From an optimization exercise on the open Yosys and OpenROAD flow, aimed at small area, a short achievable clock period and few clock cycles; shortcuts taken in it are not production practice.
At most, simulation tests tie the RTL to the original design; equivalence was not proved.
Some runs may be left out. An edit can pass the tests and still lose a function that they never use.
Only the layout flow was run in runs 7, 8 and 17 to 20; the RTL was not checked for function there.
No activity file was given, so power comes from the tool's default toggle rates.

### Clock routing, run 1

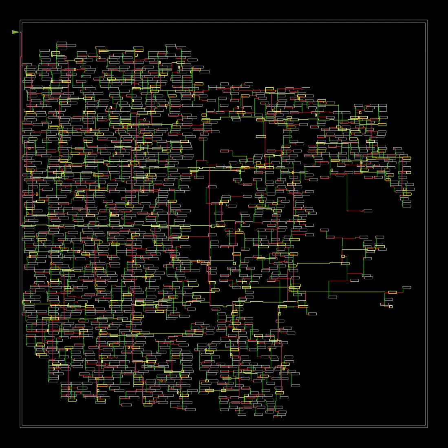
### Register map, names as in the netlist, run 1

(1 px per um) Other sequential cells in the stronger gray, the rest of the logic in the fainter gray.
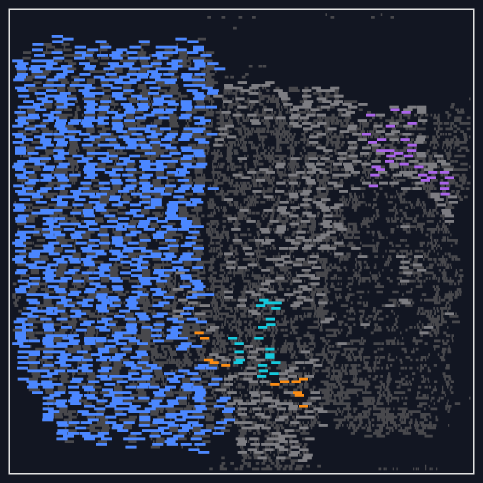
### Local utilization, run 1

23 x 23 tiles, from white (low) to dark blue (high), 0 to 100% covered.
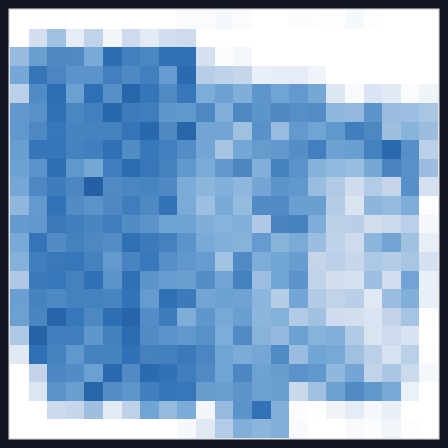
### flow/run.sh
#!/bin/bash
# synth_recipe.tcl (not shown) runs the flow's synth.tcl, then flattens the netlist and writes it again
# the make line also repeats each setting of config.mk as NAME=value (left out here)
make -C /OpenROAD-flow-scripts/flow DESIGN_CONFIG=/design/flow/config.mk WORK_HOME=/design/flow/orfs CLKGATE_MAP_FILE= SYNTH_SCRIPT=/design/flow/synth_recipe.tcl finish
### flow/config.mk
export PLATFORM = sky130hd
export DESIGN_NAME = RV32i_top
export DESIGN_NICKNAME = RV32i_top
export VERILOG_FILES = /design/flow/design.v
export SDC_FILE = /design/flow/constraint.sdc
export NUM_CORES = 8
export LEC_CHECK = 0
export CAP_MARGIN = 20
export CORE_MARGIN = 2
export CORE_UTILIZATION = 40
export SLEW_MARGIN = 20
### flow/constraint.sdc
create_clock -name core_clock -period 10.0 [get_ports {clk_i}]
set_input_delay 2.0000 -clock core_clock [delete_from_list [all_inputs] [get_ports {clk_i}]]
set_output_delay 2.0000 -clock core_clock [all_outputs]
set_load 0.01 [all_outputs]
### flow/design.v
package RV32i_pkg;
  localparam logic [6 : 0] RV32I_R_INSTR = 7'b0110011;
  localparam logic [6 : 0] RV32I_I_INSTR_JALR = 7'b1100111;
  localparam logic [6 : 0] RV32I_I_INSTR_LOAD = 7'b0000011;
  localparam logic [6 : 0] RV32I_I_INSTR_OPER = 7'b0010011;
  localparam logic [6 : 0] RV32I_I_INSTR_FENCE = 7'b0001111;
  localparam logic [6 : 0] RV32I_I_INSTR_ENVCSR = 7'b1110011;
  localparam logic [6 : 0] RV32I_S_INSTR = 7'b0100011;
  localparam logic [6 : 0] RV32I_B_INSTR = 7'b1100011;
  localparam logic [6 : 0] RV32I_U_INSTR_LUI = 7'b0110111;
  localparam logic [6 : 0] RV32I_U_INSTR_AUIPC = 7'b0010111;
  localparam logic [6 : 0] RV32I_J_INSTR = 7'b1101111;
  localparam logic [6 : 0] RV32I_FUNCT7_ADD = 7'b0000000;
  localparam logic [6 : 0] RV32I_FUNCT7_SUB = 7'b0100000;
  localparam logic [6 : 0] RV32I_FUNCT7_SLL = 7'b0000000;
  localparam logic [6 : 0] RV32I_FUNCT7_SLT = 7'b0000000;
  localparam logic [6 : 0] RV32I_FUNCT7_SLTU = 7'b0000000;
  localparam logic [6 : 0] RV32I_FUNCT7_XOR = 7'b0000000;
  localparam logic [6 : 0] RV32I_FUNCT7_SRL = 7'b0000000;
  localparam logic [6 : 0] RV32I_FUNCT7_SRA = 7'b0100000;
  localparam logic [6 : 0] RV32I_FUNCT7_OR = 7'b0000000;
  localparam logic [6 : 0] RV32I_FUNCT7_AND = 7'b0000000;
  localparam logic [1 : 0] ALU_OP_COPY = 2'b11;   
  localparam logic [1 : 0] ALU_OP_FUNCT = 2'b10;   
  localparam logic [1 : 0] ALU_OP_SUB = 2'b01;   
  localparam logic [1 : 0] ALU_OP_ADD = 2'b00;   
  localparam logic [2 : 0] IMM12_SIGEXTD_I = 3'b000;
  localparam logic [2 : 0] IMM12_SIGEXTD_S = 3'b001;
  localparam logic [2 : 0] IMM12_SIGEXTD_SB = 3'b010;
  localparam logic [2 : 0] IMM20_UNSIGN_U = 3'b011;
  localparam logic [2 : 0] IMM20_UNSIGN_UJ = 3'b100;
  localparam logic [2 : 0] RV32I_FUNCT3_ADD = 3'b000;
  localparam logic [2 : 0] RV32I_FUNCT3_JALR = 3'b000;
  localparam logic [2 : 0] RV32I_FUNCT3_SUB = 3'b000;
  localparam logic [2 : 0] RV32I_FUNCT3_SLL = 3'b001;
  localparam logic [2 : 0] RV32I_FUNCT3_SLT = 3'b010;
  localparam logic [2 : 0] RV32I_FUNCT3_SLTU = 3'b011;
  localparam logic [2 : 0] RV32I_FUNCT3_XOR = 3'b100;
  localparam logic [2 : 0] RV32I_FUNCT3_SR = 3'b101;
  localparam logic [2 : 0] RV32I_FUNCT3_OR = 3'b110;
  localparam logic [2 : 0] RV32I_FUNCT3_AND = 3'b111;
  localparam logic [2 : 0] RV32I_FUNCT3_BEQ = 3'b000;
  localparam logic [2 : 0] RV32I_FUNCT3_BNE = 3'b001;
  localparam logic [2 : 0] RV32I_FUNCT3_BLT = 3'b100;
  localparam logic [2 : 0] RV32I_FUNCT3_BGE = 3'b101;
  localparam logic [2 : 0] RV32I_FUNCT3_BLTU = 3'b110;
  localparam logic [2 : 0] RV32I_FUNCT3_BGEU = 3'b111;
  localparam logic [2 : 0] RV32I_FUNCT3_LS_BYTE = 3'b000;
  localparam logic [2 : 0] RV32I_FUNCT3_LS_HALFWORD = 3'b001;
  localparam logic [2 : 0] RV32I_FUNCT3_LS_WORD = 3'b010;
  localparam logic [2 : 0] RV32I_FUNCT3_LBU = 3'b100;
  localparam logic [2 : 0] RV32I_FUNCT3_LHU = 3'b101;
  localparam logic [2 : 0] RV32I_FUNCT3_ENV = 3'b000;
  localparam logic [2 : 0] RV32I_FUNCT3_FENCE = 3'b000;
  localparam logic [2 : 0] RV32I_FUNCT3_FENCE_I = 3'b001;
  localparam logic [2 : 0] RV32I_FUNCT3_CSRRW = 3'b001;
  localparam logic [2 : 0] RV32I_FUNCT3_CSRRS = 3'b010;
  localparam logic [2 : 0] RV32I_FUNCT3_CSRRC = 3'b011;
  localparam logic [2 : 0] RV32I_FUNCT3_CSRRWI = 3'b101;
  localparam logic [2 : 0] RV32I_FUNCT3_CSRRSI = 3'b110;
  localparam logic [2 : 0] RV32I_FUNCT3_CSRRCI = 3'b111;
  localparam logic [3 : 0] ALU_ADD = 4'h1;
  localparam logic [3 : 0] ALU_SUB = 4'h2;
  localparam logic [3 : 0] ALU_AND = 4'h3;
  localparam logic [3 : 0] ALU_XOR = 4'h4;
  localparam logic [3 : 0] ALU_OR = 4'h5;
  localparam logic [3 : 0] ALU_SLT = 4'h6;
  localparam logic [3 : 0] ALU_SLTU = 4'h7;
  localparam logic [3 : 0] ALU_SLLV = 4'h8;
  localparam logic [3 : 0] ALU_SRLV = 4'h9;
  localparam logic [3 : 0] ALU_SRAV = 4'hA;
  localparam logic [3 : 0] ALU_COPY_RS1 = 4'hB;
  localparam logic [3 : 0] ALU_X = 4'h0;
  localparam logic [1 : 0] SEL_OP1_RS1 = 2'b00;
  localparam logic [1 : 0] SEL_OP1_IMM = 2'b01;
  localparam logic [1 : 0] SEL_OP1_PC = 2'b10;
  localparam logic [1 : 0] SEL_OP1_X = 2'b11;
  localparam logic SEL_OP2_RS2 = 1'b0;
  localparam logic SEL_OP2_IMM = 1'b1;
  localparam logic [1 : 0] SEL_WB_ALU = 2'b00;
  localparam logic [1 : 0] SEL_WB_MEM = 2'b01;
  localparam logic [1 : 0] SEL_WB_PC_PLUS_4  = 2'b10;
  localparam logic [1 : 0] SEL_ALU_TO_REG = 2'b00;
  localparam logic [1 : 0] SEL_MEM_TO_REG = 2'b01;
  localparam logic [1 : 0] SEL_PC_PLUS4_TO_REG = 2'b10;
  localparam logic [1 : 0] SEL_CSR_TO_REG = 2'b11;
  localparam logic [2 : 0] SEL_PC_PLUS_4 = 3'b000;  
  localparam logic [2 : 0] SEL_PC_JAL = 3'b001;     
  localparam logic [2 : 0] SEL_PC_JALR = 3'b010;    
  localparam logic [2 : 0] SEL_PC_BRANCH = 3'b011;  
  localparam logic [2 : 0] SEL_PC_EXCEPTION = 3'b111;   
  localparam logic WE_0 = 1'b0;
  localparam logic WE_1 = 1'b1;
  localparam logic RE_0 = 1'b0;
  localparam logic RE_1 = 1'b1;
endpackage
module alu (
    input [3:0] func_i,
    input signed [31:0] op1_i,
    input signed [31:0] op2_i,
    output signed [31:0] d_o,
    output zero_o,
    output lt_o
);
  logic [31:0] d_w;
  always_comb begin
    case (func_i)
      1:  d_w = op1_i + op2_i;   
      2:  d_w = op1_i - op2_i;   
      3:  d_w = op1_i & op2_i;   
      4:  d_w = op1_i ^ op2_i;   
      5:  d_w = op1_i | op2_i;   
      6:  d_w = {31'b0, op1_i < op2_i};   
      7:  d_w = {31'b0, $unsigned(op1_i) < $unsigned(op2_i)};   
      8:  d_w = op1_i << op2_i[4:0];   
      9:  d_w = op1_i >> op2_i[4:0];   
      10: d_w = op1_i >>> op2_i[4:0];   
      11: d_w = op1_i;   
      12: d_w = 32'h0;
      default: d_w = 32'h0;
    endcase   
  end
  assign zero_o = (d_w == 32'h0) ? 1'b1 : 1'b0;
  assign lt_o = ($signed(d_w) < $signed(32'h0)) ? 1'b1 : 1'b0;
  assign d_o = d_w;
endmodule
module regfile (
    input logic clk_i,
    input logic we_i,
    input logic [4:0] rd_add_i,
    input logic [4:0] rs1_add_i,
    input logic [4:0] rs2_add_i,
    input logic [31:0] rd_data_i,
    output logic [31:0] rs1_data_o,
    output logic [31:0] rs2_data_o
);
  logic [31:0] register_r[0:31];
  assign rs1_data_o = (rs1_add_i != 5'b0)? register_r[rs1_add_i] :0;
  assign rs2_data_o = (rs2_add_i != 5'b0)? register_r[rs2_add_i] :0;
  always_ff @(posedge clk_i) begin
    if (we_i) begin
      if (rd_add_i != 5'b0) register_r[rd_add_i] <= rd_data_i;
    end
  end
endmodule
import RV32i_pkg::*;
module RV32i_datapath (
    input logic clk_i,
    input logic resetn_i,
    input logic stall_i,
    input logic [2:0] pc_next_sel_i,
    input logic [3:0] alu_control_i,
    input logic reg_we_i,
    input logic [1:0] alu_src1_i,
    input logic alu_src2_i,
    input logic [2:0] imm_gen_sel_i,
    input logic [1:0] wb_sel_i,
    input logic [4:0] rd_add_i,
    input logic fetch_nop_i,  
    input logic dec_nop_i,  
    input logic imem_valid_i,  
    output logic [31:0] instruction_o,
    output logic alu_zero_o,
    output logic alu_lt_o,
    output logic[31:0]imem_add_o,
    input logic[31:0] imem_data_i,
    output logic[31:0]dmem_add_o,
    input logic[31:0] dmem_do_i,
    output logic[31:0] dmem_di_o,
    output logic [3:0] dmem_ble_o
);
  logic [31:0] pc_counter_r, pc_counter_dec_r, pc_next_w, pc_plus4_w;
  logic [31:0] pc_counter_exec_r, pc_counter_mem_r, pc_counter_wb_r;
  logic[31:0] pc_j_target_w,pc_jr_target_w,pc_br_target_w,pc_br_target_r;
  logic [31:0] inst_w;
  logic [ 2:0] func3_w;
  logic [ 4:0] rs1_add_w;
  logic [ 4:0] rs2_add_w;
  logic [ 4:0] rd_add_w;
  logic [6:0] opcode_w,func7_w;
  logic [31:0] rs1_data_w, rs2_data_w;
  logic [31:0] imm_w;
  logic [31:0] wb_data_w;
  logic [31:0] alu_op1_data_w, alu_op2_data_w, alu_do_w;
  logic [3:0] ble_w;
  logic rdu_w;
  logic [31:0] rd_shifter_do_w, wr_shifter_di_w;
  logic [1:0] dmem_add_lsb_w;
  logic [31:0] inst_r,pc_plus4_r;
  logic [4:0] rs1_add_r, rs2_add_r;
  logic [4:0] rd_add_dec_r;
  logic [6:0] opcode_r,func7_dec_r;
  logic [31:0] alu_op1_data_r, alu_op2_data_r, rs2_data_r;
  logic [31:0] dmem_add_r, dmem_di_r, alu_do_r, rd_shifter_do_r;
  logic [3:0] dmem_ble_r;
  logic [2:0] func3_dec_r,func3_exec_r,func3_mem_r;
  assign pc_plus4_w = pc_counter_r + 4;
  assign pc_j_target_w = pc_counter_dec_r + imm_w;
  assign pc_br_target_w = pc_counter_dec_r + imm_w;
  assign pc_jr_target_w = (rs1_data_w + imm_w) & 32'hFFFF_FFFE;
  always_comb begin : pc_next_comb 
    case (pc_next_sel_i)
      SEL_PC_PLUS_4: pc_next_w = pc_plus4_w;
      SEL_PC_JAL: pc_next_w = pc_j_target_w;
      SEL_PC_JALR: pc_next_w = pc_jr_target_w;
      SEL_PC_BRANCH :pc_next_w = pc_br_target_r;
      default: pc_next_w = pc_plus4_w;
    endcase
  end
   always_ff @(posedge clk_i, negedge resetn_i) begin : program_counter
    if (resetn_i == 1'b0) pc_counter_r <= 0;
    else
      begin
        if ((stall_i == 1'b0) && (imem_valid_i == 1'b1))  
          pc_counter_r <= pc_next_w; 
      end 
  end
  assign inst_w = (fetch_nop_i == 1'b0) ? imem_data_i : 32'h00000013;  
  assign opcode_w  = inst_w[6:0];
  assign func3_w =inst_w[14:12];
  assign rs1_add_w = inst_w[19:15];
  assign rs2_add_w = inst_w[24:20];
  assign func7_w =inst_w[31:25];
  always_ff @(posedge clk_i or negedge resetn_i) begin : dec_stage
  if(resetn_i == 1'b0)
    begin
      opcode_r<=0;
      rd_add_dec_r<=0;
      func3_dec_r<=0;
      rs1_add_r<=0;
      rs2_add_r<=0;
      func7_dec_r<=0;
      pc_counter_dec_r <=0;
      pc_plus4_r <=0;
    end
  else
    begin
      if((stall_i == 1'b0) && (imem_valid_i == 1'b1))  
      begin
        opcode_r<= opcode_w;
        rd_add_dec_r<=inst_w[11:7];
        func3_dec_r<=func3_w;
        rs1_add_r<=rs1_add_w;
        rs2_add_r<=rs2_add_w;
        func7_dec_r<=func7_w;
        pc_counter_dec_r <= pc_counter_r;
        pc_plus4_r <=pc_plus4_w;
      end
    end 
  end
  assign inst_r={func7_dec_r, rs2_add_r,rs1_add_r,func3_dec_r,rd_add_dec_r,opcode_r};
  assign rd_add_w=rd_add_i;
  assign instruction_o= inst_r;
  always_comb begin : alu_src1_mux_comb
    case (alu_src1_i)
      SEL_OP1_RS1: alu_op1_data_w = rs1_data_w;
      SEL_OP1_IMM: alu_op1_data_w = imm_w;
      SEL_OP1_PC: alu_op1_data_w = pc_counter_dec_r;
      default: alu_op1_data_w = 0;
    endcase
  end
  always_comb begin : alu_src2_mux_comb
    case (alu_src2_i)
      SEL_OP2_RS2: alu_op2_data_w = rs2_data_w;
      SEL_OP2_IMM: alu_op2_data_w = imm_w;
      default: alu_op2_data_w = 0;
    endcase
  end
  always_comb begin : imm_generator
    case (imm_gen_sel_i)
      IMM20_UNSIGN_U: imm_w = {inst_r[31:12], 12'b0};
      IMM12_SIGEXTD_I: imm_w = {{20{inst_r[31]}}, inst_r[31:20]};
      IMM12_SIGEXTD_S:
      imm_w = {{20{inst_r[31]}}, {inst_r[31:25], inst_r[11:7]}};
      IMM12_SIGEXTD_SB:
      imm_w = {
        {20{inst_r[31]}}, inst_r[7], inst_r[30:25], inst_r[11:8], 1'b0
      };
      IMM20_UNSIGN_UJ:
      imm_w = {
        {12{inst_r[31]}}, inst_r[19:12], inst_r[20], inst_r[30:21], 1'b0
      };
      default: imm_w = 0;
    endcase
  end
always_ff @(posedge clk_i or negedge resetn_i) begin : exec_stage
    if (resetn_i == 1'b0) begin
        alu_op1_data_r <= 0;
        alu_op2_data_r <= 0;
        rs2_data_r <= 0;
        func3_exec_r <= 0;
        pc_br_target_r <= 0;
        pc_counter_exec_r <= 0;
    end else if (imem_valid_i) begin   
        if (dec_nop_i == 1'b1) begin   
            alu_op1_data_r <= 0;
            alu_op2_data_r <= 0;
            rs2_data_r <= 0;
            func3_exec_r <= 0;
            pc_br_target_r <= pc_br_target_w;
            pc_counter_exec_r <= pc_counter_dec_r;
        end else begin
            alu_op1_data_r <= alu_op1_data_w;
            alu_op2_data_r <= alu_op2_data_w;
            rs2_data_r <= rs2_data_w;
            func3_exec_r <= func3_dec_r;
            pc_br_target_r <= pc_br_target_w;
            pc_counter_exec_r <= pc_counter_dec_r;
        end
    end
end
  assign dmem_add_lsb_w = alu_do_w[1:0];
  always_comb begin : byte_enable_comb
    case (func3_exec_r[1:0])
      2'b00: begin
        unique case (dmem_add_lsb_w)
          2'b00: ble_w = 4'b0001;
          2'b01: ble_w = 4'b0010;
          2'b10: ble_w = 4'b0100;
          2'b11: ble_w = 4'b1000;
        endcase
      end
      2'b01: begin
        unique case (dmem_add_lsb_w)
          2'b00: ble_w = 4'b0011;
          2'b01: ble_w = 4'b0011;
          2'b10: ble_w = 4'b1100;
          2'b11: ble_w = 4'b1100;
        endcase
      end
      2'b10:   ble_w = 4'b1111;
      default: ble_w = 4'b1111;
    endcase
  end
  assign rdu_w = func3_mem_r[2];
  always_comb begin : rd_shifter_comb
    case (dmem_ble_r)
      4'b1111: rd_shifter_do_w = dmem_do_i;
      4'b0001: begin
        if (rdu_w == 1'b1) rd_shifter_do_w = {{24{1'b0}}, dmem_do_i[7:0]};
        else rd_shifter_do_w = {{24{dmem_do_i[7]}}, dmem_do_i[7:0]};
      end
      4'b0010: begin
        if (rdu_w == 1'b1) rd_shifter_do_w = {{24{1'b0}}, dmem_do_i[15:8]};
        else rd_shifter_do_w = {{24{dmem_do_i[15]}}, dmem_do_i[15:8]};
      end
      4'b0100: begin
        if (rdu_w == 1'b1) rd_shifter_do_w = {{24{1'b0}}, dmem_do_i[23:16]};
        else rd_shifter_do_w = {{24{dmem_do_i[23]}}, dmem_do_i[23:16]};
      end
      4'b1000: begin
        if (rdu_w == 1'b1) rd_shifter_do_w = {{24{1'b0}}, dmem_do_i[31:24]};
        else rd_shifter_do_w = {{24{dmem_do_i[31]}}, dmem_do_i[31:24]};
      end
      4'b0011: begin
        if (rdu_w == 1'b1) rd_shifter_do_w = {{16{1'b0}}, dmem_do_i[15:0]};
        else rd_shifter_do_w = {{16{dmem_do_i[15]}}, dmem_do_i[15:0]};
      end
      4'b1100: begin
        if (rdu_w == 1'b1) rd_shifter_do_w = {{16{1'b0}}, dmem_do_i[31:16]};
        else rd_shifter_do_w = {{16{dmem_do_i[31]}}, dmem_do_i[31:16]};
      end
      default: rd_shifter_do_w = 32'b0;
    endcase
  end
  always_comb begin : wr_shifter_comb
        case (ble_w)
      4'b1111: wr_shifter_di_w = rs2_data_r;
      4'b0001: begin
        wr_shifter_di_w = {24'b0, rs2_data_r[7:0]};
      end
      4'b0010: begin
        wr_shifter_di_w = {16'b0, rs2_data_r[7:0],8'b0};
      end
      4'b0100: begin
        wr_shifter_di_w = {8'b0, rs2_data_r[7:0],16'b0};
      end
      4'b1000: begin
        wr_shifter_di_w = {rs2_data_r[7:0],24'b0};
      end
      4'b0011: begin
        wr_shifter_di_w = {16'b0, rs2_data_r[15:0]};
      end
      4'b1100: begin
        wr_shifter_di_w ={rs2_data_r[15:0],16'b0};
      end
      default: wr_shifter_di_w = 32'b0;
    endcase
  end
  alu alu_inst (
      .func_i(alu_control_i),
      .op1_i(alu_op1_data_r),
      .op2_i(alu_op2_data_r),
      .d_o(alu_do_w),
      .zero_o(alu_zero_o),
      .lt_o(alu_lt_o)
  );
  regfile regfile_inst (
      .clk_i(clk_i),
      .we_i(reg_we_i),
      .rd_add_i(rd_add_w),
      .rs1_add_i(rs1_add_r),
      .rs2_add_i(rs2_add_r),
      .rd_data_i(wb_data_w),
      .rs1_data_o(rs1_data_w),
      .rs2_data_o(rs2_data_w)
  );
assign imem_add_o={pc_counter_r[13:2],2'b00};
always_ff @(posedge clk_i, negedge resetn_i) begin : mem_stage
    if (resetn_i == 1'b0) begin
        dmem_add_r <= 32'b0;
        dmem_di_r <= 32'b0;
        dmem_ble_r <= 4'b0;
        func3_mem_r <= 3'b0;
        pc_counter_mem_r <= 32'b0;
    end else if (imem_valid_i) begin   
        dmem_add_r <= alu_do_w;
        dmem_di_r <= wr_shifter_di_w;
        dmem_ble_r <= ble_w;
        func3_mem_r <= func3_exec_r;
        pc_counter_mem_r <= pc_counter_exec_r;
    end
end
assign dmem_di_o=dmem_di_r;
assign dmem_ble_o=dmem_ble_r;
assign dmem_add_o=dmem_add_r;
  always_comb begin : wb_mux
    case (wb_sel_i)
      SEL_WB_ALU: wb_data_w = alu_do_r;
      SEL_WB_MEM: wb_data_w = rd_shifter_do_r;
      SEL_WB_PC_PLUS_4: wb_data_w = pc_counter_wb_r + 4;
      default: wb_data_w = 0;
    endcase
  end
always_ff @(posedge clk_i, negedge resetn_i) begin : wb_stage
    if (resetn_i == 1'b0) begin
        rd_shifter_do_r <= 32'b0;
        alu_do_r <= 32'b0;
        pc_counter_wb_r <= 32'h0;
    end else if (imem_valid_i) begin   
        rd_shifter_do_r <= rd_shifter_do_w;
        alu_do_r <= dmem_add_r;
        pc_counter_wb_r <= pc_counter_mem_r;
    end
end
endmodule   
import RV32i_pkg::*;
module RV32i_controlpath (
    input logic clk_i,
    input logic resetn_i,
    input logic [31:0] instruction_i,
    input logic alu_zero_i,
    input logic alu_lt_i,
    input logic imem_valid_i,  
    output logic [2:0] pc_next_sel_o,
    output logic reg_we_o,
    output logic mem_we_o,
    output logic mem_re_o,
    output logic [1:0] alu_src1_o,
    output logic alu_src2_o,
    output logic [2:0] imm_gen_sel_o,
    output logic [3:0] alu_control_o,
    output logic [1:0] wb_sel_o,
    output logic fetch_nop_o,  
    output logic dec_nop_o,  
    output logic [4:0] rd_add_o,
    output logic stall_o
);
  logic branch_taken_w;
  logic stall_w;
  logic [6:0] opcode_dec_w, opcode_exec_w, opcode_mem_w, opcode_wb_w;
  logic [6:0] func7_exec_w;
  logic [2:0] func3_exec_w;
  logic [9:0] func10_exec_w;
  logic [31:0] inst_dec_r, inst_exec_r, inst_mem_r, inst_wb_r;
  logic [4:0] rd_add_dec_w, rd_add_exec_w, rd_add_mem_w, rd_add_wb_w, rs1_dec_w, rs2_dec_w;
  logic uses_rs1_flag, uses_rs2_flag, writes_rd_flag; 
  logic jump_taken_w;  
  assign rs1_dec_w = instruction_i[19:15];
  assign rs2_dec_w = instruction_i[24:20];
  assign rd_add_dec_w = instruction_i[11:7];
  assign inst_dec_r =((stall_w == 1'b1)||(branch_taken_w == 1'b1)) ? 32'h00000013 : instruction_i;  
  assign opcode_dec_w = instruction_i[6:0];
  always_comb begin : pc_next_sel_comb
    if (branch_taken_w == 1'b1) pc_next_sel_o = SEL_PC_BRANCH;
    else begin
      case (opcode_dec_w)
        RV32I_I_INSTR_JALR: pc_next_sel_o = SEL_PC_JALR;
        RV32I_J_INSTR: pc_next_sel_o = SEL_PC_JAL;
        default: pc_next_sel_o = SEL_PC_PLUS_4;
      endcase
    end
  end
  always_comb begin : alu_src1_comb
    case (opcode_dec_w)
      RV32I_U_INSTR_LUI: alu_src1_o = SEL_OP1_IMM;
      RV32I_U_INSTR_AUIPC: alu_src1_o = SEL_OP1_PC;
      default: alu_src1_o = SEL_OP1_RS1;
    endcase
  end
  always_comb begin : alu_src2_comb
    case (opcode_dec_w)
      RV32I_I_INSTR_OPER: alu_src2_o = SEL_OP2_IMM;
      RV32I_I_INSTR_LOAD: alu_src2_o = SEL_OP2_IMM;
      RV32I_U_INSTR_AUIPC: alu_src2_o = SEL_OP2_IMM;
      RV32I_S_INSTR: alu_src2_o = SEL_OP2_IMM;
      default: alu_src2_o = SEL_OP2_RS2;
    endcase
  end
  always_comb begin : imm_gen_sel_comb
    case (opcode_dec_w)
      RV32I_I_INSTR_OPER: imm_gen_sel_o = IMM12_SIGEXTD_I;
      RV32I_I_INSTR_LOAD: imm_gen_sel_o = IMM12_SIGEXTD_I;
      RV32I_I_INSTR_JALR: imm_gen_sel_o = IMM12_SIGEXTD_I;
      RV32I_U_INSTR_LUI: imm_gen_sel_o = IMM20_UNSIGN_U;
      RV32I_U_INSTR_AUIPC: imm_gen_sel_o = IMM20_UNSIGN_U;
      RV32I_B_INSTR: imm_gen_sel_o = IMM12_SIGEXTD_SB;
      RV32I_S_INSTR: imm_gen_sel_o = IMM12_SIGEXTD_S;
      RV32I_J_INSTR: imm_gen_sel_o = IMM20_UNSIGN_UJ;
      default: imm_gen_sel_o = IMM12_SIGEXTD_I;
    endcase
  end
always_ff @(posedge clk_i or negedge resetn_i) begin : exec_stage
    if (resetn_i == 1'b0) begin
        inst_exec_r <= 32'h0;
    end else if (imem_valid_i) begin   
        inst_exec_r <= inst_dec_r;
    end
end
  assign rd_add_exec_w = inst_exec_r[11:7];
  assign opcode_exec_w = inst_exec_r[6:0];
  assign func7_exec_w  = inst_exec_r[31:25];
  assign func3_exec_w  = inst_exec_r[14:12];
  assign func10_exec_w = {func7_exec_w, func3_exec_w};
  always_comb begin : alu_control_comb
    alu_control_o = ALU_X;
    case (opcode_exec_w)
      RV32I_R_INSTR: begin
        case (func10_exec_w)
          {RV32I_FUNCT7_ADD, RV32I_FUNCT3_ADD} : alu_control_o = ALU_ADD;
          {RV32I_FUNCT7_SUB, RV32I_FUNCT3_SUB} : alu_control_o = ALU_SUB;
          {RV32I_FUNCT7_XOR, RV32I_FUNCT3_XOR} : alu_control_o = ALU_XOR;
          {RV32I_FUNCT7_OR, RV32I_FUNCT3_OR} : alu_control_o = ALU_OR;
          {RV32I_FUNCT7_AND, RV32I_FUNCT3_AND} : alu_control_o = ALU_AND;
          {RV32I_FUNCT7_SLL, RV32I_FUNCT3_SLL} : alu_control_o = ALU_SLLV;
          {RV32I_FUNCT7_SRL, RV32I_FUNCT3_SR} : alu_control_o = ALU_SRLV;
          {RV32I_FUNCT7_SRA, RV32I_FUNCT3_SR} : alu_control_o = ALU_SRAV;
          {RV32I_FUNCT7_SLT, RV32I_FUNCT3_SLT} : alu_control_o = ALU_SLT;
          {RV32I_FUNCT7_SLTU, RV32I_FUNCT3_SLTU} : alu_control_o = ALU_SLTU;
          default: alu_control_o = ALU_X;
        endcase
      end
      RV32I_I_INSTR_OPER: begin
        case (func3_exec_w)
          RV32I_FUNCT3_ADD: alu_control_o = ALU_ADD;
          RV32I_FUNCT3_XOR: alu_control_o = ALU_XOR;
          RV32I_FUNCT3_OR: alu_control_o = ALU_OR;
          RV32I_FUNCT3_AND: alu_control_o = ALU_AND;
          RV32I_FUNCT3_SLL: alu_control_o = ALU_SLLV;
          RV32I_FUNCT3_SLT: alu_control_o = ALU_SLT;
          RV32I_FUNCT3_SLTU: alu_control_o = ALU_SLTU;
          RV32I_FUNCT3_SR: begin
            if (func7_exec_w == RV32I_FUNCT7_SRL) alu_control_o = ALU_SRLV;
            else if (func7_exec_w == RV32I_FUNCT7_SRA) alu_control_o = ALU_SRAV;
          end
          RV32I_FUNCT3_SR: alu_control_o = ALU_SRAV;
          default: alu_control_o = ALU_X;
        endcase
      end
      RV32I_U_INSTR_LUI: alu_control_o = ALU_COPY_RS1;
      RV32I_B_INSTR: begin
        case (func3_exec_w)
          RV32I_FUNCT3_BEQ: alu_control_o = ALU_SUB;
          RV32I_FUNCT3_BNE: alu_control_o = ALU_SUB;
          RV32I_FUNCT3_BLT: alu_control_o = ALU_SLT;
          RV32I_FUNCT3_BGE: alu_control_o = ALU_SLT;
          RV32I_FUNCT3_BLTU: alu_control_o = ALU_SLTU;
          RV32I_FUNCT3_BGEU: alu_control_o = ALU_SLTU;
          default: alu_control_o = ALU_SUB;
        endcase
      end
      RV32I_U_INSTR_AUIPC: alu_control_o = ALU_ADD;
      RV32I_I_INSTR_LOAD: alu_control_o = ALU_ADD;
      RV32I_S_INSTR: alu_control_o = ALU_ADD;
      RV32I_I_INSTR_LOAD: alu_control_o = ALU_ADD;
      RV32I_I_INSTR_JALR: alu_control_o = ALU_ADD;
      default: alu_control_o = ALU_X;
    endcase
  end
  always_comb begin : branch_taken_comb
    case (opcode_exec_w)
      RV32I_B_INSTR:
      case (func3_exec_w)
        RV32I_FUNCT3_BEQ: begin
          if (alu_zero_i == 1'b1) branch_taken_w = 1'b1;
          else branch_taken_w = 1'b0;
        end
        RV32I_FUNCT3_BNE: begin
          if (alu_zero_i == 1'b0) branch_taken_w = 1'b1;
          else branch_taken_w = 1'b0;
        end
        RV32I_FUNCT3_BLT: begin
          if (alu_zero_i == 1'b0) branch_taken_w = 1'b1;
          else branch_taken_w = 1'b0;
        end
        RV32I_FUNCT3_BGE: begin
          if (alu_zero_i == 1'b1) branch_taken_w = 1'b1;
          else branch_taken_w = 1'b0;
        end
        RV32I_FUNCT3_BLTU: begin
          if (alu_zero_i == 1'b0) branch_taken_w = 1'b1;
          else branch_taken_w = 1'b0;
        end
        RV32I_FUNCT3_BGEU: begin
          if (alu_zero_i == 1'b1) branch_taken_w = 1'b1;
          else branch_taken_w = 1'b0;
        end
        default: branch_taken_w = 1'b0;
      endcase
      default: branch_taken_w = 1'b0;
    endcase
  end
always_ff @(posedge clk_i or negedge resetn_i) begin : mem_stage
    if (resetn_i == 1'b0) begin
        inst_mem_r <= 32'h0;
    end else if (imem_valid_i) begin   
        inst_mem_r <= inst_exec_r;
    end
end
  assign rd_add_mem_w = inst_mem_r[11:7];
  assign opcode_mem_w = inst_mem_r[6:0];
  always_comb begin : mem_we_comb
    case (opcode_mem_w)
      RV32I_S_INSTR: mem_we_o = WE_1;
      default: mem_we_o = WE_0;
    endcase
  end
  always_comb begin : mem_re_comb
    case (opcode_mem_w)
      RV32I_I_INSTR_LOAD: mem_re_o = RE_1;
      default: mem_re_o = RE_0;
    endcase
  end
always_ff @(posedge clk_i or negedge resetn_i) begin : wb_stage
    if (resetn_i == 1'b0) begin
        inst_wb_r <= 32'h0;
    end else if (imem_valid_i) begin   
        inst_wb_r <= inst_mem_r;
    end
end
  assign rd_add_wb_w = inst_wb_r[11:7];
  assign rd_add_o = rd_add_wb_w;
  assign opcode_wb_w = inst_wb_r[6:0];
  always_comb begin : reg_we_comb
    case (opcode_wb_w)
      RV32I_B_INSTR: reg_we_o = WE_0;
      RV32I_S_INSTR: reg_we_o = WE_0;
      RV32I_I_INSTR_FENCE: reg_we_o = WE_0;
      RV32I_I_INSTR_ENVCSR: reg_we_o = WE_0;
      RV32I_I_INSTR_JALR: reg_we_o = WE_1;
      RV32I_J_INSTR: reg_we_o = WE_1;
      default: reg_we_o = WE_1;
    endcase
  end
  always_comb begin : wb_sel_comb
    case (opcode_wb_w)
      RV32I_I_INSTR_LOAD: wb_sel_o = SEL_WB_MEM;
      RV32I_I_INSTR_JALR: wb_sel_o = SEL_WB_PC_PLUS_4;
      RV32I_J_INSTR: wb_sel_o = SEL_WB_PC_PLUS_4;
      default: wb_sel_o = SEL_WB_ALU;
    endcase
  end
  always_comb begin : jump_taken_comb
  	case (opcode_dec_w)
        	RV32I_J_INSTR: jump_taken_w = 1'b1;   
        	RV32I_I_INSTR_JALR: jump_taken_w = 1'b1;  
        	default: jump_taken_w = 1'b0;
    	endcase
  end
  always_comb begin
	uses_rs1_flag = 1'b0;
	uses_rs2_flag = 1'b0;
	writes_rd_flag = 1'b0;
	case (opcode_dec_w)
    	RV32I_R_INSTR: begin
        	uses_rs1_flag = 1'b1; 
        	uses_rs2_flag = 1'b1; 
        	writes_rd_flag = 1'b1; 
    	end
    	RV32I_I_INSTR_OPER,
    	RV32I_I_INSTR_LOAD,
    	RV32I_I_INSTR_JALR: begin
        	uses_rs1_flag = 1'b1; 
        	writes_rd_flag = 1'b1; 
    	end
    	RV32I_S_INSTR: begin
        	uses_rs1_flag = 1'b1; 
        	uses_rs2_flag = 1'b1;
    	end
    	RV32I_B_INSTR: begin
        	uses_rs1_flag = 1'b1; 
        	uses_rs2_flag = 1'b1; 
    	end
    	RV32I_U_INSTR_LUI,
    	RV32I_U_INSTR_AUIPC: begin
        	writes_rd_flag = 1'b1; 
    	end
    	RV32I_J_INSTR: begin
        	writes_rd_flag = 1'b1; 
    	end
    	RV32I_I_INSTR_FENCE,
    	RV32I_I_INSTR_ENVCSR: begin
    	end
    	default: begin
	uses_rs1_flag = 1'b0; 
        uses_rs2_flag = 1'b0; 
        writes_rd_flag = 1'b0; 
    	end
	endcase
	end
	assign stall_w =(((rs1_dec_w != 5'b00000) && (uses_rs1_flag && ((rs1_dec_w == rd_add_exec_w) || (rs1_dec_w == rd_add_mem_w) || (rs1_dec_w == rd_add_wb_w))))||((rs2_dec_w != 5'b00000) && (uses_rs2_flag && ((rs2_dec_w == rd_add_exec_w) || (rs2_dec_w == rd_add_mem_w) || (rs2_dec_w == rd_add_wb_w)))));
	assign fetch_nop_o = branch_taken_w || (jump_taken_w && !stall_w) ;
	assign dec_nop_o = branch_taken_w;
  assign stall_o = stall_w && !branch_taken_w;
endmodule
module RV32i_top (
    input logic clk_i,
    input logic resetn_i,
    input logic imem_valid_i,  
    output logic [31:0] imem_add_o,
    input logic [31:0] imem_data_i,
    output logic [31:0] dmem_add_o,
    input logic [31:0] dmem_do_i,
    output logic [31:0] dmem_di_o,
    output logic dmem_we_o,
    output logic dmem_re_o,
    output logic [3:0] dmem_ble_o
);
  logic [31:0] instruction_w;
  logic  stall_w;  
  logic [2:0] pc_next_sel_w;
  logic [3:0] alu_control_w;
  logic reg_we_w;
  logic [1:0] alu_src1_w;
  logic alu_src2_w;
  logic [2:0] imm_gen_sel_w;
  logic [1:0] wb_sel_w;
  logic [4:0] rd_add_w;
  logic alu_zero_w;
  logic alu_lt_w;
  logic fetch_nop_w;
  logic dec_nop_w;
  RV32i_datapath dp (   
      .clk_i(clk_i),
      .resetn_i(resetn_i),
      .stall_i(stall_w), 
      .pc_next_sel_i(pc_next_sel_w),
      .alu_control_i(alu_control_w),
      .reg_we_i(reg_we_w),
      .alu_src1_i(alu_src1_w),
      .alu_src2_i(alu_src2_w),
      .imm_gen_sel_i(imm_gen_sel_w),
      .wb_sel_i(wb_sel_w),
      .rd_add_i(rd_add_w),
      .imem_data_i(imem_data_i),
      .dmem_do_i(dmem_do_i),
      .fetch_nop_i(fetch_nop_w),  
      .dec_nop_i(dec_nop_w),  
      .imem_valid_i(imem_valid_i),  
      .instruction_o(instruction_w),
      .alu_zero_o(alu_zero_w),
      .alu_lt_o(alu_lt_w),
      .imem_add_o(imem_add_o),
      .dmem_add_o(dmem_add_o),
      .dmem_di_o(dmem_di_o),
      .dmem_ble_o(dmem_ble_o)
  );
  RV32i_controlpath cp (
      .clk_i(clk_i),
      .resetn_i(resetn_i),
      .instruction_i(instruction_w),
      .alu_zero_i(alu_zero_w),
      .alu_lt_i(alu_lt_w),
      .imem_valid_i(imem_valid_i),  
      .pc_next_sel_o(pc_next_sel_w),
      .reg_we_o(reg_we_w),
      .mem_we_o(dmem_we_o),
      .mem_re_o(dmem_re_o),
      .alu_src1_o(alu_src1_w),
      .alu_src2_o(alu_src2_w),
      .imm_gen_sel_o(imm_gen_sel_w),
      .alu_control_o(alu_control_w),
      .wb_sel_o(wb_sel_w),
      .rd_add_o(rd_add_w),
      .stall_o(stall_w),
      .fetch_nop_o(fetch_nop_w),  
      .dec_nop_o(dec_nop_w)  
  );
endmodule
==> flow_summary.json, run 1 <==
{
  "crit_end": "dp.pc_counter_r[13]$_DFFE_PN0P_",
  "cts_root_buf": "clkbuf_16",
  "port_buffers": 148,
  "hpwl_um": 214000,
  "synth_xor_area_share_pct": 1.27,
  "grt_max_degree": 150,
  "ant_nets": 0,
  "cts_tree": "done",
  "end_kind": "flop",
  "syn_area_sq_um": 84200,
  "powerDensity_nw_per_um2": 246,
  "hold_path_class": "flop to flop",
  "r2r_end": "dp.pc_counter_r[13]$_DFFE_PN0P_",
  "hold_end": "dp.pc_counter_mem_r[2]$_DFFE_PN0P_",
  "synth_top_family_by_area": "multiplexers",
  "layout_setup_ws_ps": 1410,
  "hp-start": "dp.pc_counter_exec_r[2]$_DFFE_PN0P_",
  "status": "finished clean",
  "largest_reg_flops": 1024,
  "synth-adder-area-share_pct": 2.47,
  "ys_async_sr_fraction_pct": 32.9,
  "vias": 60600,
  "coreArea_sq_um": 209000,
  "cts_hold_buf": 0,
  "initial_core_util_pct": 40.2,
  "wirelength_um": 321000,
  "antenna_found_initial": 11,
  "grt_pass1_vias": 59000,
  "layout_min_cycle_time_ps": 8590,
  "gp_congestion": 1.01,
  "dr.pass1.iters": 8,
  "rsz0062_at_grt": "no",
  "regMostFlops": "dp.regfile_inst.register_r"
}
Testbench counts for the RTL of run 1, summed over its fixed seeds: cycles 127,585.
About 'Clock routing':
CTS Buf Count: 167
FFs & Latches: 1,526
CLK BUF: 208

About 'Register map, names as in the netlist':
Cyan is cp.inst_exec_r, sequential cells 22, where bottom middle. Blue is dp.regfile_inst.register_r, sequential cells 1,024. Orange is cp.inst_wb_r, sequential cells 12, where bottom middle. Purple is dp.alu_do_r, sequential cells 32.

About 'Local utilization':
14% of the tiles are nearly empty. 3.4% of the tiles are over 75% full. The emptiest ninth of the die: top right.

run 1: Yosys cell counts, types with 43 or more instances:
cell type	instances	share of area [%]
a211oi_1	46	0.41
a21o_1	56	0.50
a21oi_1	315	1.9
a221oi_1	48	0.50
a22o_1	50	0.52
a22oi_1	44	0.39
a31oi_1	43	0.32
and3_1	48	0.36
buf_1	84	0.37
buf_2	67	0.40
buf_4	44	0.39
clkbuf_1	316	1.4
dfrtp_1	502	15
edfxtp_1	1024	37
ha_1	160	2.4
inv_1	187	0.83
mux2_2	232	3.1
mux2i_1	69	0.82
mux4_2	697	19
nand2_1	633	2.8
nand2b_1	47	0.35
nand3_1	116	0.69
nor2_1	350	1.6
nor3_1	81	0.48
o211ai_1	53	0.47
o21ai_0	248	1.5
o22ai_1	80	0.59
o2bb2ai_1	64	0.67
xnor2_1	69	0.72
xor2_1	53	0.55
run 1: power breakdown:
group | switching [mW] | internal (mW)
sequential | 0.932 | 8.02
combinational | 5.13 | 2.96
clock | 2.73 | 3.61
total | 8.79 | 14.6
run 1: critical path: stages (launching register included):
cell and delay [ps]:
dfrtp_1 580, nand2b_1 580, a2111oi_0 310, o31ai_2 800
a211o_1 310, buf_4 410, o32ai_1 290, a311o_1 380
a211oi_1 630, nand3_1 160, nor4_1 490, nand4_1 230
nor4_1 370, nand3_1 400, a2111oi_2 640, or2_4 510
buf_4 450, mux2_1 380, and3b_1 180, a221o_1 260
run 1: metrics by stage:
step / util, % / hold WS, ps / area [sq um]
floorplan: - / 439 / 84400
global placement: 42.6 / 457 / 89300
detailed placement: 42.6 / 460 / 89300
CTS: 45.3 / 473 / 94900
global route: 45.3 / 490 / 94900
finish: 45.3 / 471 / 94900
run 1: final cells by class:
type / count / area [sq um] / share of cell area (%)
flip-flops and latches: 1526 / 43300 / 45.7
multi-input cells: 4152 / 38600 / 40.7
clock buffers: 208 / 4450 / 4.69
well taps: 2805 / 3510 / 3.70
repair buffers: 335 / 3060 / 3.23
clock inverters: 97 / 1150 / 1.21
inverters: 190 / 721 / 0.759
diodes: 12 / 30.0 / 0.0316
run 1: routing by layer:
metal | wire [um] | vias up | global-route usage (%)
li1 | - | 24900 | -
met1 | 124000 | 31600 | 38.7
met2 | 148000 | 3424 | 45.7
met3 | 29800 | 698 | 6.34
met4 | 19200 | 2 | 15.4
met5 | 11 | - | 0
--- run 2 (changed files replaced; the others as in run 1) ---
==> flow/design.v <==
package RV32i_pkg;
  localparam logic [4:0] OPC_LOAD   = 5'b00000;
  localparam logic [4:0] OPC_OPIMM  = 5'b00100;
  localparam logic [4:0] OPC_AUIPC  = 5'b00101;
  localparam logic [4:0] OPC_STORE  = 5'b01000;
  localparam logic [4:0] OPC_OP     = 5'b01100;
  localparam logic [4:0] OPC_LUI    = 5'b01101;
  localparam logic [4:0] OPC_BRANCH = 5'b11000;
  localparam logic [4:0] OPC_JALR   = 5'b11001;
  localparam logic [4:0] OPC_JAL    = 5'b11011;
endpackage
module alu (
    input  logic [31:0] a_i,
    input  logic [31:0] b_i,
    input  logic        sub_i,      
    input  logic        sel_add_i,
    input  logic        sel_slt_i,
    input  logic        sel_sltu_i,
    input  logic        sel_xor_i,
    input  logic        sel_or_i,
    input  logic        sel_and_i,
    input  logic        sel_sll_i,
    input  logic        sel_sr_i,
    input  logic        arith_i,    
    output logic [31:0] res_o,
    output logic [31:0] sum_o,
    output logic        eq_o,
    output logic        lt_o,       
    output logic        ltu_o       
);
  logic [32:0] sum33;
  logic [31:0] bx;
  logic [31:0] sll, sr;
  assign bx    = sub_i ? ~b_i : b_i;
  assign sum33 = {1'b0, a_i} + {1'b0, bx} + {32'd0, sub_i};
  assign sum_o = sum33[31:0];
  assign eq_o  = (a_i == b_i);
  assign ltu_o = ~sum33[32];
  assign lt_o  = (a_i[31] ^ b_i[31]) ? a_i[31] : sum33[31];
  assign sll = a_i << b_i[4:0];
  assign sr  = $signed({arith_i & a_i[31], a_i}) >>> b_i[4:0];
  assign res_o = ({32{sel_add_i}} & sum33[31:0])
               | ({32{sel_xor_i}} & (a_i ^ b_i))
               | ({32{sel_or_i}}  & (a_i | b_i))
               | ({32{sel_and_i}} & (a_i & b_i))
               | ({32{sel_sll_i}} & sll)
               | ({32{sel_sr_i}}  & sr)
               | {31'd0, (sel_slt_i & lt_o) | (sel_sltu_i & ltu_o)};
endmodule
module regfile (
    input  logic        clk_i,
    input  logic        we_i,
    input  logic [ 4:0] rd_add_i,
    input  logic [31:0] rd_data_i,
    input  logic [ 4:0] rs1_add_i,
    input  logic [ 4:0] rs2_add_i,
    output logic [31:0] rs1_data_o,
    output logic [31:0] rs2_data_o
);
  logic [31:0] regs[1:31];
  always_ff @(posedge clk_i) begin
    if (we_i && rd_add_i != 5'd0) regs[rd_add_i] <= rd_data_i;
  end
  always_comb begin
    rs1_data_o = 32'd0;
    rs2_data_o = 32'd0;
    for (int i = 1; i < 32; i++) begin
      if (rs1_add_i == 5'(i)) rs1_data_o = rs1_data_o | regs[i];
      if (rs2_add_i == 5'(i)) rs2_data_o = rs2_data_o | regs[i];
    end
  end
endmodule
module RV32i_store_fmt (
    input  logic [ 2:0] f3_i,
    input  logic [ 1:0] addr_i,
    input  logic [31:0] data_i,
    output logic [ 3:0] ble_o,
    output logic [31:0] data_o
);
  always_comb begin
    case (f3_i[1:0])
      2'b00: begin
        ble_o  = 4'b0001 << addr_i;
        data_o = {4{data_i[7:0]}};
      end
      2'b01: begin
        ble_o  = addr_i[1] ? 4'b1100 : 4'b0011;
        data_o = {2{data_i[15:0]}};
      end
      default: begin
        ble_o  = 4'b1111;
        data_o = data_i;
      end
    endcase
  end
endmodule
module RV32i_load_fmt (
    input  logic [ 2:0] f3_i,
    input  logic [ 1:0] addr_i,
    input  logic [31:0] word_i,
    output logic [31:0] data_o
);
  logic [15:0] h;
  logic [ 7:0] b;
  assign h = addr_i[1] ? word_i[31:16] : word_i[15:0];
  assign b = addr_i[0] ? h[15:8] : h[7:0];
  always_comb begin
    case (f3_i[1:0])
      2'b00:   data_o = {{24{b[7] & ~f3_i[2]}}, b};
      2'b01:   data_o = {{16{h[15] & ~f3_i[2]}}, h};
      default: data_o = word_i;
    endcase
  end
endmodule
import RV32i_pkg::*;
module RV32i_decoder (
    input  logic [31:0] ins_i,
    output logic        uses_rs1_o,    
    output logic        uses_rs2_o,    
    output logic        b_is_rs2_o,    
    output logic        a_is_pc_o,     
    output logic        a_is_zero_o,   
    output logic        wb_o,          
    output logic        load_o,
    output logic        store_o,
    output logic        branch_o,
    output logic        jal_o,
    output logic        jalr_o,
    output logic [31:0] imm_o,         
    output logic        sub_o,
    output logic        sel_add_o,
    output logic        sel_slt_o,
    output logic        sel_sltu_o,
    output logic        sel_xor_o,
    output logic        sel_or_o,
    output logic        sel_and_o,
    output logic        sel_sll_o,
    output logic        sel_sr_o,
    output logic        arith_o
);
  logic [4:0] opc;
  logic [2:0] f3;
  logic is_op, is_opimm, is_alu;
  assign opc = ins_i[6:2];
  assign f3  = ins_i[14:12];
  assign is_op    = (opc == OPC_OP);
  assign is_opimm = (opc == OPC_OPIMM);
  assign is_alu   = is_op | is_opimm;
  assign load_o   = (opc == OPC_LOAD);
  assign store_o  = (opc == OPC_STORE);
  assign branch_o = (opc == OPC_BRANCH);
  assign jal_o    = (opc == OPC_JAL);
  assign jalr_o   = (opc == OPC_JALR);
  assign a_is_pc_o   = (opc == OPC_AUIPC);
  assign a_is_zero_o = (opc == OPC_LUI);
  assign uses_rs1_o = is_alu | load_o | store_o | branch_o | jalr_o;
  assign uses_rs2_o = is_op | store_o | branch_o;
  assign b_is_rs2_o = is_op | branch_o;
  assign wb_o       = ~(store_o | branch_o);
  always_comb begin
    if (store_o) imm_o = {{20{ins_i[31]}}, ins_i[31:25], ins_i[11:7]};
    else if (a_is_pc_o | a_is_zero_o) imm_o = {ins_i[31:12], 12'd0};
    else imm_o = {{20{ins_i[31]}}, ins_i[31:20]};
  end
  assign sub_o      = branch_o | (is_alu & (f3 == 3'b010 || f3 == 3'b011))
                    | (is_op & f3 == 3'b000 & ins_i[30]);
  assign sel_add_o  = ~is_alu | (f3 == 3'b000);
  assign sel_slt_o  = is_alu & (f3 == 3'b010);
  assign sel_sltu_o = is_alu & (f3 == 3'b011);
  assign sel_xor_o  = is_alu & (f3 == 3'b100);
  assign sel_or_o   = is_alu & (f3 == 3'b110);
  assign sel_and_o  = is_alu & (f3 == 3'b111);
  assign sel_sll_o  = is_alu & (f3 == 3'b001);
  assign sel_sr_o   = is_alu & (f3 == 3'b101);
  assign arith_o    = ins_i[30];
endmodule
import RV32i_pkg::*;
module RV32i_top (
    input  logic        clk_i,
    input  logic        resetn_i,
    input  logic        imem_valid_i,
    output logic [31:0] imem_add_o,
    input  logic [31:0] imem_data_i,
    output logic [31:0] dmem_add_o,
    input  logic [31:0] dmem_do_i,
    output logic [31:0] dmem_di_o,
    output logic        dmem_we_o,
    output logic        dmem_re_o,
    output logic [ 3:0] dmem_ble_o
);
  logic [11:0] pc_q;   
  logic        ex_wb_q, ex_load_q, ex_store_q, ex_branch_q, ex_jalr_q, ex_link_q;
  logic        ex_pred_q;   
  logic [ 4:0] ex_rd_q;
  logic [ 2:0] ex_f3_q;
  logic [31:0] ex_a_q, ex_b_q, ex_sd_q;
  logic        ex_fwd_a_q, ex_fwd_b_q, ex_fwd_s_q;
  logic [11:0] ex_alt_q;   
  logic ex_sub_q, ex_add_q, ex_slt_q, ex_sltu_q, ex_xor_q, ex_or_q, ex_and_q;
  logic ex_sll_q, ex_sr_q, ex_arith_q;
  logic        mem_wb_q, mem_load_q, mem_store_q;
  logic [ 4:0] mem_rd_q;
  logic [ 2:0] mem_f3_q;
  logic [31:0] mem_res_q, mem_sd_q;
  logic [ 3:0] mem_ble_q;
  logic [31:0] ld_data, wb_data;
  RV32i_load_fmt u_ldfmt (
      .f3_i  (mem_f3_q),
      .addr_i(mem_res_q[1:0]),
      .word_i(dmem_do_i),
      .data_o(ld_data)
  );
  assign wb_data = mem_load_q ? ld_data : mem_res_q;
  assign dmem_add_o = mem_res_q;
  assign dmem_di_o  = mem_sd_q;
  assign dmem_ble_o = mem_ble_q;
  assign dmem_we_o  = mem_store_q;
  assign dmem_re_o  = mem_load_q;
  logic [31:0] ins;
  logic [ 4:0] rs1, rs2, rd;
  logic uses_rs1, uses_rs2, b_is_rs2, a_is_pc, a_is_zero, d_wb, d_load, d_store;
  logic d_branch, d_jal, d_jalr;
  logic [31:0] imm;
  logic d_sub, d_add, d_slt, d_sltu, d_xor, d_or, d_and, d_sll, d_sr, d_arith;
  assign ins = imem_data_i;
  assign rs1 = ins[19:15];
  assign rs2 = ins[24:20];
  assign rd  = ins[11:7];
  RV32i_decoder u_dec (
      .ins_i      (ins),
      .uses_rs1_o (uses_rs1),
      .uses_rs2_o (uses_rs2),
      .b_is_rs2_o (b_is_rs2),
      .a_is_pc_o  (a_is_pc),
      .a_is_zero_o(a_is_zero),
      .wb_o       (d_wb),
      .load_o     (d_load),
      .store_o    (d_store),
      .branch_o   (d_branch),
      .jal_o      (d_jal),
      .jalr_o     (d_jalr),
      .imm_o      (imm),
      .sub_o      (d_sub),
      .sel_add_o  (d_add),
      .sel_slt_o  (d_slt),
      .sel_sltu_o (d_sltu),
      .sel_xor_o  (d_xor),
      .sel_or_o   (d_or),
      .sel_and_o  (d_and),
      .sel_sll_o  (d_sll),
      .sel_sr_o   (d_sr),
      .arith_o    (d_arith)
  );
  logic [31:0] rf_rs1, rf_rs2, rs1_val, rs2_val;
  regfile u_rf (
      .clk_i     (clk_i),
      .we_i      (mem_wb_q),
      .rd_add_i  (mem_rd_q),
      .rd_data_i (wb_data),
      .rs1_add_i (rs1),
      .rs2_add_i (rs2),
      .rs1_data_o(rf_rs1),
      .rs2_data_o(rf_rs2)
  );
  assign rs1_val = (mem_wb_q && mem_rd_q == rs1) ? wb_data : rf_rs1;
  assign rs2_val = (mem_wb_q && mem_rd_q == rs2) ? wb_data : rf_rs2;
  logic stall;
  assign stall = ex_load_q && ((uses_rs1 && rs1 == ex_rd_q) || (uses_rs2 && rs2 == ex_rd_q));
  logic redirect;
  logic [11:0] redirect_pc;
  logic [11:0] pc_inc, pc_tgt, off;
  logic pred_taken, rd_nz;
  assign pred_taken = d_branch & ins[31];   
  assign off = d_jal ? {ins[13:12], ins[20], ins[30:22]}
                     : {ins[31], ins[31], ins[7], ins[30:25], ins[11:9]};
  assign pc_tgt = pc_q + off;
  assign pc_inc = pc_q + 12'd1;
  logic go;   
  assign go = imem_valid_i & ~stall & ~redirect;
  always_ff @(posedge clk_i or negedge resetn_i) begin
    if (!resetn_i) pc_q <= 12'd0;
    else if (redirect) pc_q <= redirect_pc;
    else if (imem_valid_i && !stall) pc_q <= (d_jal || pred_taken) ? pc_tgt : pc_inc;
  end
  assign imem_add_o = {18'd0, pc_q, 2'b00};
  assign rd_nz = (rd != 5'd0);
  always_ff @(posedge clk_i or negedge resetn_i) begin
    if (!resetn_i) begin
      ex_wb_q     <= 1'b0;
      ex_load_q   <= 1'b0;
      ex_store_q  <= 1'b0;
      ex_branch_q <= 1'b0;
      ex_jalr_q   <= 1'b0;
    end else begin
      ex_wb_q     <= go & d_wb & rd_nz;
      ex_load_q   <= go & d_load & rd_nz;
      ex_store_q  <= go & d_store;
      ex_branch_q <= go & d_branch;
      ex_jalr_q   <= go & d_jalr;
    end
  end
  always_ff @(posedge clk_i) begin
    ex_link_q  <= d_jal | d_jalr;
    ex_pred_q  <= pred_taken;
    ex_rd_q    <= rd;
    ex_f3_q    <= ins[14:12];
    ex_a_q     <= a_is_zero ? 32'd0 : a_is_pc ? {18'd0, pc_q, 2'b00} : rs1_val;
    ex_b_q     <= b_is_rs2 ? rs2_val : imm;
    ex_sd_q    <= rs2_val;
    ex_fwd_a_q <= ex_wb_q && uses_rs1 && rs1 == ex_rd_q;
    ex_fwd_b_q <= ex_wb_q && b_is_rs2 && rs2 == ex_rd_q;
    ex_fwd_s_q <= ex_wb_q && rs2 == ex_rd_q;
    ex_alt_q   <= (pred_taken || d_jal || d_jalr) ? pc_inc : pc_tgt;
    ex_sub_q   <= d_sub;
    ex_add_q   <= d_add;
    ex_slt_q   <= d_slt;
    ex_sltu_q  <= d_sltu;
    ex_xor_q   <= d_xor;
    ex_or_q    <= d_or;
    ex_and_q   <= d_and;
    ex_sll_q   <= d_sll;
    ex_sr_q    <= d_sr;
    ex_arith_q <= d_arith;
  end
  logic [31:0] a, b, sd, alu_res, sum, res;
  logic eq, lt, ltu, cond, taken;
  assign a  = ex_fwd_a_q ? mem_res_q : ex_a_q;
  assign b  = ex_fwd_b_q ? mem_res_q : ex_b_q;
  assign sd = ex_fwd_s_q ? mem_res_q : ex_sd_q;
  alu u_alu (
      .a_i       (a),
      .b_i       (b),
      .sub_i     (ex_sub_q),
      .sel_add_i (ex_add_q),
      .sel_slt_i (ex_slt_q),
      .sel_sltu_i(ex_sltu_q),
      .sel_xor_i (ex_xor_q),
      .sel_or_i  (ex_or_q),
      .sel_and_i (ex_and_q),
      .sel_sll_i (ex_sll_q),
      .sel_sr_i  (ex_sr_q),
      .arith_i   (ex_arith_q),
      .res_o     (alu_res),
      .sum_o     (sum),
      .eq_o      (eq),
      .lt_o      (lt),
      .ltu_o     (ltu)
  );
  assign cond  = ex_f3_q[2] ? (ex_f3_q[1] ? ltu : lt) : eq;
  assign taken = cond ^ ex_f3_q[0];
  assign redirect    = ex_jalr_q | (ex_branch_q & (taken ^ ex_pred_q));
  assign redirect_pc = ex_jalr_q ? sum[13:2] : ex_alt_q;
  assign res = ex_link_q ? {18'd0, ex_alt_q, 2'b00} : alu_res;
  logic [ 3:0] st_ble;
  logic [31:0] st_data;
  RV32i_store_fmt u_stfmt (
      .f3_i  (ex_f3_q),
      .addr_i(sum[1:0]),
      .data_i(sd),
      .ble_o (st_ble),
      .data_o(st_data)
  );
  always_ff @(posedge clk_i or negedge resetn_i) begin
    if (!resetn_i) begin
      mem_wb_q    <= 1'b0;
      mem_load_q  <= 1'b0;
      mem_store_q <= 1'b0;
    end else begin
      mem_wb_q    <= ex_wb_q;
      mem_load_q  <= ex_load_q;
      mem_store_q <= ex_store_q;
    end
  end
  always_ff @(posedge clk_i) begin
    mem_rd_q  <= ex_rd_q;
    mem_f3_q  <= ex_f3_q;
    mem_res_q <= res;
    mem_sd_q  <= st_data;
    mem_ble_q <= st_ble;
  end
endmodule
==> flow/config.mk <==
export PLATFORM = sky130hd
export DESIGN_NAME = RV32i_top
export DESIGN_NICKNAME = RV32i_top
export VERILOG_FILES = /design/flow/design.v
export SDC_FILE = /design/flow/constraint.sdc
export NUM_CORES = 8
export LEC_CHECK = 0
export ABC_CLOCK_PERIOD_IN_PS = 3000
export CAP_MARGIN = 20
export CORE_MARGIN = 2
export CORE_UTILIZATION = 40
export SETUP_SLACK_MARGIN = 5
export SLEW_MARGIN = 20
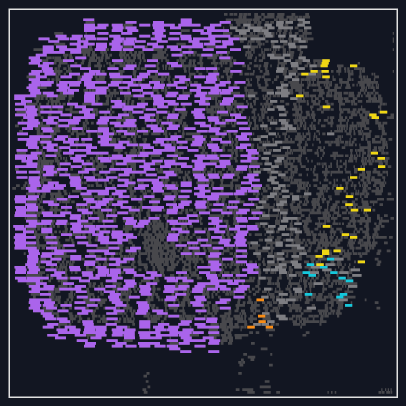
*Register map, names as in the netlist, run 2*
(1 px per um) Other sequential cells in the stronger gray, the rest of the logic in the fainter gray.
Purple is u_rf.regs, sequential cells 992. Yellow is mem_res_q, sequential cells 32. Orange is ex_rd_q, sequential cells 5. Cyan is ex_alt_q, sequential cells 12.
Another 178 sequential cells are not colored.

==> flow_summary.json, run 2 <==
{
  "post-route-util_pct": 46.9,
  "yosys.area.top_type": "edfxtp_1",
  "cts_root_buf": "clkbuf_16",
  "num_rows": 140,
  "cts_tree": "done",
  "rsz0062_at_grt": "yes",
  "cts_hold_buf": 0,
  "yosys.cell_count.top_type": "edfxtp_1",
  "grt_pass1_vias": 48000,
  "status": "finished clean",
  "dpl-instance-area_sq_um": 63100,
  "layout_setup_ws_ps": 4790,
  "gp_congestion": 1.02,
  "hpwl_um": 176000,
  "end_kind": "flop",
  "synth.area.top_cells": "edfxtp_1 51%, a22oi_1 7.9%, dfxtp_1 7.1%",
  "powerDensity_nw_per_um2": 220,
  "hp-start": "ex_store_q$_DFF_PN0_",
  "dr.pass1.iters": 10,
  "ys_top_cells_by_count": "992 x edfxtp_1, 614 x a22oi_1, 366 x nor2_1, 310 x clkbuf_1, 257 x nand2_1",
  "seq_area_sq_um": 34400,
  "largest_reg_flops": 992,
  "wl_met3_um": 47100,
  "port_buffers": 146,
  "multi_input_comb_area_sq_um": 23300,
  "ant_nets": 0,
  "post-route-cell-area_sq_um": 68200,
  "dr_wl_met2_um": 123000,
  "coreArea_sq_um": 145000,
  "hold_path_class": "flop to flop",
  "hold_slack_ps": 356,
  "wirelength_um": 297000,
  "met1Wirelength_um": 97300,
  "topRoutingLayerUsed": "met5",
  "drive_above_1_share_pct": 13.2,
  "vias": 52100,
  "initial_core_util_pct": 40.2,
  "synth_top_area_share_pct": 50.9,
  "max_slew.worst_pin.slew_ps": 1360,
  "layout_min_cycle_time_ps": 5210
}
Testbench counts for the RTL of run 2, summed over its fixed seeds: cycles 72,984.
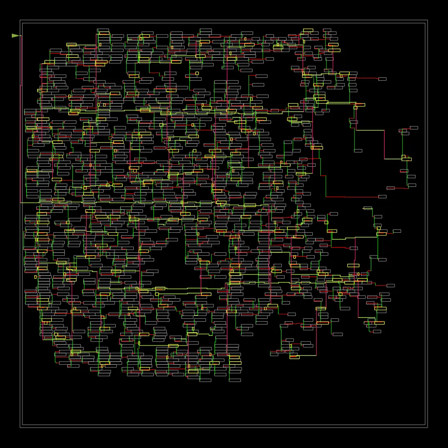
*Clock routing, run 2*
CLK BUF: 139
CTS Buf Count: 120

run 2: logic make-up after synthesis:
logic type | synth area share [%]
multiplexers | 4.53
XOR/XNOR | 1.41
other | 0.00641
AO/OA/AOI/OAI | 20.4
buffers and inverters | 3.37
adder cells (fa/ha/maj) | 2.38
AND/OR/NAND/NOR | 9.04
flip-flops | 58.8
run 2: critical path, stage by stage:
cell and delay, ps:
clkdlybuf4s50_1 460, buf_4 350, or3b_2 680, nor2_4 680, buf_4 490, a22oi_1 110
nand2_1 90, nor3_1 60, a31oi_1 750, a21o_1 220
run 2: report_power, final:
part           leakage [nW]  switching, mW  internal (mW)
registers              10.9          0.373           6.33
clock network          2.02           2.11           2.76
logic                  10.3           2.36           1.05
total                  23.2           4.85           10.1
run 2: worst paths after layout:
check                                                 to  slack [ps]
worst max-delay path                   ex_b_q[5]$_DFF_P_        4790
worst min-delay path               mem_store_q$_DFF_PN0_         360
worst max register to register  mem_res_q[30]$_SDFF_PP0_        5200
worst min register to register     mem_store_q$_DFF_PN0_         360
max in group asynchronous           mem_load_q$_DFF_PN0_        8410
min in group asynchronous           pc_q[10]$_DFFE_PN0P_        1190
run 2: what timing repair did:
item	in CTS	in global routing
buffers inserted	44	24
resized for setup	38	23
setup endpoints to repair	86	74
pin swaps	29	13
gates cloned	2	1
run 2: layout make-up:
class	count	area share, %
Antenna cell	12	0.0440
Timing Repair Buffer	396	5.11
Clock buffer	139	4.57
Sequential cell	1219	50.5
Inverter	108	0.605
Multi-Input combinational cell	3229	34.1
Clock inverter	85	1.55
Tap cell	1917	3.52
run 2: layer usage:
layer,vias up,GRT usage (%)
met5,-,0
met4,18,27.6
met3,1600,16.4
met2,5470,55.6
met1,25100,44.7
li1,19900,-
==> inputs of run 3 (changes only) <==
--- a/flow/config.mk
+++ b/flow/config.mk
@@ -5,7 +5,6 @@
 export SDC_FILE = /design/flow/constraint.sdc
 export NUM_CORES = 8
 export LEC_CHECK = 0
-export ABC_CLOCK_PERIOD_IN_PS = 3000
 export CAP_MARGIN = 20
 export CORE_MARGIN = 2
 export CORE_UTILIZATION = 40
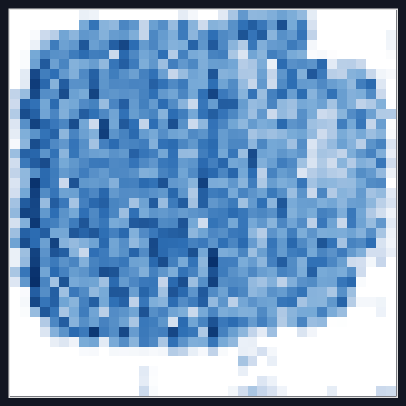
*Local utilization, run 3*
(1 px per um) 39 x 39 tiles, from white (low) to dark blue (high), 0 to 100% covered.
12% of the tiles are over 75% full. 19% of the tiles are nearly empty. The emptiest ninth of the die: bottom right. The fullest tile reaches 100%. The mean over all tiles is 44%.
Initial Utilization: 40.2%
Core Box Area: 145,000 sq um
final core utilization: 46.9%

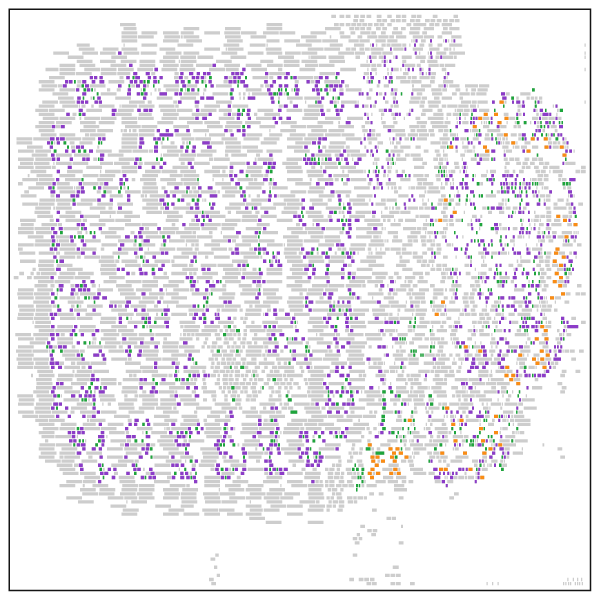
*Gate-type map, run 3*
(1.5 px per um)
Orange is XOR/XNOR gates, cells 94, most used xnor2_1. Green is NAND gates, cells 552, most used nand2_1. Purple is inverting AOI/OAI gates, cells 1,359, most used a22oi_1.

==> flow_summary.json, run 3 <==
{
  "synth.area.top_cells": "edfxtp_1 51%, a22oi_1 7.9%, dfxtp_1 7.1%",
  "end_kind": "flop",
  "hpwl_um": 176000,
  "grt_pass1_vias": 48000,
  "wirelength_um": 297000,
  "cts_root_buf": "clkbuf_16",
  "cts_hold_buf": 0,
  "drive_above_1_share_pct": 13.2,
  "port_buffers": 146,
  "num_rows": 140,
  "synth_top_area_share_pct": 50.9,
  "ys_top_cells_by_count": "992 x edfxtp_1, 614 x a22oi_1, 366 x nor2_1, 310 x clkbuf_1, 257 x nand2_1",
  "r2r_end": "mem_res_q[30]$_SDFF_PP0_",
  "hold_end": "mem_store_q$_DFF_PN0_",
  "hp-start": "ex_store_q$_DFF_PN0_",
  "regMostFlops": "u_rf.regs",
  "antenna_found_initial": 19,
  "cts_buffers": 120,
  "gp_congestion": 1.02,
  "layout_min_cycle_time_ps": 5210,
  "dr.pass1.iters": 10,
  "status": "finished clean",
  "grt_max_degree": 57,
  "largest_reg_flops": 992,
  "crit_top_cell": "buf_4",
  "critical_path.cell_chain": "clkdlybuf4s50_1 -> buf_4 -> or3b_2 -> nor2_4 -> buf_4 -> a22oi_1 -> nand2_1 -> nor3_1 -> a31oi_1 -> a21o_1",
  "max_slew.worst_pin.slew_ps": 1360,
  "hold_path_class": "flop to flop"
}
run 3: where the power goes:
part / switching [mW] / internal, mW
Clock: 2.11 / 2.76
Combinational: 2.36 / 1.05
Sequential: 0.373 / 6.33
run 3: timing repair:
action,CTS,global route
gates cloned,2,1
buffers inserted,44,24
pin swaps,29,13
hold endpoints to repair,0,0
setup endpoints to repair,86,74
resized for setup,38,23
run 3: how the worst max path moves through the flow:
stage                       start                     to  slack [ps]  depth (start not counted)
6_report          imem_data_i[23]      ex_b_q[5]$_DFF_P_        4790                         10
5_1_grt        ex_fwd_b_q$_DFF_P_    pc_q[8]$_DFFE_PN0P_        5000                         17
4_1_cts           imem_data_i[23]      ex_b_q[5]$_DFF_P_        4870                         10
3_5_place_dp      imem_data_i[19]  ex_a_q[25]$_SDFF_PP0_        3430                          8
3_3_place_gp      imem_data_i[19]  ex_a_q[25]$_SDFF_PP0_        3450                          8
2_1_floorplan      imem_data_i[5]    pc_q[8]$_DFFE_PN0P_        5010                         16
run 3: critical path: cells and delay by family:
kind / cells / cell delay, ps
buffers and inverters: 3 / 1300
AOI/OAI and AO/OA: 3 / 1080
and+or+nand+nor: 4 / 1510
run 3: metal layers:
layer	up-vias	track usage [%]	wire (um)
li1	19900	-	-
met1	25100	44.7	97300
met2	5470	55.6	123000
met3	1600	16.4	47100
met4	18	27.6	28500
met5	-	0	258
run 3: cell type report:
class	instances	area, sq um	area share, %
multi-input combinational	3229	23300	34.1
sequential	1219	34400	50.5
antenna	12	30.0	0.0440
timing repair buffer	396	3490	5.11
inverter	108	413	0.605
clock buffer	139	3120	4.57
tap	1917	2400	3.52
clock inverter	85	1060	1.55
run 3: per-stage QoR:
stage / std cells / setup WS (ps)
2_1_floorplan: 4940 / 5010
3_3_place_gp: 6794 / 3450
3_5_place_dp: 6795 / 3430
4_1_cts: 7065 / 4870
5_1_grt: 7095 / 5000
6_report: 7105 / 4790
run 3: cells by family after synthesis:
logic type               share of synthesized area [%]
flip-flops                                        58.8
AO/OA/AOI/OAI                                     20.4
adder cells (fa/ha/maj)                           2.38
XOR/XNOR                                          1.41
AND/OR/NAND/NOR                                   9.04
multiplexers                                      4.53
other                                          0.00641
buffers and inverters                             3.37
==> inputs of run 4 (changes only) <==
--- a/flow/config.mk
+++ b/flow/config.mk
@@ -8,5 +8,4 @@
 export CAP_MARGIN = 20
 export CORE_MARGIN = 2
 export CORE_UTILIZATION = 40
-export SETUP_SLACK_MARGIN = 5
 export SLEW_MARGIN = 20
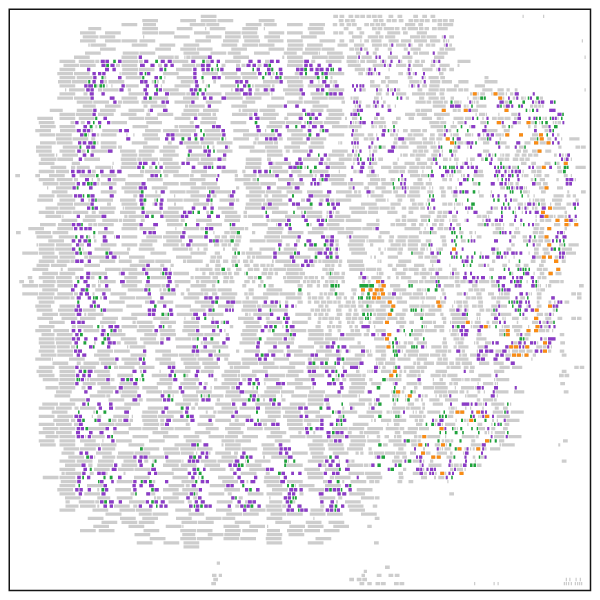
*Gate-type map, run 4*
(1.5 px per um)
Green is NAND gates, cells 552, most used nand2_1. Orange is XOR/XNOR gates, cells 94, most used xnor2_1. Purple is inverting AOI/OAI gates, cells 1,359, most used a22oi_1, where widely spread.

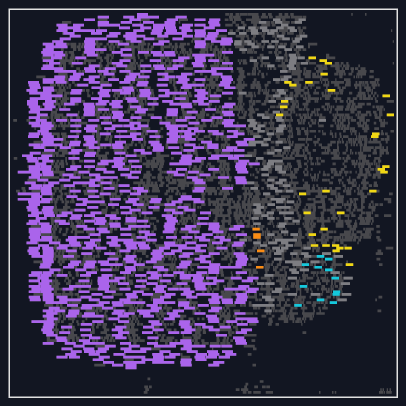
*Register map, names as in the netlist, run 4*
(1 px per um) Other sequential cells in the stronger gray, the rest of the logic in the fainter gray.
Purple is u_rf.regs, sequential cells 992. Yellow is mem_res_q, sequential cells 32. Orange is ex_rd_q, sequential cells 5. Cyan is ex_alt_q, sequential cells 12.
Another 178 sequential cells are not colored.
final core utilization: 46.4%
Seq. pwr: 6.72 mW

==> flow_summary.json, run 4 <==
{
  "status": "finished clean",
  "yosys.area.top_type": "edfxtp_1",
  "use_met1_pct": 44.4,
  "hpwl_um": 175000,
  "max_slew.worst_pin.slew_ps": 1380,
  "dpl-instance-area_sq_um": 63000,
  "cp_slowest_cell": "nor2_1",
  "powerDensity_nw_per_um2": 225,
  "initial_core_util_pct": 40.2,
  "dp_slack_ps": 3270,
  "coreArea_sq_um": 145000,
  "drive_above_1_share_pct": 11.1,
  "largest_reg_flops": 992,
  "regMostFlops": "u_rf.regs",
  "cp_top_family": "buffers and inverters",
  "post-route-cell-area_sq_um": 67500,
  "clock_latency_ps": 820,
  "antenna_found_initial": 15,
  "rsz0062_at_grt": "no",
  "dr.pass1.iters": 13,
  "cts_root_buf": "clkbuf_16",
  "dr.first_iter.drc_count": 11800,
  "gr-usage-met3_pct": 17.9,
  "syn_area_sq_um": 58500,
  "critical_path.cell_chain": "buf_4 -> mux2i_4 -> buf_4 -> inv_4 -> mux2i_2 -> inv_1 -> fa_1 -> a211oi_1 -> o21ai_0 -> a31oi_1 -> a31oi_1 -> nor2_1 -> a2111o_1 -> o211ai_2 -> buf_4 -> mux2_2 -> nor3_1",
  "cts_buffers": 132,
  "critPathLaunchType": "flop",
  "p_int_mw": 10.2,
  "grt_use_met2_pct": 54.4,
  "ant_nets": 0,
  "ys_async_sr_fraction_pct": 1.64,
  "grt_pass1_vias": 48100,
  "crit_top_cell": "buf_4",
  "cts_hold_buf": 0,
  "grt_max_degree": 60,
  "crit_buf_inv": 5,
  "clock_skew_ps": 65.6,
  "switching_power_mw": 4.95,
  "post_cts.repair.setup_buffers": 0,
  "cts_tree": "done",
  "yosys.cell_count.top_type": "edfxtp_1",
  "gp_congestion": 1.01,
  "synth_top_area_share_pct": 50.9,
  "port_buffers": 146,
  "cts_resized": 0,
  "die_y_um": 386,
  "layout_min_cycle_time_ps": 6400,
  "end_kind": "flop",
  "synth.area.top_cells": "edfxtp_1 51%, a22oi_1 7.9%, dfxtp_1 7.1%",
  "crit_path_max_incr_delay_ps": 570,
  "layout_setup_ws_ps": 3600,
  "wirelength_um": 293000
}
## run 4: changes by cell type in the layout (fill, tap and decap cells not counted), moves of 9 or more
cell / previous run / this run
buf_6: 10 / 0
buf_12: 9 / 0
clkbuf_16: 122 / 137
buf_4: 230 / 168
## run 4: kinds of logic after synthesis
logic type	count (synthesis)	share of synthesized area, %
compound gates	1615	20.4
xor+xnor	94	1.41
fa+ha+maj	110	2.38
buf+inv	495	3.37
flops	1219	58.8
mux	256	4.53
other cells	1	0.00641
simple gates	1131	9.04
## run 4: path summary, 6_finish.rpt
kind,from,end,slack [ps],cells past startpoint
max,ex_fwd_b_q$_DFF_P_,pc_q[8]$_DFFE_PN0P_,3600,17
min reg2reg,ex_store_q$_DFF_PN0_,mem_store_q$_DFF_PN0_,350,0
max in group asynchronous,resetn_i,mem_load_q$_DFF_PN0_,8380,1
min,ex_store_q$_DFF_PN0_,mem_store_q$_DFF_PN0_,350,0
max reg2reg,ex_fwd_b_q$_DFF_P_,pc_q[8]$_DFFE_PN0P_,3600,17
min in group asynchronous,resetn_i,pc_q[10]$_DFFE_PN0P_,1200,1
## run 4: per-layer routing
layer  share of wire, %  wire length, um
met3                 17            49800
met5               0.11              324
met1                 33            96700
met4                8.7            25500
met2                 41           120000
## run 4: metrics by stage
stage | util [%] | total power [mW] | cells | hold slack [ps]
2_1_floorplan | - | 8.38 | 4940 | 329
3_3_place_gp | 43.3 | 10.0 | 6783 | 342
3_5_place_dp | 43.3 | 10.0 | 6784 | 343
4_1_cts | 46.3 | 15.0 | 7021 | 356
5_1_grt | 46.4 | 15.5 | 7029 | 366
6_report | 46.4 | 15.2 | 7036 | 354
## run 4: power groups by stage
stage	Combinational [mW]	Sequential (mW)	Clock (mW)
finish	3.40	6.72	5.05
global route	3.53	6.73	5.23
CTS	3.23	6.71	5.04
detailed placement	3.22	6.81	0
global placement	3.19	6.82	0
floorplan	1.73	6.65	0
## run 4: area by class of cell
type	count	area, sq um
Fill cell	13100	77900
Sequential cell	1219	34400
Multi-Input combinational cell	3226	23100
Clock buffer	164	3550
Timing Repair Buffer	322	2810
Tap cell	1917	2400
Clock inverter	73	813
Inverter	108	408
Antenna cell	7	17.5
### Local utilization, run 4

(1 px per um) 39 x 39 tiles, from white (low) to dark blue (high), 0 to 100% covered.
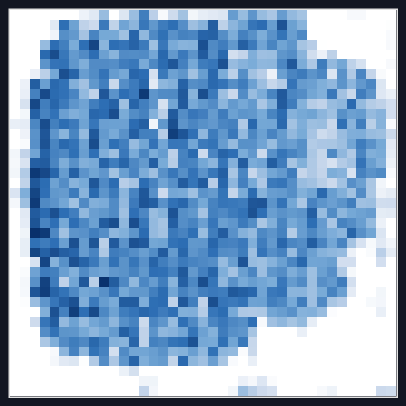

==> inputs of run 5 (changes only) <==
==> flow/flow/run.sh (new file) <==
#!/bin/bash
# Layout: the standard flow (standard.sh), with the timing-repair knobs
# from flow/knobs.sh exported to ORFS. Each tool's output is in standard.log
# here and in ORFS's own logs under orfs/logs.
set -euo pipefail
source flow/knobs.sh
bash standard.sh > standard.log 2>&1
==> flow/flow/knobs.sh (new file) <==
export SETUP_SLACK_MARGIN=6.5
export TNS_END_PERCENT=5
==> flow/standard.sh (new file) <==
#!/bin/bash
# synth_recipe.tcl (not shown) runs the flow's synth.tcl, then flattens the netlist and writes it again
# the make line also repeats each setting of config.mk as NAME=value (left out here)
make -C /OpenROAD-flow-scripts/flow DESIGN_CONFIG=/design/flow/config.mk WORK_HOME=/design/flow/orfs CLKGATE_MAP_FILE= SYNTH_SCRIPT=/design/flow/synth_recipe.tcl "${@:-finish}"
removed: flow/run.sh
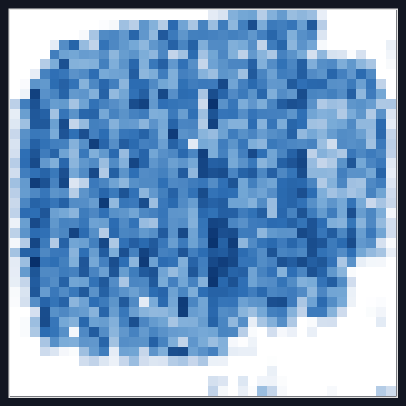
*Local utilization, run 5*
(1 px per um) 39 x 39 tiles, from white (low) to dark blue (high), 0 to 100% covered.
The mean over all tiles is 47%. 18% of the tiles are over 75% full. The densest ninth of the die: middle. The fullest tile reaches 100%. 19% of the tiles are nearly empty.
final core utilization: 50.3%

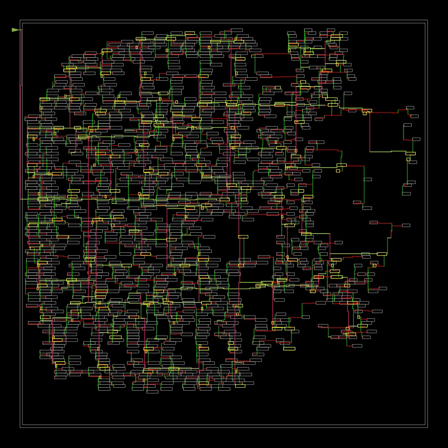
*Clock routing, run 5*
CLK BUF: 151
Setup Skew: 97.4 ps
FFs & Latches: 1,219

==> flow_summary.json, run 5 <==
{
  "status": "finished clean",
  "synth_xor_area_share_pct": 1.41,
  "ant_nets": 0,
  "end_kind": "flop",
  "crit_buf_inv": 2,
  "yosys.area.top_type": "edfxtp_1",
  "reg2reg_depth": 15,
  "r2r_end": "pc_q[8]$_DFFE_PN0P_",
  "synth_top_family_by_area": "compound AO/OA/AOI/OAI gates",
  "seq_area_sq_um": 34500,
  "ff2ff_setup_slack_ps": 5830,
  "powerDensity_nw_per_um2": 211,
  "synth.area.top_cells": "edfxtp_1 51%, a22oi_1 7.9%, dfxtp_1 7.1%",
  "multi_input_comb_area_sq_um": 25300,
  "drive_above_1_share_pct": 21.4,
  "critPathLaunch": "imem_data_i[4]",
  "grt_pass1_vias": 49900,
  "hold_end": "mem_store_q$_DFF_PN0_",
  "synthSimpleGateAreaFrac_pct": 9.04,
  "layout_setup_ws_ps": 5780,
  "layout_min_cycle_time_ps": 4220,
  "synth_top_area_share_pct": 50.9,
  "regMostFlops": "u_rf.regs",
  "grt_max_degree": 57,
  "dp_slack_ps": 3410,
  "p_seq_share_pct": 43.8
}
## run 5: per-layer routing
| layer | vias to the layer above | GRT usage (%) | part of all wire (%) |
|---|---|---|---|
| met5 | - | 0.682 | 0.091 |
| met4 | 20 | 28.3 | 10 |
| met3 | 1919 | 20.8 | 18 |
| met2 | 6178 | 55.8 | 40 |
| met1 | 26400 | 46.0 | 32 |
| li1 | 20400 | - | - |
## run 5: repair_timing
action                     in CTS  in global routing
cloned                         24                 13
setup buffers                 149                113
gates resized for setup       537                201
hold endpoints to repair        0                  0
setup endpoints to repair    1138                619
pin swaps                     118                 68
## run 5: cells by family (layout without fill, tap and decap cells)
group	count (synthesis)	count (layout)
other	1	31
AO/OA/AOI/OAI	1615	1615
adder cells (fa/ha/maj)	110	110
flip-flops	1219	1219
XOR/XNOR	94	94
multiplexers	256	256
buffers and inverters	495	941
AND/OR/NAND/NOR	1131	1136
## run 5: layout make-up
cell class,instances,share of cell area (%)
well taps,1917,3.28
inverters,108,0.614
clock buffers,151,4.39
flip-flops and latches,1219,47.1
repair inverters,3,0.0342
multi-input cells,3231,34.6
repair buffers,611,9.01
diodes,11,0.0376
clock inverters,68,0.939
## run 5: how the worst max path moves through the flow
stage,endpoint,slack (ps),cells after the start
final,pc_q[9]$_DFFE_PN0P_,5780,16
after global routing,pc_q[9]$_DFFE_PN0P_,5680,16
after CTS,pc_q[10]$_DFFE_PN0P_,5760,16
after detailed placement,ex_b_q[0]$_DFF_P_,3410,11
after global placement,ex_b_q[0]$_DFF_P_,3380,11
after floorplan,pc_q[8]$_DFFE_PN0P_,5090,16
## run 5: power groups by stage
stage	Clock, mW	Sequential, mW	Combinational [mW]
6_report	4.60	6.78	4.09
2_1_floorplan	0	6.64	1.77
3_3_place_gp	0	6.81	3.21
3_5_place_dp	0	6.81	3.25
4_1_cts	4.57	6.74	3.58
5_1_grt	4.78	6.78	4.20
## run 5: metrics by stage
step | util, % | hold WS, ps | power [mW] | cell area (sq um) | std cells
floorplan | - | 329 | 8.42 | 59300 | 4940
global placement | 43.5 | 342 | 10.0 | 63200 | 6789
detailed placement | 43.5 | 363 | 10.1 | 63200 | 6790
CTS | 48.8 | 366 | 14.9 | 70900 | 7182
global route | 50.3 | 372 | 15.8 | 73100 | 7308
finish | 50.3 | 362 | 15.5 | 73200 | 7319
### Gate-type map, run 5

(1.5 px per um)
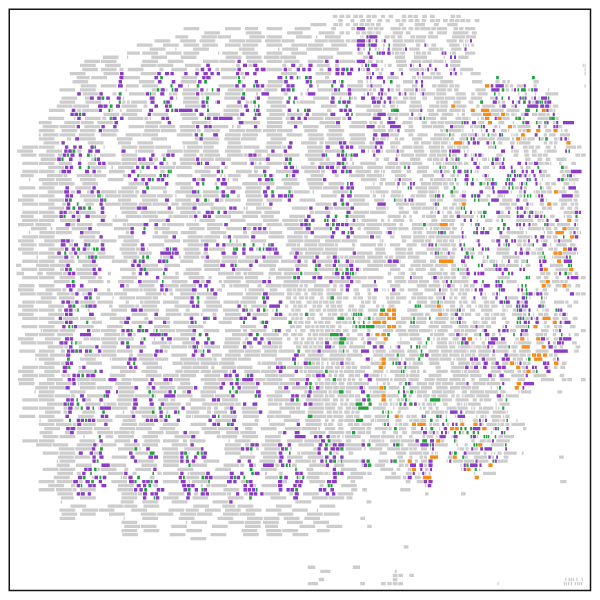

==> inputs of run 6 (changes only) <==
==> flow/flow/knobs.sh (replaced) <==
export SETUP_SLACK_MARGIN=6.0
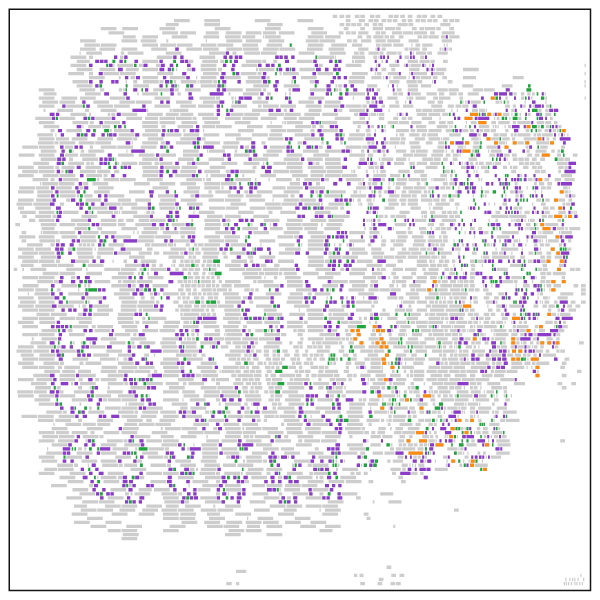
*Gate-type map, run 6*
(1.5 px per um)
Orange is XOR/XNOR gates, cells 94, most used xnor2_1. Purple is inverting AOI/OAI gates, cells 1,361, most used a22oi_1, where widely spread. Green is NAND gates, cells 553, most used nand2_1.

==> flow_summary.json, run 6 <==
{
  "holdPathStages": 0,
  "power_mw": 15.8,
  "hp-start": "ex_store_q$_DFF_PN0_",
  "p_sw_share_pct": 33.5,
  "synth_top_area_share_pct": 50.9,
  "p_clk_share_pct": 31.1,
  "cts_tree": "done",
  "critPathLaunch": "imem_data_i[4]",
  "num_rows": 140,
  "status": "finished clean",
  "end_kind": "flop",
  "hold_end": "mem_store_q$_DFF_PN0_",
  "initial_core_util_pct": 40.2,
  "p_comb_share_pct": 25.8,
  "cts_hold_buf": 0,
  "hpwl_um": 175000,
  "dr.pass1.iters": 13,
  "r2r_end": "pc_q[4]$_DFFE_PN0P_",
  "switching_power_mw": 5.27,
  "r2r-start": "ex_fwd_b_q$_DFF_P_",
  "ff2ff_setup_slack_ps": 5860,
  "p_seq_share_pct": 43.1,
  "yosys.area.top_type": "edfxtp_1",
  "synth.area.top_cells": "edfxtp_1 51%, a22oi_1 7.9%, dfxtp_1 7.1%",
  "largest_reg_flops": 992,
  "critPathLaunchType": "primary input",
  "wirelength_um": 308000,
  "ant_nets": 0,
  "regMostFlops": "u_rf.regs",
  "die_y_um": 386,
  "p_int_mw": 10.5,
  "drive_above_1_share_pct": 21.2,
  "rsz0062_at_grt": "yes",
  "ys_top_cells_by_count": "992 x edfxtp_1, 614 x a22oi_1, 366 x nor2_1, 310 x clkbuf_1, 257 x nand2_1",
  "grt_max_degree": 60,
  "vias": 54000,
  "yosys.cell_count.top_type": "edfxtp_1",
  "gp_congestion": 1.00,
  "hold_path_class": "flop to flop",
  "dr.first_iter.drc_count": 11900,
  "max_slew.worst_pin.slew_ps": 1270,
  "layout_min_cycle_time_ps": 4230
}
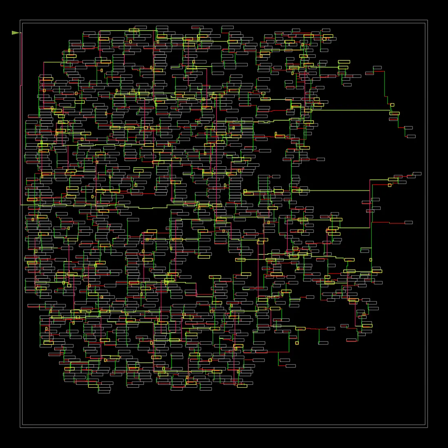
*Clock routing, run 6*
CTS Buf Count: 130
Clk Latency, worst-skew pair: 810 ps
Setup Skew: 47.3 ps

-- run 6: cell types whose count changed in the layout (fill, tap and decap cells not counted), sizes merged, moves of 2 or more --
cell and change:
dlygate4sd2 -3, inv +6, diode +4, clkinvlp +5, clkdlybuf4s50 +5, bufbuf -2
nor2 +2, buf -53
-- run 6: routing by layer --
layer	vias to the layer above	GRT usage, %	wire length [um]
met5	-	0.227	426
met4	22	28.5	28900
met3	1773	19.4	53700
met2	5888	56.2	126000
met1	25900	45.7	98900
li1	20400	-	-
-- run 6: what timing repair did --
action	4_1_cts	5_1_grt
buffers inserted	177	63
gates resized for setup	494	190
setup endpoints to repair	511	287
cloned	29	3
pin swaps	108	61
-- run 6: power by group through the flow --
| stage | logic [mW] | registers [mW] | clock network [mW] |
|---|---|---|---|
| floorplan | 1.77 | 6.64 | 0 |
| CTS | 3.63 | 6.76 | 4.88 |
| detailed placement | 3.21 | 6.80 | 0 |
| finish | 4.06 | 6.79 | 4.90 |
| global placement | 3.18 | 6.80 | 0 |
| global route | 4.17 | 6.80 | 5.09 |
-- run 6: logic make-up after synthesis --
group	share of synthesized area, %
AO/OA/AOI/OAI	20.4
flip-flops	58.8
AND/OR/NAND/NOR	9.04
buffers and inverters	3.37
multiplexers	4.53
adder cells (fa/ha/maj)	2.38
XOR/XNOR	1.41
other	0.00641
-- run 6: stage by stage --
step / worst slack [ps] / instances
after floorplan: 5090 / 4940
after global placement: 3220 / 6766
after detailed placement: 3130 / 6766
after CTS: 5800 / 7205
after global routing: 5700 / 7272
final: 5770 / 7286
-- run 6: critical path, cell delays in order --
cell	delay (ps)
buf_8	100
and3b_2	250
and2_4	160
nand2_4	70
mux2_4	350
ha_4	240
a21o_1	180
a21o_1	210
a211oi_4	260
o21bai_1	140
a21oi_2	210
xnor2_2	170
o221ai_2	140
mux2_4	290
mux2i_1	120
-- run 6: layout make-up --
cell class                      count  area (sq um)
Clock buffer                      159          3440
Antenna cell                       15          37.5
Inverter                          108           440
Multi-Input combinational cell   3235         25300
Sequential cell                  1219         34500
Timing Repair inverter              8          57.6
Timing Repair Buffer              551          5530
Clock inverter                     74           795
Fill cell                       12600         72900
Tap cell                         1917          2400
### Register map, names as in the netlist, run 6

(1 px per um) Other sequential cells in the stronger gray, the rest of the logic in the fainter gray.
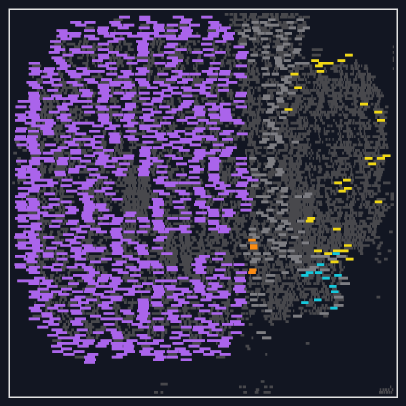

==> inputs of run 7 (changes only) <==
--- a/flow/design.v
+++ b/flow/design.v
@@ -12,6 +12,7 @@
 module alu (
     input  logic [31:0] a_i,
     input  logic [31:0] b_i,
+    input  logic [ 4:0] shamt_i,    
     input  logic        sub_i,      
     input  logic        sel_add_i,
     input  logic        sel_slt_i,
@@ -30,15 +31,21 @@
 );
   logic [32:0] sum33;
   logic [31:0] bx;
-  logic [31:0] sll, sr;
+  logic [31:0] sh_in, sh_out, sll, sr;
   assign bx    = sub_i ? ~b_i : b_i;
   assign sum33 = {1'b0, a_i} + {1'b0, bx} + {32'd0, sub_i};
   assign sum_o = sum33[31:0];
   assign eq_o  = (a_i == b_i);
   assign ltu_o = ~sum33[32];
   assign lt_o  = (a_i[31] ^ b_i[31]) ? a_i[31] : sum33[31];
-  assign sll = a_i << b_i[4:0];
-  assign sr  = $signed({arith_i & a_i[31], a_i}) >>> b_i[4:0];
+  always_comb begin
+    for (int i = 0; i < 32; i++) sh_in[i] = sel_sll_i ? a_i[31-i] : a_i[i];
+  end
+  assign sh_out = 32'($signed({arith_i & a_i[31], sh_in}) >>> shamt_i);
+  always_comb begin
+    for (int i = 0; i < 32; i++) sll[i] = sh_out[31-i];
+  end
+  assign sr = sh_out;
   assign res_o = ({32{sel_add_i}} & sum33[31:0])
                | ({32{sel_xor_i}} & (a_i ^ b_i))
                | ({32{sel_or_i}}  & (a_i | b_i))
@@ -191,6 +198,7 @@
   logic [11:0] pc_q;   
   logic        ex_wb_q, ex_load_q, ex_store_q, ex_branch_q, ex_jalr_q, ex_link_q;
   logic        ex_pred_q;   
+  logic        ex_kill_q;   
   logic [ 4:0] ex_rd_q;
   logic [ 2:0] ex_f3_q;
   logic [31:0] ex_a_q, ex_b_q, ex_sd_q;
@@ -198,11 +206,19 @@
   logic [11:0] ex_alt_q;   
   logic ex_sub_q, ex_add_q, ex_slt_q, ex_sltu_q, ex_xor_q, ex_or_q, ex_and_q;
   logic ex_sll_q, ex_sr_q, ex_arith_q;
+  logic [ 4:0] ex_shamt_q;   
+  logic        ex_fwd_sh_q;
   logic        mem_wb_q, mem_load_q, mem_store_q;
   logic [ 4:0] mem_rd_q;
   logic [ 2:0] mem_f3_q;
   logic [31:0] mem_res_q, mem_sd_q;
   logic [ 3:0] mem_ble_q;
+  logic ex_wb, ex_load, ex_store, ex_branch, ex_jalr;
+  assign ex_wb     = ex_wb_q & ~ex_kill_q;
+  assign ex_load   = ex_load_q & ~ex_kill_q;
+  assign ex_store  = ex_store_q & ~ex_kill_q;
+  assign ex_branch = ex_branch_q & ~ex_kill_q;
+  assign ex_jalr   = ex_jalr_q & ~ex_kill_q;
   logic [31:0] ld_data, wb_data;
   RV32i_load_fmt u_ldfmt (
       .f3_i  (mem_f3_q),
@@ -265,25 +281,26 @@
   assign rs1_val = (mem_wb_q && mem_rd_q == rs1) ? wb_data : rf_rs1;
   assign rs2_val = (mem_wb_q && mem_rd_q == rs2) ? wb_data : rf_rs2;
   logic stall;
-  assign stall = ex_load_q && ((uses_rs1 && rs1 == ex_rd_q) || (uses_rs2 && rs2 == ex_rd_q));
+  assign stall = ex_load && ((uses_rs1 && rs1 == ex_rd_q) || (uses_rs2 && rs2 == ex_rd_q));
   logic redirect;
   logic [11:0] redirect_pc;
-  logic [11:0] pc_inc, pc_tgt, off;
-  logic pred_taken, rd_nz;
+  logic [11:0] pc_inc, tgt_j, tgt_b, pc_fd;
+  logic pred_taken, rd_nz, d_shift;
   assign pred_taken = d_branch & ins[31];   
-  assign off = d_jal ? {ins[13:12], ins[20], ins[30:22]}
-                     : {ins[31], ins[31], ins[7], ins[30:25], ins[11:9]};
-  assign pc_tgt = pc_q + off;
+  assign tgt_j  = pc_q + {ins[13:12], ins[20], ins[30:22]};
+  assign tgt_b  = pc_q + {ins[31], ins[31], ins[7], ins[30:25], ins[11:9]};
   assign pc_inc = pc_q + 12'd1;
+  assign pc_fd  = d_jal ? tgt_j : pred_taken ? tgt_b : pc_inc;
   logic go;   
-  assign go = imem_valid_i & ~stall & ~redirect;
+  assign go = imem_valid_i & ~stall;
   always_ff @(posedge clk_i or negedge resetn_i) begin
     if (!resetn_i) pc_q <= 12'd0;
     else if (redirect) pc_q <= redirect_pc;
-    else if (imem_valid_i && !stall) pc_q <= (d_jal || pred_taken) ? pc_tgt : pc_inc;
+    else if (imem_valid_i && !stall) pc_q <= pc_fd;
   end
   assign imem_add_o = {18'd0, pc_q, 2'b00};
   assign rd_nz = (rd != 5'd0);
+  assign d_shift = d_sll | d_sr;
   always_ff @(posedge clk_i or negedge resetn_i) begin
     if (!resetn_i) begin
       ex_wb_q     <= 1'b0;
@@ -291,7 +308,9 @@
       ex_store_q  <= 1'b0;
       ex_branch_q <= 1'b0;
       ex_jalr_q   <= 1'b0;
+      ex_kill_q   <= 1'b0;
     end else begin
+      ex_kill_q   <= redirect;
       ex_wb_q     <= go & d_wb & rd_nz;
       ex_load_q   <= go & d_load & rd_nz;
       ex_store_q  <= go & d_store;
@@ -307,10 +326,12 @@
     ex_a_q     <= a_is_zero ? 32'd0 : a_is_pc ? {18'd0, pc_q, 2'b00} : rs1_val;
     ex_b_q     <= b_is_rs2 ? rs2_val : imm;
     ex_sd_q    <= rs2_val;
-    ex_fwd_a_q <= ex_wb_q && uses_rs1 && rs1 == ex_rd_q;
-    ex_fwd_b_q <= ex_wb_q && b_is_rs2 && rs2 == ex_rd_q;
-    ex_fwd_s_q <= ex_wb_q && rs2 == ex_rd_q;
-    ex_alt_q   <= (pred_taken || d_jal || d_jalr) ? pc_inc : pc_tgt;
+    ex_fwd_a_q <= ex_wb && uses_rs1 && rs1 == ex_rd_q;
+    ex_fwd_b_q <= ex_wb && b_is_rs2 && rs2 == ex_rd_q;
+    ex_fwd_s_q <= ex_wb && rs2 == ex_rd_q;
+    ex_fwd_sh_q <= ex_wb && d_shift && b_is_rs2 && rs2 == ex_rd_q;
+    ex_shamt_q <= d_shift ? (b_is_rs2 ? rs2_val[4:0] : ins[24:20]) : 5'd0;
+    ex_alt_q   <= (pred_taken || d_jal || d_jalr) ? pc_inc : tgt_b;
     ex_sub_q   <= d_sub;
     ex_add_q   <= d_add;
     ex_slt_q   <= d_slt;
@@ -323,13 +344,16 @@
     ex_arith_q <= d_arith;
   end
   logic [31:0] a, b, sd, alu_res, sum, res;
+  logic [ 4:0] shamt;
   logic eq, lt, ltu, cond, taken;
   assign a  = ex_fwd_a_q ? mem_res_q : ex_a_q;
   assign b  = ex_fwd_b_q ? mem_res_q : ex_b_q;
   assign sd = ex_fwd_s_q ? mem_res_q : ex_sd_q;
+  assign shamt = ex_fwd_sh_q ? mem_res_q[4:0] : ex_shamt_q;
   alu u_alu (
       .a_i       (a),
       .b_i       (b),
+      .shamt_i   (shamt),
       .sub_i     (ex_sub_q),
       .sel_add_i (ex_add_q),
       .sel_slt_i (ex_slt_q),
@@ -348,7 +372,7 @@
   );
   assign cond  = ex_f3_q[2] ? (ex_f3_q[1] ? ltu : lt) : eq;
   assign taken = cond ^ ex_f3_q[0];
-  assign redirect    = ex_jalr_q | (ex_branch_q & (taken ^ ex_pred_q));
+  assign redirect    = ex_jalr | (ex_branch & (taken ^ ex_pred_q));
   assign redirect_pc = ex_jalr_q ? sum[13:2] : ex_alt_q;
   assign res = ex_link_q ? {18'd0, ex_alt_q, 2'b00} : alu_res;
   logic [ 3:0] st_ble;
@@ -366,9 +390,9 @@
       mem_load_q  <= 1'b0;
       mem_store_q <= 1'b0;
     end else begin
-      mem_wb_q    <= ex_wb_q;
-      mem_load_q  <= ex_load_q;
-      mem_store_q <= ex_store_q;
+      mem_wb_q    <= ex_wb;
+      mem_load_q  <= ex_load;
+      mem_store_q <= ex_store;
     end
   end
   always_ff @(posedge clk_i) begin
==> flow/flow/knobs.sh (replaced) <==
export SETUP_SLACK_MARGIN=6.0
export BUFFER_PORTS_ARGS="-buffer_cell sky130_fd_sc_hd__buf_2"
--- a/flow/config.mk
+++ b/flow/config.mk
@@ -7,5 +7,5 @@
 export LEC_CHECK = 0
 export CAP_MARGIN = 20
 export CORE_MARGIN = 2
-export CORE_UTILIZATION = 40
+export CORE_UTILIZATION = 60
 export SLEW_MARGIN = 20
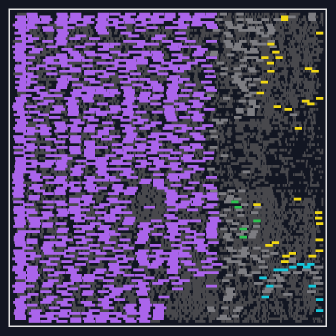
*Register map, names as in the netlist, run 7*
(1 px per um) Other sequential cells in the stronger gray, the rest of the logic in the fainter gray.
Yellow is mem_res_q, sequential cells 32, where a vertical strip on the right. Purple is u_rf.regs, sequential cells 992. Green is ex_shamt_q, sequential cells 5. Cyan is ex_alt_q, sequential cells 12, where bottom right.
Another 185 sequential cells are not colored.
Seq. pwr: 6.85 mW
Register Area: 34,600 sq um
Seq/total area: 50.6%
final core utilization: 70.9%

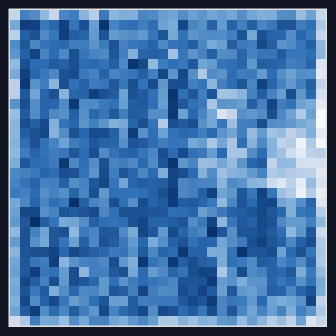
*Local utilization, run 7*
(1 px per um) 32 x 32 tiles, from white (low) to dark blue (high), 0 to 100% covered.
37% of the tiles are over 75% full. The fullest tile reaches 100%. The mean over all tiles is 67%. The emptiest ninth of the die: right middle.

==> flow_summary.json, run 7 <==
{
  "clock_skew_ps": 73.1,
  "hp-start": "ex_rd_q[4]$_DFF_P_",
  "post-route-cell-area_sq_um": 68400,
  "ys_async_sr_fraction_pct": 1.71,
  "regMostFlops": "u_rf.regs",
  "hpwl_um": 160000,
  "ys_top_cells_by_count": "992 x edfxtp_1, 399 x a22oi_1, 307 x nor2_1, 297 x clkbuf_1, 285 x a221oi_1",
  "layout_min_cycle_time_ps": 4210,
  "placedCellCount": 5962,
  "critical_path.cell_chain": "buf_6 -> buf_16 -> mux2i_4 -> a32oi_2 -> nand2_2 -> fa_2 -> a211oi_2 -> o21ai_1 -> nand4_1 -> o211ai_4 -> a21oi_4 -> o41a_1 -> mux2i_2 -> nand3_4 -> a21oi_4 -> buf_6 -> mux2i_2",
  "reg2reg_depth": 17,
  "largest_reg_flops": 992,
  "synth_xor_area_share_pct": 1.56,
  "muxShareOfSynthArea_pct": 4.63,
  "synth-adder-area-share_pct": 2.51,
  "status": "failed layout checks",
  "hold_slack_ps": 406,
  "final_cells": 6358,
  "power_mw": 14.7,
  "cts_root_buf": "clkbuf_16",
  "cp_top_family": "compound AO/OA/AOI/OAI gates",
  "drv_cap": 1,
  "crit_path_max_incr_delay_ps": 420,
  "synth_top_family_by_area": "compound AO/OA/AOI/OAI gates",
  "cts_tree": "done",
  "ant_nets": 0,
  "wirelength_um": 286000,
  "ff2ff_setup_slack_ps": 5790,
  "synth_compound_area_share_pct": 20.5,
  "max_slew.worst_pin.slew_ps": 1460,
  "yosys.area.top_type": "edfxtp_1",
  "cp_slowest_cell": "fa_2",
  "grt_max_degree": 62,
  "vias": 52800,
  "gp_congestion": 1.08,
  "initial_core_util_pct": 60.4,
  "so_faults": "max-capacitance violations",
  "powerDensity_nw_per_um2": 215,
  "dr.pass1.iters": 17,
  "drive_above_1_share_pct": 20.2,
  "syn_area_sq_um": 58200,
  "clock_latency_ps": 800,
  "r2r-start": "ex_fwd_b_q$_DFF_P_",
  "cts_buffers": 118,
  "dr.first_iter.drc_count": 13100,
  "rsz0062_at_grt": "yes",
  "yosys.cell_count.top_type": "edfxtp_1",
  "port_buffers": 146,
  "coreArea_sq_um": 96400,
  "synth_top_area_share_pct": 51.1,
  "multi_input_comb_area_sq_um": 24000,
  "holdPathStages": 0,
  "dp_slack_ps": 4200,
  "synthSimpleGateAreaFrac_pct": 8.12,
  "r2r_end": "pc_q[7]$_DFFE_PN0P_",
  "antenna_found_initial": 23,
  "layout_setup_ws_ps": 5790
}
==> run 7: cell count changes after synthesis, moves of 32 or more <==
cell and delta:
a22oi_1 -215, mux4_2 +32, a221oi_1 +110, a22o_1 +109, nor2_1 -59, mux2i_1 -52
==> run 7: cell type report <==
type | count | share of cell area (%)
flip-flops and latches | 1226 | 50.6
clock inverters | 84 | 1.34
multi-input cells | 3046 | 35.1
inverters | 113 | 0.629
repair buffers | 455 | 5.40
diodes | 18 | 0.0659
well taps | 1276 | 2.33
clock buffers | 140 | 4.56
==> run 7: repair_timing <==
action	CTS	global route
gates resized for setup	267	88
hold buffers	0	0
pin swaps	67	48
cloned	9	1
setup buffers	114	29
endpoints found under the setup margin	147	140
==> run 7: logic make-up after synthesis <==
family,Yosys count
compound gates,1582
fa+ha+maj,115
mux,220
other cells,1
buf+inv,477
simple gates,1002
xor+xnor,104
flops,1226
==> run 7: worst max path at each step <==
stage                                  start                   to  cells past startpoint
after global placement       imem_data_i[23]   ex_b_q[25]$_DFF_P_                     11
after detailed placement     imem_data_i[23]   ex_b_q[25]$_DFF_P_                     11
after floorplan               imem_data_i[9]  pc_q[6]$_DFFE_PN0P_                     13
final                     ex_fwd_b_q$_DFF_P_  pc_q[7]$_DFFE_PN0P_                     17
after CTS                 ex_fwd_b_q$_DFF_P_  pc_q[7]$_DFFE_PN0P_                     15
after global routing      ex_fwd_b_q$_DFF_P_  pc_q[7]$_DFFE_PN0P_                     17
==> run 7: worst register-to-register path, stage by stage (launching register included) <==
cell and delay (ps):
dfxtp_4 400, buf_6 160, buf_16 150, mux2i_4 200, a32oi_2 220, nand2_2 110
fa_2 420, a211oi_2 300, o21ai_1 130, nand4_1 230, o211ai_4 160, a21oi_4 240
o41a_1 220, mux2i_2 290, nand3_4 190, a21oi_4 310, buf_6 170, mux2i_2 220
==> run 7: per-layer routing <==
layer  wire length [um]  GRT usage [%]  vias to the layer above
met2             113000           77.3                     6178
met1              84600           63.3                    24900
met4              35000           48.7                       28
met3              52200           30.9                     2152
met5                713           2.84                        -
li1                   -              -                    19600
==> run 7: power breakdown <==
| part | leakage (nW) | internal (mW) | switching, mW |
|---|---|---|---|
| clock network | 1.94 | 2.62 | 2.06 |
| registers | 11.0 | 6.36 | 0.492 |
| logic | 10.7 | 0.995 | 2.18 |
### Gate-type map, run 7

(2 px per um)
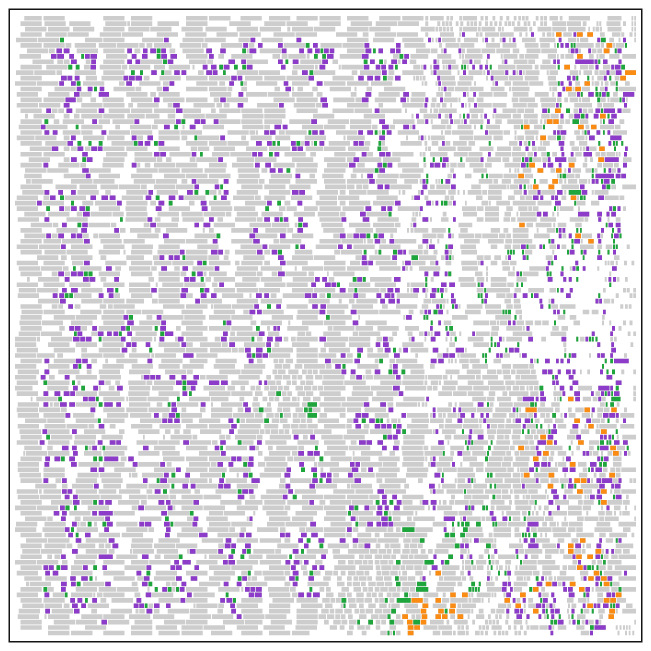

==> inputs of run 8 (changes only) <==
--- a/flow/config.mk
+++ b/flow/config.mk
@@ -7,5 +7,5 @@
 export LEC_CHECK = 0
 export CAP_MARGIN = 20
 export CORE_MARGIN = 2
-export CORE_UTILIZATION = 60
+export CORE_UTILIZATION = 40
 export SLEW_MARGIN = 20
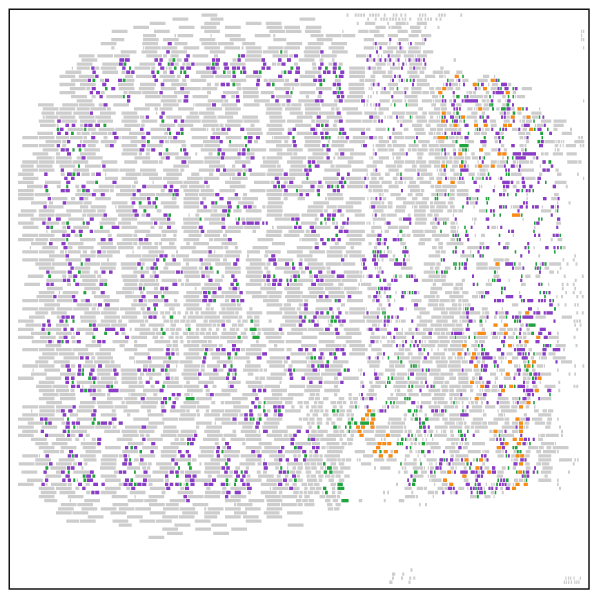
*Gate-type map, run 8*
(1.5 px per um)
Orange is XOR/XNOR gates, cells 104, most used xnor2_1. Green is NAND gates, cells 523, most used nand2_1, where widely spread. Purple is inverting AOI/OAI gates, cells 1,245, most used a22oi_1, where widely spread.

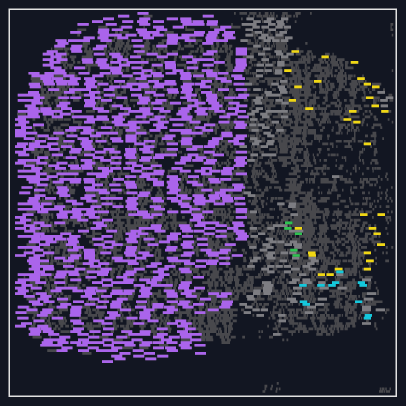
*Register map, names as in the netlist, run 8*
(1 px per um) Other sequential cells in the stronger gray, the rest of the logic in the fainter gray.
Purple is u_rf.regs, sequential cells 992. Green is ex_shamt_q, sequential cells 5, where right middle. Cyan is ex_alt_q, sequential cells 12. Yellow is mem_res_q, sequential cells 32.
Seq. pwr: 6.84 mW
Seq/total area: 49.8%
Register Area: 34,600 sq um
final core utilization: 47.9%

==> flow_summary.json, run 8 <==
{
  "fillers": 12800,
  "dp_slack_ps": 4060,
  "crit_buf_inv": 3,
  "grt_max_degree": 62,
  "yosys.area.top_type": "edfxtp_1",
  "cts_tree": "done",
  "synth_top_area_share_pct": 51.1,
  "antenna_found_initial": 15,
  "post-route-cell-area_sq_um": 69400,
  "critical_path.cell_chain": "buf_12 -> buf_16 -> mux2i_4 -> xnor2_1 -> ha_1 -> o211ai_1 -> nor3_2 -> nand4_1 -> o211ai_4 -> a21oi_4 -> o41a_1 -> mux2i_2 -> nand3_4 -> a21oi_4 -> buf_4 -> mux2i_1",
  "multi_input_area_share_pct": 34.5,
  "largest_reg_flops": 992,
  "buf_share_pct": 5.33,
  "drive_above_1_share_pct": 20.7,
  "layout_setup_ws_ps": 5800,
  "max_slew.worst_pin.slew_ps": 1240,
  "nWellTaps": 1917,
  "layout_min_cycle_time_ps": 4200,
  "largest_class": "sequential cells",
  "coreArea_sq_um": 145000,
  "num_rows": 140,
  "cp_top_family": "compound AO/OA/AOI/OAI gates",
  "inverters": 115,
  "syn_area_sq_um": 58200,
  "nFlopsAndLatches": 1226,
  "wirelength_um": 300000,
  "vias": 52100,
  "initial_core_util_pct": 40.2,
  "final_cells": 7030,
  "end_kind": "flop",
  "synth.area.top_cells": "edfxtp_1 51%, dfxtp_1 7.3%, a22oi_1 5.1%",
  "hold_path_class": "flop to flop",
  "clock_latency_ps": 820,
  "status": "finished clean",
  "ant_nets": 0
}
==> run 8: cell families after synthesis <==
| family | after synthesis | share of synthesized area [%] |
|---|---|---|
| compound gates | 1582 | 20.5 |
| xor+xnor | 104 | 1.56 |
| fa+ha+maj | 115 | 2.51 |
| buf+inv | 477 | 3.34 |
| flops | 1226 | 59.4 |
| mux | 220 | 4.63 |
| other cells | 1 | 0.00644 |
| simple gates | 1002 | 8.12 |
==> run 8: final timing paths <==
path,from,to,slack [ps],cells after the start
min in group asynchronous,resetn_i,mem_store_q$_DFF_PN0_,1190,1
worst min-delay path,ex_rd_q[3]$_DFF_P_,mem_rd_q[3]$_DFF_P_,390,0
worst max register to register,ex_fwd_b_q$_DFF_P_,pc_q[5]$_DFFE_PN0P_,5800,16
max in group asynchronous,resetn_i,mem_load_q$_DFF_PN0_,8420,1
worst max-delay path,ex_fwd_b_q$_DFF_P_,pc_q[5]$_DFFE_PN0P_,5800,16
worst min register to register,ex_rd_q[3]$_DFF_P_,mem_rd_q[3]$_DFF_P_,390,0
==> run 8: repair_timing <==
item                                   CTS  global route
endpoints found under the hold margin    0             0
hold buffers                             0             0
resized for setup                      241            92
setup endpoints to repair              207           120
cloned                                  10             1
pin swaps                               90            33
setup buffers                          124            28
==> run 8: routing by layer <==
| layer | wire (um) | share of wire [%] | vias up | global-route usage [%] |
|---|---|---|---|---|
| li1 | - | - | 19600 | - |
| met1 | 97400 | 33 | 25200 | 45.3 |
| met2 | 124000 | 41 | 5515 | 56.7 |
| met3 | 48100 | 16 | 1719 | 17.2 |
| met4 | 29800 | 10 | 22 | 30.2 |
| met5 | 351 | 0.12 | - | 0.682 |
==> run 8: where the power goes <==
group | total, mW | internal, mW | leakage [nW] | switching (mW)
Combinational | 3.25 | 1.00 | 10.8 | 2.25
Sequential | 6.84 | 6.36 | 11.0 | 0.481
Clock | 4.96 | 2.73 | 2.08 | 2.23
==> run 8: worst reg2reg max path, cell delays in order (launching register included) <==
cell      delay (ps)
dfxtp_4          420
buf_12           120
buf_16           130
mux2i_4          320
xnor2_1          110
ha_1             350
o211ai_1         110
nor3_2           220
nand4_1          270
o211ai_4         400
a21oi_4          110
o41a_1           390
mux2i_2          260
nand3_4          180
a21oi_4          340
buf_4            190
mux2i_1          190
### Local utilization, run 8

(1 px per um) 39 x 39 tiles, from white (low) to dark blue (high), 0 to 100% covered.
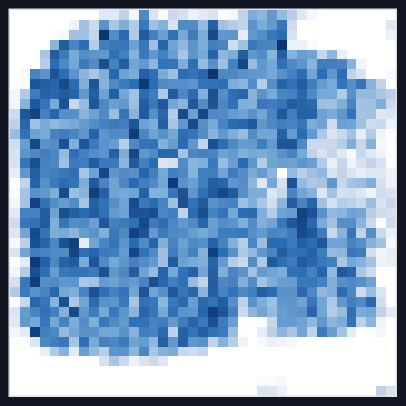

==> inputs of run 9 (changes only) <==
--- a/flow/design.v
+++ b/flow/design.v
@@ -202,12 +202,10 @@
   logic [ 4:0] ex_rd_q;
   logic [ 2:0] ex_f3_q;
   logic [31:0] ex_a_q, ex_b_q, ex_sd_q;
-  logic        ex_fwd_a_q, ex_fwd_b_q, ex_fwd_s_q;
   logic [11:0] ex_alt_q;   
   logic ex_sub_q, ex_add_q, ex_slt_q, ex_sltu_q, ex_xor_q, ex_or_q, ex_and_q;
   logic ex_sll_q, ex_sr_q, ex_arith_q;
   logic [ 4:0] ex_shamt_q;   
-  logic        ex_fwd_sh_q;
   logic        mem_wb_q, mem_load_q, mem_store_q;
   logic [ 4:0] mem_rd_q;
   logic [ 2:0] mem_f3_q;
@@ -280,6 +278,10 @@
   );
   assign rs1_val = (mem_wb_q && mem_rd_q == rs1) ? wb_data : rf_rs1;
   assign rs2_val = (mem_wb_q && mem_rd_q == rs2) ? wb_data : rf_rs2;
+  logic fwd1, fwd2;
+  logic [31:0] res;
+  assign fwd1 = ex_wb && rs1 == ex_rd_q;
+  assign fwd2 = ex_wb && rs2 == ex_rd_q;
   logic stall;
   assign stall = ex_load && ((uses_rs1 && rs1 == ex_rd_q) || (uses_rs2 && rs2 == ex_rd_q));
   logic redirect;
@@ -323,14 +325,12 @@
     ex_pred_q  <= pred_taken;
     ex_rd_q    <= rd;
     ex_f3_q    <= ins[14:12];
-    ex_a_q     <= a_is_zero ? 32'd0 : a_is_pc ? {18'd0, pc_q, 2'b00} : rs1_val;
-    ex_b_q     <= b_is_rs2 ? rs2_val : imm;
-    ex_sd_q    <= rs2_val;
-    ex_fwd_a_q <= ex_wb && uses_rs1 && rs1 == ex_rd_q;
-    ex_fwd_b_q <= ex_wb && b_is_rs2 && rs2 == ex_rd_q;
-    ex_fwd_s_q <= ex_wb && rs2 == ex_rd_q;
-    ex_fwd_sh_q <= ex_wb && d_shift && b_is_rs2 && rs2 == ex_rd_q;
-    ex_shamt_q <= d_shift ? (b_is_rs2 ? rs2_val[4:0] : ins[24:20]) : 5'd0;
+    ex_a_q     <= (fwd1 && uses_rs1) ? res
+                : a_is_zero ? 32'd0 : a_is_pc ? {18'd0, pc_q, 2'b00} : rs1_val;
+    ex_b_q     <= (fwd2 && b_is_rs2) ? res : b_is_rs2 ? rs2_val : imm;
+    ex_sd_q    <= fwd2 ? res : rs2_val;
+    ex_shamt_q <= (fwd2 && d_shift && b_is_rs2) ? res[4:0]
+                : !d_shift ? 5'd0 : b_is_rs2 ? rs2_val[4:0] : ins[24:20];
     ex_alt_q   <= (pred_taken || d_jal || d_jalr) ? pc_inc : tgt_b;
     ex_sub_q   <= d_sub;
     ex_add_q   <= d_add;
@@ -343,13 +343,13 @@
     ex_sr_q    <= d_sr;
     ex_arith_q <= d_arith;
   end
-  logic [31:0] a, b, sd, alu_res, sum, res;
+  logic [31:0] a, b, sd, alu_res, sum;
   logic [ 4:0] shamt;
   logic eq, lt, ltu, cond, taken;
-  assign a  = ex_fwd_a_q ? mem_res_q : ex_a_q;
-  assign b  = ex_fwd_b_q ? mem_res_q : ex_b_q;
-  assign sd = ex_fwd_s_q ? mem_res_q : ex_sd_q;
-  assign shamt = ex_fwd_sh_q ? mem_res_q[4:0] : ex_shamt_q;
+  assign a     = ex_a_q;
+  assign b     = ex_b_q;
+  assign sd    = ex_sd_q;
+  assign shamt = ex_shamt_q;
   alu u_alu (
       .a_i       (a),
       .b_i       (b),
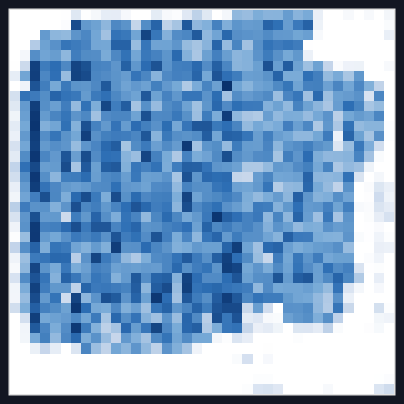
*Local utilization, run 9*
(1 px per um) 38 x 38 tiles, from white (low) to dark blue (high), 0 to 100% covered.
13% of the tiles are over 75% full. 21% of the tiles are nearly empty. The fullest tile reaches 99%. The emptiest ninth of the die: bottom right. The mean over all tiles is 45%.
Core Box Area: 143,000 sq um
final core utilization: 47.6%
Initial Utilization: 40.3%

==> flow_summary.json, run 9 <==
{
  "num_rows": 139,
  "crit_path_max_incr_delay_ps": 540,
  "synth_top_area_share_pct": 51.6,
  "clock_skew_ps": 35.5,
  "crit_end": "ex_a_q[0]$_DFF_P_",
  "clk_path_buf_depth": 3,
  "synth_compound_area_share_pct": 20.6,
  "hold_path_class": "flop to flop",
  "setup_viol": 0,
  "cp_slowest_cell": "nand4_1",
  "dr.pass1.iters": 13,
  "cts_tree": "done",
  "drv_cap": 0,
  "max_slew.worst_pin.slew_ps": 1300,
  "r2r_end": "ex_sd_q[27]$_DFF_P_",
  "powerDensity_nw_per_um2": 218,
  "antenna_found_initial": 24,
  "wirelength_um": 298000,
  "largest_reg_flops": 992,
  "synth_xor_area_share_pct": 1.50,
  "ys_async_sr_fraction_pct": 1.72,
  "die_y_um": 384,
  "ant_nets": 0,
  "power_mw": 14.9,
  "reg2reg_depth": 9,
  "grt_max_degree": 59,
  "hpwl_um": 168000,
  "synthSimpleGateAreaFrac_pct": 8.59,
  "cts_root_buf": "clkbuf_16",
  "vias": 52100,
  "synth.area.top_cells": "edfxtp_1 52%, a22oi_1 8.7%, dfxtp_1 7.2%",
  "ff2ff_setup_slack_ps": 5920,
  "rsz0062_at_grt": "yes",
  "gp_congestion": 0.992,
  "regMostFlops": "u_rf.regs",
  "cts_buffers": 131,
  "end_kind": "flop",
  "post-route-cell-area_sq_um": 68300,
  "crit_top_cell": "buf_4",
  "synth_top_family_by_area": "compound AO/OA/AOI/OAI gates",
  "status": "finished clean",
  "ys_top_cells_by_count": "992 x edfxtp_1, 666 x a22oi_1, 317 x nand2_1, 291 x clkbuf_1, 279 x nor2_1",
  "critPathLaunch": "imem_data_i[16]",
  "dr.first_iter.drc_count": 11500,
  "min_period_over_period_pct": 41.7,
  "port_buffers": 146,
  "layout_min_cycle_time_ps": 4170,
  "r2r-start": "ex_sll_q$_DFF_P_",
  "yosys.area.top_type": "edfxtp_1",
  "area_growth_pct": 18.2,
  "syn_area_sq_um": 57800,
  "yosys.cell_count.top_type": "edfxtp_1",
  "grt_pass1_vias": 47500,
  "dpl-instance-area_sq_um": 61700,
  "cts_hold_buf": 0,
  "synth-adder-area-share_pct": 2.53
}
Testbench counts for the RTL of run 9, summed over its fixed seeds: cycles 72,984.
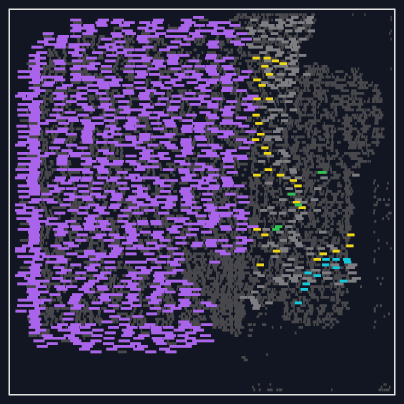
*Register map, names as in the netlist, run 9*
(1 px per um) Other sequential cells in the stronger gray, the rest of the logic in the fainter gray.
Seq/total area: 50.6%
Register Area: 34,500 sq um
Seq. pwr: 6.75 mW

run 9: cell count changes after synthesis, sizes merged, moves of 44 or more:
| cell | delta |
|---|---|
| mux2i | -88 |
| nand2 | +83 |
| o21ai | +48 |
| a22o | -142 |
| a21oi | -68 |
| a221oi | -150 |
| o211ai | +44 |
| a22oi | +267 |
run 9: power by group:
part / switching [mW] / internal, mW
logic: 2.36 / 0.955
clock network: 2.10 / 2.70
registers: 0.399 / 6.35
run 9: how the worst min path moves through the flow:
stage                             startpoint             endpoint  slack (ps)  cells past startpoint
after floorplan           ex_f3_q[2]$_DFF_P_  mem_f3_q[2]$_DFF_P_         350                      0
after global placement    ex_sd_q[7]$_DFF_P_  mem_sd_q[7]$_DFF_P_         380                      0
after detailed placement  ex_sd_q[7]$_DFF_P_  mem_sd_q[7]$_DFF_P_         380                      0
after CTS                 ex_sd_q[7]$_DFF_P_  mem_sd_q[7]$_DFF_P_         390                      0
after global routing      ex_sd_q[7]$_DFF_P_  mem_sd_q[7]$_DFF_P_         400                      0
final                     ex_sd_q[7]$_DFF_P_  mem_sd_q[7]$_DFF_P_         390                      0
run 9: final cells by class:
class	instances	area [sq um]
flip-flops and latches	1222	34500
repair buffers	405	3280
well taps	1903	2380
inverters	123	473
multi-input cells	3086	23400
clock buffers	161	3450
clock inverters	72	689
diodes	16	40.0
fillers	12700	75200
run 9: what timing repair did:
item                       4_1_cts  5_1_grt
setup endpoints to repair      152      158
pin swaps                       36       42
cloned                           7        9
gates resized for setup        172      140
buffers inserted                67       33
hold endpoints to repair         0        0
run 9: per-layer routing:
metal	track usage (%)	routed length (um)	up-vias
met5	1.88	531	-
met4	27.7	27800	30
met3	18.8	53100	1660
met2	54.2	120000	5707
met1	45.7	96600	25200
li1	-	-	19500
run 9: critical path: cells and delay by family:
family | cells | cell delay (ps)
buf+inv | 4 | 1020
simple gates | 5 | 960
compound gates | 3 | 780
run 9: through the flow:
stage	utilization, %	cells	worst slack (ps)	hold slack, ps
after global routing	47.5	6973	5860	401
after floorplan	-	4778	5990	346
after detailed placement	43.0	6622	3990	377
after CTS	46.8	6929	5960	387
final	47.6	6988	5830	386
after global placement	43.0	6622	4030	380
### Clock routing, run 9

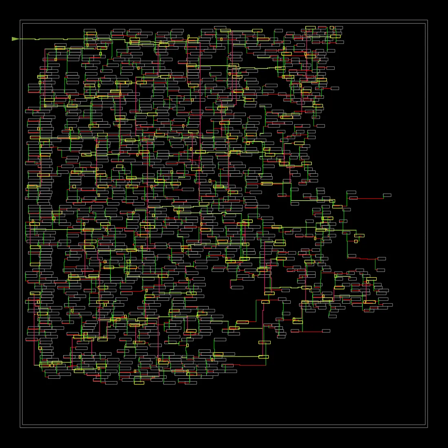

==> inputs of run 10 (changes only) <==
--- a/flow/config.mk
+++ b/flow/config.mk
@@ -8,4 +8,5 @@
 export CAP_MARGIN = 20
 export CORE_MARGIN = 2
 export CORE_UTILIZATION = 40
+export CTS_BUF_LIST = sky130_fd_sc_hd__clkbuf_4
 export SLEW_MARGIN = 20
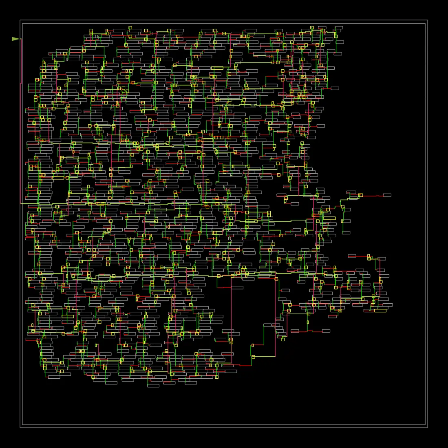
*Clock routing, run 10*
Clk power: 4.45 mW
CLK BUF: 457

==> flow_summary.json, run 10 <==
{
  "cts_root_buf": "clkbuf_4",
  "max_slew.worst_pin.slew_ps": 1270,
  "p_clk_share_pct": 31.0,
  "cts_tree": "done",
  "ys_async_sr_fraction_pct": 1.72,
  "hpwl_um": 168000,
  "clk_path_buf_depth": 4,
  "crit_end": "ex_a_q[4]$_DFF_P_",
  "cp_slowest_cell": "nor3_1",
  "holdPathStages": 0,
  "crit_path_max_incr_delay_ps": 470,
  "port_buffers": 146,
  "r2r-start": "ex_sll_q$_DFF_P_",
  "layout_min_cycle_time_ps": 4230,
  "status": "finished clean",
  "syn_area_sq_um": 57800,
  "rsz0062_at_grt": "yes",
  "synth.area.top_cells": "edfxtp_1 52%, a22oi_1 8.7%, dfxtp_1 7.2%",
  "initial_core_util_pct": 40.3,
  "yosys.area.top_type": "edfxtp_1",
  "gp_congestion": 0.992,
  "critPathLaunch": "imem_data_i[18]",
  "hold_end": "mem_sd_q[7]$_DFF_P_",
  "end_kind": "flop",
  "hold_path_class": "flop to flop",
  "switching_power_mw": 4.80,
  "wirelength_um": 295000,
  "die_y_um": 384,
  "vias": 52900,
  "yosys.cell_count.top_type": "edfxtp_1",
  "regMostFlops": "u_rf.regs",
  "clock_skew_ps": 130,
  "coreArea_sq_um": 143000,
  "cts_hold_buf": 0,
  "reg2reg_depth": 9,
  "synth_top_area_share_pct": 51.6,
  "dp_slack_ps": 3990,
  "drive_above_1_share_pct": 21.7,
  "grt_max_degree": 59,
  "p_seq_share_pct": 46.6
}
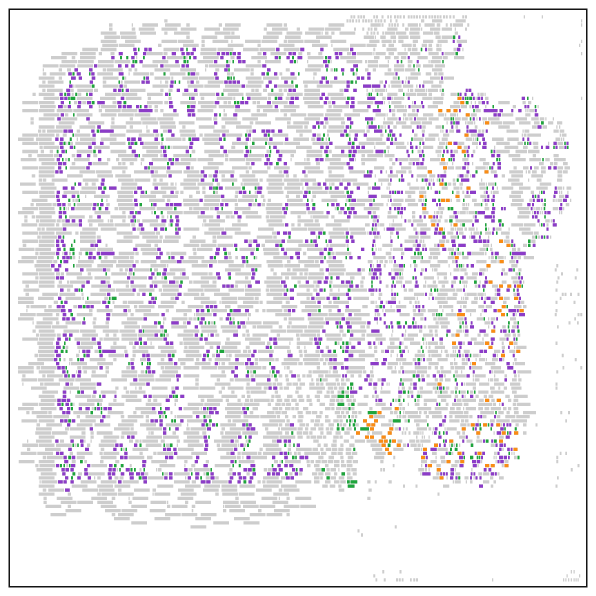
*Gate-type map, run 10*
(1.5 px per um)
Green is NAND gates, cells 597, most used nand2_1, where widely spread. Purple is inverting AOI/OAI gates, cells 1,422, most used a22oi_1, where widely spread. Orange is XOR/XNOR gates, cells 99, most used xor2_1.

-- run 10: critical path: cells and delay by family --
kind / cells / cell delay (ps)
and+or+nand+nor: 4 / 1010
buffers and inverters: 3 / 1040
AOI/OAI and AO/OA: 5 / 1260
-- run 10: area by class of cell --
class                   count  area (sq um)
clock buffers             457          3430
well taps                1903          2380
repair buffers            363          2550
multi-input cells        3076         22800
inverters                 123           462
clock inverters           107           623
flip-flops and latches   1222         34500
diodes                     19          47.5
fillers                 13100         76600
-- run 10: cell families (layout without fill, tap and decap cells) --
family	count (synthesis)	count (layout)	share of synthesized area (%)
multiplexers	153	153	3.69
flip-flops	1222	1222	59.7
AO/OA/AOI/OAI	1620	1621	20.6
AND/OR/NAND/NOR	1066	1068	8.59
other	1	39	0.00649
buffers and inverters	483	1050	3.34
XOR/XNOR	99	99	1.50
adder cells (fa/ha/maj)	115	115	2.53
-- run 10: timing repair --
action,CTS,global route
pin swaps,15,8
cloned,3,1
endpoints found under the setup margin,133,96
gates resized for setup,73,63
setup buffers,40,20
-- run 10: layer usage --
layer / global-route usage (%) / up-vias / share of wire, %
li1: - / 20000 / -
met1: 45.5 / 25300 / 32
met2: 54.9 / 5939 / 41
met3: 18.1 / 1719 / 17
met4: 27.8 / 22 / 9.3
met5: 0 / - / 0.14
-- run 10: metrics by stage --
step	power, mW	hold WS (ps)	util (%)	instances	area [sq um]
2_1_floorplan	8.29	346	-	4778	58100
3_3_place_gp	9.67	380	43.0	6622	61600
3_5_place_dp	9.70	377	43.0	6622	61700
4_1_cts	14.1	383	46.2	7229	66300
5_1_grt	14.8	389	46.6	7258	66800
6_report	14.4	388	46.6	7270	66900
-- run 10: power by group through the flow --
stage	Clock (mW)	Sequential (mW)	Combinational, mW
3_5_place_dp	0	6.83	2.87
4_1_cts	4.44	6.68	2.99
5_1_grt	4.73	6.71	3.34
6_report	4.45	6.71	3.22
2_1_floorplan	0	6.66	1.63
3_3_place_gp	0	6.84	2.83
### Register map, names as in the netlist, run 10

(1 px per um) Other sequential cells in the stronger gray, the rest of the logic in the fainter gray.
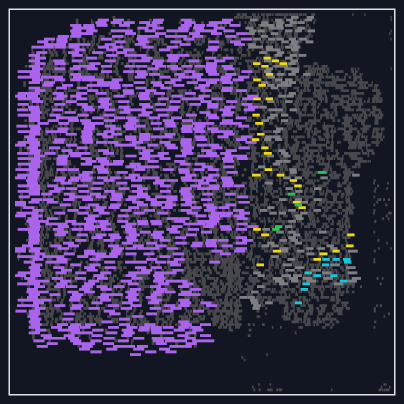

==> inputs of run 11 (changes only) <==
--- a/flow/config.mk
+++ b/flow/config.mk
@@ -8,5 +8,7 @@
 export CAP_MARGIN = 20
 export CORE_MARGIN = 2
 export CORE_UTILIZATION = 40
-export CTS_BUF_LIST = sky130_fd_sc_hd__clkbuf_4
+export CTS_BUF_LIST = sky130_fd_sc_hd__clkbuf_8
+export CTS_CLUSTER_DIAMETER = 100
+export CTS_CLUSTER_SIZE = 16
 export SLEW_MARGIN = 20
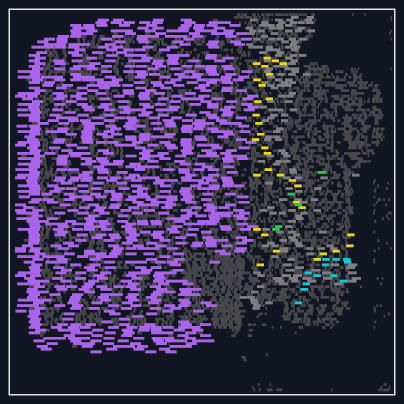
*Register map, names as in the netlist, run 11*
(1 px per um) Other sequential cells in the stronger gray, the rest of the logic in the fainter gray.
Seq. pwr: 6.74 mW
final core utilization: 45.5%
Register Area: 34,500 sq um

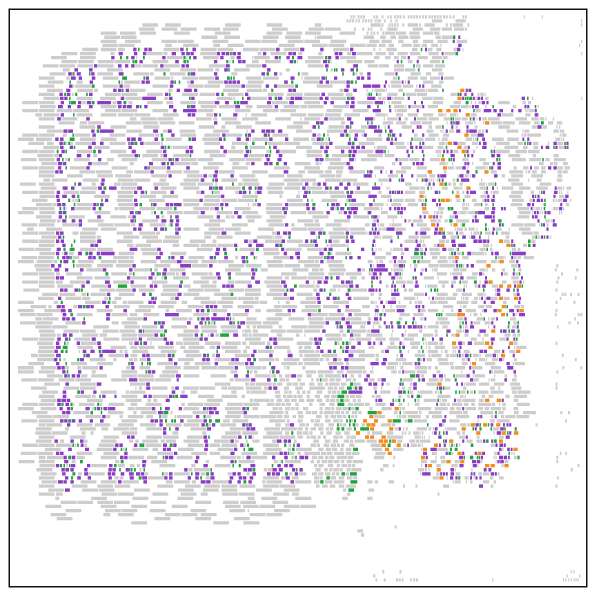
*Gate-type map, run 11*
(1.5 px per um)
Orange is XOR/XNOR gates, cells 99, most used xor2_1. Green is NAND gates, cells 597, most used nand2_1, where widely spread. Purple is inverting AOI/OAI gates, cells 1,428, most used a22oi_1, where widely spread.

==> flow_summary.json, run 11 <==
{
  "status": "finished clean",
  "rsz0062_at_grt": "yes",
  "clock_latency_ps": 880,
  "setup_viol": 0,
  "dr.first_iter.drc_count": 11800,
  "end_kind": "flop",
  "wl_met3_um": 53000,
  "synth_top_area_share_pct": 51.6,
  "clock_skew_ps": 58.5,
  "cp_slowest_cell": "clkinvlp_4",
  "hpwl_um": 168000,
  "cts_tree": "done",
  "critPathLaunchType": "primary input",
  "met1Wirelength_um": 94500,
  "clk_path_buf_depth": 3,
  "coreArea_sq_um": 143000,
  "initial_core_util_pct": 40.3,
  "regMostFlops": "u_rf.regs",
  "grt_pass1_vias": 46900,
  "dr_wl_met2_um": 118000,
  "ant_nets": 0,
  "crit_path_max_incr_delay_ps": 570,
  "die_y_um": 384,
  "critical_path.cell_chain": "clkbuf_4 -> mux4_2 -> nor2b_4 -> nor3b_4 -> buf_4 -> o22ai_2 -> clkinvlp_4 -> o211ai_1 -> a21o_1 -> o21ai_0",
  "post-route-cell-area_sq_um": 65300,
  "area_growth_pct": 13.1,
  "vias": 51300,
  "drv_cap": 0,
  "dr.pass1.iters": 14,
  "topRoutingLayerUsed": "met5"
}
## run 11: path summary, 6_finish.rpt
path | depth (start not counted) | startpoint | endpoint | slack, ps
setup / recovery | 10 | dmem_do_i[23] | ex_b_q[15]$_DFF_P_ | 5830
hold / removal | 0 | ex_sd_q[7]$_DFF_P_ | mem_sd_q[7]$_DFF_P_ | 390
setup reg to reg | 9 | ex_sll_q$_DFF_P_ | ex_b_q[9]$_DFF_P_ | 6080
hold reg to reg | 0 | ex_sd_q[7]$_DFF_P_ | mem_sd_q[7]$_DFF_P_ | 390
max in group asynchronous | 1 | resetn_i | mem_load_q$_DFF_PN0_ | 8540
min in group asynchronous | 1 | resetn_i | pc_q[11]$_DFFE_PN0P_ | 1110
## run 11: per-layer routing
layer  vias up  GRT usage, %
li1      19300             -
met1     24600          45.6
met2      5698          54.2
met3      1667          17.8
met4        36          26.1
met5         -          1.62
## run 11: kinds of logic after synthesis
| family | share of synthesized area, % |
|---|---|
| compound gates | 20.6 |
| flops | 59.7 |
| simple gates | 8.59 |
| buf+inv | 3.34 |
| mux | 3.69 |
| fa+ha+maj | 2.53 |
| xor+xnor | 1.50 |
| other cells | 0.00649 |
## run 11: cell type report
type,count,area [sq um],share of cell area (%)
Tap cell,1903,2380,3.64
Multi-Input combinational cell,3082,23300,35.6
Antenna cell,7,17.5,0.0268
Sequential cell,1222,34500,52.8
Timing Repair inverter,1,5.00,0.00766
Clock inverter,33,225,0.345
Inverter,123,473,0.724
Timing Repair Buffer,401,3200,4.89
Clock buffer,91,1250,1.92
## run 11: per-stage QoR
step | hold WS, ps | cells
2_1_floorplan | 346 | 4778
3_3_place_gp | 380 | 6622
3_5_place_dp | 377 | 6622
4_1_cts | 393 | 6805
5_1_grt | 402 | 6860
6_report | 394 | 6863
## run 11: what timing repair did
action | 4_1_cts | 5_1_grt
setup buffers | 54 | 43
endpoints found under the setup margin | 153 | 129
pin swaps | 29 | 38
gates resized for setup | 151 | 121
cloned | 5 | 7
## run 11: report_power, final
group          leakage (nW)  total [mW]  switching [mW]  internal, mW
Sequential             11.0        6.74           0.394          6.34
Combinational          10.7        3.26            2.32         0.935
Clock                 0.840        2.60            1.70         0.896
Total                  22.5        12.6            4.42          8.17
## run 11: critical path: cells and delay by family
family | cells | cell delay, ps
muxes | 1 | 470
AOI/OAI and AO/OA | 4 | 1120
buffers and inverters | 3 | 920
and+or+nand+nor | 2 | 340
### Clock routing, run 11

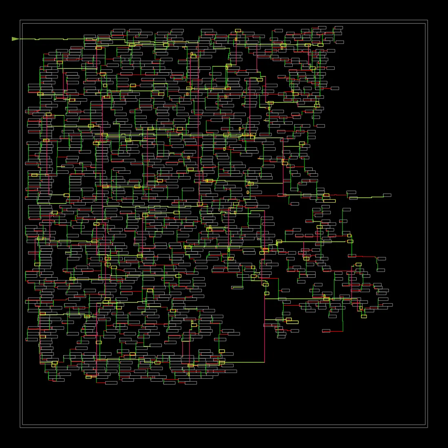

==> inputs of run 12 (changes only) <==
==> flow/flow/knobs.sh (replaced) <==
export SETUP_SLACK_MARGIN=6.0
export BUFFER_PORTS_ARGS="-buffer_cell sky130_fd_sc_hd__buf_2"
export TNS_END_PERCENT=10
--- a/flow/config.mk
+++ b/flow/config.mk
@@ -10,5 +10,5 @@
 export CORE_UTILIZATION = 40
 export CTS_BUF_LIST = sky130_fd_sc_hd__clkbuf_8
 export CTS_CLUSTER_DIAMETER = 100
-export CTS_CLUSTER_SIZE = 16
+export CTS_CLUSTER_SIZE = 12
 export SLEW_MARGIN = 20
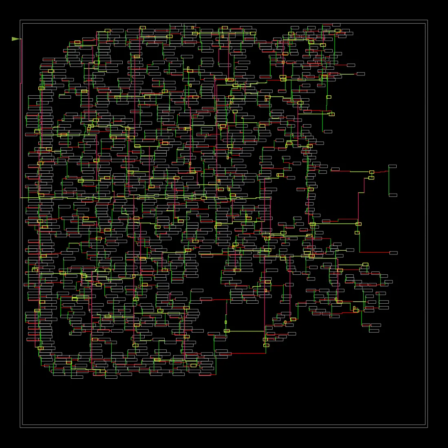
*Clock routing, run 12*
CTS Buf Count: 114
Setup Skew: 66.5 ps

==> flow_summary.json, run 12 <==
{
  "clock_latency_ps": 890,
  "synth_top_area_share_pct": 51.6,
  "dr.first_iter.drc_count": 12000,
  "multi_input_comb_area_sq_um": 23100,
  "end_kind": "flop",
  "grt_pass1_vias": 47800,
  "ant_nets": 0,
  "ys_top_cells_by_count": "992 x edfxtp_1, 666 x a22oi_1, 317 x nand2_1, 291 x clkbuf_1, 279 x nor2_1",
  "layout_min_cycle_time_ps": 4260,
  "crit_top_cell": "nor2b_1",
  "largest_reg_flops": 992,
  "regMostFlops": "u_rf.regs",
  "power_mw": 12.9,
  "dp_slack_ps": 3970,
  "grt_max_degree": 59,
  "hold_end": "mem_sd_q[7]$_DFF_P_",
  "ff2ff_setup_slack_ps": 5960,
  "reg2reg_depth": 14,
  "initial_core_util_pct": 40.3,
  "cp_top_family": "compound AO/OA/AOI/OAI gates",
  "crit_path_max_incr_delay_ps": 520,
  "seq_area_sq_um": 34500,
  "hpwl_um": 170000,
  "final_cells": 6881,
  "cts_tree": "done",
  "p_int_mw": 8.31,
  "cp_slowest_cell": "a31oi_2",
  "num_rows": 139,
  "ys_async_sr_fraction_pct": 1.72,
  "drv_cap": 0,
  "powerDensity_nw_per_um2": 197,
  "cts_hold_buf": 0,
  "p_clk_share_pct": 22.1,
  "min_period_over_period_pct": 42.6,
  "gp_congestion": 1.00,
  "critical_path.cell_chain": "buf_2 -> mux4_2 -> nor2b_1 -> nor3b_4 -> a21oi_1 -> o211ai_1 -> o21ai_0 -> buf_4 -> nor2b_1 -> a31oi_2 -> nand2_1 -> o21ai_1",
  "switching_power_mw": 4.54,
  "wirelength_um": 301000,
  "rsz0062_at_grt": "yes",
  "status": "finished clean",
  "synth.area.top_cells": "edfxtp_1 52%, a22oi_1 8.7%, dfxtp_1 7.2%",
  "vias": 51900,
  "path_depth": 12,
  "area_growth_pct": 12.9,
  "coreArea_sq_um": 143000,
  "setup_viol": 0
}
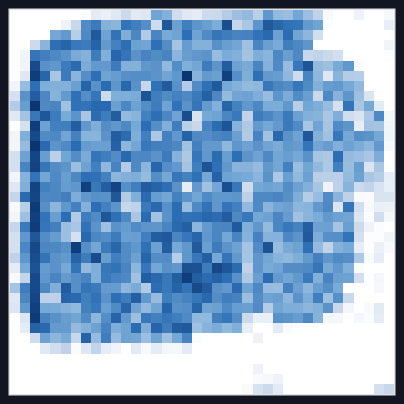
*Local utilization, run 12*
(1 px per um) 38 x 38 tiles, from white (low) to dark blue (high), 0 to 100% covered.
final core utilization: 45.5%

-- run 12: final cells by class --
type | instances | share of cell area (%)
flip-flops and latches | 1222 | 52.9
multi-input cells | 3082 | 35.4
repair buffers | 388 | 4.55
well taps | 1903 | 3.65
clock buffers | 114 | 2.41
inverters | 123 | 0.714
clock inverters | 36 | 0.345
diodes | 13 | 0.0499
-- run 12: cell families (layout without fill, tap and decap cells) --
| kind of cell | Yosys count | after routing | synth area share, % |
|---|---|---|---|
| compound gates | 1620 | 1629 | 20.6 |
| xor+xnor | 99 | 99 | 1.50 |
| fa+ha+maj | 115 | 115 | 2.53 |
| buf+inv | 483 | 661 | 3.34 |
| flops | 1222 | 1222 | 59.7 |
| mux | 153 | 153 | 3.69 |
| other cells | 1 | 33 | 0.00649 |
| simple gates | 1066 | 1066 | 8.59 |
-- run 12: layer usage --
| layer | up-vias | GRT usage, % | part of all wire, % | routed length, um |
|---|---|---|---|---|
| met5 | - | 0.422 | 0.26 | 787 |
| met1 | 24900 | 45.6 | 32 | 96400 |
| met3 | 1861 | 18.5 | 18 | 53600 |
| met2 | 5836 | 55.1 | 40 | 120000 |
| li1 | 19300 | - | - | - |
| met4 | 29 | 28.9 | 10 | 30300 |
-- run 12: worst max path at each step --
| stage | endpoint | from |
|---|---|---|
| 2_1_floorplan | pc_q[11]$_DFFE_PN0P_ | imem_data_i[27] |
| 3_3_place_gp | ex_a_q[8]$_DFF_P_ | imem_data_i[18] |
| 3_5_place_dp | ex_a_q[8]$_DFF_P_ | imem_data_i[18] |
| 4_1_cts | ex_sd_q[26]$_DFF_P_ | ex_shamt_q[0]$_DFF_P_ |
| 5_1_grt | ex_a_q[28]$_DFF_P_ | imem_data_i[18] |
| 6_report | ex_sd_q[10]$_DFF_P_ | dmem_do_i[31] |
-- run 12: power by group through the flow --
stage | registers, mW | logic [mW] | clock network [mW]
after detailed placement | 6.83 | 2.87 | 0
after global routing | 6.75 | 3.38 | 2.98
after CTS | 6.72 | 2.94 | 2.81
final | 6.75 | 3.26 | 2.85
after global placement | 6.84 | 2.83 | 0
after floorplan | 6.66 | 1.62 | 0
-- run 12: what timing repair did --
item                       4_1_cts  5_1_grt
cloned                           1        8
setup endpoints to repair      163      173
buffers inserted                48       38
gates resized for setup        115       81
pin swaps                       29       23
### Gate-type map, run 12

(1.5 px per um)
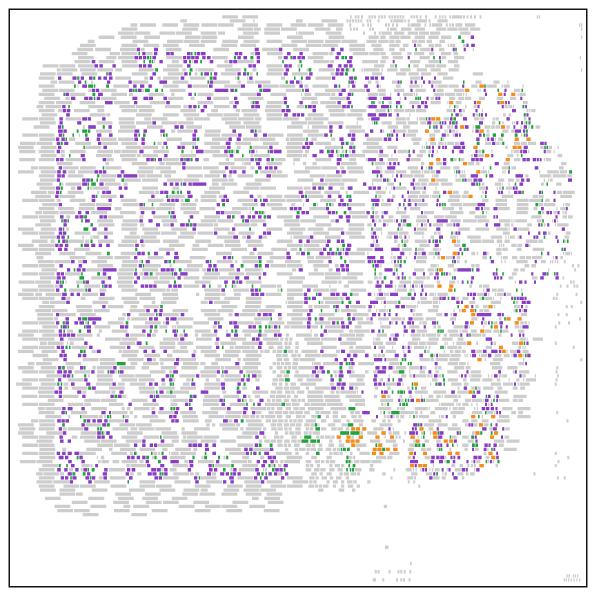

==> inputs of run 13 (changes only) <==
==> flow/flow/knobs.sh (replaced) <==
export SETUP_SLACK_MARGIN=6.0
export BUFFER_PORTS_ARGS="-buffer_cell sky130_fd_sc_hd__buf_2"
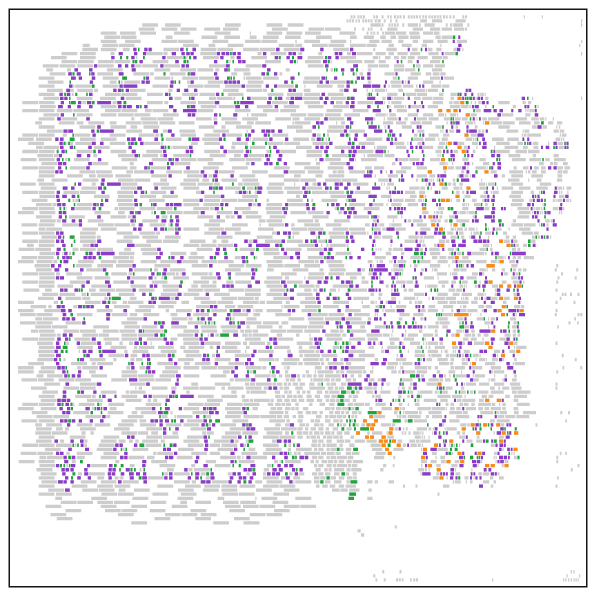
*Gate-type map, run 13*
(1.5 px per um)
Purple is inverting AOI/OAI gates, cells 1,427, most used a22oi_1, where widely spread. Orange is XOR/XNOR gates, cells 99, most used xor2_1. Green is NAND gates, cells 597, most used nand2_1, where widely spread.
fraction of area in multi-input gates: 35.4%
most common cell after layout, fill and taps aside: edfxtp_1

==> flow_summary.json, run 13 <==
{
  "powerDensity_nw_per_um2": 195,
  "clock_skew_ps": 47.9,
  "cts_buffers": 113,
  "cp_slowest_cell": "o221ai_2",
  "critical_path.cell_chain": "buf_4 -> nand2b_4 -> buf_4 -> nor2_4 -> buf_6 -> buf_8 -> a22o_1 -> a221oi_1 -> nand3_1 -> nor2_1 -> nand4_1 -> o221ai_2 -> o21ai_0",
  "yosys.cell_count.top_type": "edfxtp_1",
  "rsz0062_at_grt": "yes",
  "dpl-instance-area_sq_um": 61700,
  "crit_top_cell": "buf_4",
  "ys_async_sr_fraction_pct": 1.72,
  "num_rows": 139,
  "dr.pass1.iters": 11,
  "crit_path_max_incr_delay_ps": 580,
  "critPathLaunchType": "primary input",
  "antenna_found_initial": 29,
  "area_growth_pct": 14.1,
  "min_period_over_period_pct": 41.0,
  "yosys.area.top_type": "edfxtp_1",
  "clk_path_buf_depth": 3,
  "drv_cap": 0,
  "cp_top_family": "compound AO/OA/AOI/OAI gates",
  "syn_area_sq_um": 57800,
  "ys_top_cells_by_count": "992 x edfxtp_1, 666 x a22oi_1, 317 x nand2_1, 291 x clkbuf_1, 279 x nor2_1",
  "grt_pass1_vias": 47100,
  "end_kind": "flop",
  "wirelength_um": 295000,
  "status": "finished clean",
  "crit_buf_inv": 4,
  "cts_root_buf": "clkbuf_8"
}
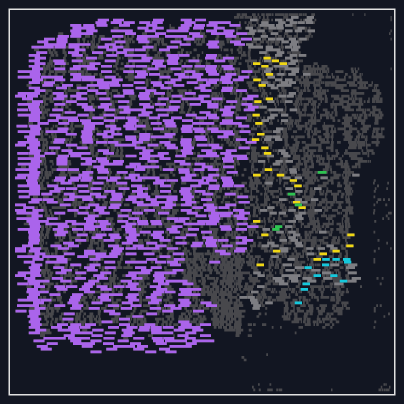
*Register map, names as in the netlist, run 13*
(1 px per um) Other sequential cells in the stronger gray, the rest of the logic in the fainter gray.
Purple is u_rf.regs, sequential cells 992. Green is ex_shamt_q, sequential cells 5, where right middle. Yellow is mem_res_q, sequential cells 32. Cyan is ex_alt_q, sequential cells 12.

run 13: cell counts after synthesis:
Identical to the previous run, type by type.
run 13: worst paths after layout:
check,from,to,slack (ps),cells past startpoint
setup / recovery,imem_data_i[19],ex_a_q[24]$_DFF_P_,5900,13
hold / removal,ex_sd_q[7]$_DFF_P_,mem_sd_q[7]$_DFF_P_,380,0
setup reg to reg,ex_sll_q$_DFF_P_,ex_sd_q[27]$_DFF_P_,5910,9
hold reg to reg,ex_sd_q[7]$_DFF_P_,mem_sd_q[7]$_DFF_P_,380,0
max in group asynchronous,resetn_i,mem_load_q$_DFF_PN0_,8530,1
min in group asynchronous,resetn_i,pc_q[6]$_DFFE_PN0P_,1120,1
run 13: cell families (layout without fill, tap and decap cells):
family | Yosys count | in the layout | synth area share (%)
flops | 1222 | 1222 | 59.7
simple gates | 1066 | 1068 | 8.59
buf+inv | 483 | 697 | 3.34
fa+ha+maj | 115 | 115 | 2.53
other cells | 1 | 30 | 0.00649
xor+xnor | 99 | 99 | 1.50
compound gates | 1620 | 1626 | 20.6
mux | 153 | 153 | 3.69
run 13: layout make-up:
type,count,area [sq um]
Tap cell,1903,2380
Inverter,123,473
Timing Repair Buffer,418,3390
Antenna cell,10,25.0
Clock buffer,114,1570
Clock inverter,42,229
Sequential cell,1222,34500
Fill cell,13000,77600
Multi-Input combinational cell,3081,23300
run 13: per-layer routing:
metal / global-route usage, % / routed length, um
met5: 0.162 / 413
met1: 46.0 / 97100
met3: 17.6 / 51500
met2: 54.2 / 119000
met4: 26.5 / 27200
run 13: power by group:
group	internal, mW	leakage (nW)	switching, mW
logic	0.961	10.8	2.33
registers	6.34	11.0	0.395
clock network	1.07	1.05	1.76
run 13: what timing repair did:
| action | 4_1_cts | 5_1_grt |
|---|---|---|
| pin swaps | 29 | 52 |
| cloned | 5 | 7 |
| endpoints found under the setup margin | 153 | 133 |
| resized for setup | 132 | 148 |
| hold buffers | 0 | 0 |
| setup buffers | 57 | 55 |
run 13: through the flow:
stage / hold slack (ps) / util (%) / std cells
after floorplan: 346 / - / 4778
after global placement: 380 / 43.0 / 6622
after detailed placement: 377 / 43.0 / 6622
after CTS: 384 / 45.0 / 6840
after global routing: 398 / 45.9 / 6905
final: 379 / 45.9 / 6913
### Local utilization, run 13

(1 px per um) 38 x 38 tiles, from white (low) to dark blue (high), 0 to 100% covered.
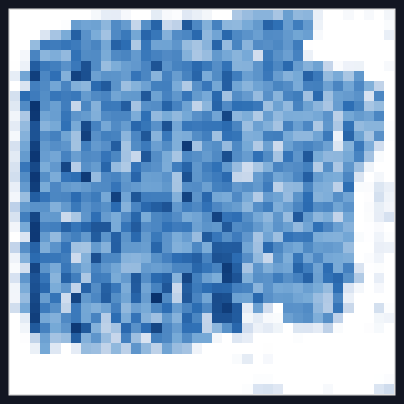

==> inputs of run 14 (changes only) <==
==> flow/flow/knobs.sh (replaced) <==
export SETUP_SLACK_MARGIN=6.2
export BUFFER_PORTS_ARGS="-buffer_cell sky130_fd_sc_hd__buf_1"
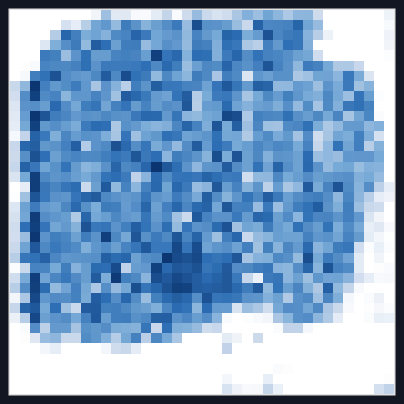
*Local utilization, run 14*
(1 px per um) 38 x 38 tiles, from white (low) to dark blue (high), 0 to 100% covered.
final core utilization: 47.1%

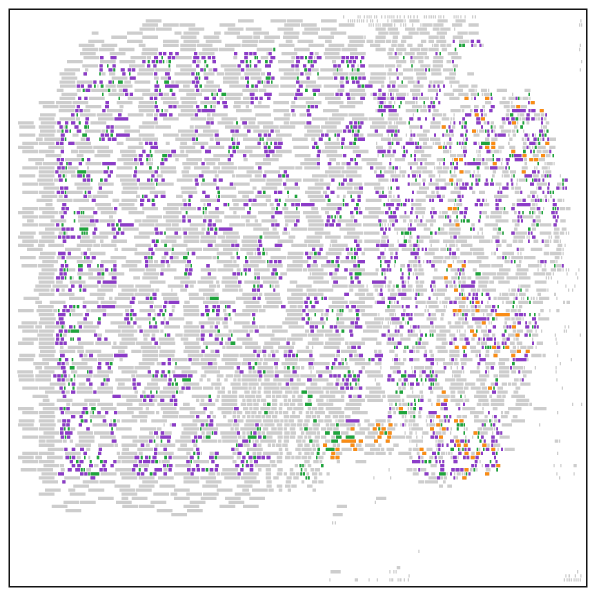
*Gate-type map, run 14*
(1.5 px per um)
Layout Cells excl Fill: 7,004
fraction of area in multi-input gates: 35.7%

==> flow_summary.json, run 14 <==
{
  "ant_nets": 0,
  "critPathLaunchType": "primary input",
  "grt_pass1_vias": 48500,
  "min_period_over_period_pct": 39.3,
  "yosys.area.top_type": "edfxtp_1",
  "antenna_found_initial": 19,
  "end_kind": "flop",
  "synth.area.top_cells": "edfxtp_1 52%, a22oi_1 8.7%, dfxtp_1 7.2%",
  "post-route-cell-area_sq_um": 67500,
  "vias": 53000,
  "synth_top_area_share_pct": 51.6,
  "initial_core_util_pct": 40.3,
  "setup_viol": 0,
  "ys_top_cells_by_count": "992 x edfxtp_1, 666 x a22oi_1, 317 x nand2_1, 291 x clkbuf_1, 279 x nor2_1",
  "drv_cap": 0,
  "wirelength_um": 309000,
  "seq_area_sq_um": 34500,
  "grt_max_degree": 59,
  "fillers": 12800,
  "syn_area_sq_um": 57800,
  "hpwl_um": 173000,
  "largest_reg_flops": 992,
  "layout_min_cycle_time_ps": 3930,
  "placedCellCount": 6630,
  "ys_async_sr_fraction_pct": 1.72,
  "cts_root_buf": "clkbuf_8",
  "area_growth_pct": 16.9,
  "regMostFlops": "u_rf.regs",
  "drive_above_1_share_pct": 19.1,
  "max_slew.worst_pin.slew_ps": 1250,
  "dr.first_iter.drc_count": 12300,
  "num_rows": 139,
  "port_buffers": 146,
  "clock_skew_ps": 94.7,
  "dpl-instance-area_sq_um": 61700,
  "status": "finished clean"
}
## run 14: changes by cell type in the layout (fill, tap and decap cells not counted), sizes merged, moves of 2 or more
cell	previous run	this run
clkinvlp	4	2
diode	10	16
buf	413	502
a21oi	157	166
inv	157	146
## run 14: repair_timing
action | in CTS | in global routing
pin swaps | 89 | 85
buffers inserted | 124 | 70
resized for setup | 259 | 217
gates cloned | 17 | 7
setup endpoints to repair | 411 | 184
## run 14: area by class of cell
cell class	count	share of cell area [%]
inverters	123	0.684
multi-input cells	3091	35.7
clock buffers	113	2.30
repair buffers	509	6.27
flip-flops and latches	1222	51.1
diodes	16	0.0593
well taps	1903	3.53
clock inverters	27	0.267
## run 14: critical path: stages
cell and delay [ps]:
buf_4 230, or3_1 330, nor2_4 130, buf_4 210, a22o_1 250, a221oi_2 230
nand3_1 120, nor2_1 110, nand4_1 520, o221ai_4 460, a21oi_1 120
## run 14: worst paths after layout
kind                               startpoint                     to  slack (ps)  cells past startpoint
max in group asynchronous            resetn_i   pc_q[10]$_DFFE_PN0P_        8690                      2
setup reg to reg             ex_sub_q$_DFF_P_    ex_sd_q[10]$_DFF_P_        6220                     15
hold reg to reg            ex_sd_q[7]$_DFF_P_    mem_sd_q[7]$_DFF_P_         390                      0
min in group asynchronous            resetn_i  mem_store_q$_DFF_PN0_        1040                      2
setup / recovery              imem_data_i[15]      ex_a_q[0]$_DFF_P_        6070                     11
hold / removal             ex_sd_q[7]$_DFF_P_    mem_sd_q[7]$_DFF_P_         390                      0
## run 14: logic make-up after synthesis
family | after synthesis | share of synthesized area (%)
AO/OA/AOI/OAI | 1620 | 20.6
flip-flops | 1222 | 59.7
AND/OR/NAND/NOR | 1066 | 8.59
buffers and inverters | 483 | 3.34
multiplexers | 153 | 3.69
adder cells (fa/ha/maj) | 115 | 2.53
XOR/XNOR | 99 | 1.50
other | 1 | 0.00649
## run 14: power by group
group | switching (mW) | internal (mW)
Clock | 1.78 | 1.04
Combinational | 2.52 | 1.04
Sequential | 0.412 | 6.35
## run 14: metal layers
metal / wire length (um) / global-route usage [%] / vias up
met3: 55900 / 21.6 / 2037
li1: - / - / 19600
met2: 121000 / 55.5 / 6008
met1: 97200 / 46.1 / 25300
met5: 1350 / 1.59 / -
met4: 33000 / 30.7 / 46
### Register map, names as in the netlist, run 14

(1 px per um) Other sequential cells in the stronger gray, the rest of the logic in the fainter gray.
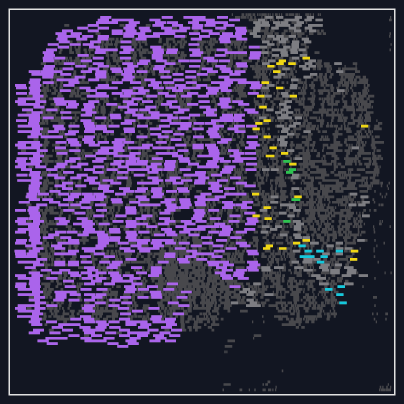

==> inputs of run 15 (changes only) <==
--- a/flow/design.v
+++ b/flow/design.v
@@ -198,6 +198,8 @@
   logic [11:0] pc_q;   
   logic        ex_wb_q, ex_load_q, ex_store_q, ex_branch_q, ex_jalr_q, ex_link_q;
   logic        ex_pred_q;   
+  logic        ex_back_q;   
+  logic [3:0] ex_hidx_q;   
   logic        ex_kill_q;   
   logic [ 4:0] ex_rd_q;
   logic [ 2:0] ex_f3_q;
@@ -284,11 +286,16 @@
   assign fwd2 = ex_wb && rs2 == ex_rd_q;
   logic stall;
   assign stall = ex_load && ((uses_rs1 && rs1 == ex_rd_q) || (uses_rs2 && rs2 == ex_rd_q));
-  logic redirect;
+  logic redirect, taken;
   logic [11:0] redirect_pc;
   logic [11:0] pc_inc, tgt_j, tgt_b, pc_fd;
   logic pred_taken, rd_nz, d_shift;
-  assign pred_taken = d_branch & ins[31];   
+  logic [15:0] bht_q;
+  always_ff @(posedge clk_i or negedge resetn_i) begin
+    if (!resetn_i) bht_q <= '0;
+    else if (ex_branch && !ex_back_q) bht_q[ex_hidx_q] <= taken;
+  end
+  assign pred_taken = d_branch & (ins[31] | bht_q[pc_q[3:0]]);
   assign tgt_j  = pc_q + {ins[13:12], ins[20], ins[30:22]};
   assign tgt_b  = pc_q + {ins[31], ins[31], ins[7], ins[30:25], ins[11:9]};
   assign pc_inc = pc_q + 12'd1;
@@ -323,6 +330,8 @@
   always_ff @(posedge clk_i) begin
     ex_link_q  <= d_jal | d_jalr;
     ex_pred_q  <= pred_taken;
+    ex_back_q  <= ins[31];
+    ex_hidx_q  <= pc_q[3:0];
     ex_rd_q    <= rd;
     ex_f3_q    <= ins[14:12];
     ex_a_q     <= (fwd1 && uses_rs1) ? res
@@ -345,7 +354,7 @@
   end
   logic [31:0] a, b, sd, alu_res, sum;
   logic [ 4:0] shamt;
-  logic eq, lt, ltu, cond, taken;
+  logic eq, lt, ltu, cond;
   assign a     = ex_a_q;
   assign b     = ex_b_q;
   assign sd    = ex_sd_q;
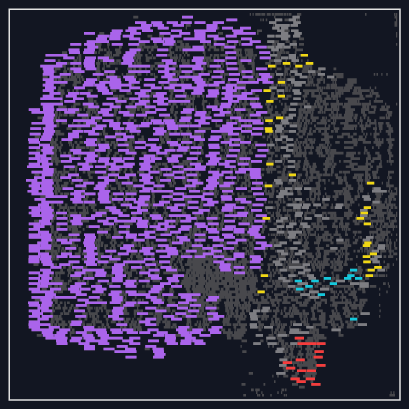
*Register map, names as in the netlist, run 15*
(1 px per um) Other sequential cells in the stronger gray, the rest of the logic in the fainter gray.
Yellow is mem_res_q, sequential cells 32. Purple is u_rf.regs, sequential cells 992. Red is bht_q, sequential cells 16, where bottom right. Cyan is ex_alt_q, sequential cells 12.
Another 191 sequential cells are not colored.
Seq/total area: 51.2%
Register Area: 35,000 sq um
Seq. pwr: 6.81 mW
final core utilization: 46.3%

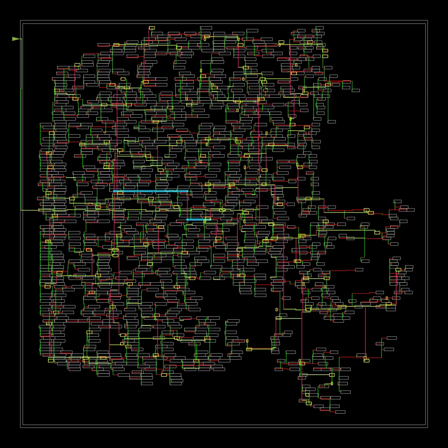
*Clock routing, run 15*
Clk Latency, worst-skew pair: 920 ps
Setup Skew: 48.7 ps
FFs & Latches: 1,243

==> flow_summary.json, run 15 <==
{
  "clk_path_buf_depth": 3,
  "antenna_found_initial": 14,
  "area_growth_pct": 15.2,
  "hold_end": "mem_sd_q[3]$_DFF_P_",
  "regMostFlops": "u_rf.regs",
  "cts_root_buf": "clkbuf_8",
  "multi_input_area_share_pct": 36.0,
  "hpwl_um": 171000,
  "vias": 54000,
  "setup_viol": 0,
  "r2r-start": "ex_sub_q$_DFF_P_",
  "max_slew.worst_pin.slew_ps": 1170,
  "multi_input_comb_area_sq_um": 24700,
  "largest_class": "sequential cells",
  "critPathLaunchType": "primary input",
  "gp_congestion": 0.998,
  "clkbuf_count": 118,
  "inverters": 140,
  "ys_top_cells_by_count": "992 x edfxtp_1, 859 x a22oi_1, 538 x nand2_1, 286 x clkbuf_1, 260 x nor2_1",
  "post_cts.repair.setup_buffers": 96,
  "final_common_cell": "edfxtp_1",
  "final_cells": 7276,
  "synth.area.top_cells": "edfxtp_1 50%, a22oi_1 11%, dfxtp_1 7.2%",
  "ant_nets": 0,
  "cts_buffers": 114,
  "wirelength_um": 309000,
  "buf_share_pct": 5.69,
  "ys_async_sr_fraction_pct": 2.98,
  "nWellTaps": 1930,
  "status": "finished clean",
  "placedCellCount": 6929,
  "cts_tree": "done",
  "ff2ff_setup_slack_ps": 6200,
  "antenna_cells": 15,
  "hp-start": "ex_sd_q[3]$_DFF_P_",
  "rsz0062_at_grt": "yes",
  "end_kind": "flop",
  "cts_hold_buf": 0,
  "yosys.cell_count.top_type": "edfxtp_1",
  "drive_above_1_share_pct": 16.4,
  "min_period_over_period_pct": 39.0,
  "overflow": 0,
  "dr.first_iter.drc_count": 12700,
  "port_buffers": 146,
  "grt_max_degree": 57,
  "yosys.area.top_type": "edfxtp_1",
  "dr.pass1.iters": 17,
  "drv_cap": 0,
  "layout_min_cycle_time_ps": 3900,
  "final-clk-cell-share_pct": 2.70,
  "dp_slack_ps": 3530,
  "powerDensity_nw_per_um2": 193,
  "grt_pass1_vias": 49200,
  "hold_path_class": "flop to flop",
  "num_rows": 141,
  "holdPathStages": 0,
  "die_y_um": 389,
  "cts_resized": 263
}
Testbench counts for the RTL of run 15, summed over its fixed seeds: cycles 70,366.
==> run 15: cell count changes after synthesis, moves of 15 or more <==
cell,change
dfrtp_1,+16
a22o_1,-77
nand4_1,-53
o211ai_1,-25
nor3_1,+15
a221oi_1,-92
a22oi_1,+193
o21ai_0,+35
a31oi_1,+20
nand3_1,-42
nor2_1,-19
nor4_1,+36
nand2_1,+221
o221ai_1,-21
==> run 15: worst max-delay path by stage <==
stage,start,to,slack (ps),depth (start not counted)
floorplan,dmem_do_i[23],ex_b_q[16]$_DFF_P_,5650,8
global placement,imem_data_i[23],ex_b_q[18]$_DFF_P_,3510,11
detailed placement,imem_data_i[23],ex_b_q[18]$_DFF_P_,3530,11
CTS,mem_load_q$_DFF_PN0_,dmem_re_o,6170,1
global route,ex_sub_q$_DFF_P_,pc_q[11]$_DFFE_PN0P_,6130,16
finish,imem_data_i[20],ex_b_q[22]$_DFF_P_,6100,12
==> run 15: through the flow <==
| step | utilization [%] | hold slack, ps | cell area (sq um) | power (mW) |
|---|---|---|---|---|
| 2_1_floorplan | - | 329 | 60500 | 8.47 |
| 4_1_cts | 45.4 | 395 | 67100 | 12.8 |
| 3_3_place_gp | 42.8 | 383 | 63100 | 9.80 |
| 5_1_grt | 46.3 | 407 | 68400 | 13.5 |
| 6_report | 46.3 | 391 | 68400 | 13.2 |
| 3_5_place_dp | 42.8 | 384 | 63100 | 9.83 |
==> run 15: metal layers <==
metal  vias up  global-route usage, %  wire [um]
met4        39                   27.3      27800
met5         -                   3.41       1480
li1      20300                      -          -
met3      1598                   19.7      55900
met1     26000                   46.8     102000
met2      6051                   53.4     121000
==> run 15: report_power, final <==
group	total, mW	switching (mW)	internal [mW]
Combinational	3.53	2.54	0.993
Clock	2.88	1.81	1.08
Sequential	6.81	0.379	6.44
==> run 15: worst max-delay path: stages <==
cell	delay, ps
buf_1	90
buf_8	150
or3b_4	450
nor2_4	330
buf_4	430
a22oi_1	130
nand2_1	110
nor4_1	60
a31oi_2	450
o21ai_1	180
a22o_1	260
o21ai_0	60
==> run 15: cells by family (layout without fill, tap and decap cells) <==
family,Yosys count,after routing,share of synthesized area [%]
compound gates,1678,1698,20.3
xor+xnor,100,101,1.47
fa+ha+maj,119,119,2.55
buf+inv,510,759,3.69
flops,1243,1243,58.9
mux,163,163,3.85
other cells,1,35,0.00631
simple gates,1227,1228,9.24
### Local utilization, run 15

(1 px per um) 39 x 39 tiles, from white (low) to dark blue (high), 0 to 100% covered.
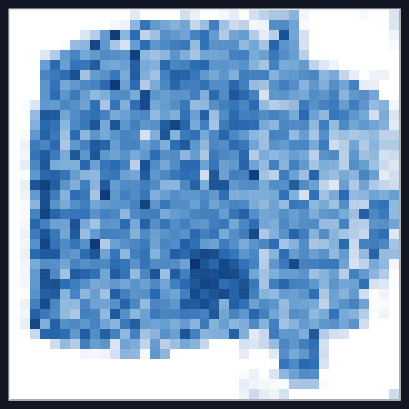

==> inputs of run 16 (changes only) <==
==> flow/run.sh (new file) <==
#!/bin/bash
# synth_recipe.tcl (not shown) runs the flow's synth.tcl, then flattens the netlist and writes it again
# the make line also repeats each setting of config.mk as NAME=value (left out here)
make -C /OpenROAD-flow-scripts/flow DESIGN_CONFIG=/design/flow/config.mk WORK_HOME=/design/flow/orfs CLKGATE_MAP_FILE= SYNTH_SCRIPT=/design/flow/synth_recipe.tcl finish
--- a/flow/config.mk
+++ b/flow/config.mk
@@ -11,4 +11,5 @@
 export CTS_BUF_LIST = sky130_fd_sc_hd__clkbuf_8
 export CTS_CLUSTER_DIAMETER = 100
 export CTS_CLUSTER_SIZE = 12
+export SETUP_SLACK_MARGIN = 5
 export SLEW_MARGIN = 20
removed: flow/flow/run.sh
removed: flow/flow/knobs.sh
removed: flow/standard.sh
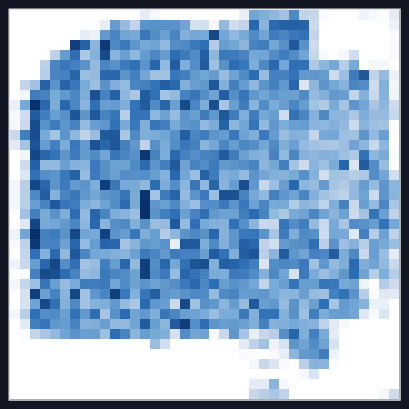
*Local utilization, run 16*
(1 px per um) 39 x 39 tiles, from white (low) to dark blue (high), 0 to 100% covered.
The densest ninth of the die: middle. 20% of the tiles are nearly empty. The fullest tile reaches 100%. The mean over all tiles is 42%.
final core utilization: 44.9%
Initial Utilization: 40.2%
Core Box Area: 148,000 sq um

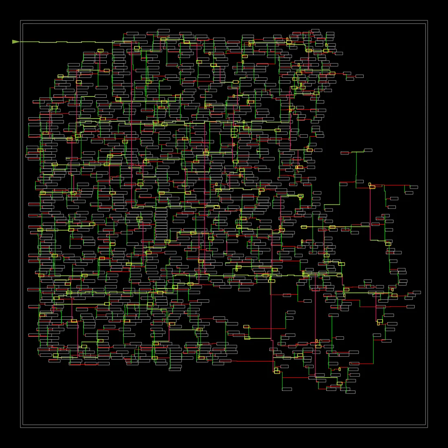
*Clock routing, run 16*
CLK BUF: 117
Setup Skew: 101 ps
Clk power: 2.88 mW
Clk Latency, worst-skew pair: 930 ps

==> flow_summary.json, run 16 <==
{
  "post-route-cell-area_sq_um": 66300,
  "regMostFlops": "u_rf.regs",
  "ios": 169,
  "ant_nets": 0,
  "grt_pass1_vias": 48100,
  "critPathLaunchType": "primary input",
  "port_buffers": 146,
  "p_clk_share_pct": 22.2,
  "syn_area_sq_um": 59400,
  "rsz0062_at_grt": "yes",
  "hpwl_um": 172000,
  "drive_above_1_share_pct": 11.6,
  "status": "finished clean",
  "die_y_um": 389,
  "cts.clk_slew.worst_paths_ps": 100,
  "cts_hold_buf": 0,
  "num_rows": 141,
  "layout_min_cycle_time_ps": 5230,
  "dpl-instance-area_sq_um": 64000,
  "p_sw_share_pct": 34.3,
  "antenna_found_initial": 21,
  "cts_root_buf": "clkbuf_8",
  "cts_buffers": 114,
  "overflow": 0,
  "switching_power_mw": 4.44,
  "drv_cap": 0,
  "wirelength_um": 295000,
  "p_comb_share_pct": 25.2,
  "dr.pass1.iters": 9,
  "powerDensity_nw_per_um2": 195,
  "end_kind": "flop",
  "ys_top_cells_by_count": "992 x edfxtp_1, 859 x a22oi_1, 538 x nand2_1, 286 x clkbuf_1, 260 x nor2_1",
  "cts_tree": "done",
  "setup_viol": 0,
  "p_seq_share_pct": 52.6,
  "p_int_mw": 8.51,
  "dr.first_iter.drc_count": 12100,
  "worstSetupPathType": "primary input to flop",
  "r2r-start": "ex_sub_q$_DFF_P_",
  "hold_slack_ps": 349,
  "vias": 52200,
  "die_w_um": 389,
  "min_period_over_period_pct": 52.3,
  "clk_path_buf_depth": 3,
  "max_slew.worst_pin.slew_ps": 1210,
  "hold_path_class": "flop to flop",
  "largest_reg_flops": 992,
  "gp_congestion": 1.00,
  "grt_max_degree": 48,
  "ys_async_sr_fraction_pct": 2.98,
  "yosys.area.top_type": "edfxtp_1",
  "final_common_cell": "edfxtp_1"
}
-- run 16: cell counts after synthesis --
No cell type changed its count.
-- run 16: power groups by stage --
stage               sequential (mW)  combinational, mW  clock (mW)
finish                         6.81               3.26        2.88
global route                   6.83               3.40        3.04
CTS                            6.80               3.10        2.86
detailed placement             6.92               3.08           0
global placement               6.91               3.05           0
floorplan                      6.77               1.63           0
-- run 16: worst paths after layout --
check                      depth (start not counted)  slack (ps)                    to
max reg2reg                                       13        5150  bht_q[6]$_DFFE_PN0P_
min                                                0         350   mem_rd_q[0]$_DFF_P_
max in group asynchronous                          1        8100  mem_load_q$_DFF_PN0_
min in group asynchronous                          1        1210  bht_q[4]$_DFFE_PN0P_
min reg2reg                                        0         350   mem_rd_q[0]$_DFF_P_
max                                               11        4770    ex_sd_q[7]$_DFF_P_
-- run 16: stage by stage --
step                      cells  setup WS (ps)  total power, mW
final                      7160           4770             13.0
after global routing       7148           5000             13.3
after CTS                  7136           5000             12.8
after detailed placement   6950           3270             9.99
after global placement     6950           3320             9.96
after floorplan            5060           5260             8.40
-- run 16: layout make-up --
cell class | count | area, sq um
fill | 13400 | 81300
sequential | 1243 | 35000
multi-input combinational | 3309 | 23300
timing repair buffer | 368 | 3260
tap | 1930 | 2410
clock buffer | 117 | 1610
inverter | 140 | 526
clock inverter | 38 | 195
antenna | 15 | 37.5
-- run 16: logic make-up after synthesis --
| kind of cell | Yosys count | share of synthesized area [%] |
|---|---|---|
| compound gates | 1678 | 20.3 |
| flops | 1243 | 58.9 |
| simple gates | 1227 | 9.24 |
| xor+xnor | 100 | 1.47 |
| fa+ha+maj | 119 | 2.55 |
| mux | 163 | 3.85 |
| buf+inv | 510 | 3.69 |
| other cells | 1 | 0.00631 |
-- run 16: layer usage --
metal / global-route usage, % / up-vias / share of wire (%)
li1: - / 20000 / -
met1: 45.5 / 25100 / 33
met2: 53.4 / 5608 / 41
met3: 17.6 / 1410 / 17
met4: 25.2 / 36 / 8.6
met5: 1.88 / - / 0.22
-- run 16: worst max-delay path, stage by stage --
cell,delay (ps)
dlygate4sd2_1,640
nand2_2,430
nor2_4,190
buf_4,480
buf_4,510
a22oi_1,170
nand2_1,90
nor4_1,60
nand3_1,370
o21ai_0,300
mux2i_2,620
-- run 16: timing repair --
item,CTS,global route
resized for setup,30,23
buffers inserted,29,9
pin swaps,16,5
gates cloned,2,0
setup endpoints to repair,92,37
### Register map, names as in the netlist, run 16

(1 px per um) Other sequential cells in the stronger gray, the rest of the logic in the fainter gray.
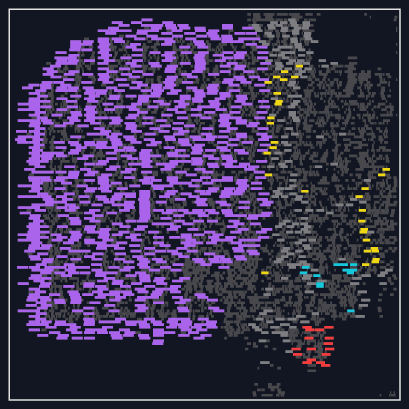

==> inputs of run 17 (changes only) <==
--- a/flow/design.v
+++ b/flow/design.v
@@ -15,6 +15,7 @@
     input  logic [ 4:0] shamt_i,    
     input  logic        sub_i,      
     input  logic        sel_add_i,
+    input  logic        sel_b_i,
     input  logic        sel_slt_i,
     input  logic        sel_sltu_i,
     input  logic        sel_xor_i,
@@ -47,6 +48,7 @@
   end
   assign sr = sh_out;
   assign res_o = ({32{sel_add_i}} & sum33[31:0])
+               | ({32{sel_b_i}}   & b_i)
                | ({32{sel_xor_i}} & (a_i ^ b_i))
                | ({32{sel_or_i}}  & (a_i | b_i))
                | ({32{sel_and_i}} & (a_i & b_i))
@@ -136,6 +138,7 @@
     output logic [31:0] imm_o,         
     output logic        sub_o,
     output logic        sel_add_o,
+    output logic        sel_b_o,       
     output logic        sel_slt_o,
     output logic        sel_sltu_o,
     output logic        sel_xor_o,
@@ -171,7 +174,8 @@
   end
   assign sub_o      = branch_o | (is_alu & (f3 == 3'b010 || f3 == 3'b011))
                     | (is_op & f3 == 3'b000 & ins_i[30]);
-  assign sel_add_o  = ~is_alu | (f3 == 3'b000);
+  assign sel_add_o  = (~is_alu & ~(a_is_pc_o | a_is_zero_o)) | (is_alu & f3 == 3'b000);
+  assign sel_b_o    = a_is_pc_o | a_is_zero_o;
   assign sel_slt_o  = is_alu & (f3 == 3'b010);
   assign sel_sltu_o = is_alu & (f3 == 3'b011);
   assign sel_xor_o  = is_alu & (f3 == 3'b100);
@@ -197,18 +201,17 @@
 );
   logic [11:0] pc_q;   
   logic        ex_wb_q, ex_load_q, ex_store_q, ex_branch_q, ex_jalr_q, ex_link_q;
+  logic        ex_re_q;   
   logic        ex_pred_q;   
-  logic        ex_back_q;   
-  logic [3:0] ex_hidx_q;   
   logic        ex_kill_q;   
   logic [ 4:0] ex_rd_q;
   logic [ 2:0] ex_f3_q;
   logic [31:0] ex_a_q, ex_b_q, ex_sd_q;
   logic [11:0] ex_alt_q;   
   logic ex_sub_q, ex_add_q, ex_slt_q, ex_sltu_q, ex_xor_q, ex_or_q, ex_and_q;
-  logic ex_sll_q, ex_sr_q, ex_arith_q;
+  logic ex_sll_q, ex_sr_q, ex_arith_q, ex_sel_b_q;
   logic [ 4:0] ex_shamt_q;   
-  logic        mem_wb_q, mem_load_q, mem_store_q;
+  logic        mem_wb_q, mem_load_q, mem_store_q, mem_re_q;
   logic [ 4:0] mem_rd_q;
   logic [ 2:0] mem_f3_q;
   logic [31:0] mem_res_q, mem_sd_q;
@@ -231,12 +234,13 @@
   assign dmem_di_o  = mem_sd_q;
   assign dmem_ble_o = mem_ble_q;
   assign dmem_we_o  = mem_store_q;
-  assign dmem_re_o  = mem_load_q;
+  assign dmem_re_o  = mem_re_q;
   logic [31:0] ins;
   logic [ 4:0] rs1, rs2, rd;
   logic uses_rs1, uses_rs2, b_is_rs2, a_is_pc, a_is_zero, d_wb, d_load, d_store;
   logic d_branch, d_jal, d_jalr;
   logic [31:0] imm;
+  logic d_sel_b;
   logic d_sub, d_add, d_slt, d_sltu, d_xor, d_or, d_and, d_sll, d_sr, d_arith;
   assign ins = imem_data_i;
   assign rs1 = ins[19:15];
@@ -258,6 +262,7 @@
       .imm_o      (imm),
       .sub_o      (d_sub),
       .sel_add_o  (d_add),
+      .sel_b_o    (d_sel_b),
       .sel_slt_o  (d_slt),
       .sel_sltu_o (d_sltu),
       .sel_xor_o  (d_xor),
@@ -286,16 +291,11 @@
   assign fwd2 = ex_wb && rs2 == ex_rd_q;
   logic stall;
   assign stall = ex_load && ((uses_rs1 && rs1 == ex_rd_q) || (uses_rs2 && rs2 == ex_rd_q));
-  logic redirect, taken;
+  logic redirect;
   logic [11:0] redirect_pc;
   logic [11:0] pc_inc, tgt_j, tgt_b, pc_fd;
   logic pred_taken, rd_nz, d_shift;
-  logic [15:0] bht_q;
-  always_ff @(posedge clk_i or negedge resetn_i) begin
-    if (!resetn_i) bht_q <= '0;
-    else if (ex_branch && !ex_back_q) bht_q[ex_hidx_q] <= taken;
-  end
-  assign pred_taken = d_branch & (ins[31] | bht_q[pc_q[3:0]]);
+  assign pred_taken = d_branch & ins[31];   
   assign tgt_j  = pc_q + {ins[13:12], ins[20], ins[30:22]};
   assign tgt_b  = pc_q + {ins[31], ins[31], ins[7], ins[30:25], ins[11:9]};
   assign pc_inc = pc_q + 12'd1;
@@ -309,11 +309,15 @@
   end
   assign imem_add_o = {18'd0, pc_q, 2'b00};
   assign rd_nz = (rd != 5'd0);
+  logic [31:0] u_val;
+  assign u_val = {ins[31:12] + {18'd0, pc_q[11:10] & {2{a_is_pc}}},
+                  a_is_pc ? {pc_q[9:0], 2'b00} : 12'd0};
   assign d_shift = d_sll | d_sr;
   always_ff @(posedge clk_i or negedge resetn_i) begin
     if (!resetn_i) begin
       ex_wb_q     <= 1'b0;
       ex_load_q   <= 1'b0;
+      ex_re_q     <= 1'b0;
       ex_store_q  <= 1'b0;
       ex_branch_q <= 1'b0;
       ex_jalr_q   <= 1'b0;
@@ -322,6 +326,7 @@
       ex_kill_q   <= redirect;
       ex_wb_q     <= go & d_wb & rd_nz;
       ex_load_q   <= go & d_load & rd_nz;
+      ex_re_q     <= go & d_load;
       ex_store_q  <= go & d_store;
       ex_branch_q <= go & d_branch;
       ex_jalr_q   <= go & d_jalr;
@@ -330,19 +335,17 @@
   always_ff @(posedge clk_i) begin
     ex_link_q  <= d_jal | d_jalr;
     ex_pred_q  <= pred_taken;
-    ex_back_q  <= ins[31];
-    ex_hidx_q  <= pc_q[3:0];
     ex_rd_q    <= rd;
     ex_f3_q    <= ins[14:12];
-    ex_a_q     <= (fwd1 && uses_rs1) ? res
-                : a_is_zero ? 32'd0 : a_is_pc ? {18'd0, pc_q, 2'b00} : rs1_val;
-    ex_b_q     <= (fwd2 && b_is_rs2) ? res : b_is_rs2 ? rs2_val : imm;
+    ex_a_q     <= fwd1 ? res : rs1_val;
+    ex_b_q     <= (fwd2 && b_is_rs2) ? res : b_is_rs2 ? rs2_val : d_sel_b ? u_val : imm;
     ex_sd_q    <= fwd2 ? res : rs2_val;
     ex_shamt_q <= (fwd2 && d_shift && b_is_rs2) ? res[4:0]
                 : !d_shift ? 5'd0 : b_is_rs2 ? rs2_val[4:0] : ins[24:20];
     ex_alt_q   <= (pred_taken || d_jal || d_jalr) ? pc_inc : tgt_b;
     ex_sub_q   <= d_sub;
     ex_add_q   <= d_add;
+    ex_sel_b_q <= d_sel_b;
     ex_slt_q   <= d_slt;
     ex_sltu_q  <= d_sltu;
     ex_xor_q   <= d_xor;
@@ -354,7 +357,7 @@
   end
   logic [31:0] a, b, sd, alu_res, sum;
   logic [ 4:0] shamt;
-  logic eq, lt, ltu, cond;
+  logic eq, lt, ltu, cond, taken;
   assign a     = ex_a_q;
   assign b     = ex_b_q;
   assign sd    = ex_sd_q;
@@ -365,6 +368,7 @@
       .shamt_i   (shamt),
       .sub_i     (ex_sub_q),
       .sel_add_i (ex_add_q),
+      .sel_b_i   (ex_sel_b_q),
       .sel_slt_i (ex_slt_q),
       .sel_sltu_i(ex_sltu_q),
       .sel_xor_i (ex_xor_q),
@@ -398,10 +402,12 @@
       mem_wb_q    <= 1'b0;
       mem_load_q  <= 1'b0;
       mem_store_q <= 1'b0;
+      mem_re_q    <= 1'b0;
     end else begin
       mem_wb_q    <= ex_wb;
       mem_load_q  <= ex_load;
       mem_store_q <= ex_store;
+      mem_re_q    <= ex_re_q & ~ex_kill_q;
     end
   end
   always_ff @(posedge clk_i) begin
==> flow/flow/run.sh (new file) <==
#!/bin/bash
# Layout: the standard flow (standard.sh), with the timing-repair knobs
# from flow/knobs.sh exported to ORFS. Each tool's output is in standard.log
# here and in ORFS's own logs under orfs/logs.
set -euo pipefail
source flow/knobs.sh
bash standard.sh > standard.log 2>&1
==> flow/flow/knobs.sh (new file) <==
export SETUP_SLACK_MARGIN=6.0
export BUFFER_PORTS_ARGS="-buffer_cell sky130_fd_sc_hd__buf_2"
==> flow/standard.sh (new file) <==
#!/bin/bash
# synth_recipe.tcl (not shown) runs the flow's synth.tcl, then flattens the netlist and writes it again
# the make line also repeats each setting of config.mk as NAME=value (left out here)
make -C /OpenROAD-flow-scripts/flow DESIGN_CONFIG=/design/flow/config.mk WORK_HOME=/design/flow/orfs CLKGATE_MAP_FILE= SYNTH_SCRIPT=/design/flow/synth_recipe.tcl "${@:-finish}"
--- a/flow/config.mk
+++ b/flow/config.mk
@@ -8,8 +8,4 @@
 export CAP_MARGIN = 20
 export CORE_MARGIN = 2
 export CORE_UTILIZATION = 40
-export CTS_BUF_LIST = sky130_fd_sc_hd__clkbuf_8
-export CTS_CLUSTER_DIAMETER = 100
-export CTS_CLUSTER_SIZE = 12
-export SETUP_SLACK_MARGIN = 5
 export SLEW_MARGIN = 20
removed: flow/run.sh
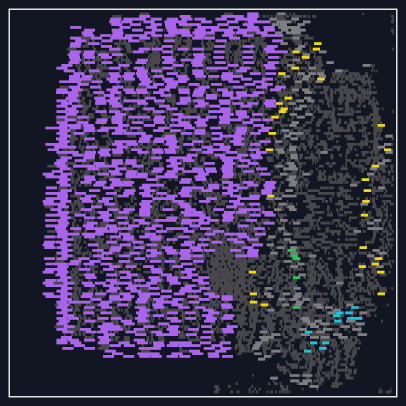
*Register map, names as in the netlist, run 17*
(1 px per um) Other sequential cells in the stronger gray, the rest of the logic in the fainter gray.
Green is ex_shamt_q, sequential cells 5. Cyan is ex_alt_q, sequential cells 12, where bottom right. Yellow is mem_res_q, sequential cells 32. Purple is u_rf.regs, sequential cells 992.
Another 184 sequential cells are not colored.
Register Area: 34,600 sq um
Seq. pwr: 6.73 mW
final core utilization: 47.8%
Seq/total area: 49.9%

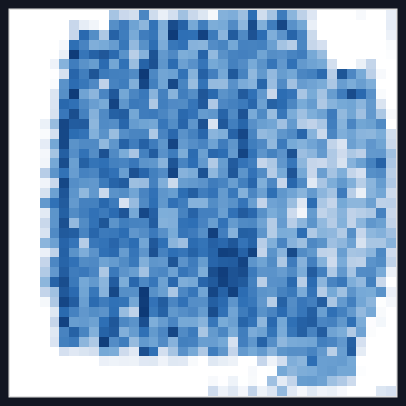
*Local utilization, run 17*
(1 px per um) 39 x 39 tiles, from white (low) to dark blue (high), 0 to 100% covered.
The fullest tile reaches 96%. 19% of the tiles are nearly empty. The emptiest ninth of the die: bottom left. 14% of the tiles are over 75% full. The mean over all tiles is 45%.
Core Box Area: 145,000 sq um
Initial Utilization: 40.2%

==> flow_summary.json, run 17 <==
{
  "ant_nets": 0,
  "hold_slack_ps": 389,
  "final_common_cell": "edfxtp_1",
  "r2r-start": "ex_sll_q$_DFF_P_",
  "vias": 52500,
  "holdPathStages": 0,
  "gr-usage-met3_pct": 18.0,
  "cp_top_family": "simple AND/OR/NAND/NOR gates",
  "dr_wl_met2_um": 122000,
  "end_kind": "flop",
  "status": "finished clean",
  "grt_max_degree": 46,
  "overflow": 0,
  "grt_use_met2_pct": 55.8,
  "setup_viol": 0,
  "synth_top_area_share_pct": 51.1,
  "critPathLaunchType": "primary input",
  "max_slew.worst_pin.slew_ps": 1270,
  "antenna_found_initial": 16,
  "worstSetupPathType": "primary input to flop",
  "rsz0062_at_grt": "yes",
  "cts_buffers": 132,
  "gr-max-usage-layer": "met2",
  "fillers": 12700,
  "port_buffers": 146,
  "ios": 169,
  "dr.first_iter.drc_count": 11800,
  "critical_path.cell_chain": "buf_6 -> nand3b_1 -> buf_4 -> nor2_4 -> buf_4 -> a22oi_1 -> nand2_1 -> nor4_1 -> nand4_1 -> o221ai_1 -> nand2_1 -> nand2_1 -> o21ai_0",
  "synth.area.top_cells": "edfxtp_1 51%, a22oi_1 8.7%, dfxtp_1 7.2%",
  "num_rows": 140,
  "yosys.area.top_type": "edfxtp_1",
  "cts_hold_buf": 0,
  "hpwl_um": 173000,
  "clk_path_buf_depth": 3,
  "r2r_end": "ex_b_q[9]$_DFF_P_",
  "cts.clk_slew.worst_paths_ps": 60
}
==> run 17: changes by cell type in the layout (fill, tap and decap cells not counted), moves of 35 or more <==
cell,previous run,this run
nor4_1,64,25
o21ai_0,222,122
a221oi_1,44,141
clkbuf_16,0,142
clkbuf_8,117,4
nand4_1,40,101
clkdlybuf4s50_1,139,0
buf_4,201,241
nand2_1,535,361
a22oi_1,858,674
a22o_1,45,129
inv_1,166,123
buf_2,1,133
a21oi_1,121,86
==> run 17: logic make-up after synthesis <==
family,synth area share (%)
flip-flops,59.3
adder cells (fa/ha/maj),2.58
AND/OR/NAND/NOR,8.83
buffers and inverters,3.37
AO/OA/AOI/OAI,20.3
other,0.00643
multiplexers,3.94
XOR/XNOR,1.76
==> run 17: stage by stage <==
stage               util, %  total power [mW]  instances  setup WS [ps]
global route           47.7              15.4       7088           5940
detailed placement     43.0              9.75       6719           4130
CTS                    47.2              14.8       7053           5970
global placement       43.0              9.73       6719           4060
floorplan                 -              8.26       4831           5510
finish                 47.8              15.1       7098           5920
==> run 17: power breakdown <==
part           switching [mW]  internal, mW  total, mW
sequential              0.384          6.34       6.73
combinational            2.33         0.991       3.32
clock                    2.15          2.88       5.02
==> run 17: area by class of cell <==
cell class              instances  area share [%]
flip-flops and latches       1225            49.9
repair inverters                1         0.00722
clock inverters                71            1.02
diodes                         11          0.0397
clock buffers                 168            5.29
repair buffers                451            5.21
multi-input cells            3123            34.4
well taps                    1917            3.46
inverters                     131           0.738
==> run 17: worst max-delay path by stage <==
| stage | startpoint | to | slack [ps] | depth (start not counted) |
|---|---|---|---|---|
| 6_report | imem_data_i[22] | ex_b_q[21]$_DFF_P_ | 5920 | 13 |
| 3_3_place_gp | imem_data_i[21] | ex_b_q[31]$_DFF_P_ | 4060 | 11 |
| 2_1_floorplan | imem_data_i[6] | ex_b_q[28]$_DFF_P_ | 5510 | 17 |
| 5_1_grt | ex_sub_q$_DFF_P_ | ex_b_q[12]$_DFF_P_ | 5940 | 14 |
| 4_1_cts | ex_sub_q$_DFF_P_ | ex_b_q[27]$_DFF_P_ | 5970 | 15 |
| 3_5_place_dp | imem_data_i[21] | ex_b_q[31]$_DFF_P_ | 4130 | 11 |
==> run 17: what timing repair did <==
action                                  CTS  global route
buffers inserted                         87            33
pin swaps                                54            48
endpoints found under the setup margin  132            81
endpoints found under the hold margin     0             0
gates resized for setup                 185           121
cloned                                    8             1
### Clock routing, run 17

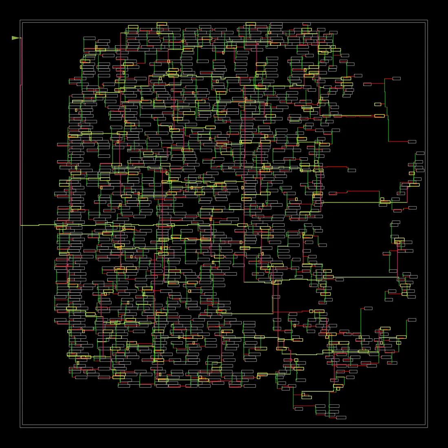

==> inputs of run 18 (changes only) <==
--- a/flow/design.v
+++ b/flow/design.v
@@ -12,10 +12,11 @@
 module alu (
     input  logic [31:0] a_i,
     input  logic [31:0] b_i,
+    input  logic        simm_sel_i,   
+    input  logic [11:0] simm_i,
     input  logic [ 4:0] shamt_i,    
     input  logic        sub_i,      
     input  logic        sel_add_i,
-    input  logic        sel_b_i,
     input  logic        sel_slt_i,
     input  logic        sel_sltu_i,
     input  logic        sel_xor_i,
@@ -33,7 +34,7 @@
   logic [32:0] sum33;
   logic [31:0] bx;
   logic [31:0] sh_in, sh_out, sll, sr;
-  assign bx    = sub_i ? ~b_i : b_i;
+  assign bx    = sub_i ? ~b_i : simm_sel_i ? {{20{simm_i[11]}}, simm_i} : b_i;
   assign sum33 = {1'b0, a_i} + {1'b0, bx} + {32'd0, sub_i};
   assign sum_o = sum33[31:0];
   assign eq_o  = (a_i == b_i);
@@ -48,7 +49,6 @@
   end
   assign sr = sh_out;
   assign res_o = ({32{sel_add_i}} & sum33[31:0])
-               | ({32{sel_b_i}}   & b_i)
                | ({32{sel_xor_i}} & (a_i ^ b_i))
                | ({32{sel_or_i}}  & (a_i | b_i))
                | ({32{sel_and_i}} & (a_i & b_i))
@@ -127,6 +127,7 @@
     output logic        uses_rs1_o,    
     output logic        uses_rs2_o,    
     output logic        b_is_rs2_o,    
+    output logic [11:0] simm_o,        
     output logic        a_is_pc_o,     
     output logic        a_is_zero_o,   
     output logic        wb_o,          
@@ -138,7 +139,6 @@
     output logic [31:0] imm_o,         
     output logic        sub_o,
     output logic        sel_add_o,
-    output logic        sel_b_o,       
     output logic        sel_slt_o,
     output logic        sel_sltu_o,
     output logic        sel_xor_o,
@@ -165,17 +165,16 @@
   assign a_is_zero_o = (opc == OPC_LUI);
   assign uses_rs1_o = is_alu | load_o | store_o | branch_o | jalr_o;
   assign uses_rs2_o = is_op | store_o | branch_o;
-  assign b_is_rs2_o = is_op | branch_o;
+  assign b_is_rs2_o = is_op | branch_o | store_o;
+  assign simm_o     = {ins_i[31:25], ins_i[11:7]};
   assign wb_o       = ~(store_o | branch_o);
   always_comb begin
-    if (store_o) imm_o = {{20{ins_i[31]}}, ins_i[31:25], ins_i[11:7]};
-    else if (a_is_pc_o | a_is_zero_o) imm_o = {ins_i[31:12], 12'd0};
+    if (a_is_pc_o | a_is_zero_o) imm_o = {ins_i[31:12], 12'd0};
     else imm_o = {{20{ins_i[31]}}, ins_i[31:20]};
   end
   assign sub_o      = branch_o | (is_alu & (f3 == 3'b010 || f3 == 3'b011))
                     | (is_op & f3 == 3'b000 & ins_i[30]);
-  assign sel_add_o  = (~is_alu & ~(a_is_pc_o | a_is_zero_o)) | (is_alu & f3 == 3'b000);
-  assign sel_b_o    = a_is_pc_o | a_is_zero_o;
+  assign sel_add_o  = ~is_alu | (f3 == 3'b000);
   assign sel_slt_o  = is_alu & (f3 == 3'b010);
   assign sel_sltu_o = is_alu & (f3 == 3'b011);
   assign sel_xor_o  = is_alu & (f3 == 3'b100);
@@ -206,10 +205,11 @@
   logic        ex_kill_q;   
   logic [ 4:0] ex_rd_q;
   logic [ 2:0] ex_f3_q;
-  logic [31:0] ex_a_q, ex_b_q, ex_sd_q;
+  logic [31:0] ex_a_q, ex_b_q;
+  logic [11:0] ex_simm_q;   
   logic [11:0] ex_alt_q;   
   logic ex_sub_q, ex_add_q, ex_slt_q, ex_sltu_q, ex_xor_q, ex_or_q, ex_and_q;
-  logic ex_sll_q, ex_sr_q, ex_arith_q, ex_sel_b_q;
+  logic ex_sll_q, ex_sr_q, ex_arith_q;
   logic [ 4:0] ex_shamt_q;   
   logic        mem_wb_q, mem_load_q, mem_store_q, mem_re_q;
   logic [ 4:0] mem_rd_q;
@@ -237,10 +237,10 @@
   assign dmem_re_o  = mem_re_q;
   logic [31:0] ins;
   logic [ 4:0] rs1, rs2, rd;
+  logic [11:0] simm;
   logic uses_rs1, uses_rs2, b_is_rs2, a_is_pc, a_is_zero, d_wb, d_load, d_store;
   logic d_branch, d_jal, d_jalr;
   logic [31:0] imm;
-  logic d_sel_b;
   logic d_sub, d_add, d_slt, d_sltu, d_xor, d_or, d_and, d_sll, d_sr, d_arith;
   assign ins = imem_data_i;
   assign rs1 = ins[19:15];
@@ -251,6 +251,7 @@
       .uses_rs1_o (uses_rs1),
       .uses_rs2_o (uses_rs2),
       .b_is_rs2_o (b_is_rs2),
+      .simm_o     (simm),
       .a_is_pc_o  (a_is_pc),
       .a_is_zero_o(a_is_zero),
       .wb_o       (d_wb),
@@ -262,7 +263,6 @@
       .imm_o      (imm),
       .sub_o      (d_sub),
       .sel_add_o  (d_add),
-      .sel_b_o    (d_sel_b),
       .sel_slt_o  (d_slt),
       .sel_sltu_o (d_sltu),
       .sel_xor_o  (d_xor),
@@ -309,9 +309,6 @@
   end
   assign imem_add_o = {18'd0, pc_q, 2'b00};
   assign rd_nz = (rd != 5'd0);
-  logic [31:0] u_val;
-  assign u_val = {ins[31:12] + {18'd0, pc_q[11:10] & {2{a_is_pc}}},
-                  a_is_pc ? {pc_q[9:0], 2'b00} : 12'd0};
   assign d_shift = d_sll | d_sr;
   always_ff @(posedge clk_i or negedge resetn_i) begin
     if (!resetn_i) begin
@@ -337,15 +334,15 @@
     ex_pred_q  <= pred_taken;
     ex_rd_q    <= rd;
     ex_f3_q    <= ins[14:12];
-    ex_a_q     <= fwd1 ? res : rs1_val;
-    ex_b_q     <= (fwd2 && b_is_rs2) ? res : b_is_rs2 ? rs2_val : d_sel_b ? u_val : imm;
-    ex_sd_q    <= fwd2 ? res : rs2_val;
+    ex_a_q     <= (fwd1 && uses_rs1) ? res
+                : a_is_zero ? 32'd0 : a_is_pc ? {18'd0, pc_q, 2'b00} : rs1_val;
+    ex_b_q     <= (fwd2 && b_is_rs2) ? res : b_is_rs2 ? rs2_val : imm;
+    ex_simm_q  <= simm;
     ex_shamt_q <= (fwd2 && d_shift && b_is_rs2) ? res[4:0]
                 : !d_shift ? 5'd0 : b_is_rs2 ? rs2_val[4:0] : ins[24:20];
     ex_alt_q   <= (pred_taken || d_jal || d_jalr) ? pc_inc : tgt_b;
     ex_sub_q   <= d_sub;
     ex_add_q   <= d_add;
-    ex_sel_b_q <= d_sel_b;
     ex_slt_q   <= d_slt;
     ex_sltu_q  <= d_sltu;
     ex_xor_q   <= d_xor;
@@ -360,15 +357,16 @@
   logic eq, lt, ltu, cond, taken;
   assign a     = ex_a_q;
   assign b     = ex_b_q;
-  assign sd    = ex_sd_q;
+  assign sd    = ex_b_q;   
   assign shamt = ex_shamt_q;
   alu u_alu (
       .a_i       (a),
       .b_i       (b),
+      .simm_sel_i(ex_store_q),
+      .simm_i    (ex_simm_q),
       .shamt_i   (shamt),
       .sub_i     (ex_sub_q),
       .sel_add_i (ex_add_q),
-      .sel_b_i   (ex_sel_b_q),
       .sel_slt_i (ex_slt_q),
       .sel_sltu_i(ex_sltu_q),
       .sel_xor_i (ex_xor_q),
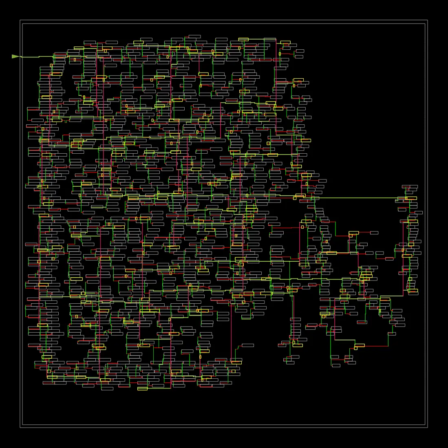
*Clock routing, run 18*
FFs & Latches: 1,198
Clk power: 4.32 mW
CTS Buf Count: 116
CTS Sinks: 1,198

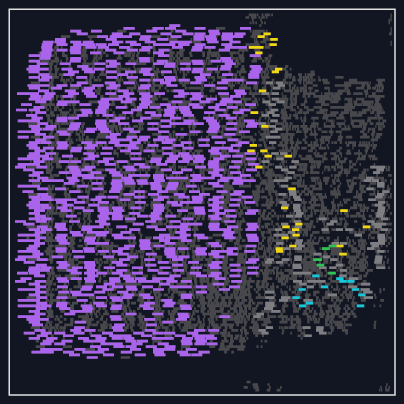
*Register map, names as in the netlist, run 18*
(1 px per um) Other sequential cells in the stronger gray, the rest of the logic in the fainter gray.
Register Area: 34,000 sq um
final core utilization: 47.4%
Seq/total area: 50.1%
Seq. pwr: 6.60 mW

==> flow_summary.json, run 18 <==
{
  "status": "finished clean",
  "gr-max-usage-layer": "met2",
  "critPathLaunchType": "primary input",
  "fillers": 12800,
  "regMostFlops": "u_rf.regs",
  "cts_hold_buf": 0,
  "setup_viol": 0,
  "r2r_end": "pc_q[3]$_DFFE_PN0P_",
  "dr.first_iter.drc_count": 12500,
  "final_common_cell": "edfxtp_1",
  "clock_skew_ps": 61.4,
  "dr_wl_met2_um": 121000,
  "holdPathStages": 0,
  "hold_end": "mem_f3_q[1]$_DFF_P_",
  "port_buffers": 146,
  "wirelength_um": 304000,
  "multi_input_comb_area_sq_um": 23700,
  "switching_power_mw": 4.69,
  "wl_met3_um": 54200,
  "num_rows": 139,
  "syn_area_sq_um": 57800,
  "dr.pass1.iters": 13,
  "hold_path_class": "flop to flop",
  "dpl-instance-area_sq_um": 61400,
  "critical_path.cell_chain": "buf_2 -> mux4_2 -> nor2b_1 -> nor2_1 -> o31a_4 -> buf_4 -> a21oi_4 -> buf_12 -> o211ai_1 -> nand2_1 -> o21a_1",
  "min_period_over_period_pct": 42.1,
  "critPathLaunch": "dmem_do_i[31]",
  "area_growth_pct": 17.6,
  "rsz0062_at_grt": "yes",
  "gr-usage-met3_pct": 18.0,
  "ff2ff_setup_slack_ps": 5920,
  "topRoutingLayerUsed": "met5",
  "r2r-start": "ex_sub_q$_DFF_P_",
  "cp_slowest_cell": "o211ai_1",
  "coreArea_sq_um": 143000,
  "maxPowerGroup": "registers",
  "grt_pass1_vias": 47700,
  "yosys.area.top_type": "edfxtp_1",
  "ys_top_cells_by_count": "992 x edfxtp_1, 881 x a22oi_1, 517 x nand2_1, 249 x nor2_1, 235 x clkbuf_1"
}
[run 18: what timing repair did]
| item | 4_1_cts | 5_1_grt |
|---|---|---|
| pin swaps | 46 | 49 |
| setup endpoints to repair | 135 | 97 |
| cloned | 8 | 12 |
| setup buffers | 75 | 42 |
| gates resized for setup | 232 | 171 |
[run 18: logic make-up (layout without fill, tap and decap cells)]
| kind of cell | count (synthesis) | count (layout) | share of synthesized area, % |
|---|---|---|---|
| flops | 1198 | 1198 | 58.8 |
| fa+ha+maj | 116 | 116 | 2.56 |
| other cells | 1 | 23 | 0.00648 |
| mux | 140 | 140 | 3.59 |
| xor+xnor | 68 | 68 | 1.03 |
| compound gates | 1657 | 1659 | 20.3 |
| buf+inv | 490 | 774 | 3.59 |
| simple gates | 1262 | 1267 | 10.1 |
[run 18: cell type report]
| cell class | instances | share of cell area (%) |
|---|---|---|
| repair inverters | 3 | 0.0258 |
| clock buffers | 156 | 4.61 |
| inverters | 128 | 0.729 |
| diodes | 3 | 0.0110 |
| multi-input cells | 3270 | 34.8 |
| well taps | 1903 | 3.50 |
| clock inverters | 57 | 0.740 |
| flip-flops and latches | 1198 | 50.1 |
| repair buffers | 430 | 5.46 |
[run 18: critical path, delay by kind of cell]
| kind | cells | cell delay [ps] |
|---|---|---|
| AOI/OAI and AO/OA | 4 | 1270 |
| muxes | 1 | 480 |
| and+or+nand+nor | 3 | 640 |
| buffers and inverters | 3 | 470 |
[run 18: worst max path at each step]
stage / end / slack [ps] / cells after the start
final: ex_b_q[29]$_DFF_P_ / 5790 / 11
after global routing: pc_q[9]$_DFFE_PN0P_ / 5840 / 17
after CTS: ex_shamt_q[1]$_DFF_P_ / 5900 / 12
after detailed placement: ex_b_q[22]$_DFF_P_ / 3890 / 11
after global placement: ex_b_q[22]$_DFF_P_ / 3920 / 11
after floorplan: ex_b_q[18]$_DFF_P_ / 5990 / 9
[run 18: stage by stage]
| stage | hold WS (ps) | std cells | setup slack [ps] |
|---|---|---|---|
| 2_1_floorplan | 364 | 4951 | 5990 |
| 3_3_place_gp | 388 | 6794 | 3920 |
| 3_5_place_dp | 385 | 6794 | 3890 |
| 4_1_cts | 410 | 7090 | 5900 |
| 5_1_grt | 449 | 7146 | 5840 |
| 6_report | 435 | 7148 | 5790 |
### Local utilization, run 18

(1 px per um) 38 x 38 tiles, from white (low) to dark blue (high), 0 to 100% covered.
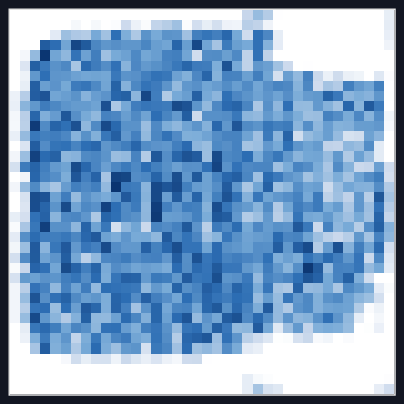

==> inputs of run 19 (changes only) <==
--- a/flow/design.v
+++ b/flow/design.v
@@ -12,8 +12,6 @@
 module alu (
     input  logic [31:0] a_i,
     input  logic [31:0] b_i,
-    input  logic        simm_sel_i,   
-    input  logic [11:0] simm_i,
     input  logic [ 4:0] shamt_i,    
     input  logic        sub_i,      
     input  logic        sel_add_i,
@@ -34,7 +32,7 @@
   logic [32:0] sum33;
   logic [31:0] bx;
   logic [31:0] sh_in, sh_out, sll, sr;
-  assign bx    = sub_i ? ~b_i : simm_sel_i ? {{20{simm_i[11]}}, simm_i} : b_i;
+  assign bx    = sub_i ? ~b_i : b_i;
   assign sum33 = {1'b0, a_i} + {1'b0, bx} + {32'd0, sub_i};
   assign sum_o = sum33[31:0];
   assign eq_o  = (a_i == b_i);
@@ -127,7 +125,6 @@
     output logic        uses_rs1_o,    
     output logic        uses_rs2_o,    
     output logic        b_is_rs2_o,    
-    output logic [11:0] simm_o,        
     output logic        a_is_pc_o,     
     output logic        a_is_zero_o,   
     output logic        wb_o,          
@@ -165,11 +162,11 @@
   assign a_is_zero_o = (opc == OPC_LUI);
   assign uses_rs1_o = is_alu | load_o | store_o | branch_o | jalr_o;
   assign uses_rs2_o = is_op | store_o | branch_o;
-  assign b_is_rs2_o = is_op | branch_o | store_o;
-  assign simm_o     = {ins_i[31:25], ins_i[11:7]};
+  assign b_is_rs2_o = is_op | branch_o;
   assign wb_o       = ~(store_o | branch_o);
   always_comb begin
-    if (a_is_pc_o | a_is_zero_o) imm_o = {ins_i[31:12], 12'd0};
+    if (store_o) imm_o = {{20{ins_i[31]}}, ins_i[31:25], ins_i[11:7]};
+    else if (a_is_pc_o | a_is_zero_o) imm_o = {ins_i[31:12], 12'd0};
     else imm_o = {{20{ins_i[31]}}, ins_i[31:20]};
   end
   assign sub_o      = branch_o | (is_alu & (f3 == 3'b010 || f3 == 3'b011))
@@ -202,11 +199,11 @@
   logic        ex_wb_q, ex_load_q, ex_store_q, ex_branch_q, ex_jalr_q, ex_link_q;
   logic        ex_re_q;   
   logic        ex_pred_q;   
+  logic        ex_addt_q;   
   logic        ex_kill_q;   
   logic [ 4:0] ex_rd_q;
   logic [ 2:0] ex_f3_q;
-  logic [31:0] ex_a_q, ex_b_q;
-  logic [11:0] ex_simm_q;   
+  logic [31:0] ex_a_q, ex_b_q, ex_sd_q;
   logic [11:0] ex_alt_q;   
   logic ex_sub_q, ex_add_q, ex_slt_q, ex_sltu_q, ex_xor_q, ex_or_q, ex_and_q;
   logic ex_sll_q, ex_sr_q, ex_arith_q;
@@ -237,7 +234,6 @@
   assign dmem_re_o  = mem_re_q;
   logic [31:0] ins;
   logic [ 4:0] rs1, rs2, rd;
-  logic [11:0] simm;
   logic uses_rs1, uses_rs2, b_is_rs2, a_is_pc, a_is_zero, d_wb, d_load, d_store;
   logic d_branch, d_jal, d_jalr;
   logic [31:0] imm;
@@ -251,7 +247,6 @@
       .uses_rs1_o (uses_rs1),
       .uses_rs2_o (uses_rs2),
       .b_is_rs2_o (b_is_rs2),
-      .simm_o     (simm),
       .a_is_pc_o  (a_is_pc),
       .a_is_zero_o(a_is_zero),
       .wb_o       (d_wb),
@@ -294,12 +289,15 @@
   logic redirect;
   logic [11:0] redirect_pc;
   logic [11:0] pc_inc, tgt_j, tgt_b, pc_fd;
-  logic pred_taken, rd_nz, d_shift;
+  logic pred_taken, rd_nz, d_shift, jalr_early;
+  logic [13:0] jalr_tgt;
   assign pred_taken = d_branch & ins[31];   
   assign tgt_j  = pc_q + {ins[13:12], ins[20], ins[30:22]};
   assign tgt_b  = pc_q + {ins[31], ins[31], ins[7], ins[30:25], ins[11:9]};
   assign pc_inc = pc_q + 12'd1;
-  assign pc_fd  = d_jal ? tgt_j : pred_taken ? tgt_b : pc_inc;
+  assign jalr_early = d_jalr & ex_wb & ex_addt_q & (rs1 == ex_rd_q);
+  assign jalr_tgt   = ex_a_q[13:0] + ex_b_q[13:0] + {{2{ins[31]}}, ins[31:20]};
+  assign pc_fd  = d_jal ? tgt_j : pred_taken ? tgt_b : jalr_early ? jalr_tgt[13:2] : pc_inc;
   logic go;   
   assign go = imem_valid_i & ~stall;
   always_ff @(posedge clk_i or negedge resetn_i) begin
@@ -326,18 +324,19 @@
       ex_re_q     <= go & d_load;
       ex_store_q  <= go & d_store;
       ex_branch_q <= go & d_branch;
-      ex_jalr_q   <= go & d_jalr;
+      ex_jalr_q   <= go & d_jalr & ~jalr_early;
     end
   end
   always_ff @(posedge clk_i) begin
     ex_link_q  <= d_jal | d_jalr;
     ex_pred_q  <= pred_taken;
+    ex_addt_q  <= d_add & ~d_sub & ~d_load & ~d_jal & ~d_jalr;
     ex_rd_q    <= rd;
     ex_f3_q    <= ins[14:12];
     ex_a_q     <= (fwd1 && uses_rs1) ? res
                 : a_is_zero ? 32'd0 : a_is_pc ? {18'd0, pc_q, 2'b00} : rs1_val;
     ex_b_q     <= (fwd2 && b_is_rs2) ? res : b_is_rs2 ? rs2_val : imm;
-    ex_simm_q  <= simm;
+    ex_sd_q    <= fwd2 ? res : rs2_val;
     ex_shamt_q <= (fwd2 && d_shift && b_is_rs2) ? res[4:0]
                 : !d_shift ? 5'd0 : b_is_rs2 ? rs2_val[4:0] : ins[24:20];
     ex_alt_q   <= (pred_taken || d_jal || d_jalr) ? pc_inc : tgt_b;
@@ -357,13 +356,11 @@
   logic eq, lt, ltu, cond, taken;
   assign a     = ex_a_q;
   assign b     = ex_b_q;
-  assign sd    = ex_b_q;   
+  assign sd    = ex_sd_q;
   assign shamt = ex_shamt_q;
   alu u_alu (
       .a_i       (a),
       .b_i       (b),
-      .simm_sel_i(ex_store_q),
-      .simm_i    (ex_simm_q),
       .shamt_i   (shamt),
       .sub_i     (ex_sub_q),
       .sel_add_i (ex_add_q),
--- a/flow/config.mk
+++ b/flow/config.mk
@@ -8,4 +8,7 @@
 export CAP_MARGIN = 20
 export CORE_MARGIN = 2
 export CORE_UTILIZATION = 40
+export CTS_BUF_LIST = sky130_fd_sc_hd__clkbuf_8
+export CTS_CLUSTER_DIAMETER = 100
+export CTS_CLUSTER_SIZE = 12
 export SLEW_MARGIN = 20
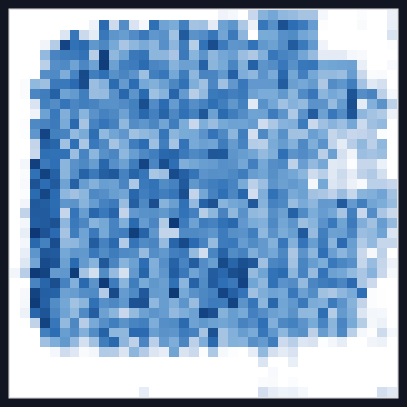
*Local utilization, run 19*
(1 px per um) 39 x 39 tiles, from white (low) to dark blue (high), 0 to 100% covered.
The fullest tile reaches 97%. 20% of the tiles are nearly empty. The mean over all tiles is 43%. The densest ninth of the die: middle.

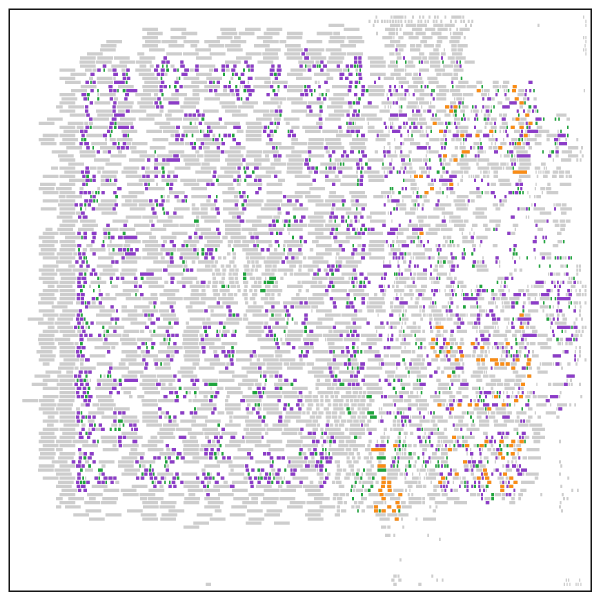
*Gate-type map, run 19*
(1.5 px per um)
Orange is XOR/XNOR gates, cells 117, most used xor2_1, where a vertical strip on the right. Purple is inverting AOI/OAI gates, cells 1,412, most used a22oi_1, where widely spread. Green is NAND gates, cells 600, most used nand2_1, where widely spread.
Layout Cells excl Fill: 6,998
fraction of area in multi-input gates: 36.3%

==> flow_summary.json, run 19 <==
{
  "port_buffers": 146,
  "rsz0062_at_grt": "yes",
  "synth.area.top_cells": "edfxtp_1 51%, a22oi_1 8.5%, dfxtp_1 7.2%",
  "ant_nets": 0,
  "post-route-cell-area_sq_um": 66600,
  "fillers": 13200,
  "critical_path.cell_chain": "ha_1 -> and3_4 -> and3_4 -> a2111oi_4 -> buf_6 -> o31ai_4 -> buf_6 -> a2111o_1 -> nand4_1 -> buf_4 -> a21oi_4 -> or4_4 -> mux2i_2",
  "final_common_cell": "edfxtp_1",
  "ios": 169,
  "min_period_over_period_pct": 43.1,
  "status": "finished clean",
  "r2r-start": "ex_a_q[9]$_DFF_P_",
  "yosys.area.top_type": "edfxtp_1",
  "largest_reg_flops": 992,
  "drv_cap": 0,
  "regMostFlops": "u_rf.regs",
  "area_growth_pct": 13.5,
  "coreArea_sq_um": 146000,
  "worstSetupPathType": "flop to flop",
  "antenna_found_initial": 17,
  "yosys.cell_count.top_type": "edfxtp_1",
  "cts_root_buf": "clkbuf_8",
  "clock-sinks": 1225,
  "crit_buf_inv": 3,
  "num_rows": 140,
  "die_w_um": 387,
  "synth_top_area_share_pct": 50.8,
  "grt_max_degree": 58,
  "ff2ff_setup_slack_ps": 5690,
  "clock_latency_ps": 930,
  "wirelength_um": 303000,
  "dpl-instance-area_sq_um": 62700,
  "hpwl_um": 174000,
  "max_slew.worst_pin.slew_ps": 1170,
  "gp_congestion": 0.982,
  "overflow": 0
}
## run 19: kinds of logic (layout without fill, tap and decap cells)
logic type                 count (synthesis)  after routing  share of synthesized area, %
and+or+nand+nor                         1111           1114                          8.80
DFF                                     1225           1225                          58.9
AOI/OAI and AO/OA                       1613           1615                          20.2
muxes                                    165            165                          3.91
xor gates and xnor gates                 117            117                          1.75
adders and majority gates                140            140                          3.19
buffers and inverters                    478            672                          3.22
other                                      1             33                       0.00639
## run 19: worst max path at each step
stage / start / to / slack, ps / cells after the start
finish: ex_a_q[9]$_DFF_P_ / pc_q[5]$_DFFE_PN0P_ / 5690 / 13
global route: ex_sub_q$_DFF_P_ / pc_q[5]$_DFFE_PN0P_ / 5680 / 17
CTS: ex_sub_q$_DFF_P_ / pc_q[5]$_DFFE_PN0P_ / 5780 / 16
detailed placement: imem_data_i[21] / ex_b_q[19]$_DFF_P_ / 3810 / 12
global placement: imem_data_i[21] / ex_b_q[19]$_DFF_P_ / 3820 / 12
floorplan: imem_data_i[22] / pc_q[11]$_DFFE_PN0P_ / 5610 / 13
## run 19: area by class of cell
type	instances	area (sq um)	area share, %
diodes	13	32.5	0.0489
clock buffers	115	1580	2.38
clock inverters	31	208	0.312
inverters	119	452	0.679
multi-input cells	3171	24200	36.3
flip-flops and latches	1225	34600	52.0
well taps	1917	2400	3.60
repair buffers	407	3120	4.69
## run 19: what timing repair did
action                     in CTS  in global routing
hold buffers                    0                  0
setup endpoints to repair     126                 81
resized for setup             167                101
setup buffers                  69                 27
pin swaps                      58                 31
cloned                          6                  3
## run 19: power by group
| group | switching [mW] | internal, mW |
|---|---|---|
| clock | 1.79 | 1.06 |
| combinational | 2.45 | 1.05 |
| sequential | 0.373 | 6.36 |
| total | 4.62 | 8.47 |
## run 19: metrics by stage
stage	hold WS [ps]	std cells	setup slack, ps
floorplan	357	4869	5610
global placement	374	6734	3820
detailed placement	372	6734	3810
CTS	384	6955	5780
global route	388	6987	5680
finish	385	6998	5690
## run 19: layer usage
| layer | global-route usage, % | up-vias | wire (um) |
|---|---|---|---|
| met5 | 0.255 | - | 485 |
| met4 | 28.2 | 24 | 28700 |
| met3 | 17.5 | 1723 | 52000 |
| met2 | 55.1 | 5806 | 123000 |
| met1 | 46.0 | 25300 | 98400 |
| li1 | - | 19600 | - |
### Clock routing, run 19

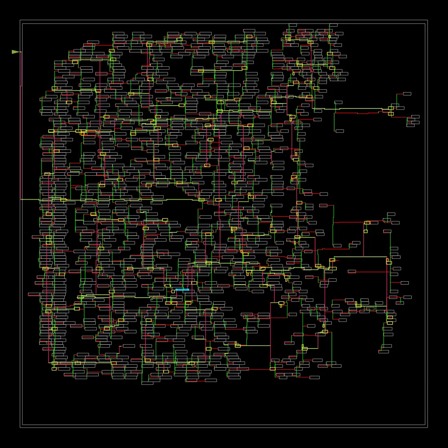

==> inputs of run 20 (changes only) <==
--- a/flow/design.v
+++ b/flow/design.v
@@ -199,7 +199,6 @@
   logic        ex_wb_q, ex_load_q, ex_store_q, ex_branch_q, ex_jalr_q, ex_link_q;
   logic        ex_re_q;   
   logic        ex_pred_q;   
-  logic        ex_addt_q;   
   logic        ex_kill_q;   
   logic [ 4:0] ex_rd_q;
   logic [ 2:0] ex_f3_q;
@@ -267,7 +266,7 @@
       .sel_sr_o   (d_sr),
       .arith_o    (d_arith)
   );
-  logic [31:0] rf_rs1, rf_rs2, rs1_val, rs2_val;
+  logic [31:0] rf_rs1, rf_rs2, rs2_val;
   regfile u_rf (
       .clk_i     (clk_i),
       .we_i      (mem_wb_q),
@@ -278,26 +277,35 @@
       .rs1_data_o(rf_rs1),
       .rs2_data_o(rf_rs2)
   );
-  assign rs1_val = (mem_wb_q && mem_rd_q == rs1) ? wb_data : rf_rs1;
-  assign rs2_val = (mem_wb_q && mem_rd_q == rs2) ? wb_data : rf_rs2;
-  logic fwd1, fwd2;
+  logic fwd1, fwd2, byp1, byp2;
+  logic a_fwd, a_byp, a_rf, a_pc, b_fwd, b_byp, b_rf, b_imm, s_byp, s_rf;
   logic [31:0] res;
-  assign fwd1 = ex_wb && rs1 == ex_rd_q;
-  assign fwd2 = ex_wb && rs2 == ex_rd_q;
+  assign fwd1  = ex_wb && rs1 == ex_rd_q;
+  assign fwd2  = ex_wb && rs2 == ex_rd_q;
+  assign byp1  = mem_wb_q && rs1 == mem_rd_q;
+  assign byp2  = mem_wb_q && rs2 == mem_rd_q;
+  assign a_fwd = uses_rs1 & fwd1;
+  assign a_byp = uses_rs1 & ~fwd1 & byp1;
+  assign a_rf  = uses_rs1 & ~fwd1 & ~byp1;
+  assign a_pc  = a_is_pc;
+  assign b_fwd = b_is_rs2 & fwd2;
+  assign b_byp = b_is_rs2 & ~fwd2 & byp2;
+  assign b_rf  = b_is_rs2 & ~fwd2 & ~byp2;
+  assign b_imm = ~b_is_rs2;
+  assign s_byp = ~fwd2 & byp2;
+  assign s_rf  = ~fwd2 & ~byp2;
+  assign rs2_val = ({32{s_byp}} & wb_data) | ({32{s_rf}} & rf_rs2);
   logic stall;
   assign stall = ex_load && ((uses_rs1 && rs1 == ex_rd_q) || (uses_rs2 && rs2 == ex_rd_q));
   logic redirect;
   logic [11:0] redirect_pc;
   logic [11:0] pc_inc, tgt_j, tgt_b, pc_fd;
-  logic pred_taken, rd_nz, d_shift, jalr_early;
-  logic [13:0] jalr_tgt;
+  logic pred_taken, rd_nz, d_shift;
   assign pred_taken = d_branch & ins[31];   
   assign tgt_j  = pc_q + {ins[13:12], ins[20], ins[30:22]};
   assign tgt_b  = pc_q + {ins[31], ins[31], ins[7], ins[30:25], ins[11:9]};
   assign pc_inc = pc_q + 12'd1;
-  assign jalr_early = d_jalr & ex_wb & ex_addt_q & (rs1 == ex_rd_q);
-  assign jalr_tgt   = ex_a_q[13:0] + ex_b_q[13:0] + {{2{ins[31]}}, ins[31:20]};
-  assign pc_fd  = d_jal ? tgt_j : pred_taken ? tgt_b : jalr_early ? jalr_tgt[13:2] : pc_inc;
+  assign pc_fd  = d_jal ? tgt_j : pred_taken ? tgt_b : pc_inc;
   logic go;   
   assign go = imem_valid_i & ~stall;
   always_ff @(posedge clk_i or negedge resetn_i) begin
@@ -324,19 +332,19 @@
       ex_re_q     <= go & d_load;
       ex_store_q  <= go & d_store;
       ex_branch_q <= go & d_branch;
-      ex_jalr_q   <= go & d_jalr & ~jalr_early;
+      ex_jalr_q   <= go & d_jalr;
     end
   end
   always_ff @(posedge clk_i) begin
     ex_link_q  <= d_jal | d_jalr;
     ex_pred_q  <= pred_taken;
-    ex_addt_q  <= d_add & ~d_sub & ~d_load & ~d_jal & ~d_jalr;
     ex_rd_q    <= rd;
     ex_f3_q    <= ins[14:12];
-    ex_a_q     <= (fwd1 && uses_rs1) ? res
-                : a_is_zero ? 32'd0 : a_is_pc ? {18'd0, pc_q, 2'b00} : rs1_val;
-    ex_b_q     <= (fwd2 && b_is_rs2) ? res : b_is_rs2 ? rs2_val : imm;
-    ex_sd_q    <= fwd2 ? res : rs2_val;
+    ex_a_q     <= ({32{a_fwd}} & res) | ({32{a_byp}} & wb_data) | ({32{a_rf}} & rf_rs1)
+                | ({32{a_pc}} & {18'd0, pc_q, 2'b00});
+    ex_b_q     <= ({32{b_fwd}} & res) | ({32{b_byp}} & wb_data) | ({32{b_rf}} & rf_rs2)
+                | ({32{b_imm}} & imm);
+    ex_sd_q    <= ({32{fwd2}} & res) | ({32{s_byp}} & wb_data) | ({32{s_rf}} & rf_rs2);
     ex_shamt_q <= (fwd2 && d_shift && b_is_rs2) ? res[4:0]
                 : !d_shift ? 5'd0 : b_is_rs2 ? rs2_val[4:0] : ins[24:20];
     ex_alt_q   <= (pred_taken || d_jal || d_jalr) ? pc_inc : tgt_b;
==> flow/flow/knobs.sh (replaced) <==
export SETUP_SLACK_MARGIN=6.2
export BUFFER_PORTS_ARGS="-buffer_cell sky130_fd_sc_hd__buf_1"
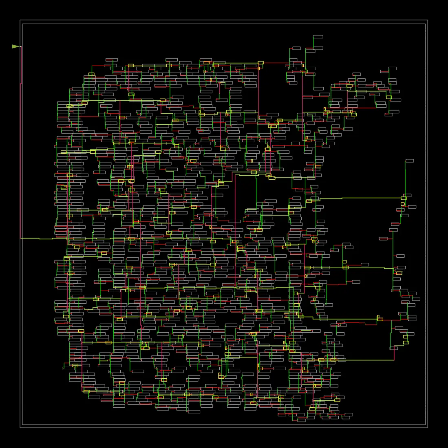
*Clock routing, run 20*
Setup Skew: 70.3 ps
Clk power: 2.80 mW

==> flow_summary.json, run 20 <==
{
  "status": "finished clean",
  "topRoutingLayerUsed": "met5",
  "cts_tree": "done",
  "largest_reg_flops": 992,
  "setup_viol": 0,
  "die_w_um": 384,
  "max_slew.worst_pin.slew_ps": 1160,
  "wl_met3_um": 53900,
  "synth_xor_area_share_pct": 1.60,
  "ios": 169,
  "holdPathStages": 0,
  "hold_end": "mem_rd_q[1]$_DFF_P_",
  "gp_congestion": 1.05,
  "fillers": 12700,
  "dr_wl_met2_um": 120000,
  "grt_use_met2_pct": 54.9,
  "met1Wirelength_um": 96800,
  "r2r-start": "ex_sub_q$_DFF_P_",
  "synth-adder-area-share_pct": 2.53,
  "clock_latency_ps": 870,
  "powerDensity_nw_per_um2": 169,
  "power_mw": 11.5,
  "grt_max_degree": 49,
  "seq_area_sq_um": 34600,
  "cp_slowest_cell": "or4b_4",
  "dr.pass1.iters": 32,
  "overflow": 0,
  "clock-sinks": 1224,
  "area_growth_pct": 17.7,
  "vias": 52500,
  "worstSetupPathType": "flop to flop",
  "synth_compound_area_share_pct": 20.7,
  "muxShareOfSynthArea_pct": 3.82,
  "synthSimpleGateAreaFrac_pct": 8.32,
  "cts_hold_buf": 0,
  "gr-max-usage-layer": "met2",
  "drive_above_1_share_pct": 20.6,
  "hp-start": "ex_rd_q[1]$_DFF_P_",
  "synth.area.top_cells": "edfxtp_1 51%, a22oi_1 8.1%, dfxtp_1 7.2%",
  "cts_buffers": 113,
  "ys_top_cells_by_count": "992 x edfxtp_1, 623 x a22oi_1, 298 x clkbuf_1, 280 x nor2_1, 263 x nand2_1",
  "critical_path.cell_chain": "buf_12 -> buf_16 -> xor2_1 -> ha_1 -> and4_4 -> nor4b_4 -> a22oi_2 -> a21oi_2 -> mux2_4 -> o211a_4 -> or4b_4 -> nand2_8 -> buf_4 -> mux2_4 -> a21oi_2",
  "gr-usage-met3_pct": 19.3,
  "layout_min_cycle_time_ps": 4030,
  "drv_cap": 0,
  "hold_path_class": "flop to flop",
  "port_buffers": 146,
  "use_met1_pct": 46.0,
  "r2r_end": "pc_q[5]$_DFFE_PN0P_",
  "reg2reg_depth": 15,
  "num_rows": 139,
  "ant_nets": 0,
  "ff2ff_setup_slack_ps": 5970
}
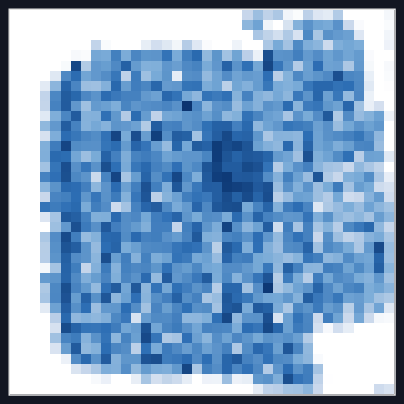
*Local utilization, run 20*
(1 px per um) 38 x 38 tiles, from white (low) to dark blue (high), 0 to 100% covered.
Core Box Area: 144,000 sq um
final core utilization: 47.4%

## run 20: cell type report
class                      count  area share, %
antenna                       12         0.0441
clock buffer                 116           2.34
clock inverter                43          0.299
inverter                     123          0.698
multi-input combinational   3016           35.7
sequential                  1224           50.8
tap                         1903           3.50
timing repair buffer         530           6.65
## run 20: repair_timing
item / 4_1_cts / 5_1_grt
buffers inserted: 135 / 69
endpoints found under the hold margin: 0 / 0
resized for setup: 297 / 245
endpoints found under the setup margin: 170 / 108
gates cloned: 16 / 8
pin swaps: 89 / 95
## run 20: worst max-delay path: cells and delay by family, from the launching register on
family          cells  cell delay [ps]
simple gates        4             1140
compound gates      4              800
mux                 2              640
buf+inv             3              430
flops               1              390
fa+ha+maj           1              370
xor+xnor            1              150
## run 20: cells by family after synthesis
kind of cell	Yosys count
buffers and inverters	485
XOR/XNOR	106
AO/OA/AOI/OAI	1586
multiplexers	150
flip-flops	1224
other	1
adder cells (fa/ha/maj)	115
AND/OR/NAND/NOR	1027
## run 20: worst max path at each step
stage / slack, ps / startpoint / cells after the start / end
3_3_place_gp: 3710 / imem_data_i[19] / 11 / ex_a_q[3]$_DFF_P_
2_1_floorplan: 5630 / dmem_do_i[23] / 8 / ex_b_q[16]$_DFF_P_
6_report: 5970 / ex_sub_q$_DFF_P_ / 15 / pc_q[5]$_DFFE_PN0P_
5_1_grt: 5890 / ex_sub_q$_DFF_P_ / 14 / pc_q[7]$_DFFE_PN0P_
3_5_place_dp: 3720 / imem_data_i[19] / 11 / ex_a_q[3]$_DFF_P_
4_1_cts: 6060 / ex_sub_q$_DFF_P_ / 15 / pc_q[7]$_DFFE_PN0P_
## run 20: per-stage QoR
stage / std cells / setup slack, ps / util [%] / cell area [sq um] / hold slack [ps]
floorplan: 4713 / 5630 / - / 58700 / 351
global placement: 6566 / 3710 / 43.0 / 61700 / 382
detailed placement: 6567 / 3720 / 43.0 / 61800 / 386
CTS: 6877 / 6060 / 46.1 / 66300 / 403
global route: 6958 / 5890 / 47.4 / 68100 / 415
finish: 6967 / 5970 / 47.4 / 68100 / 404
## run 20: where the power goes
part | total (mW) | switching, mW | internal [mW] | leakage (nW)
sequential | 6.26 | 0.285 | 5.97 | 11.0
clock | 2.80 | 1.75 | 1.06 | 1.05
combinational | 2.46 | 1.69 | 0.776 | 10.9
total | 11.5 | 3.72 | 7.80 | 23.0

==> port drivers added, routing unchanged <==
The results above use ideal ports. As a check the final layouts listed here were re-extracted and re-timed, cells and wires unchanged.
Step 1, drivers: a clkbuf_16 drives clk_i and a buf_2 each remaining input, both assumed.
Step 2 times the ports against the registers' clock, not the clock port: input delays grow and output delays shrink by t, the midpoint of the rising clock arrivals with the driver on.
Slacks: ideal / step 1 / step 2; pairs: ideal / step 1.
run	t, ns	slack for setup (ns)	worst data-port slew with drivers (ns)
run 1	0.912	1.406 / 1.406 / 1.406	0.05
run 2	0.847	4.787 / 4.840 / 3.993	0.13
run 3	0.847	4.787 / 4.840 / 3.993	0.13
run 4	0.866	3.598 / 3.598 / 2.816	0.15
run 5	0.852	5.781 / 5.782 / 4.932	0.15
run 6	0.865	5.774 / 5.771 / 4.906	0.13
run 7	0.835	5.785 / 5.782 / 4.947	0.16
run 8	0.865	5.798 / 5.798 / 4.993	0.13
run 9	0.843	5.829 / 5.819 / 4.976	0.10
run 10	1.346	5.766 / 5.787 / 4.441	0.11
run 11	0.920	5.833 / 5.860 / 4.940	0.10
run 12	0.931	5.739 / 5.766 / 4.834	0.11
run 13	0.912	5.899 / 5.904 / 4.992	0.10
run 14	0.959	6.074 / 6.081 / 5.122	0.09
run 15	0.969	6.098 / 6.121 / 5.152	0.09
run 16	0.958	4.773 / 4.795 / 3.837	0.15
run 17	0.866	5.924 / 5.852 / 4.986	0.21
run 18	0.849	5.795 / 5.836 / 4.987	0.15
run 19	0.966	5.686 / 5.686 / 4.849	0.09
run 20	0.913	5.968 / 5.947 / 5.034	0.26
For run 10, which loses most, drivers alone change the setup slack by +0.021 ns; drivers and shift together by -1.325 ns.
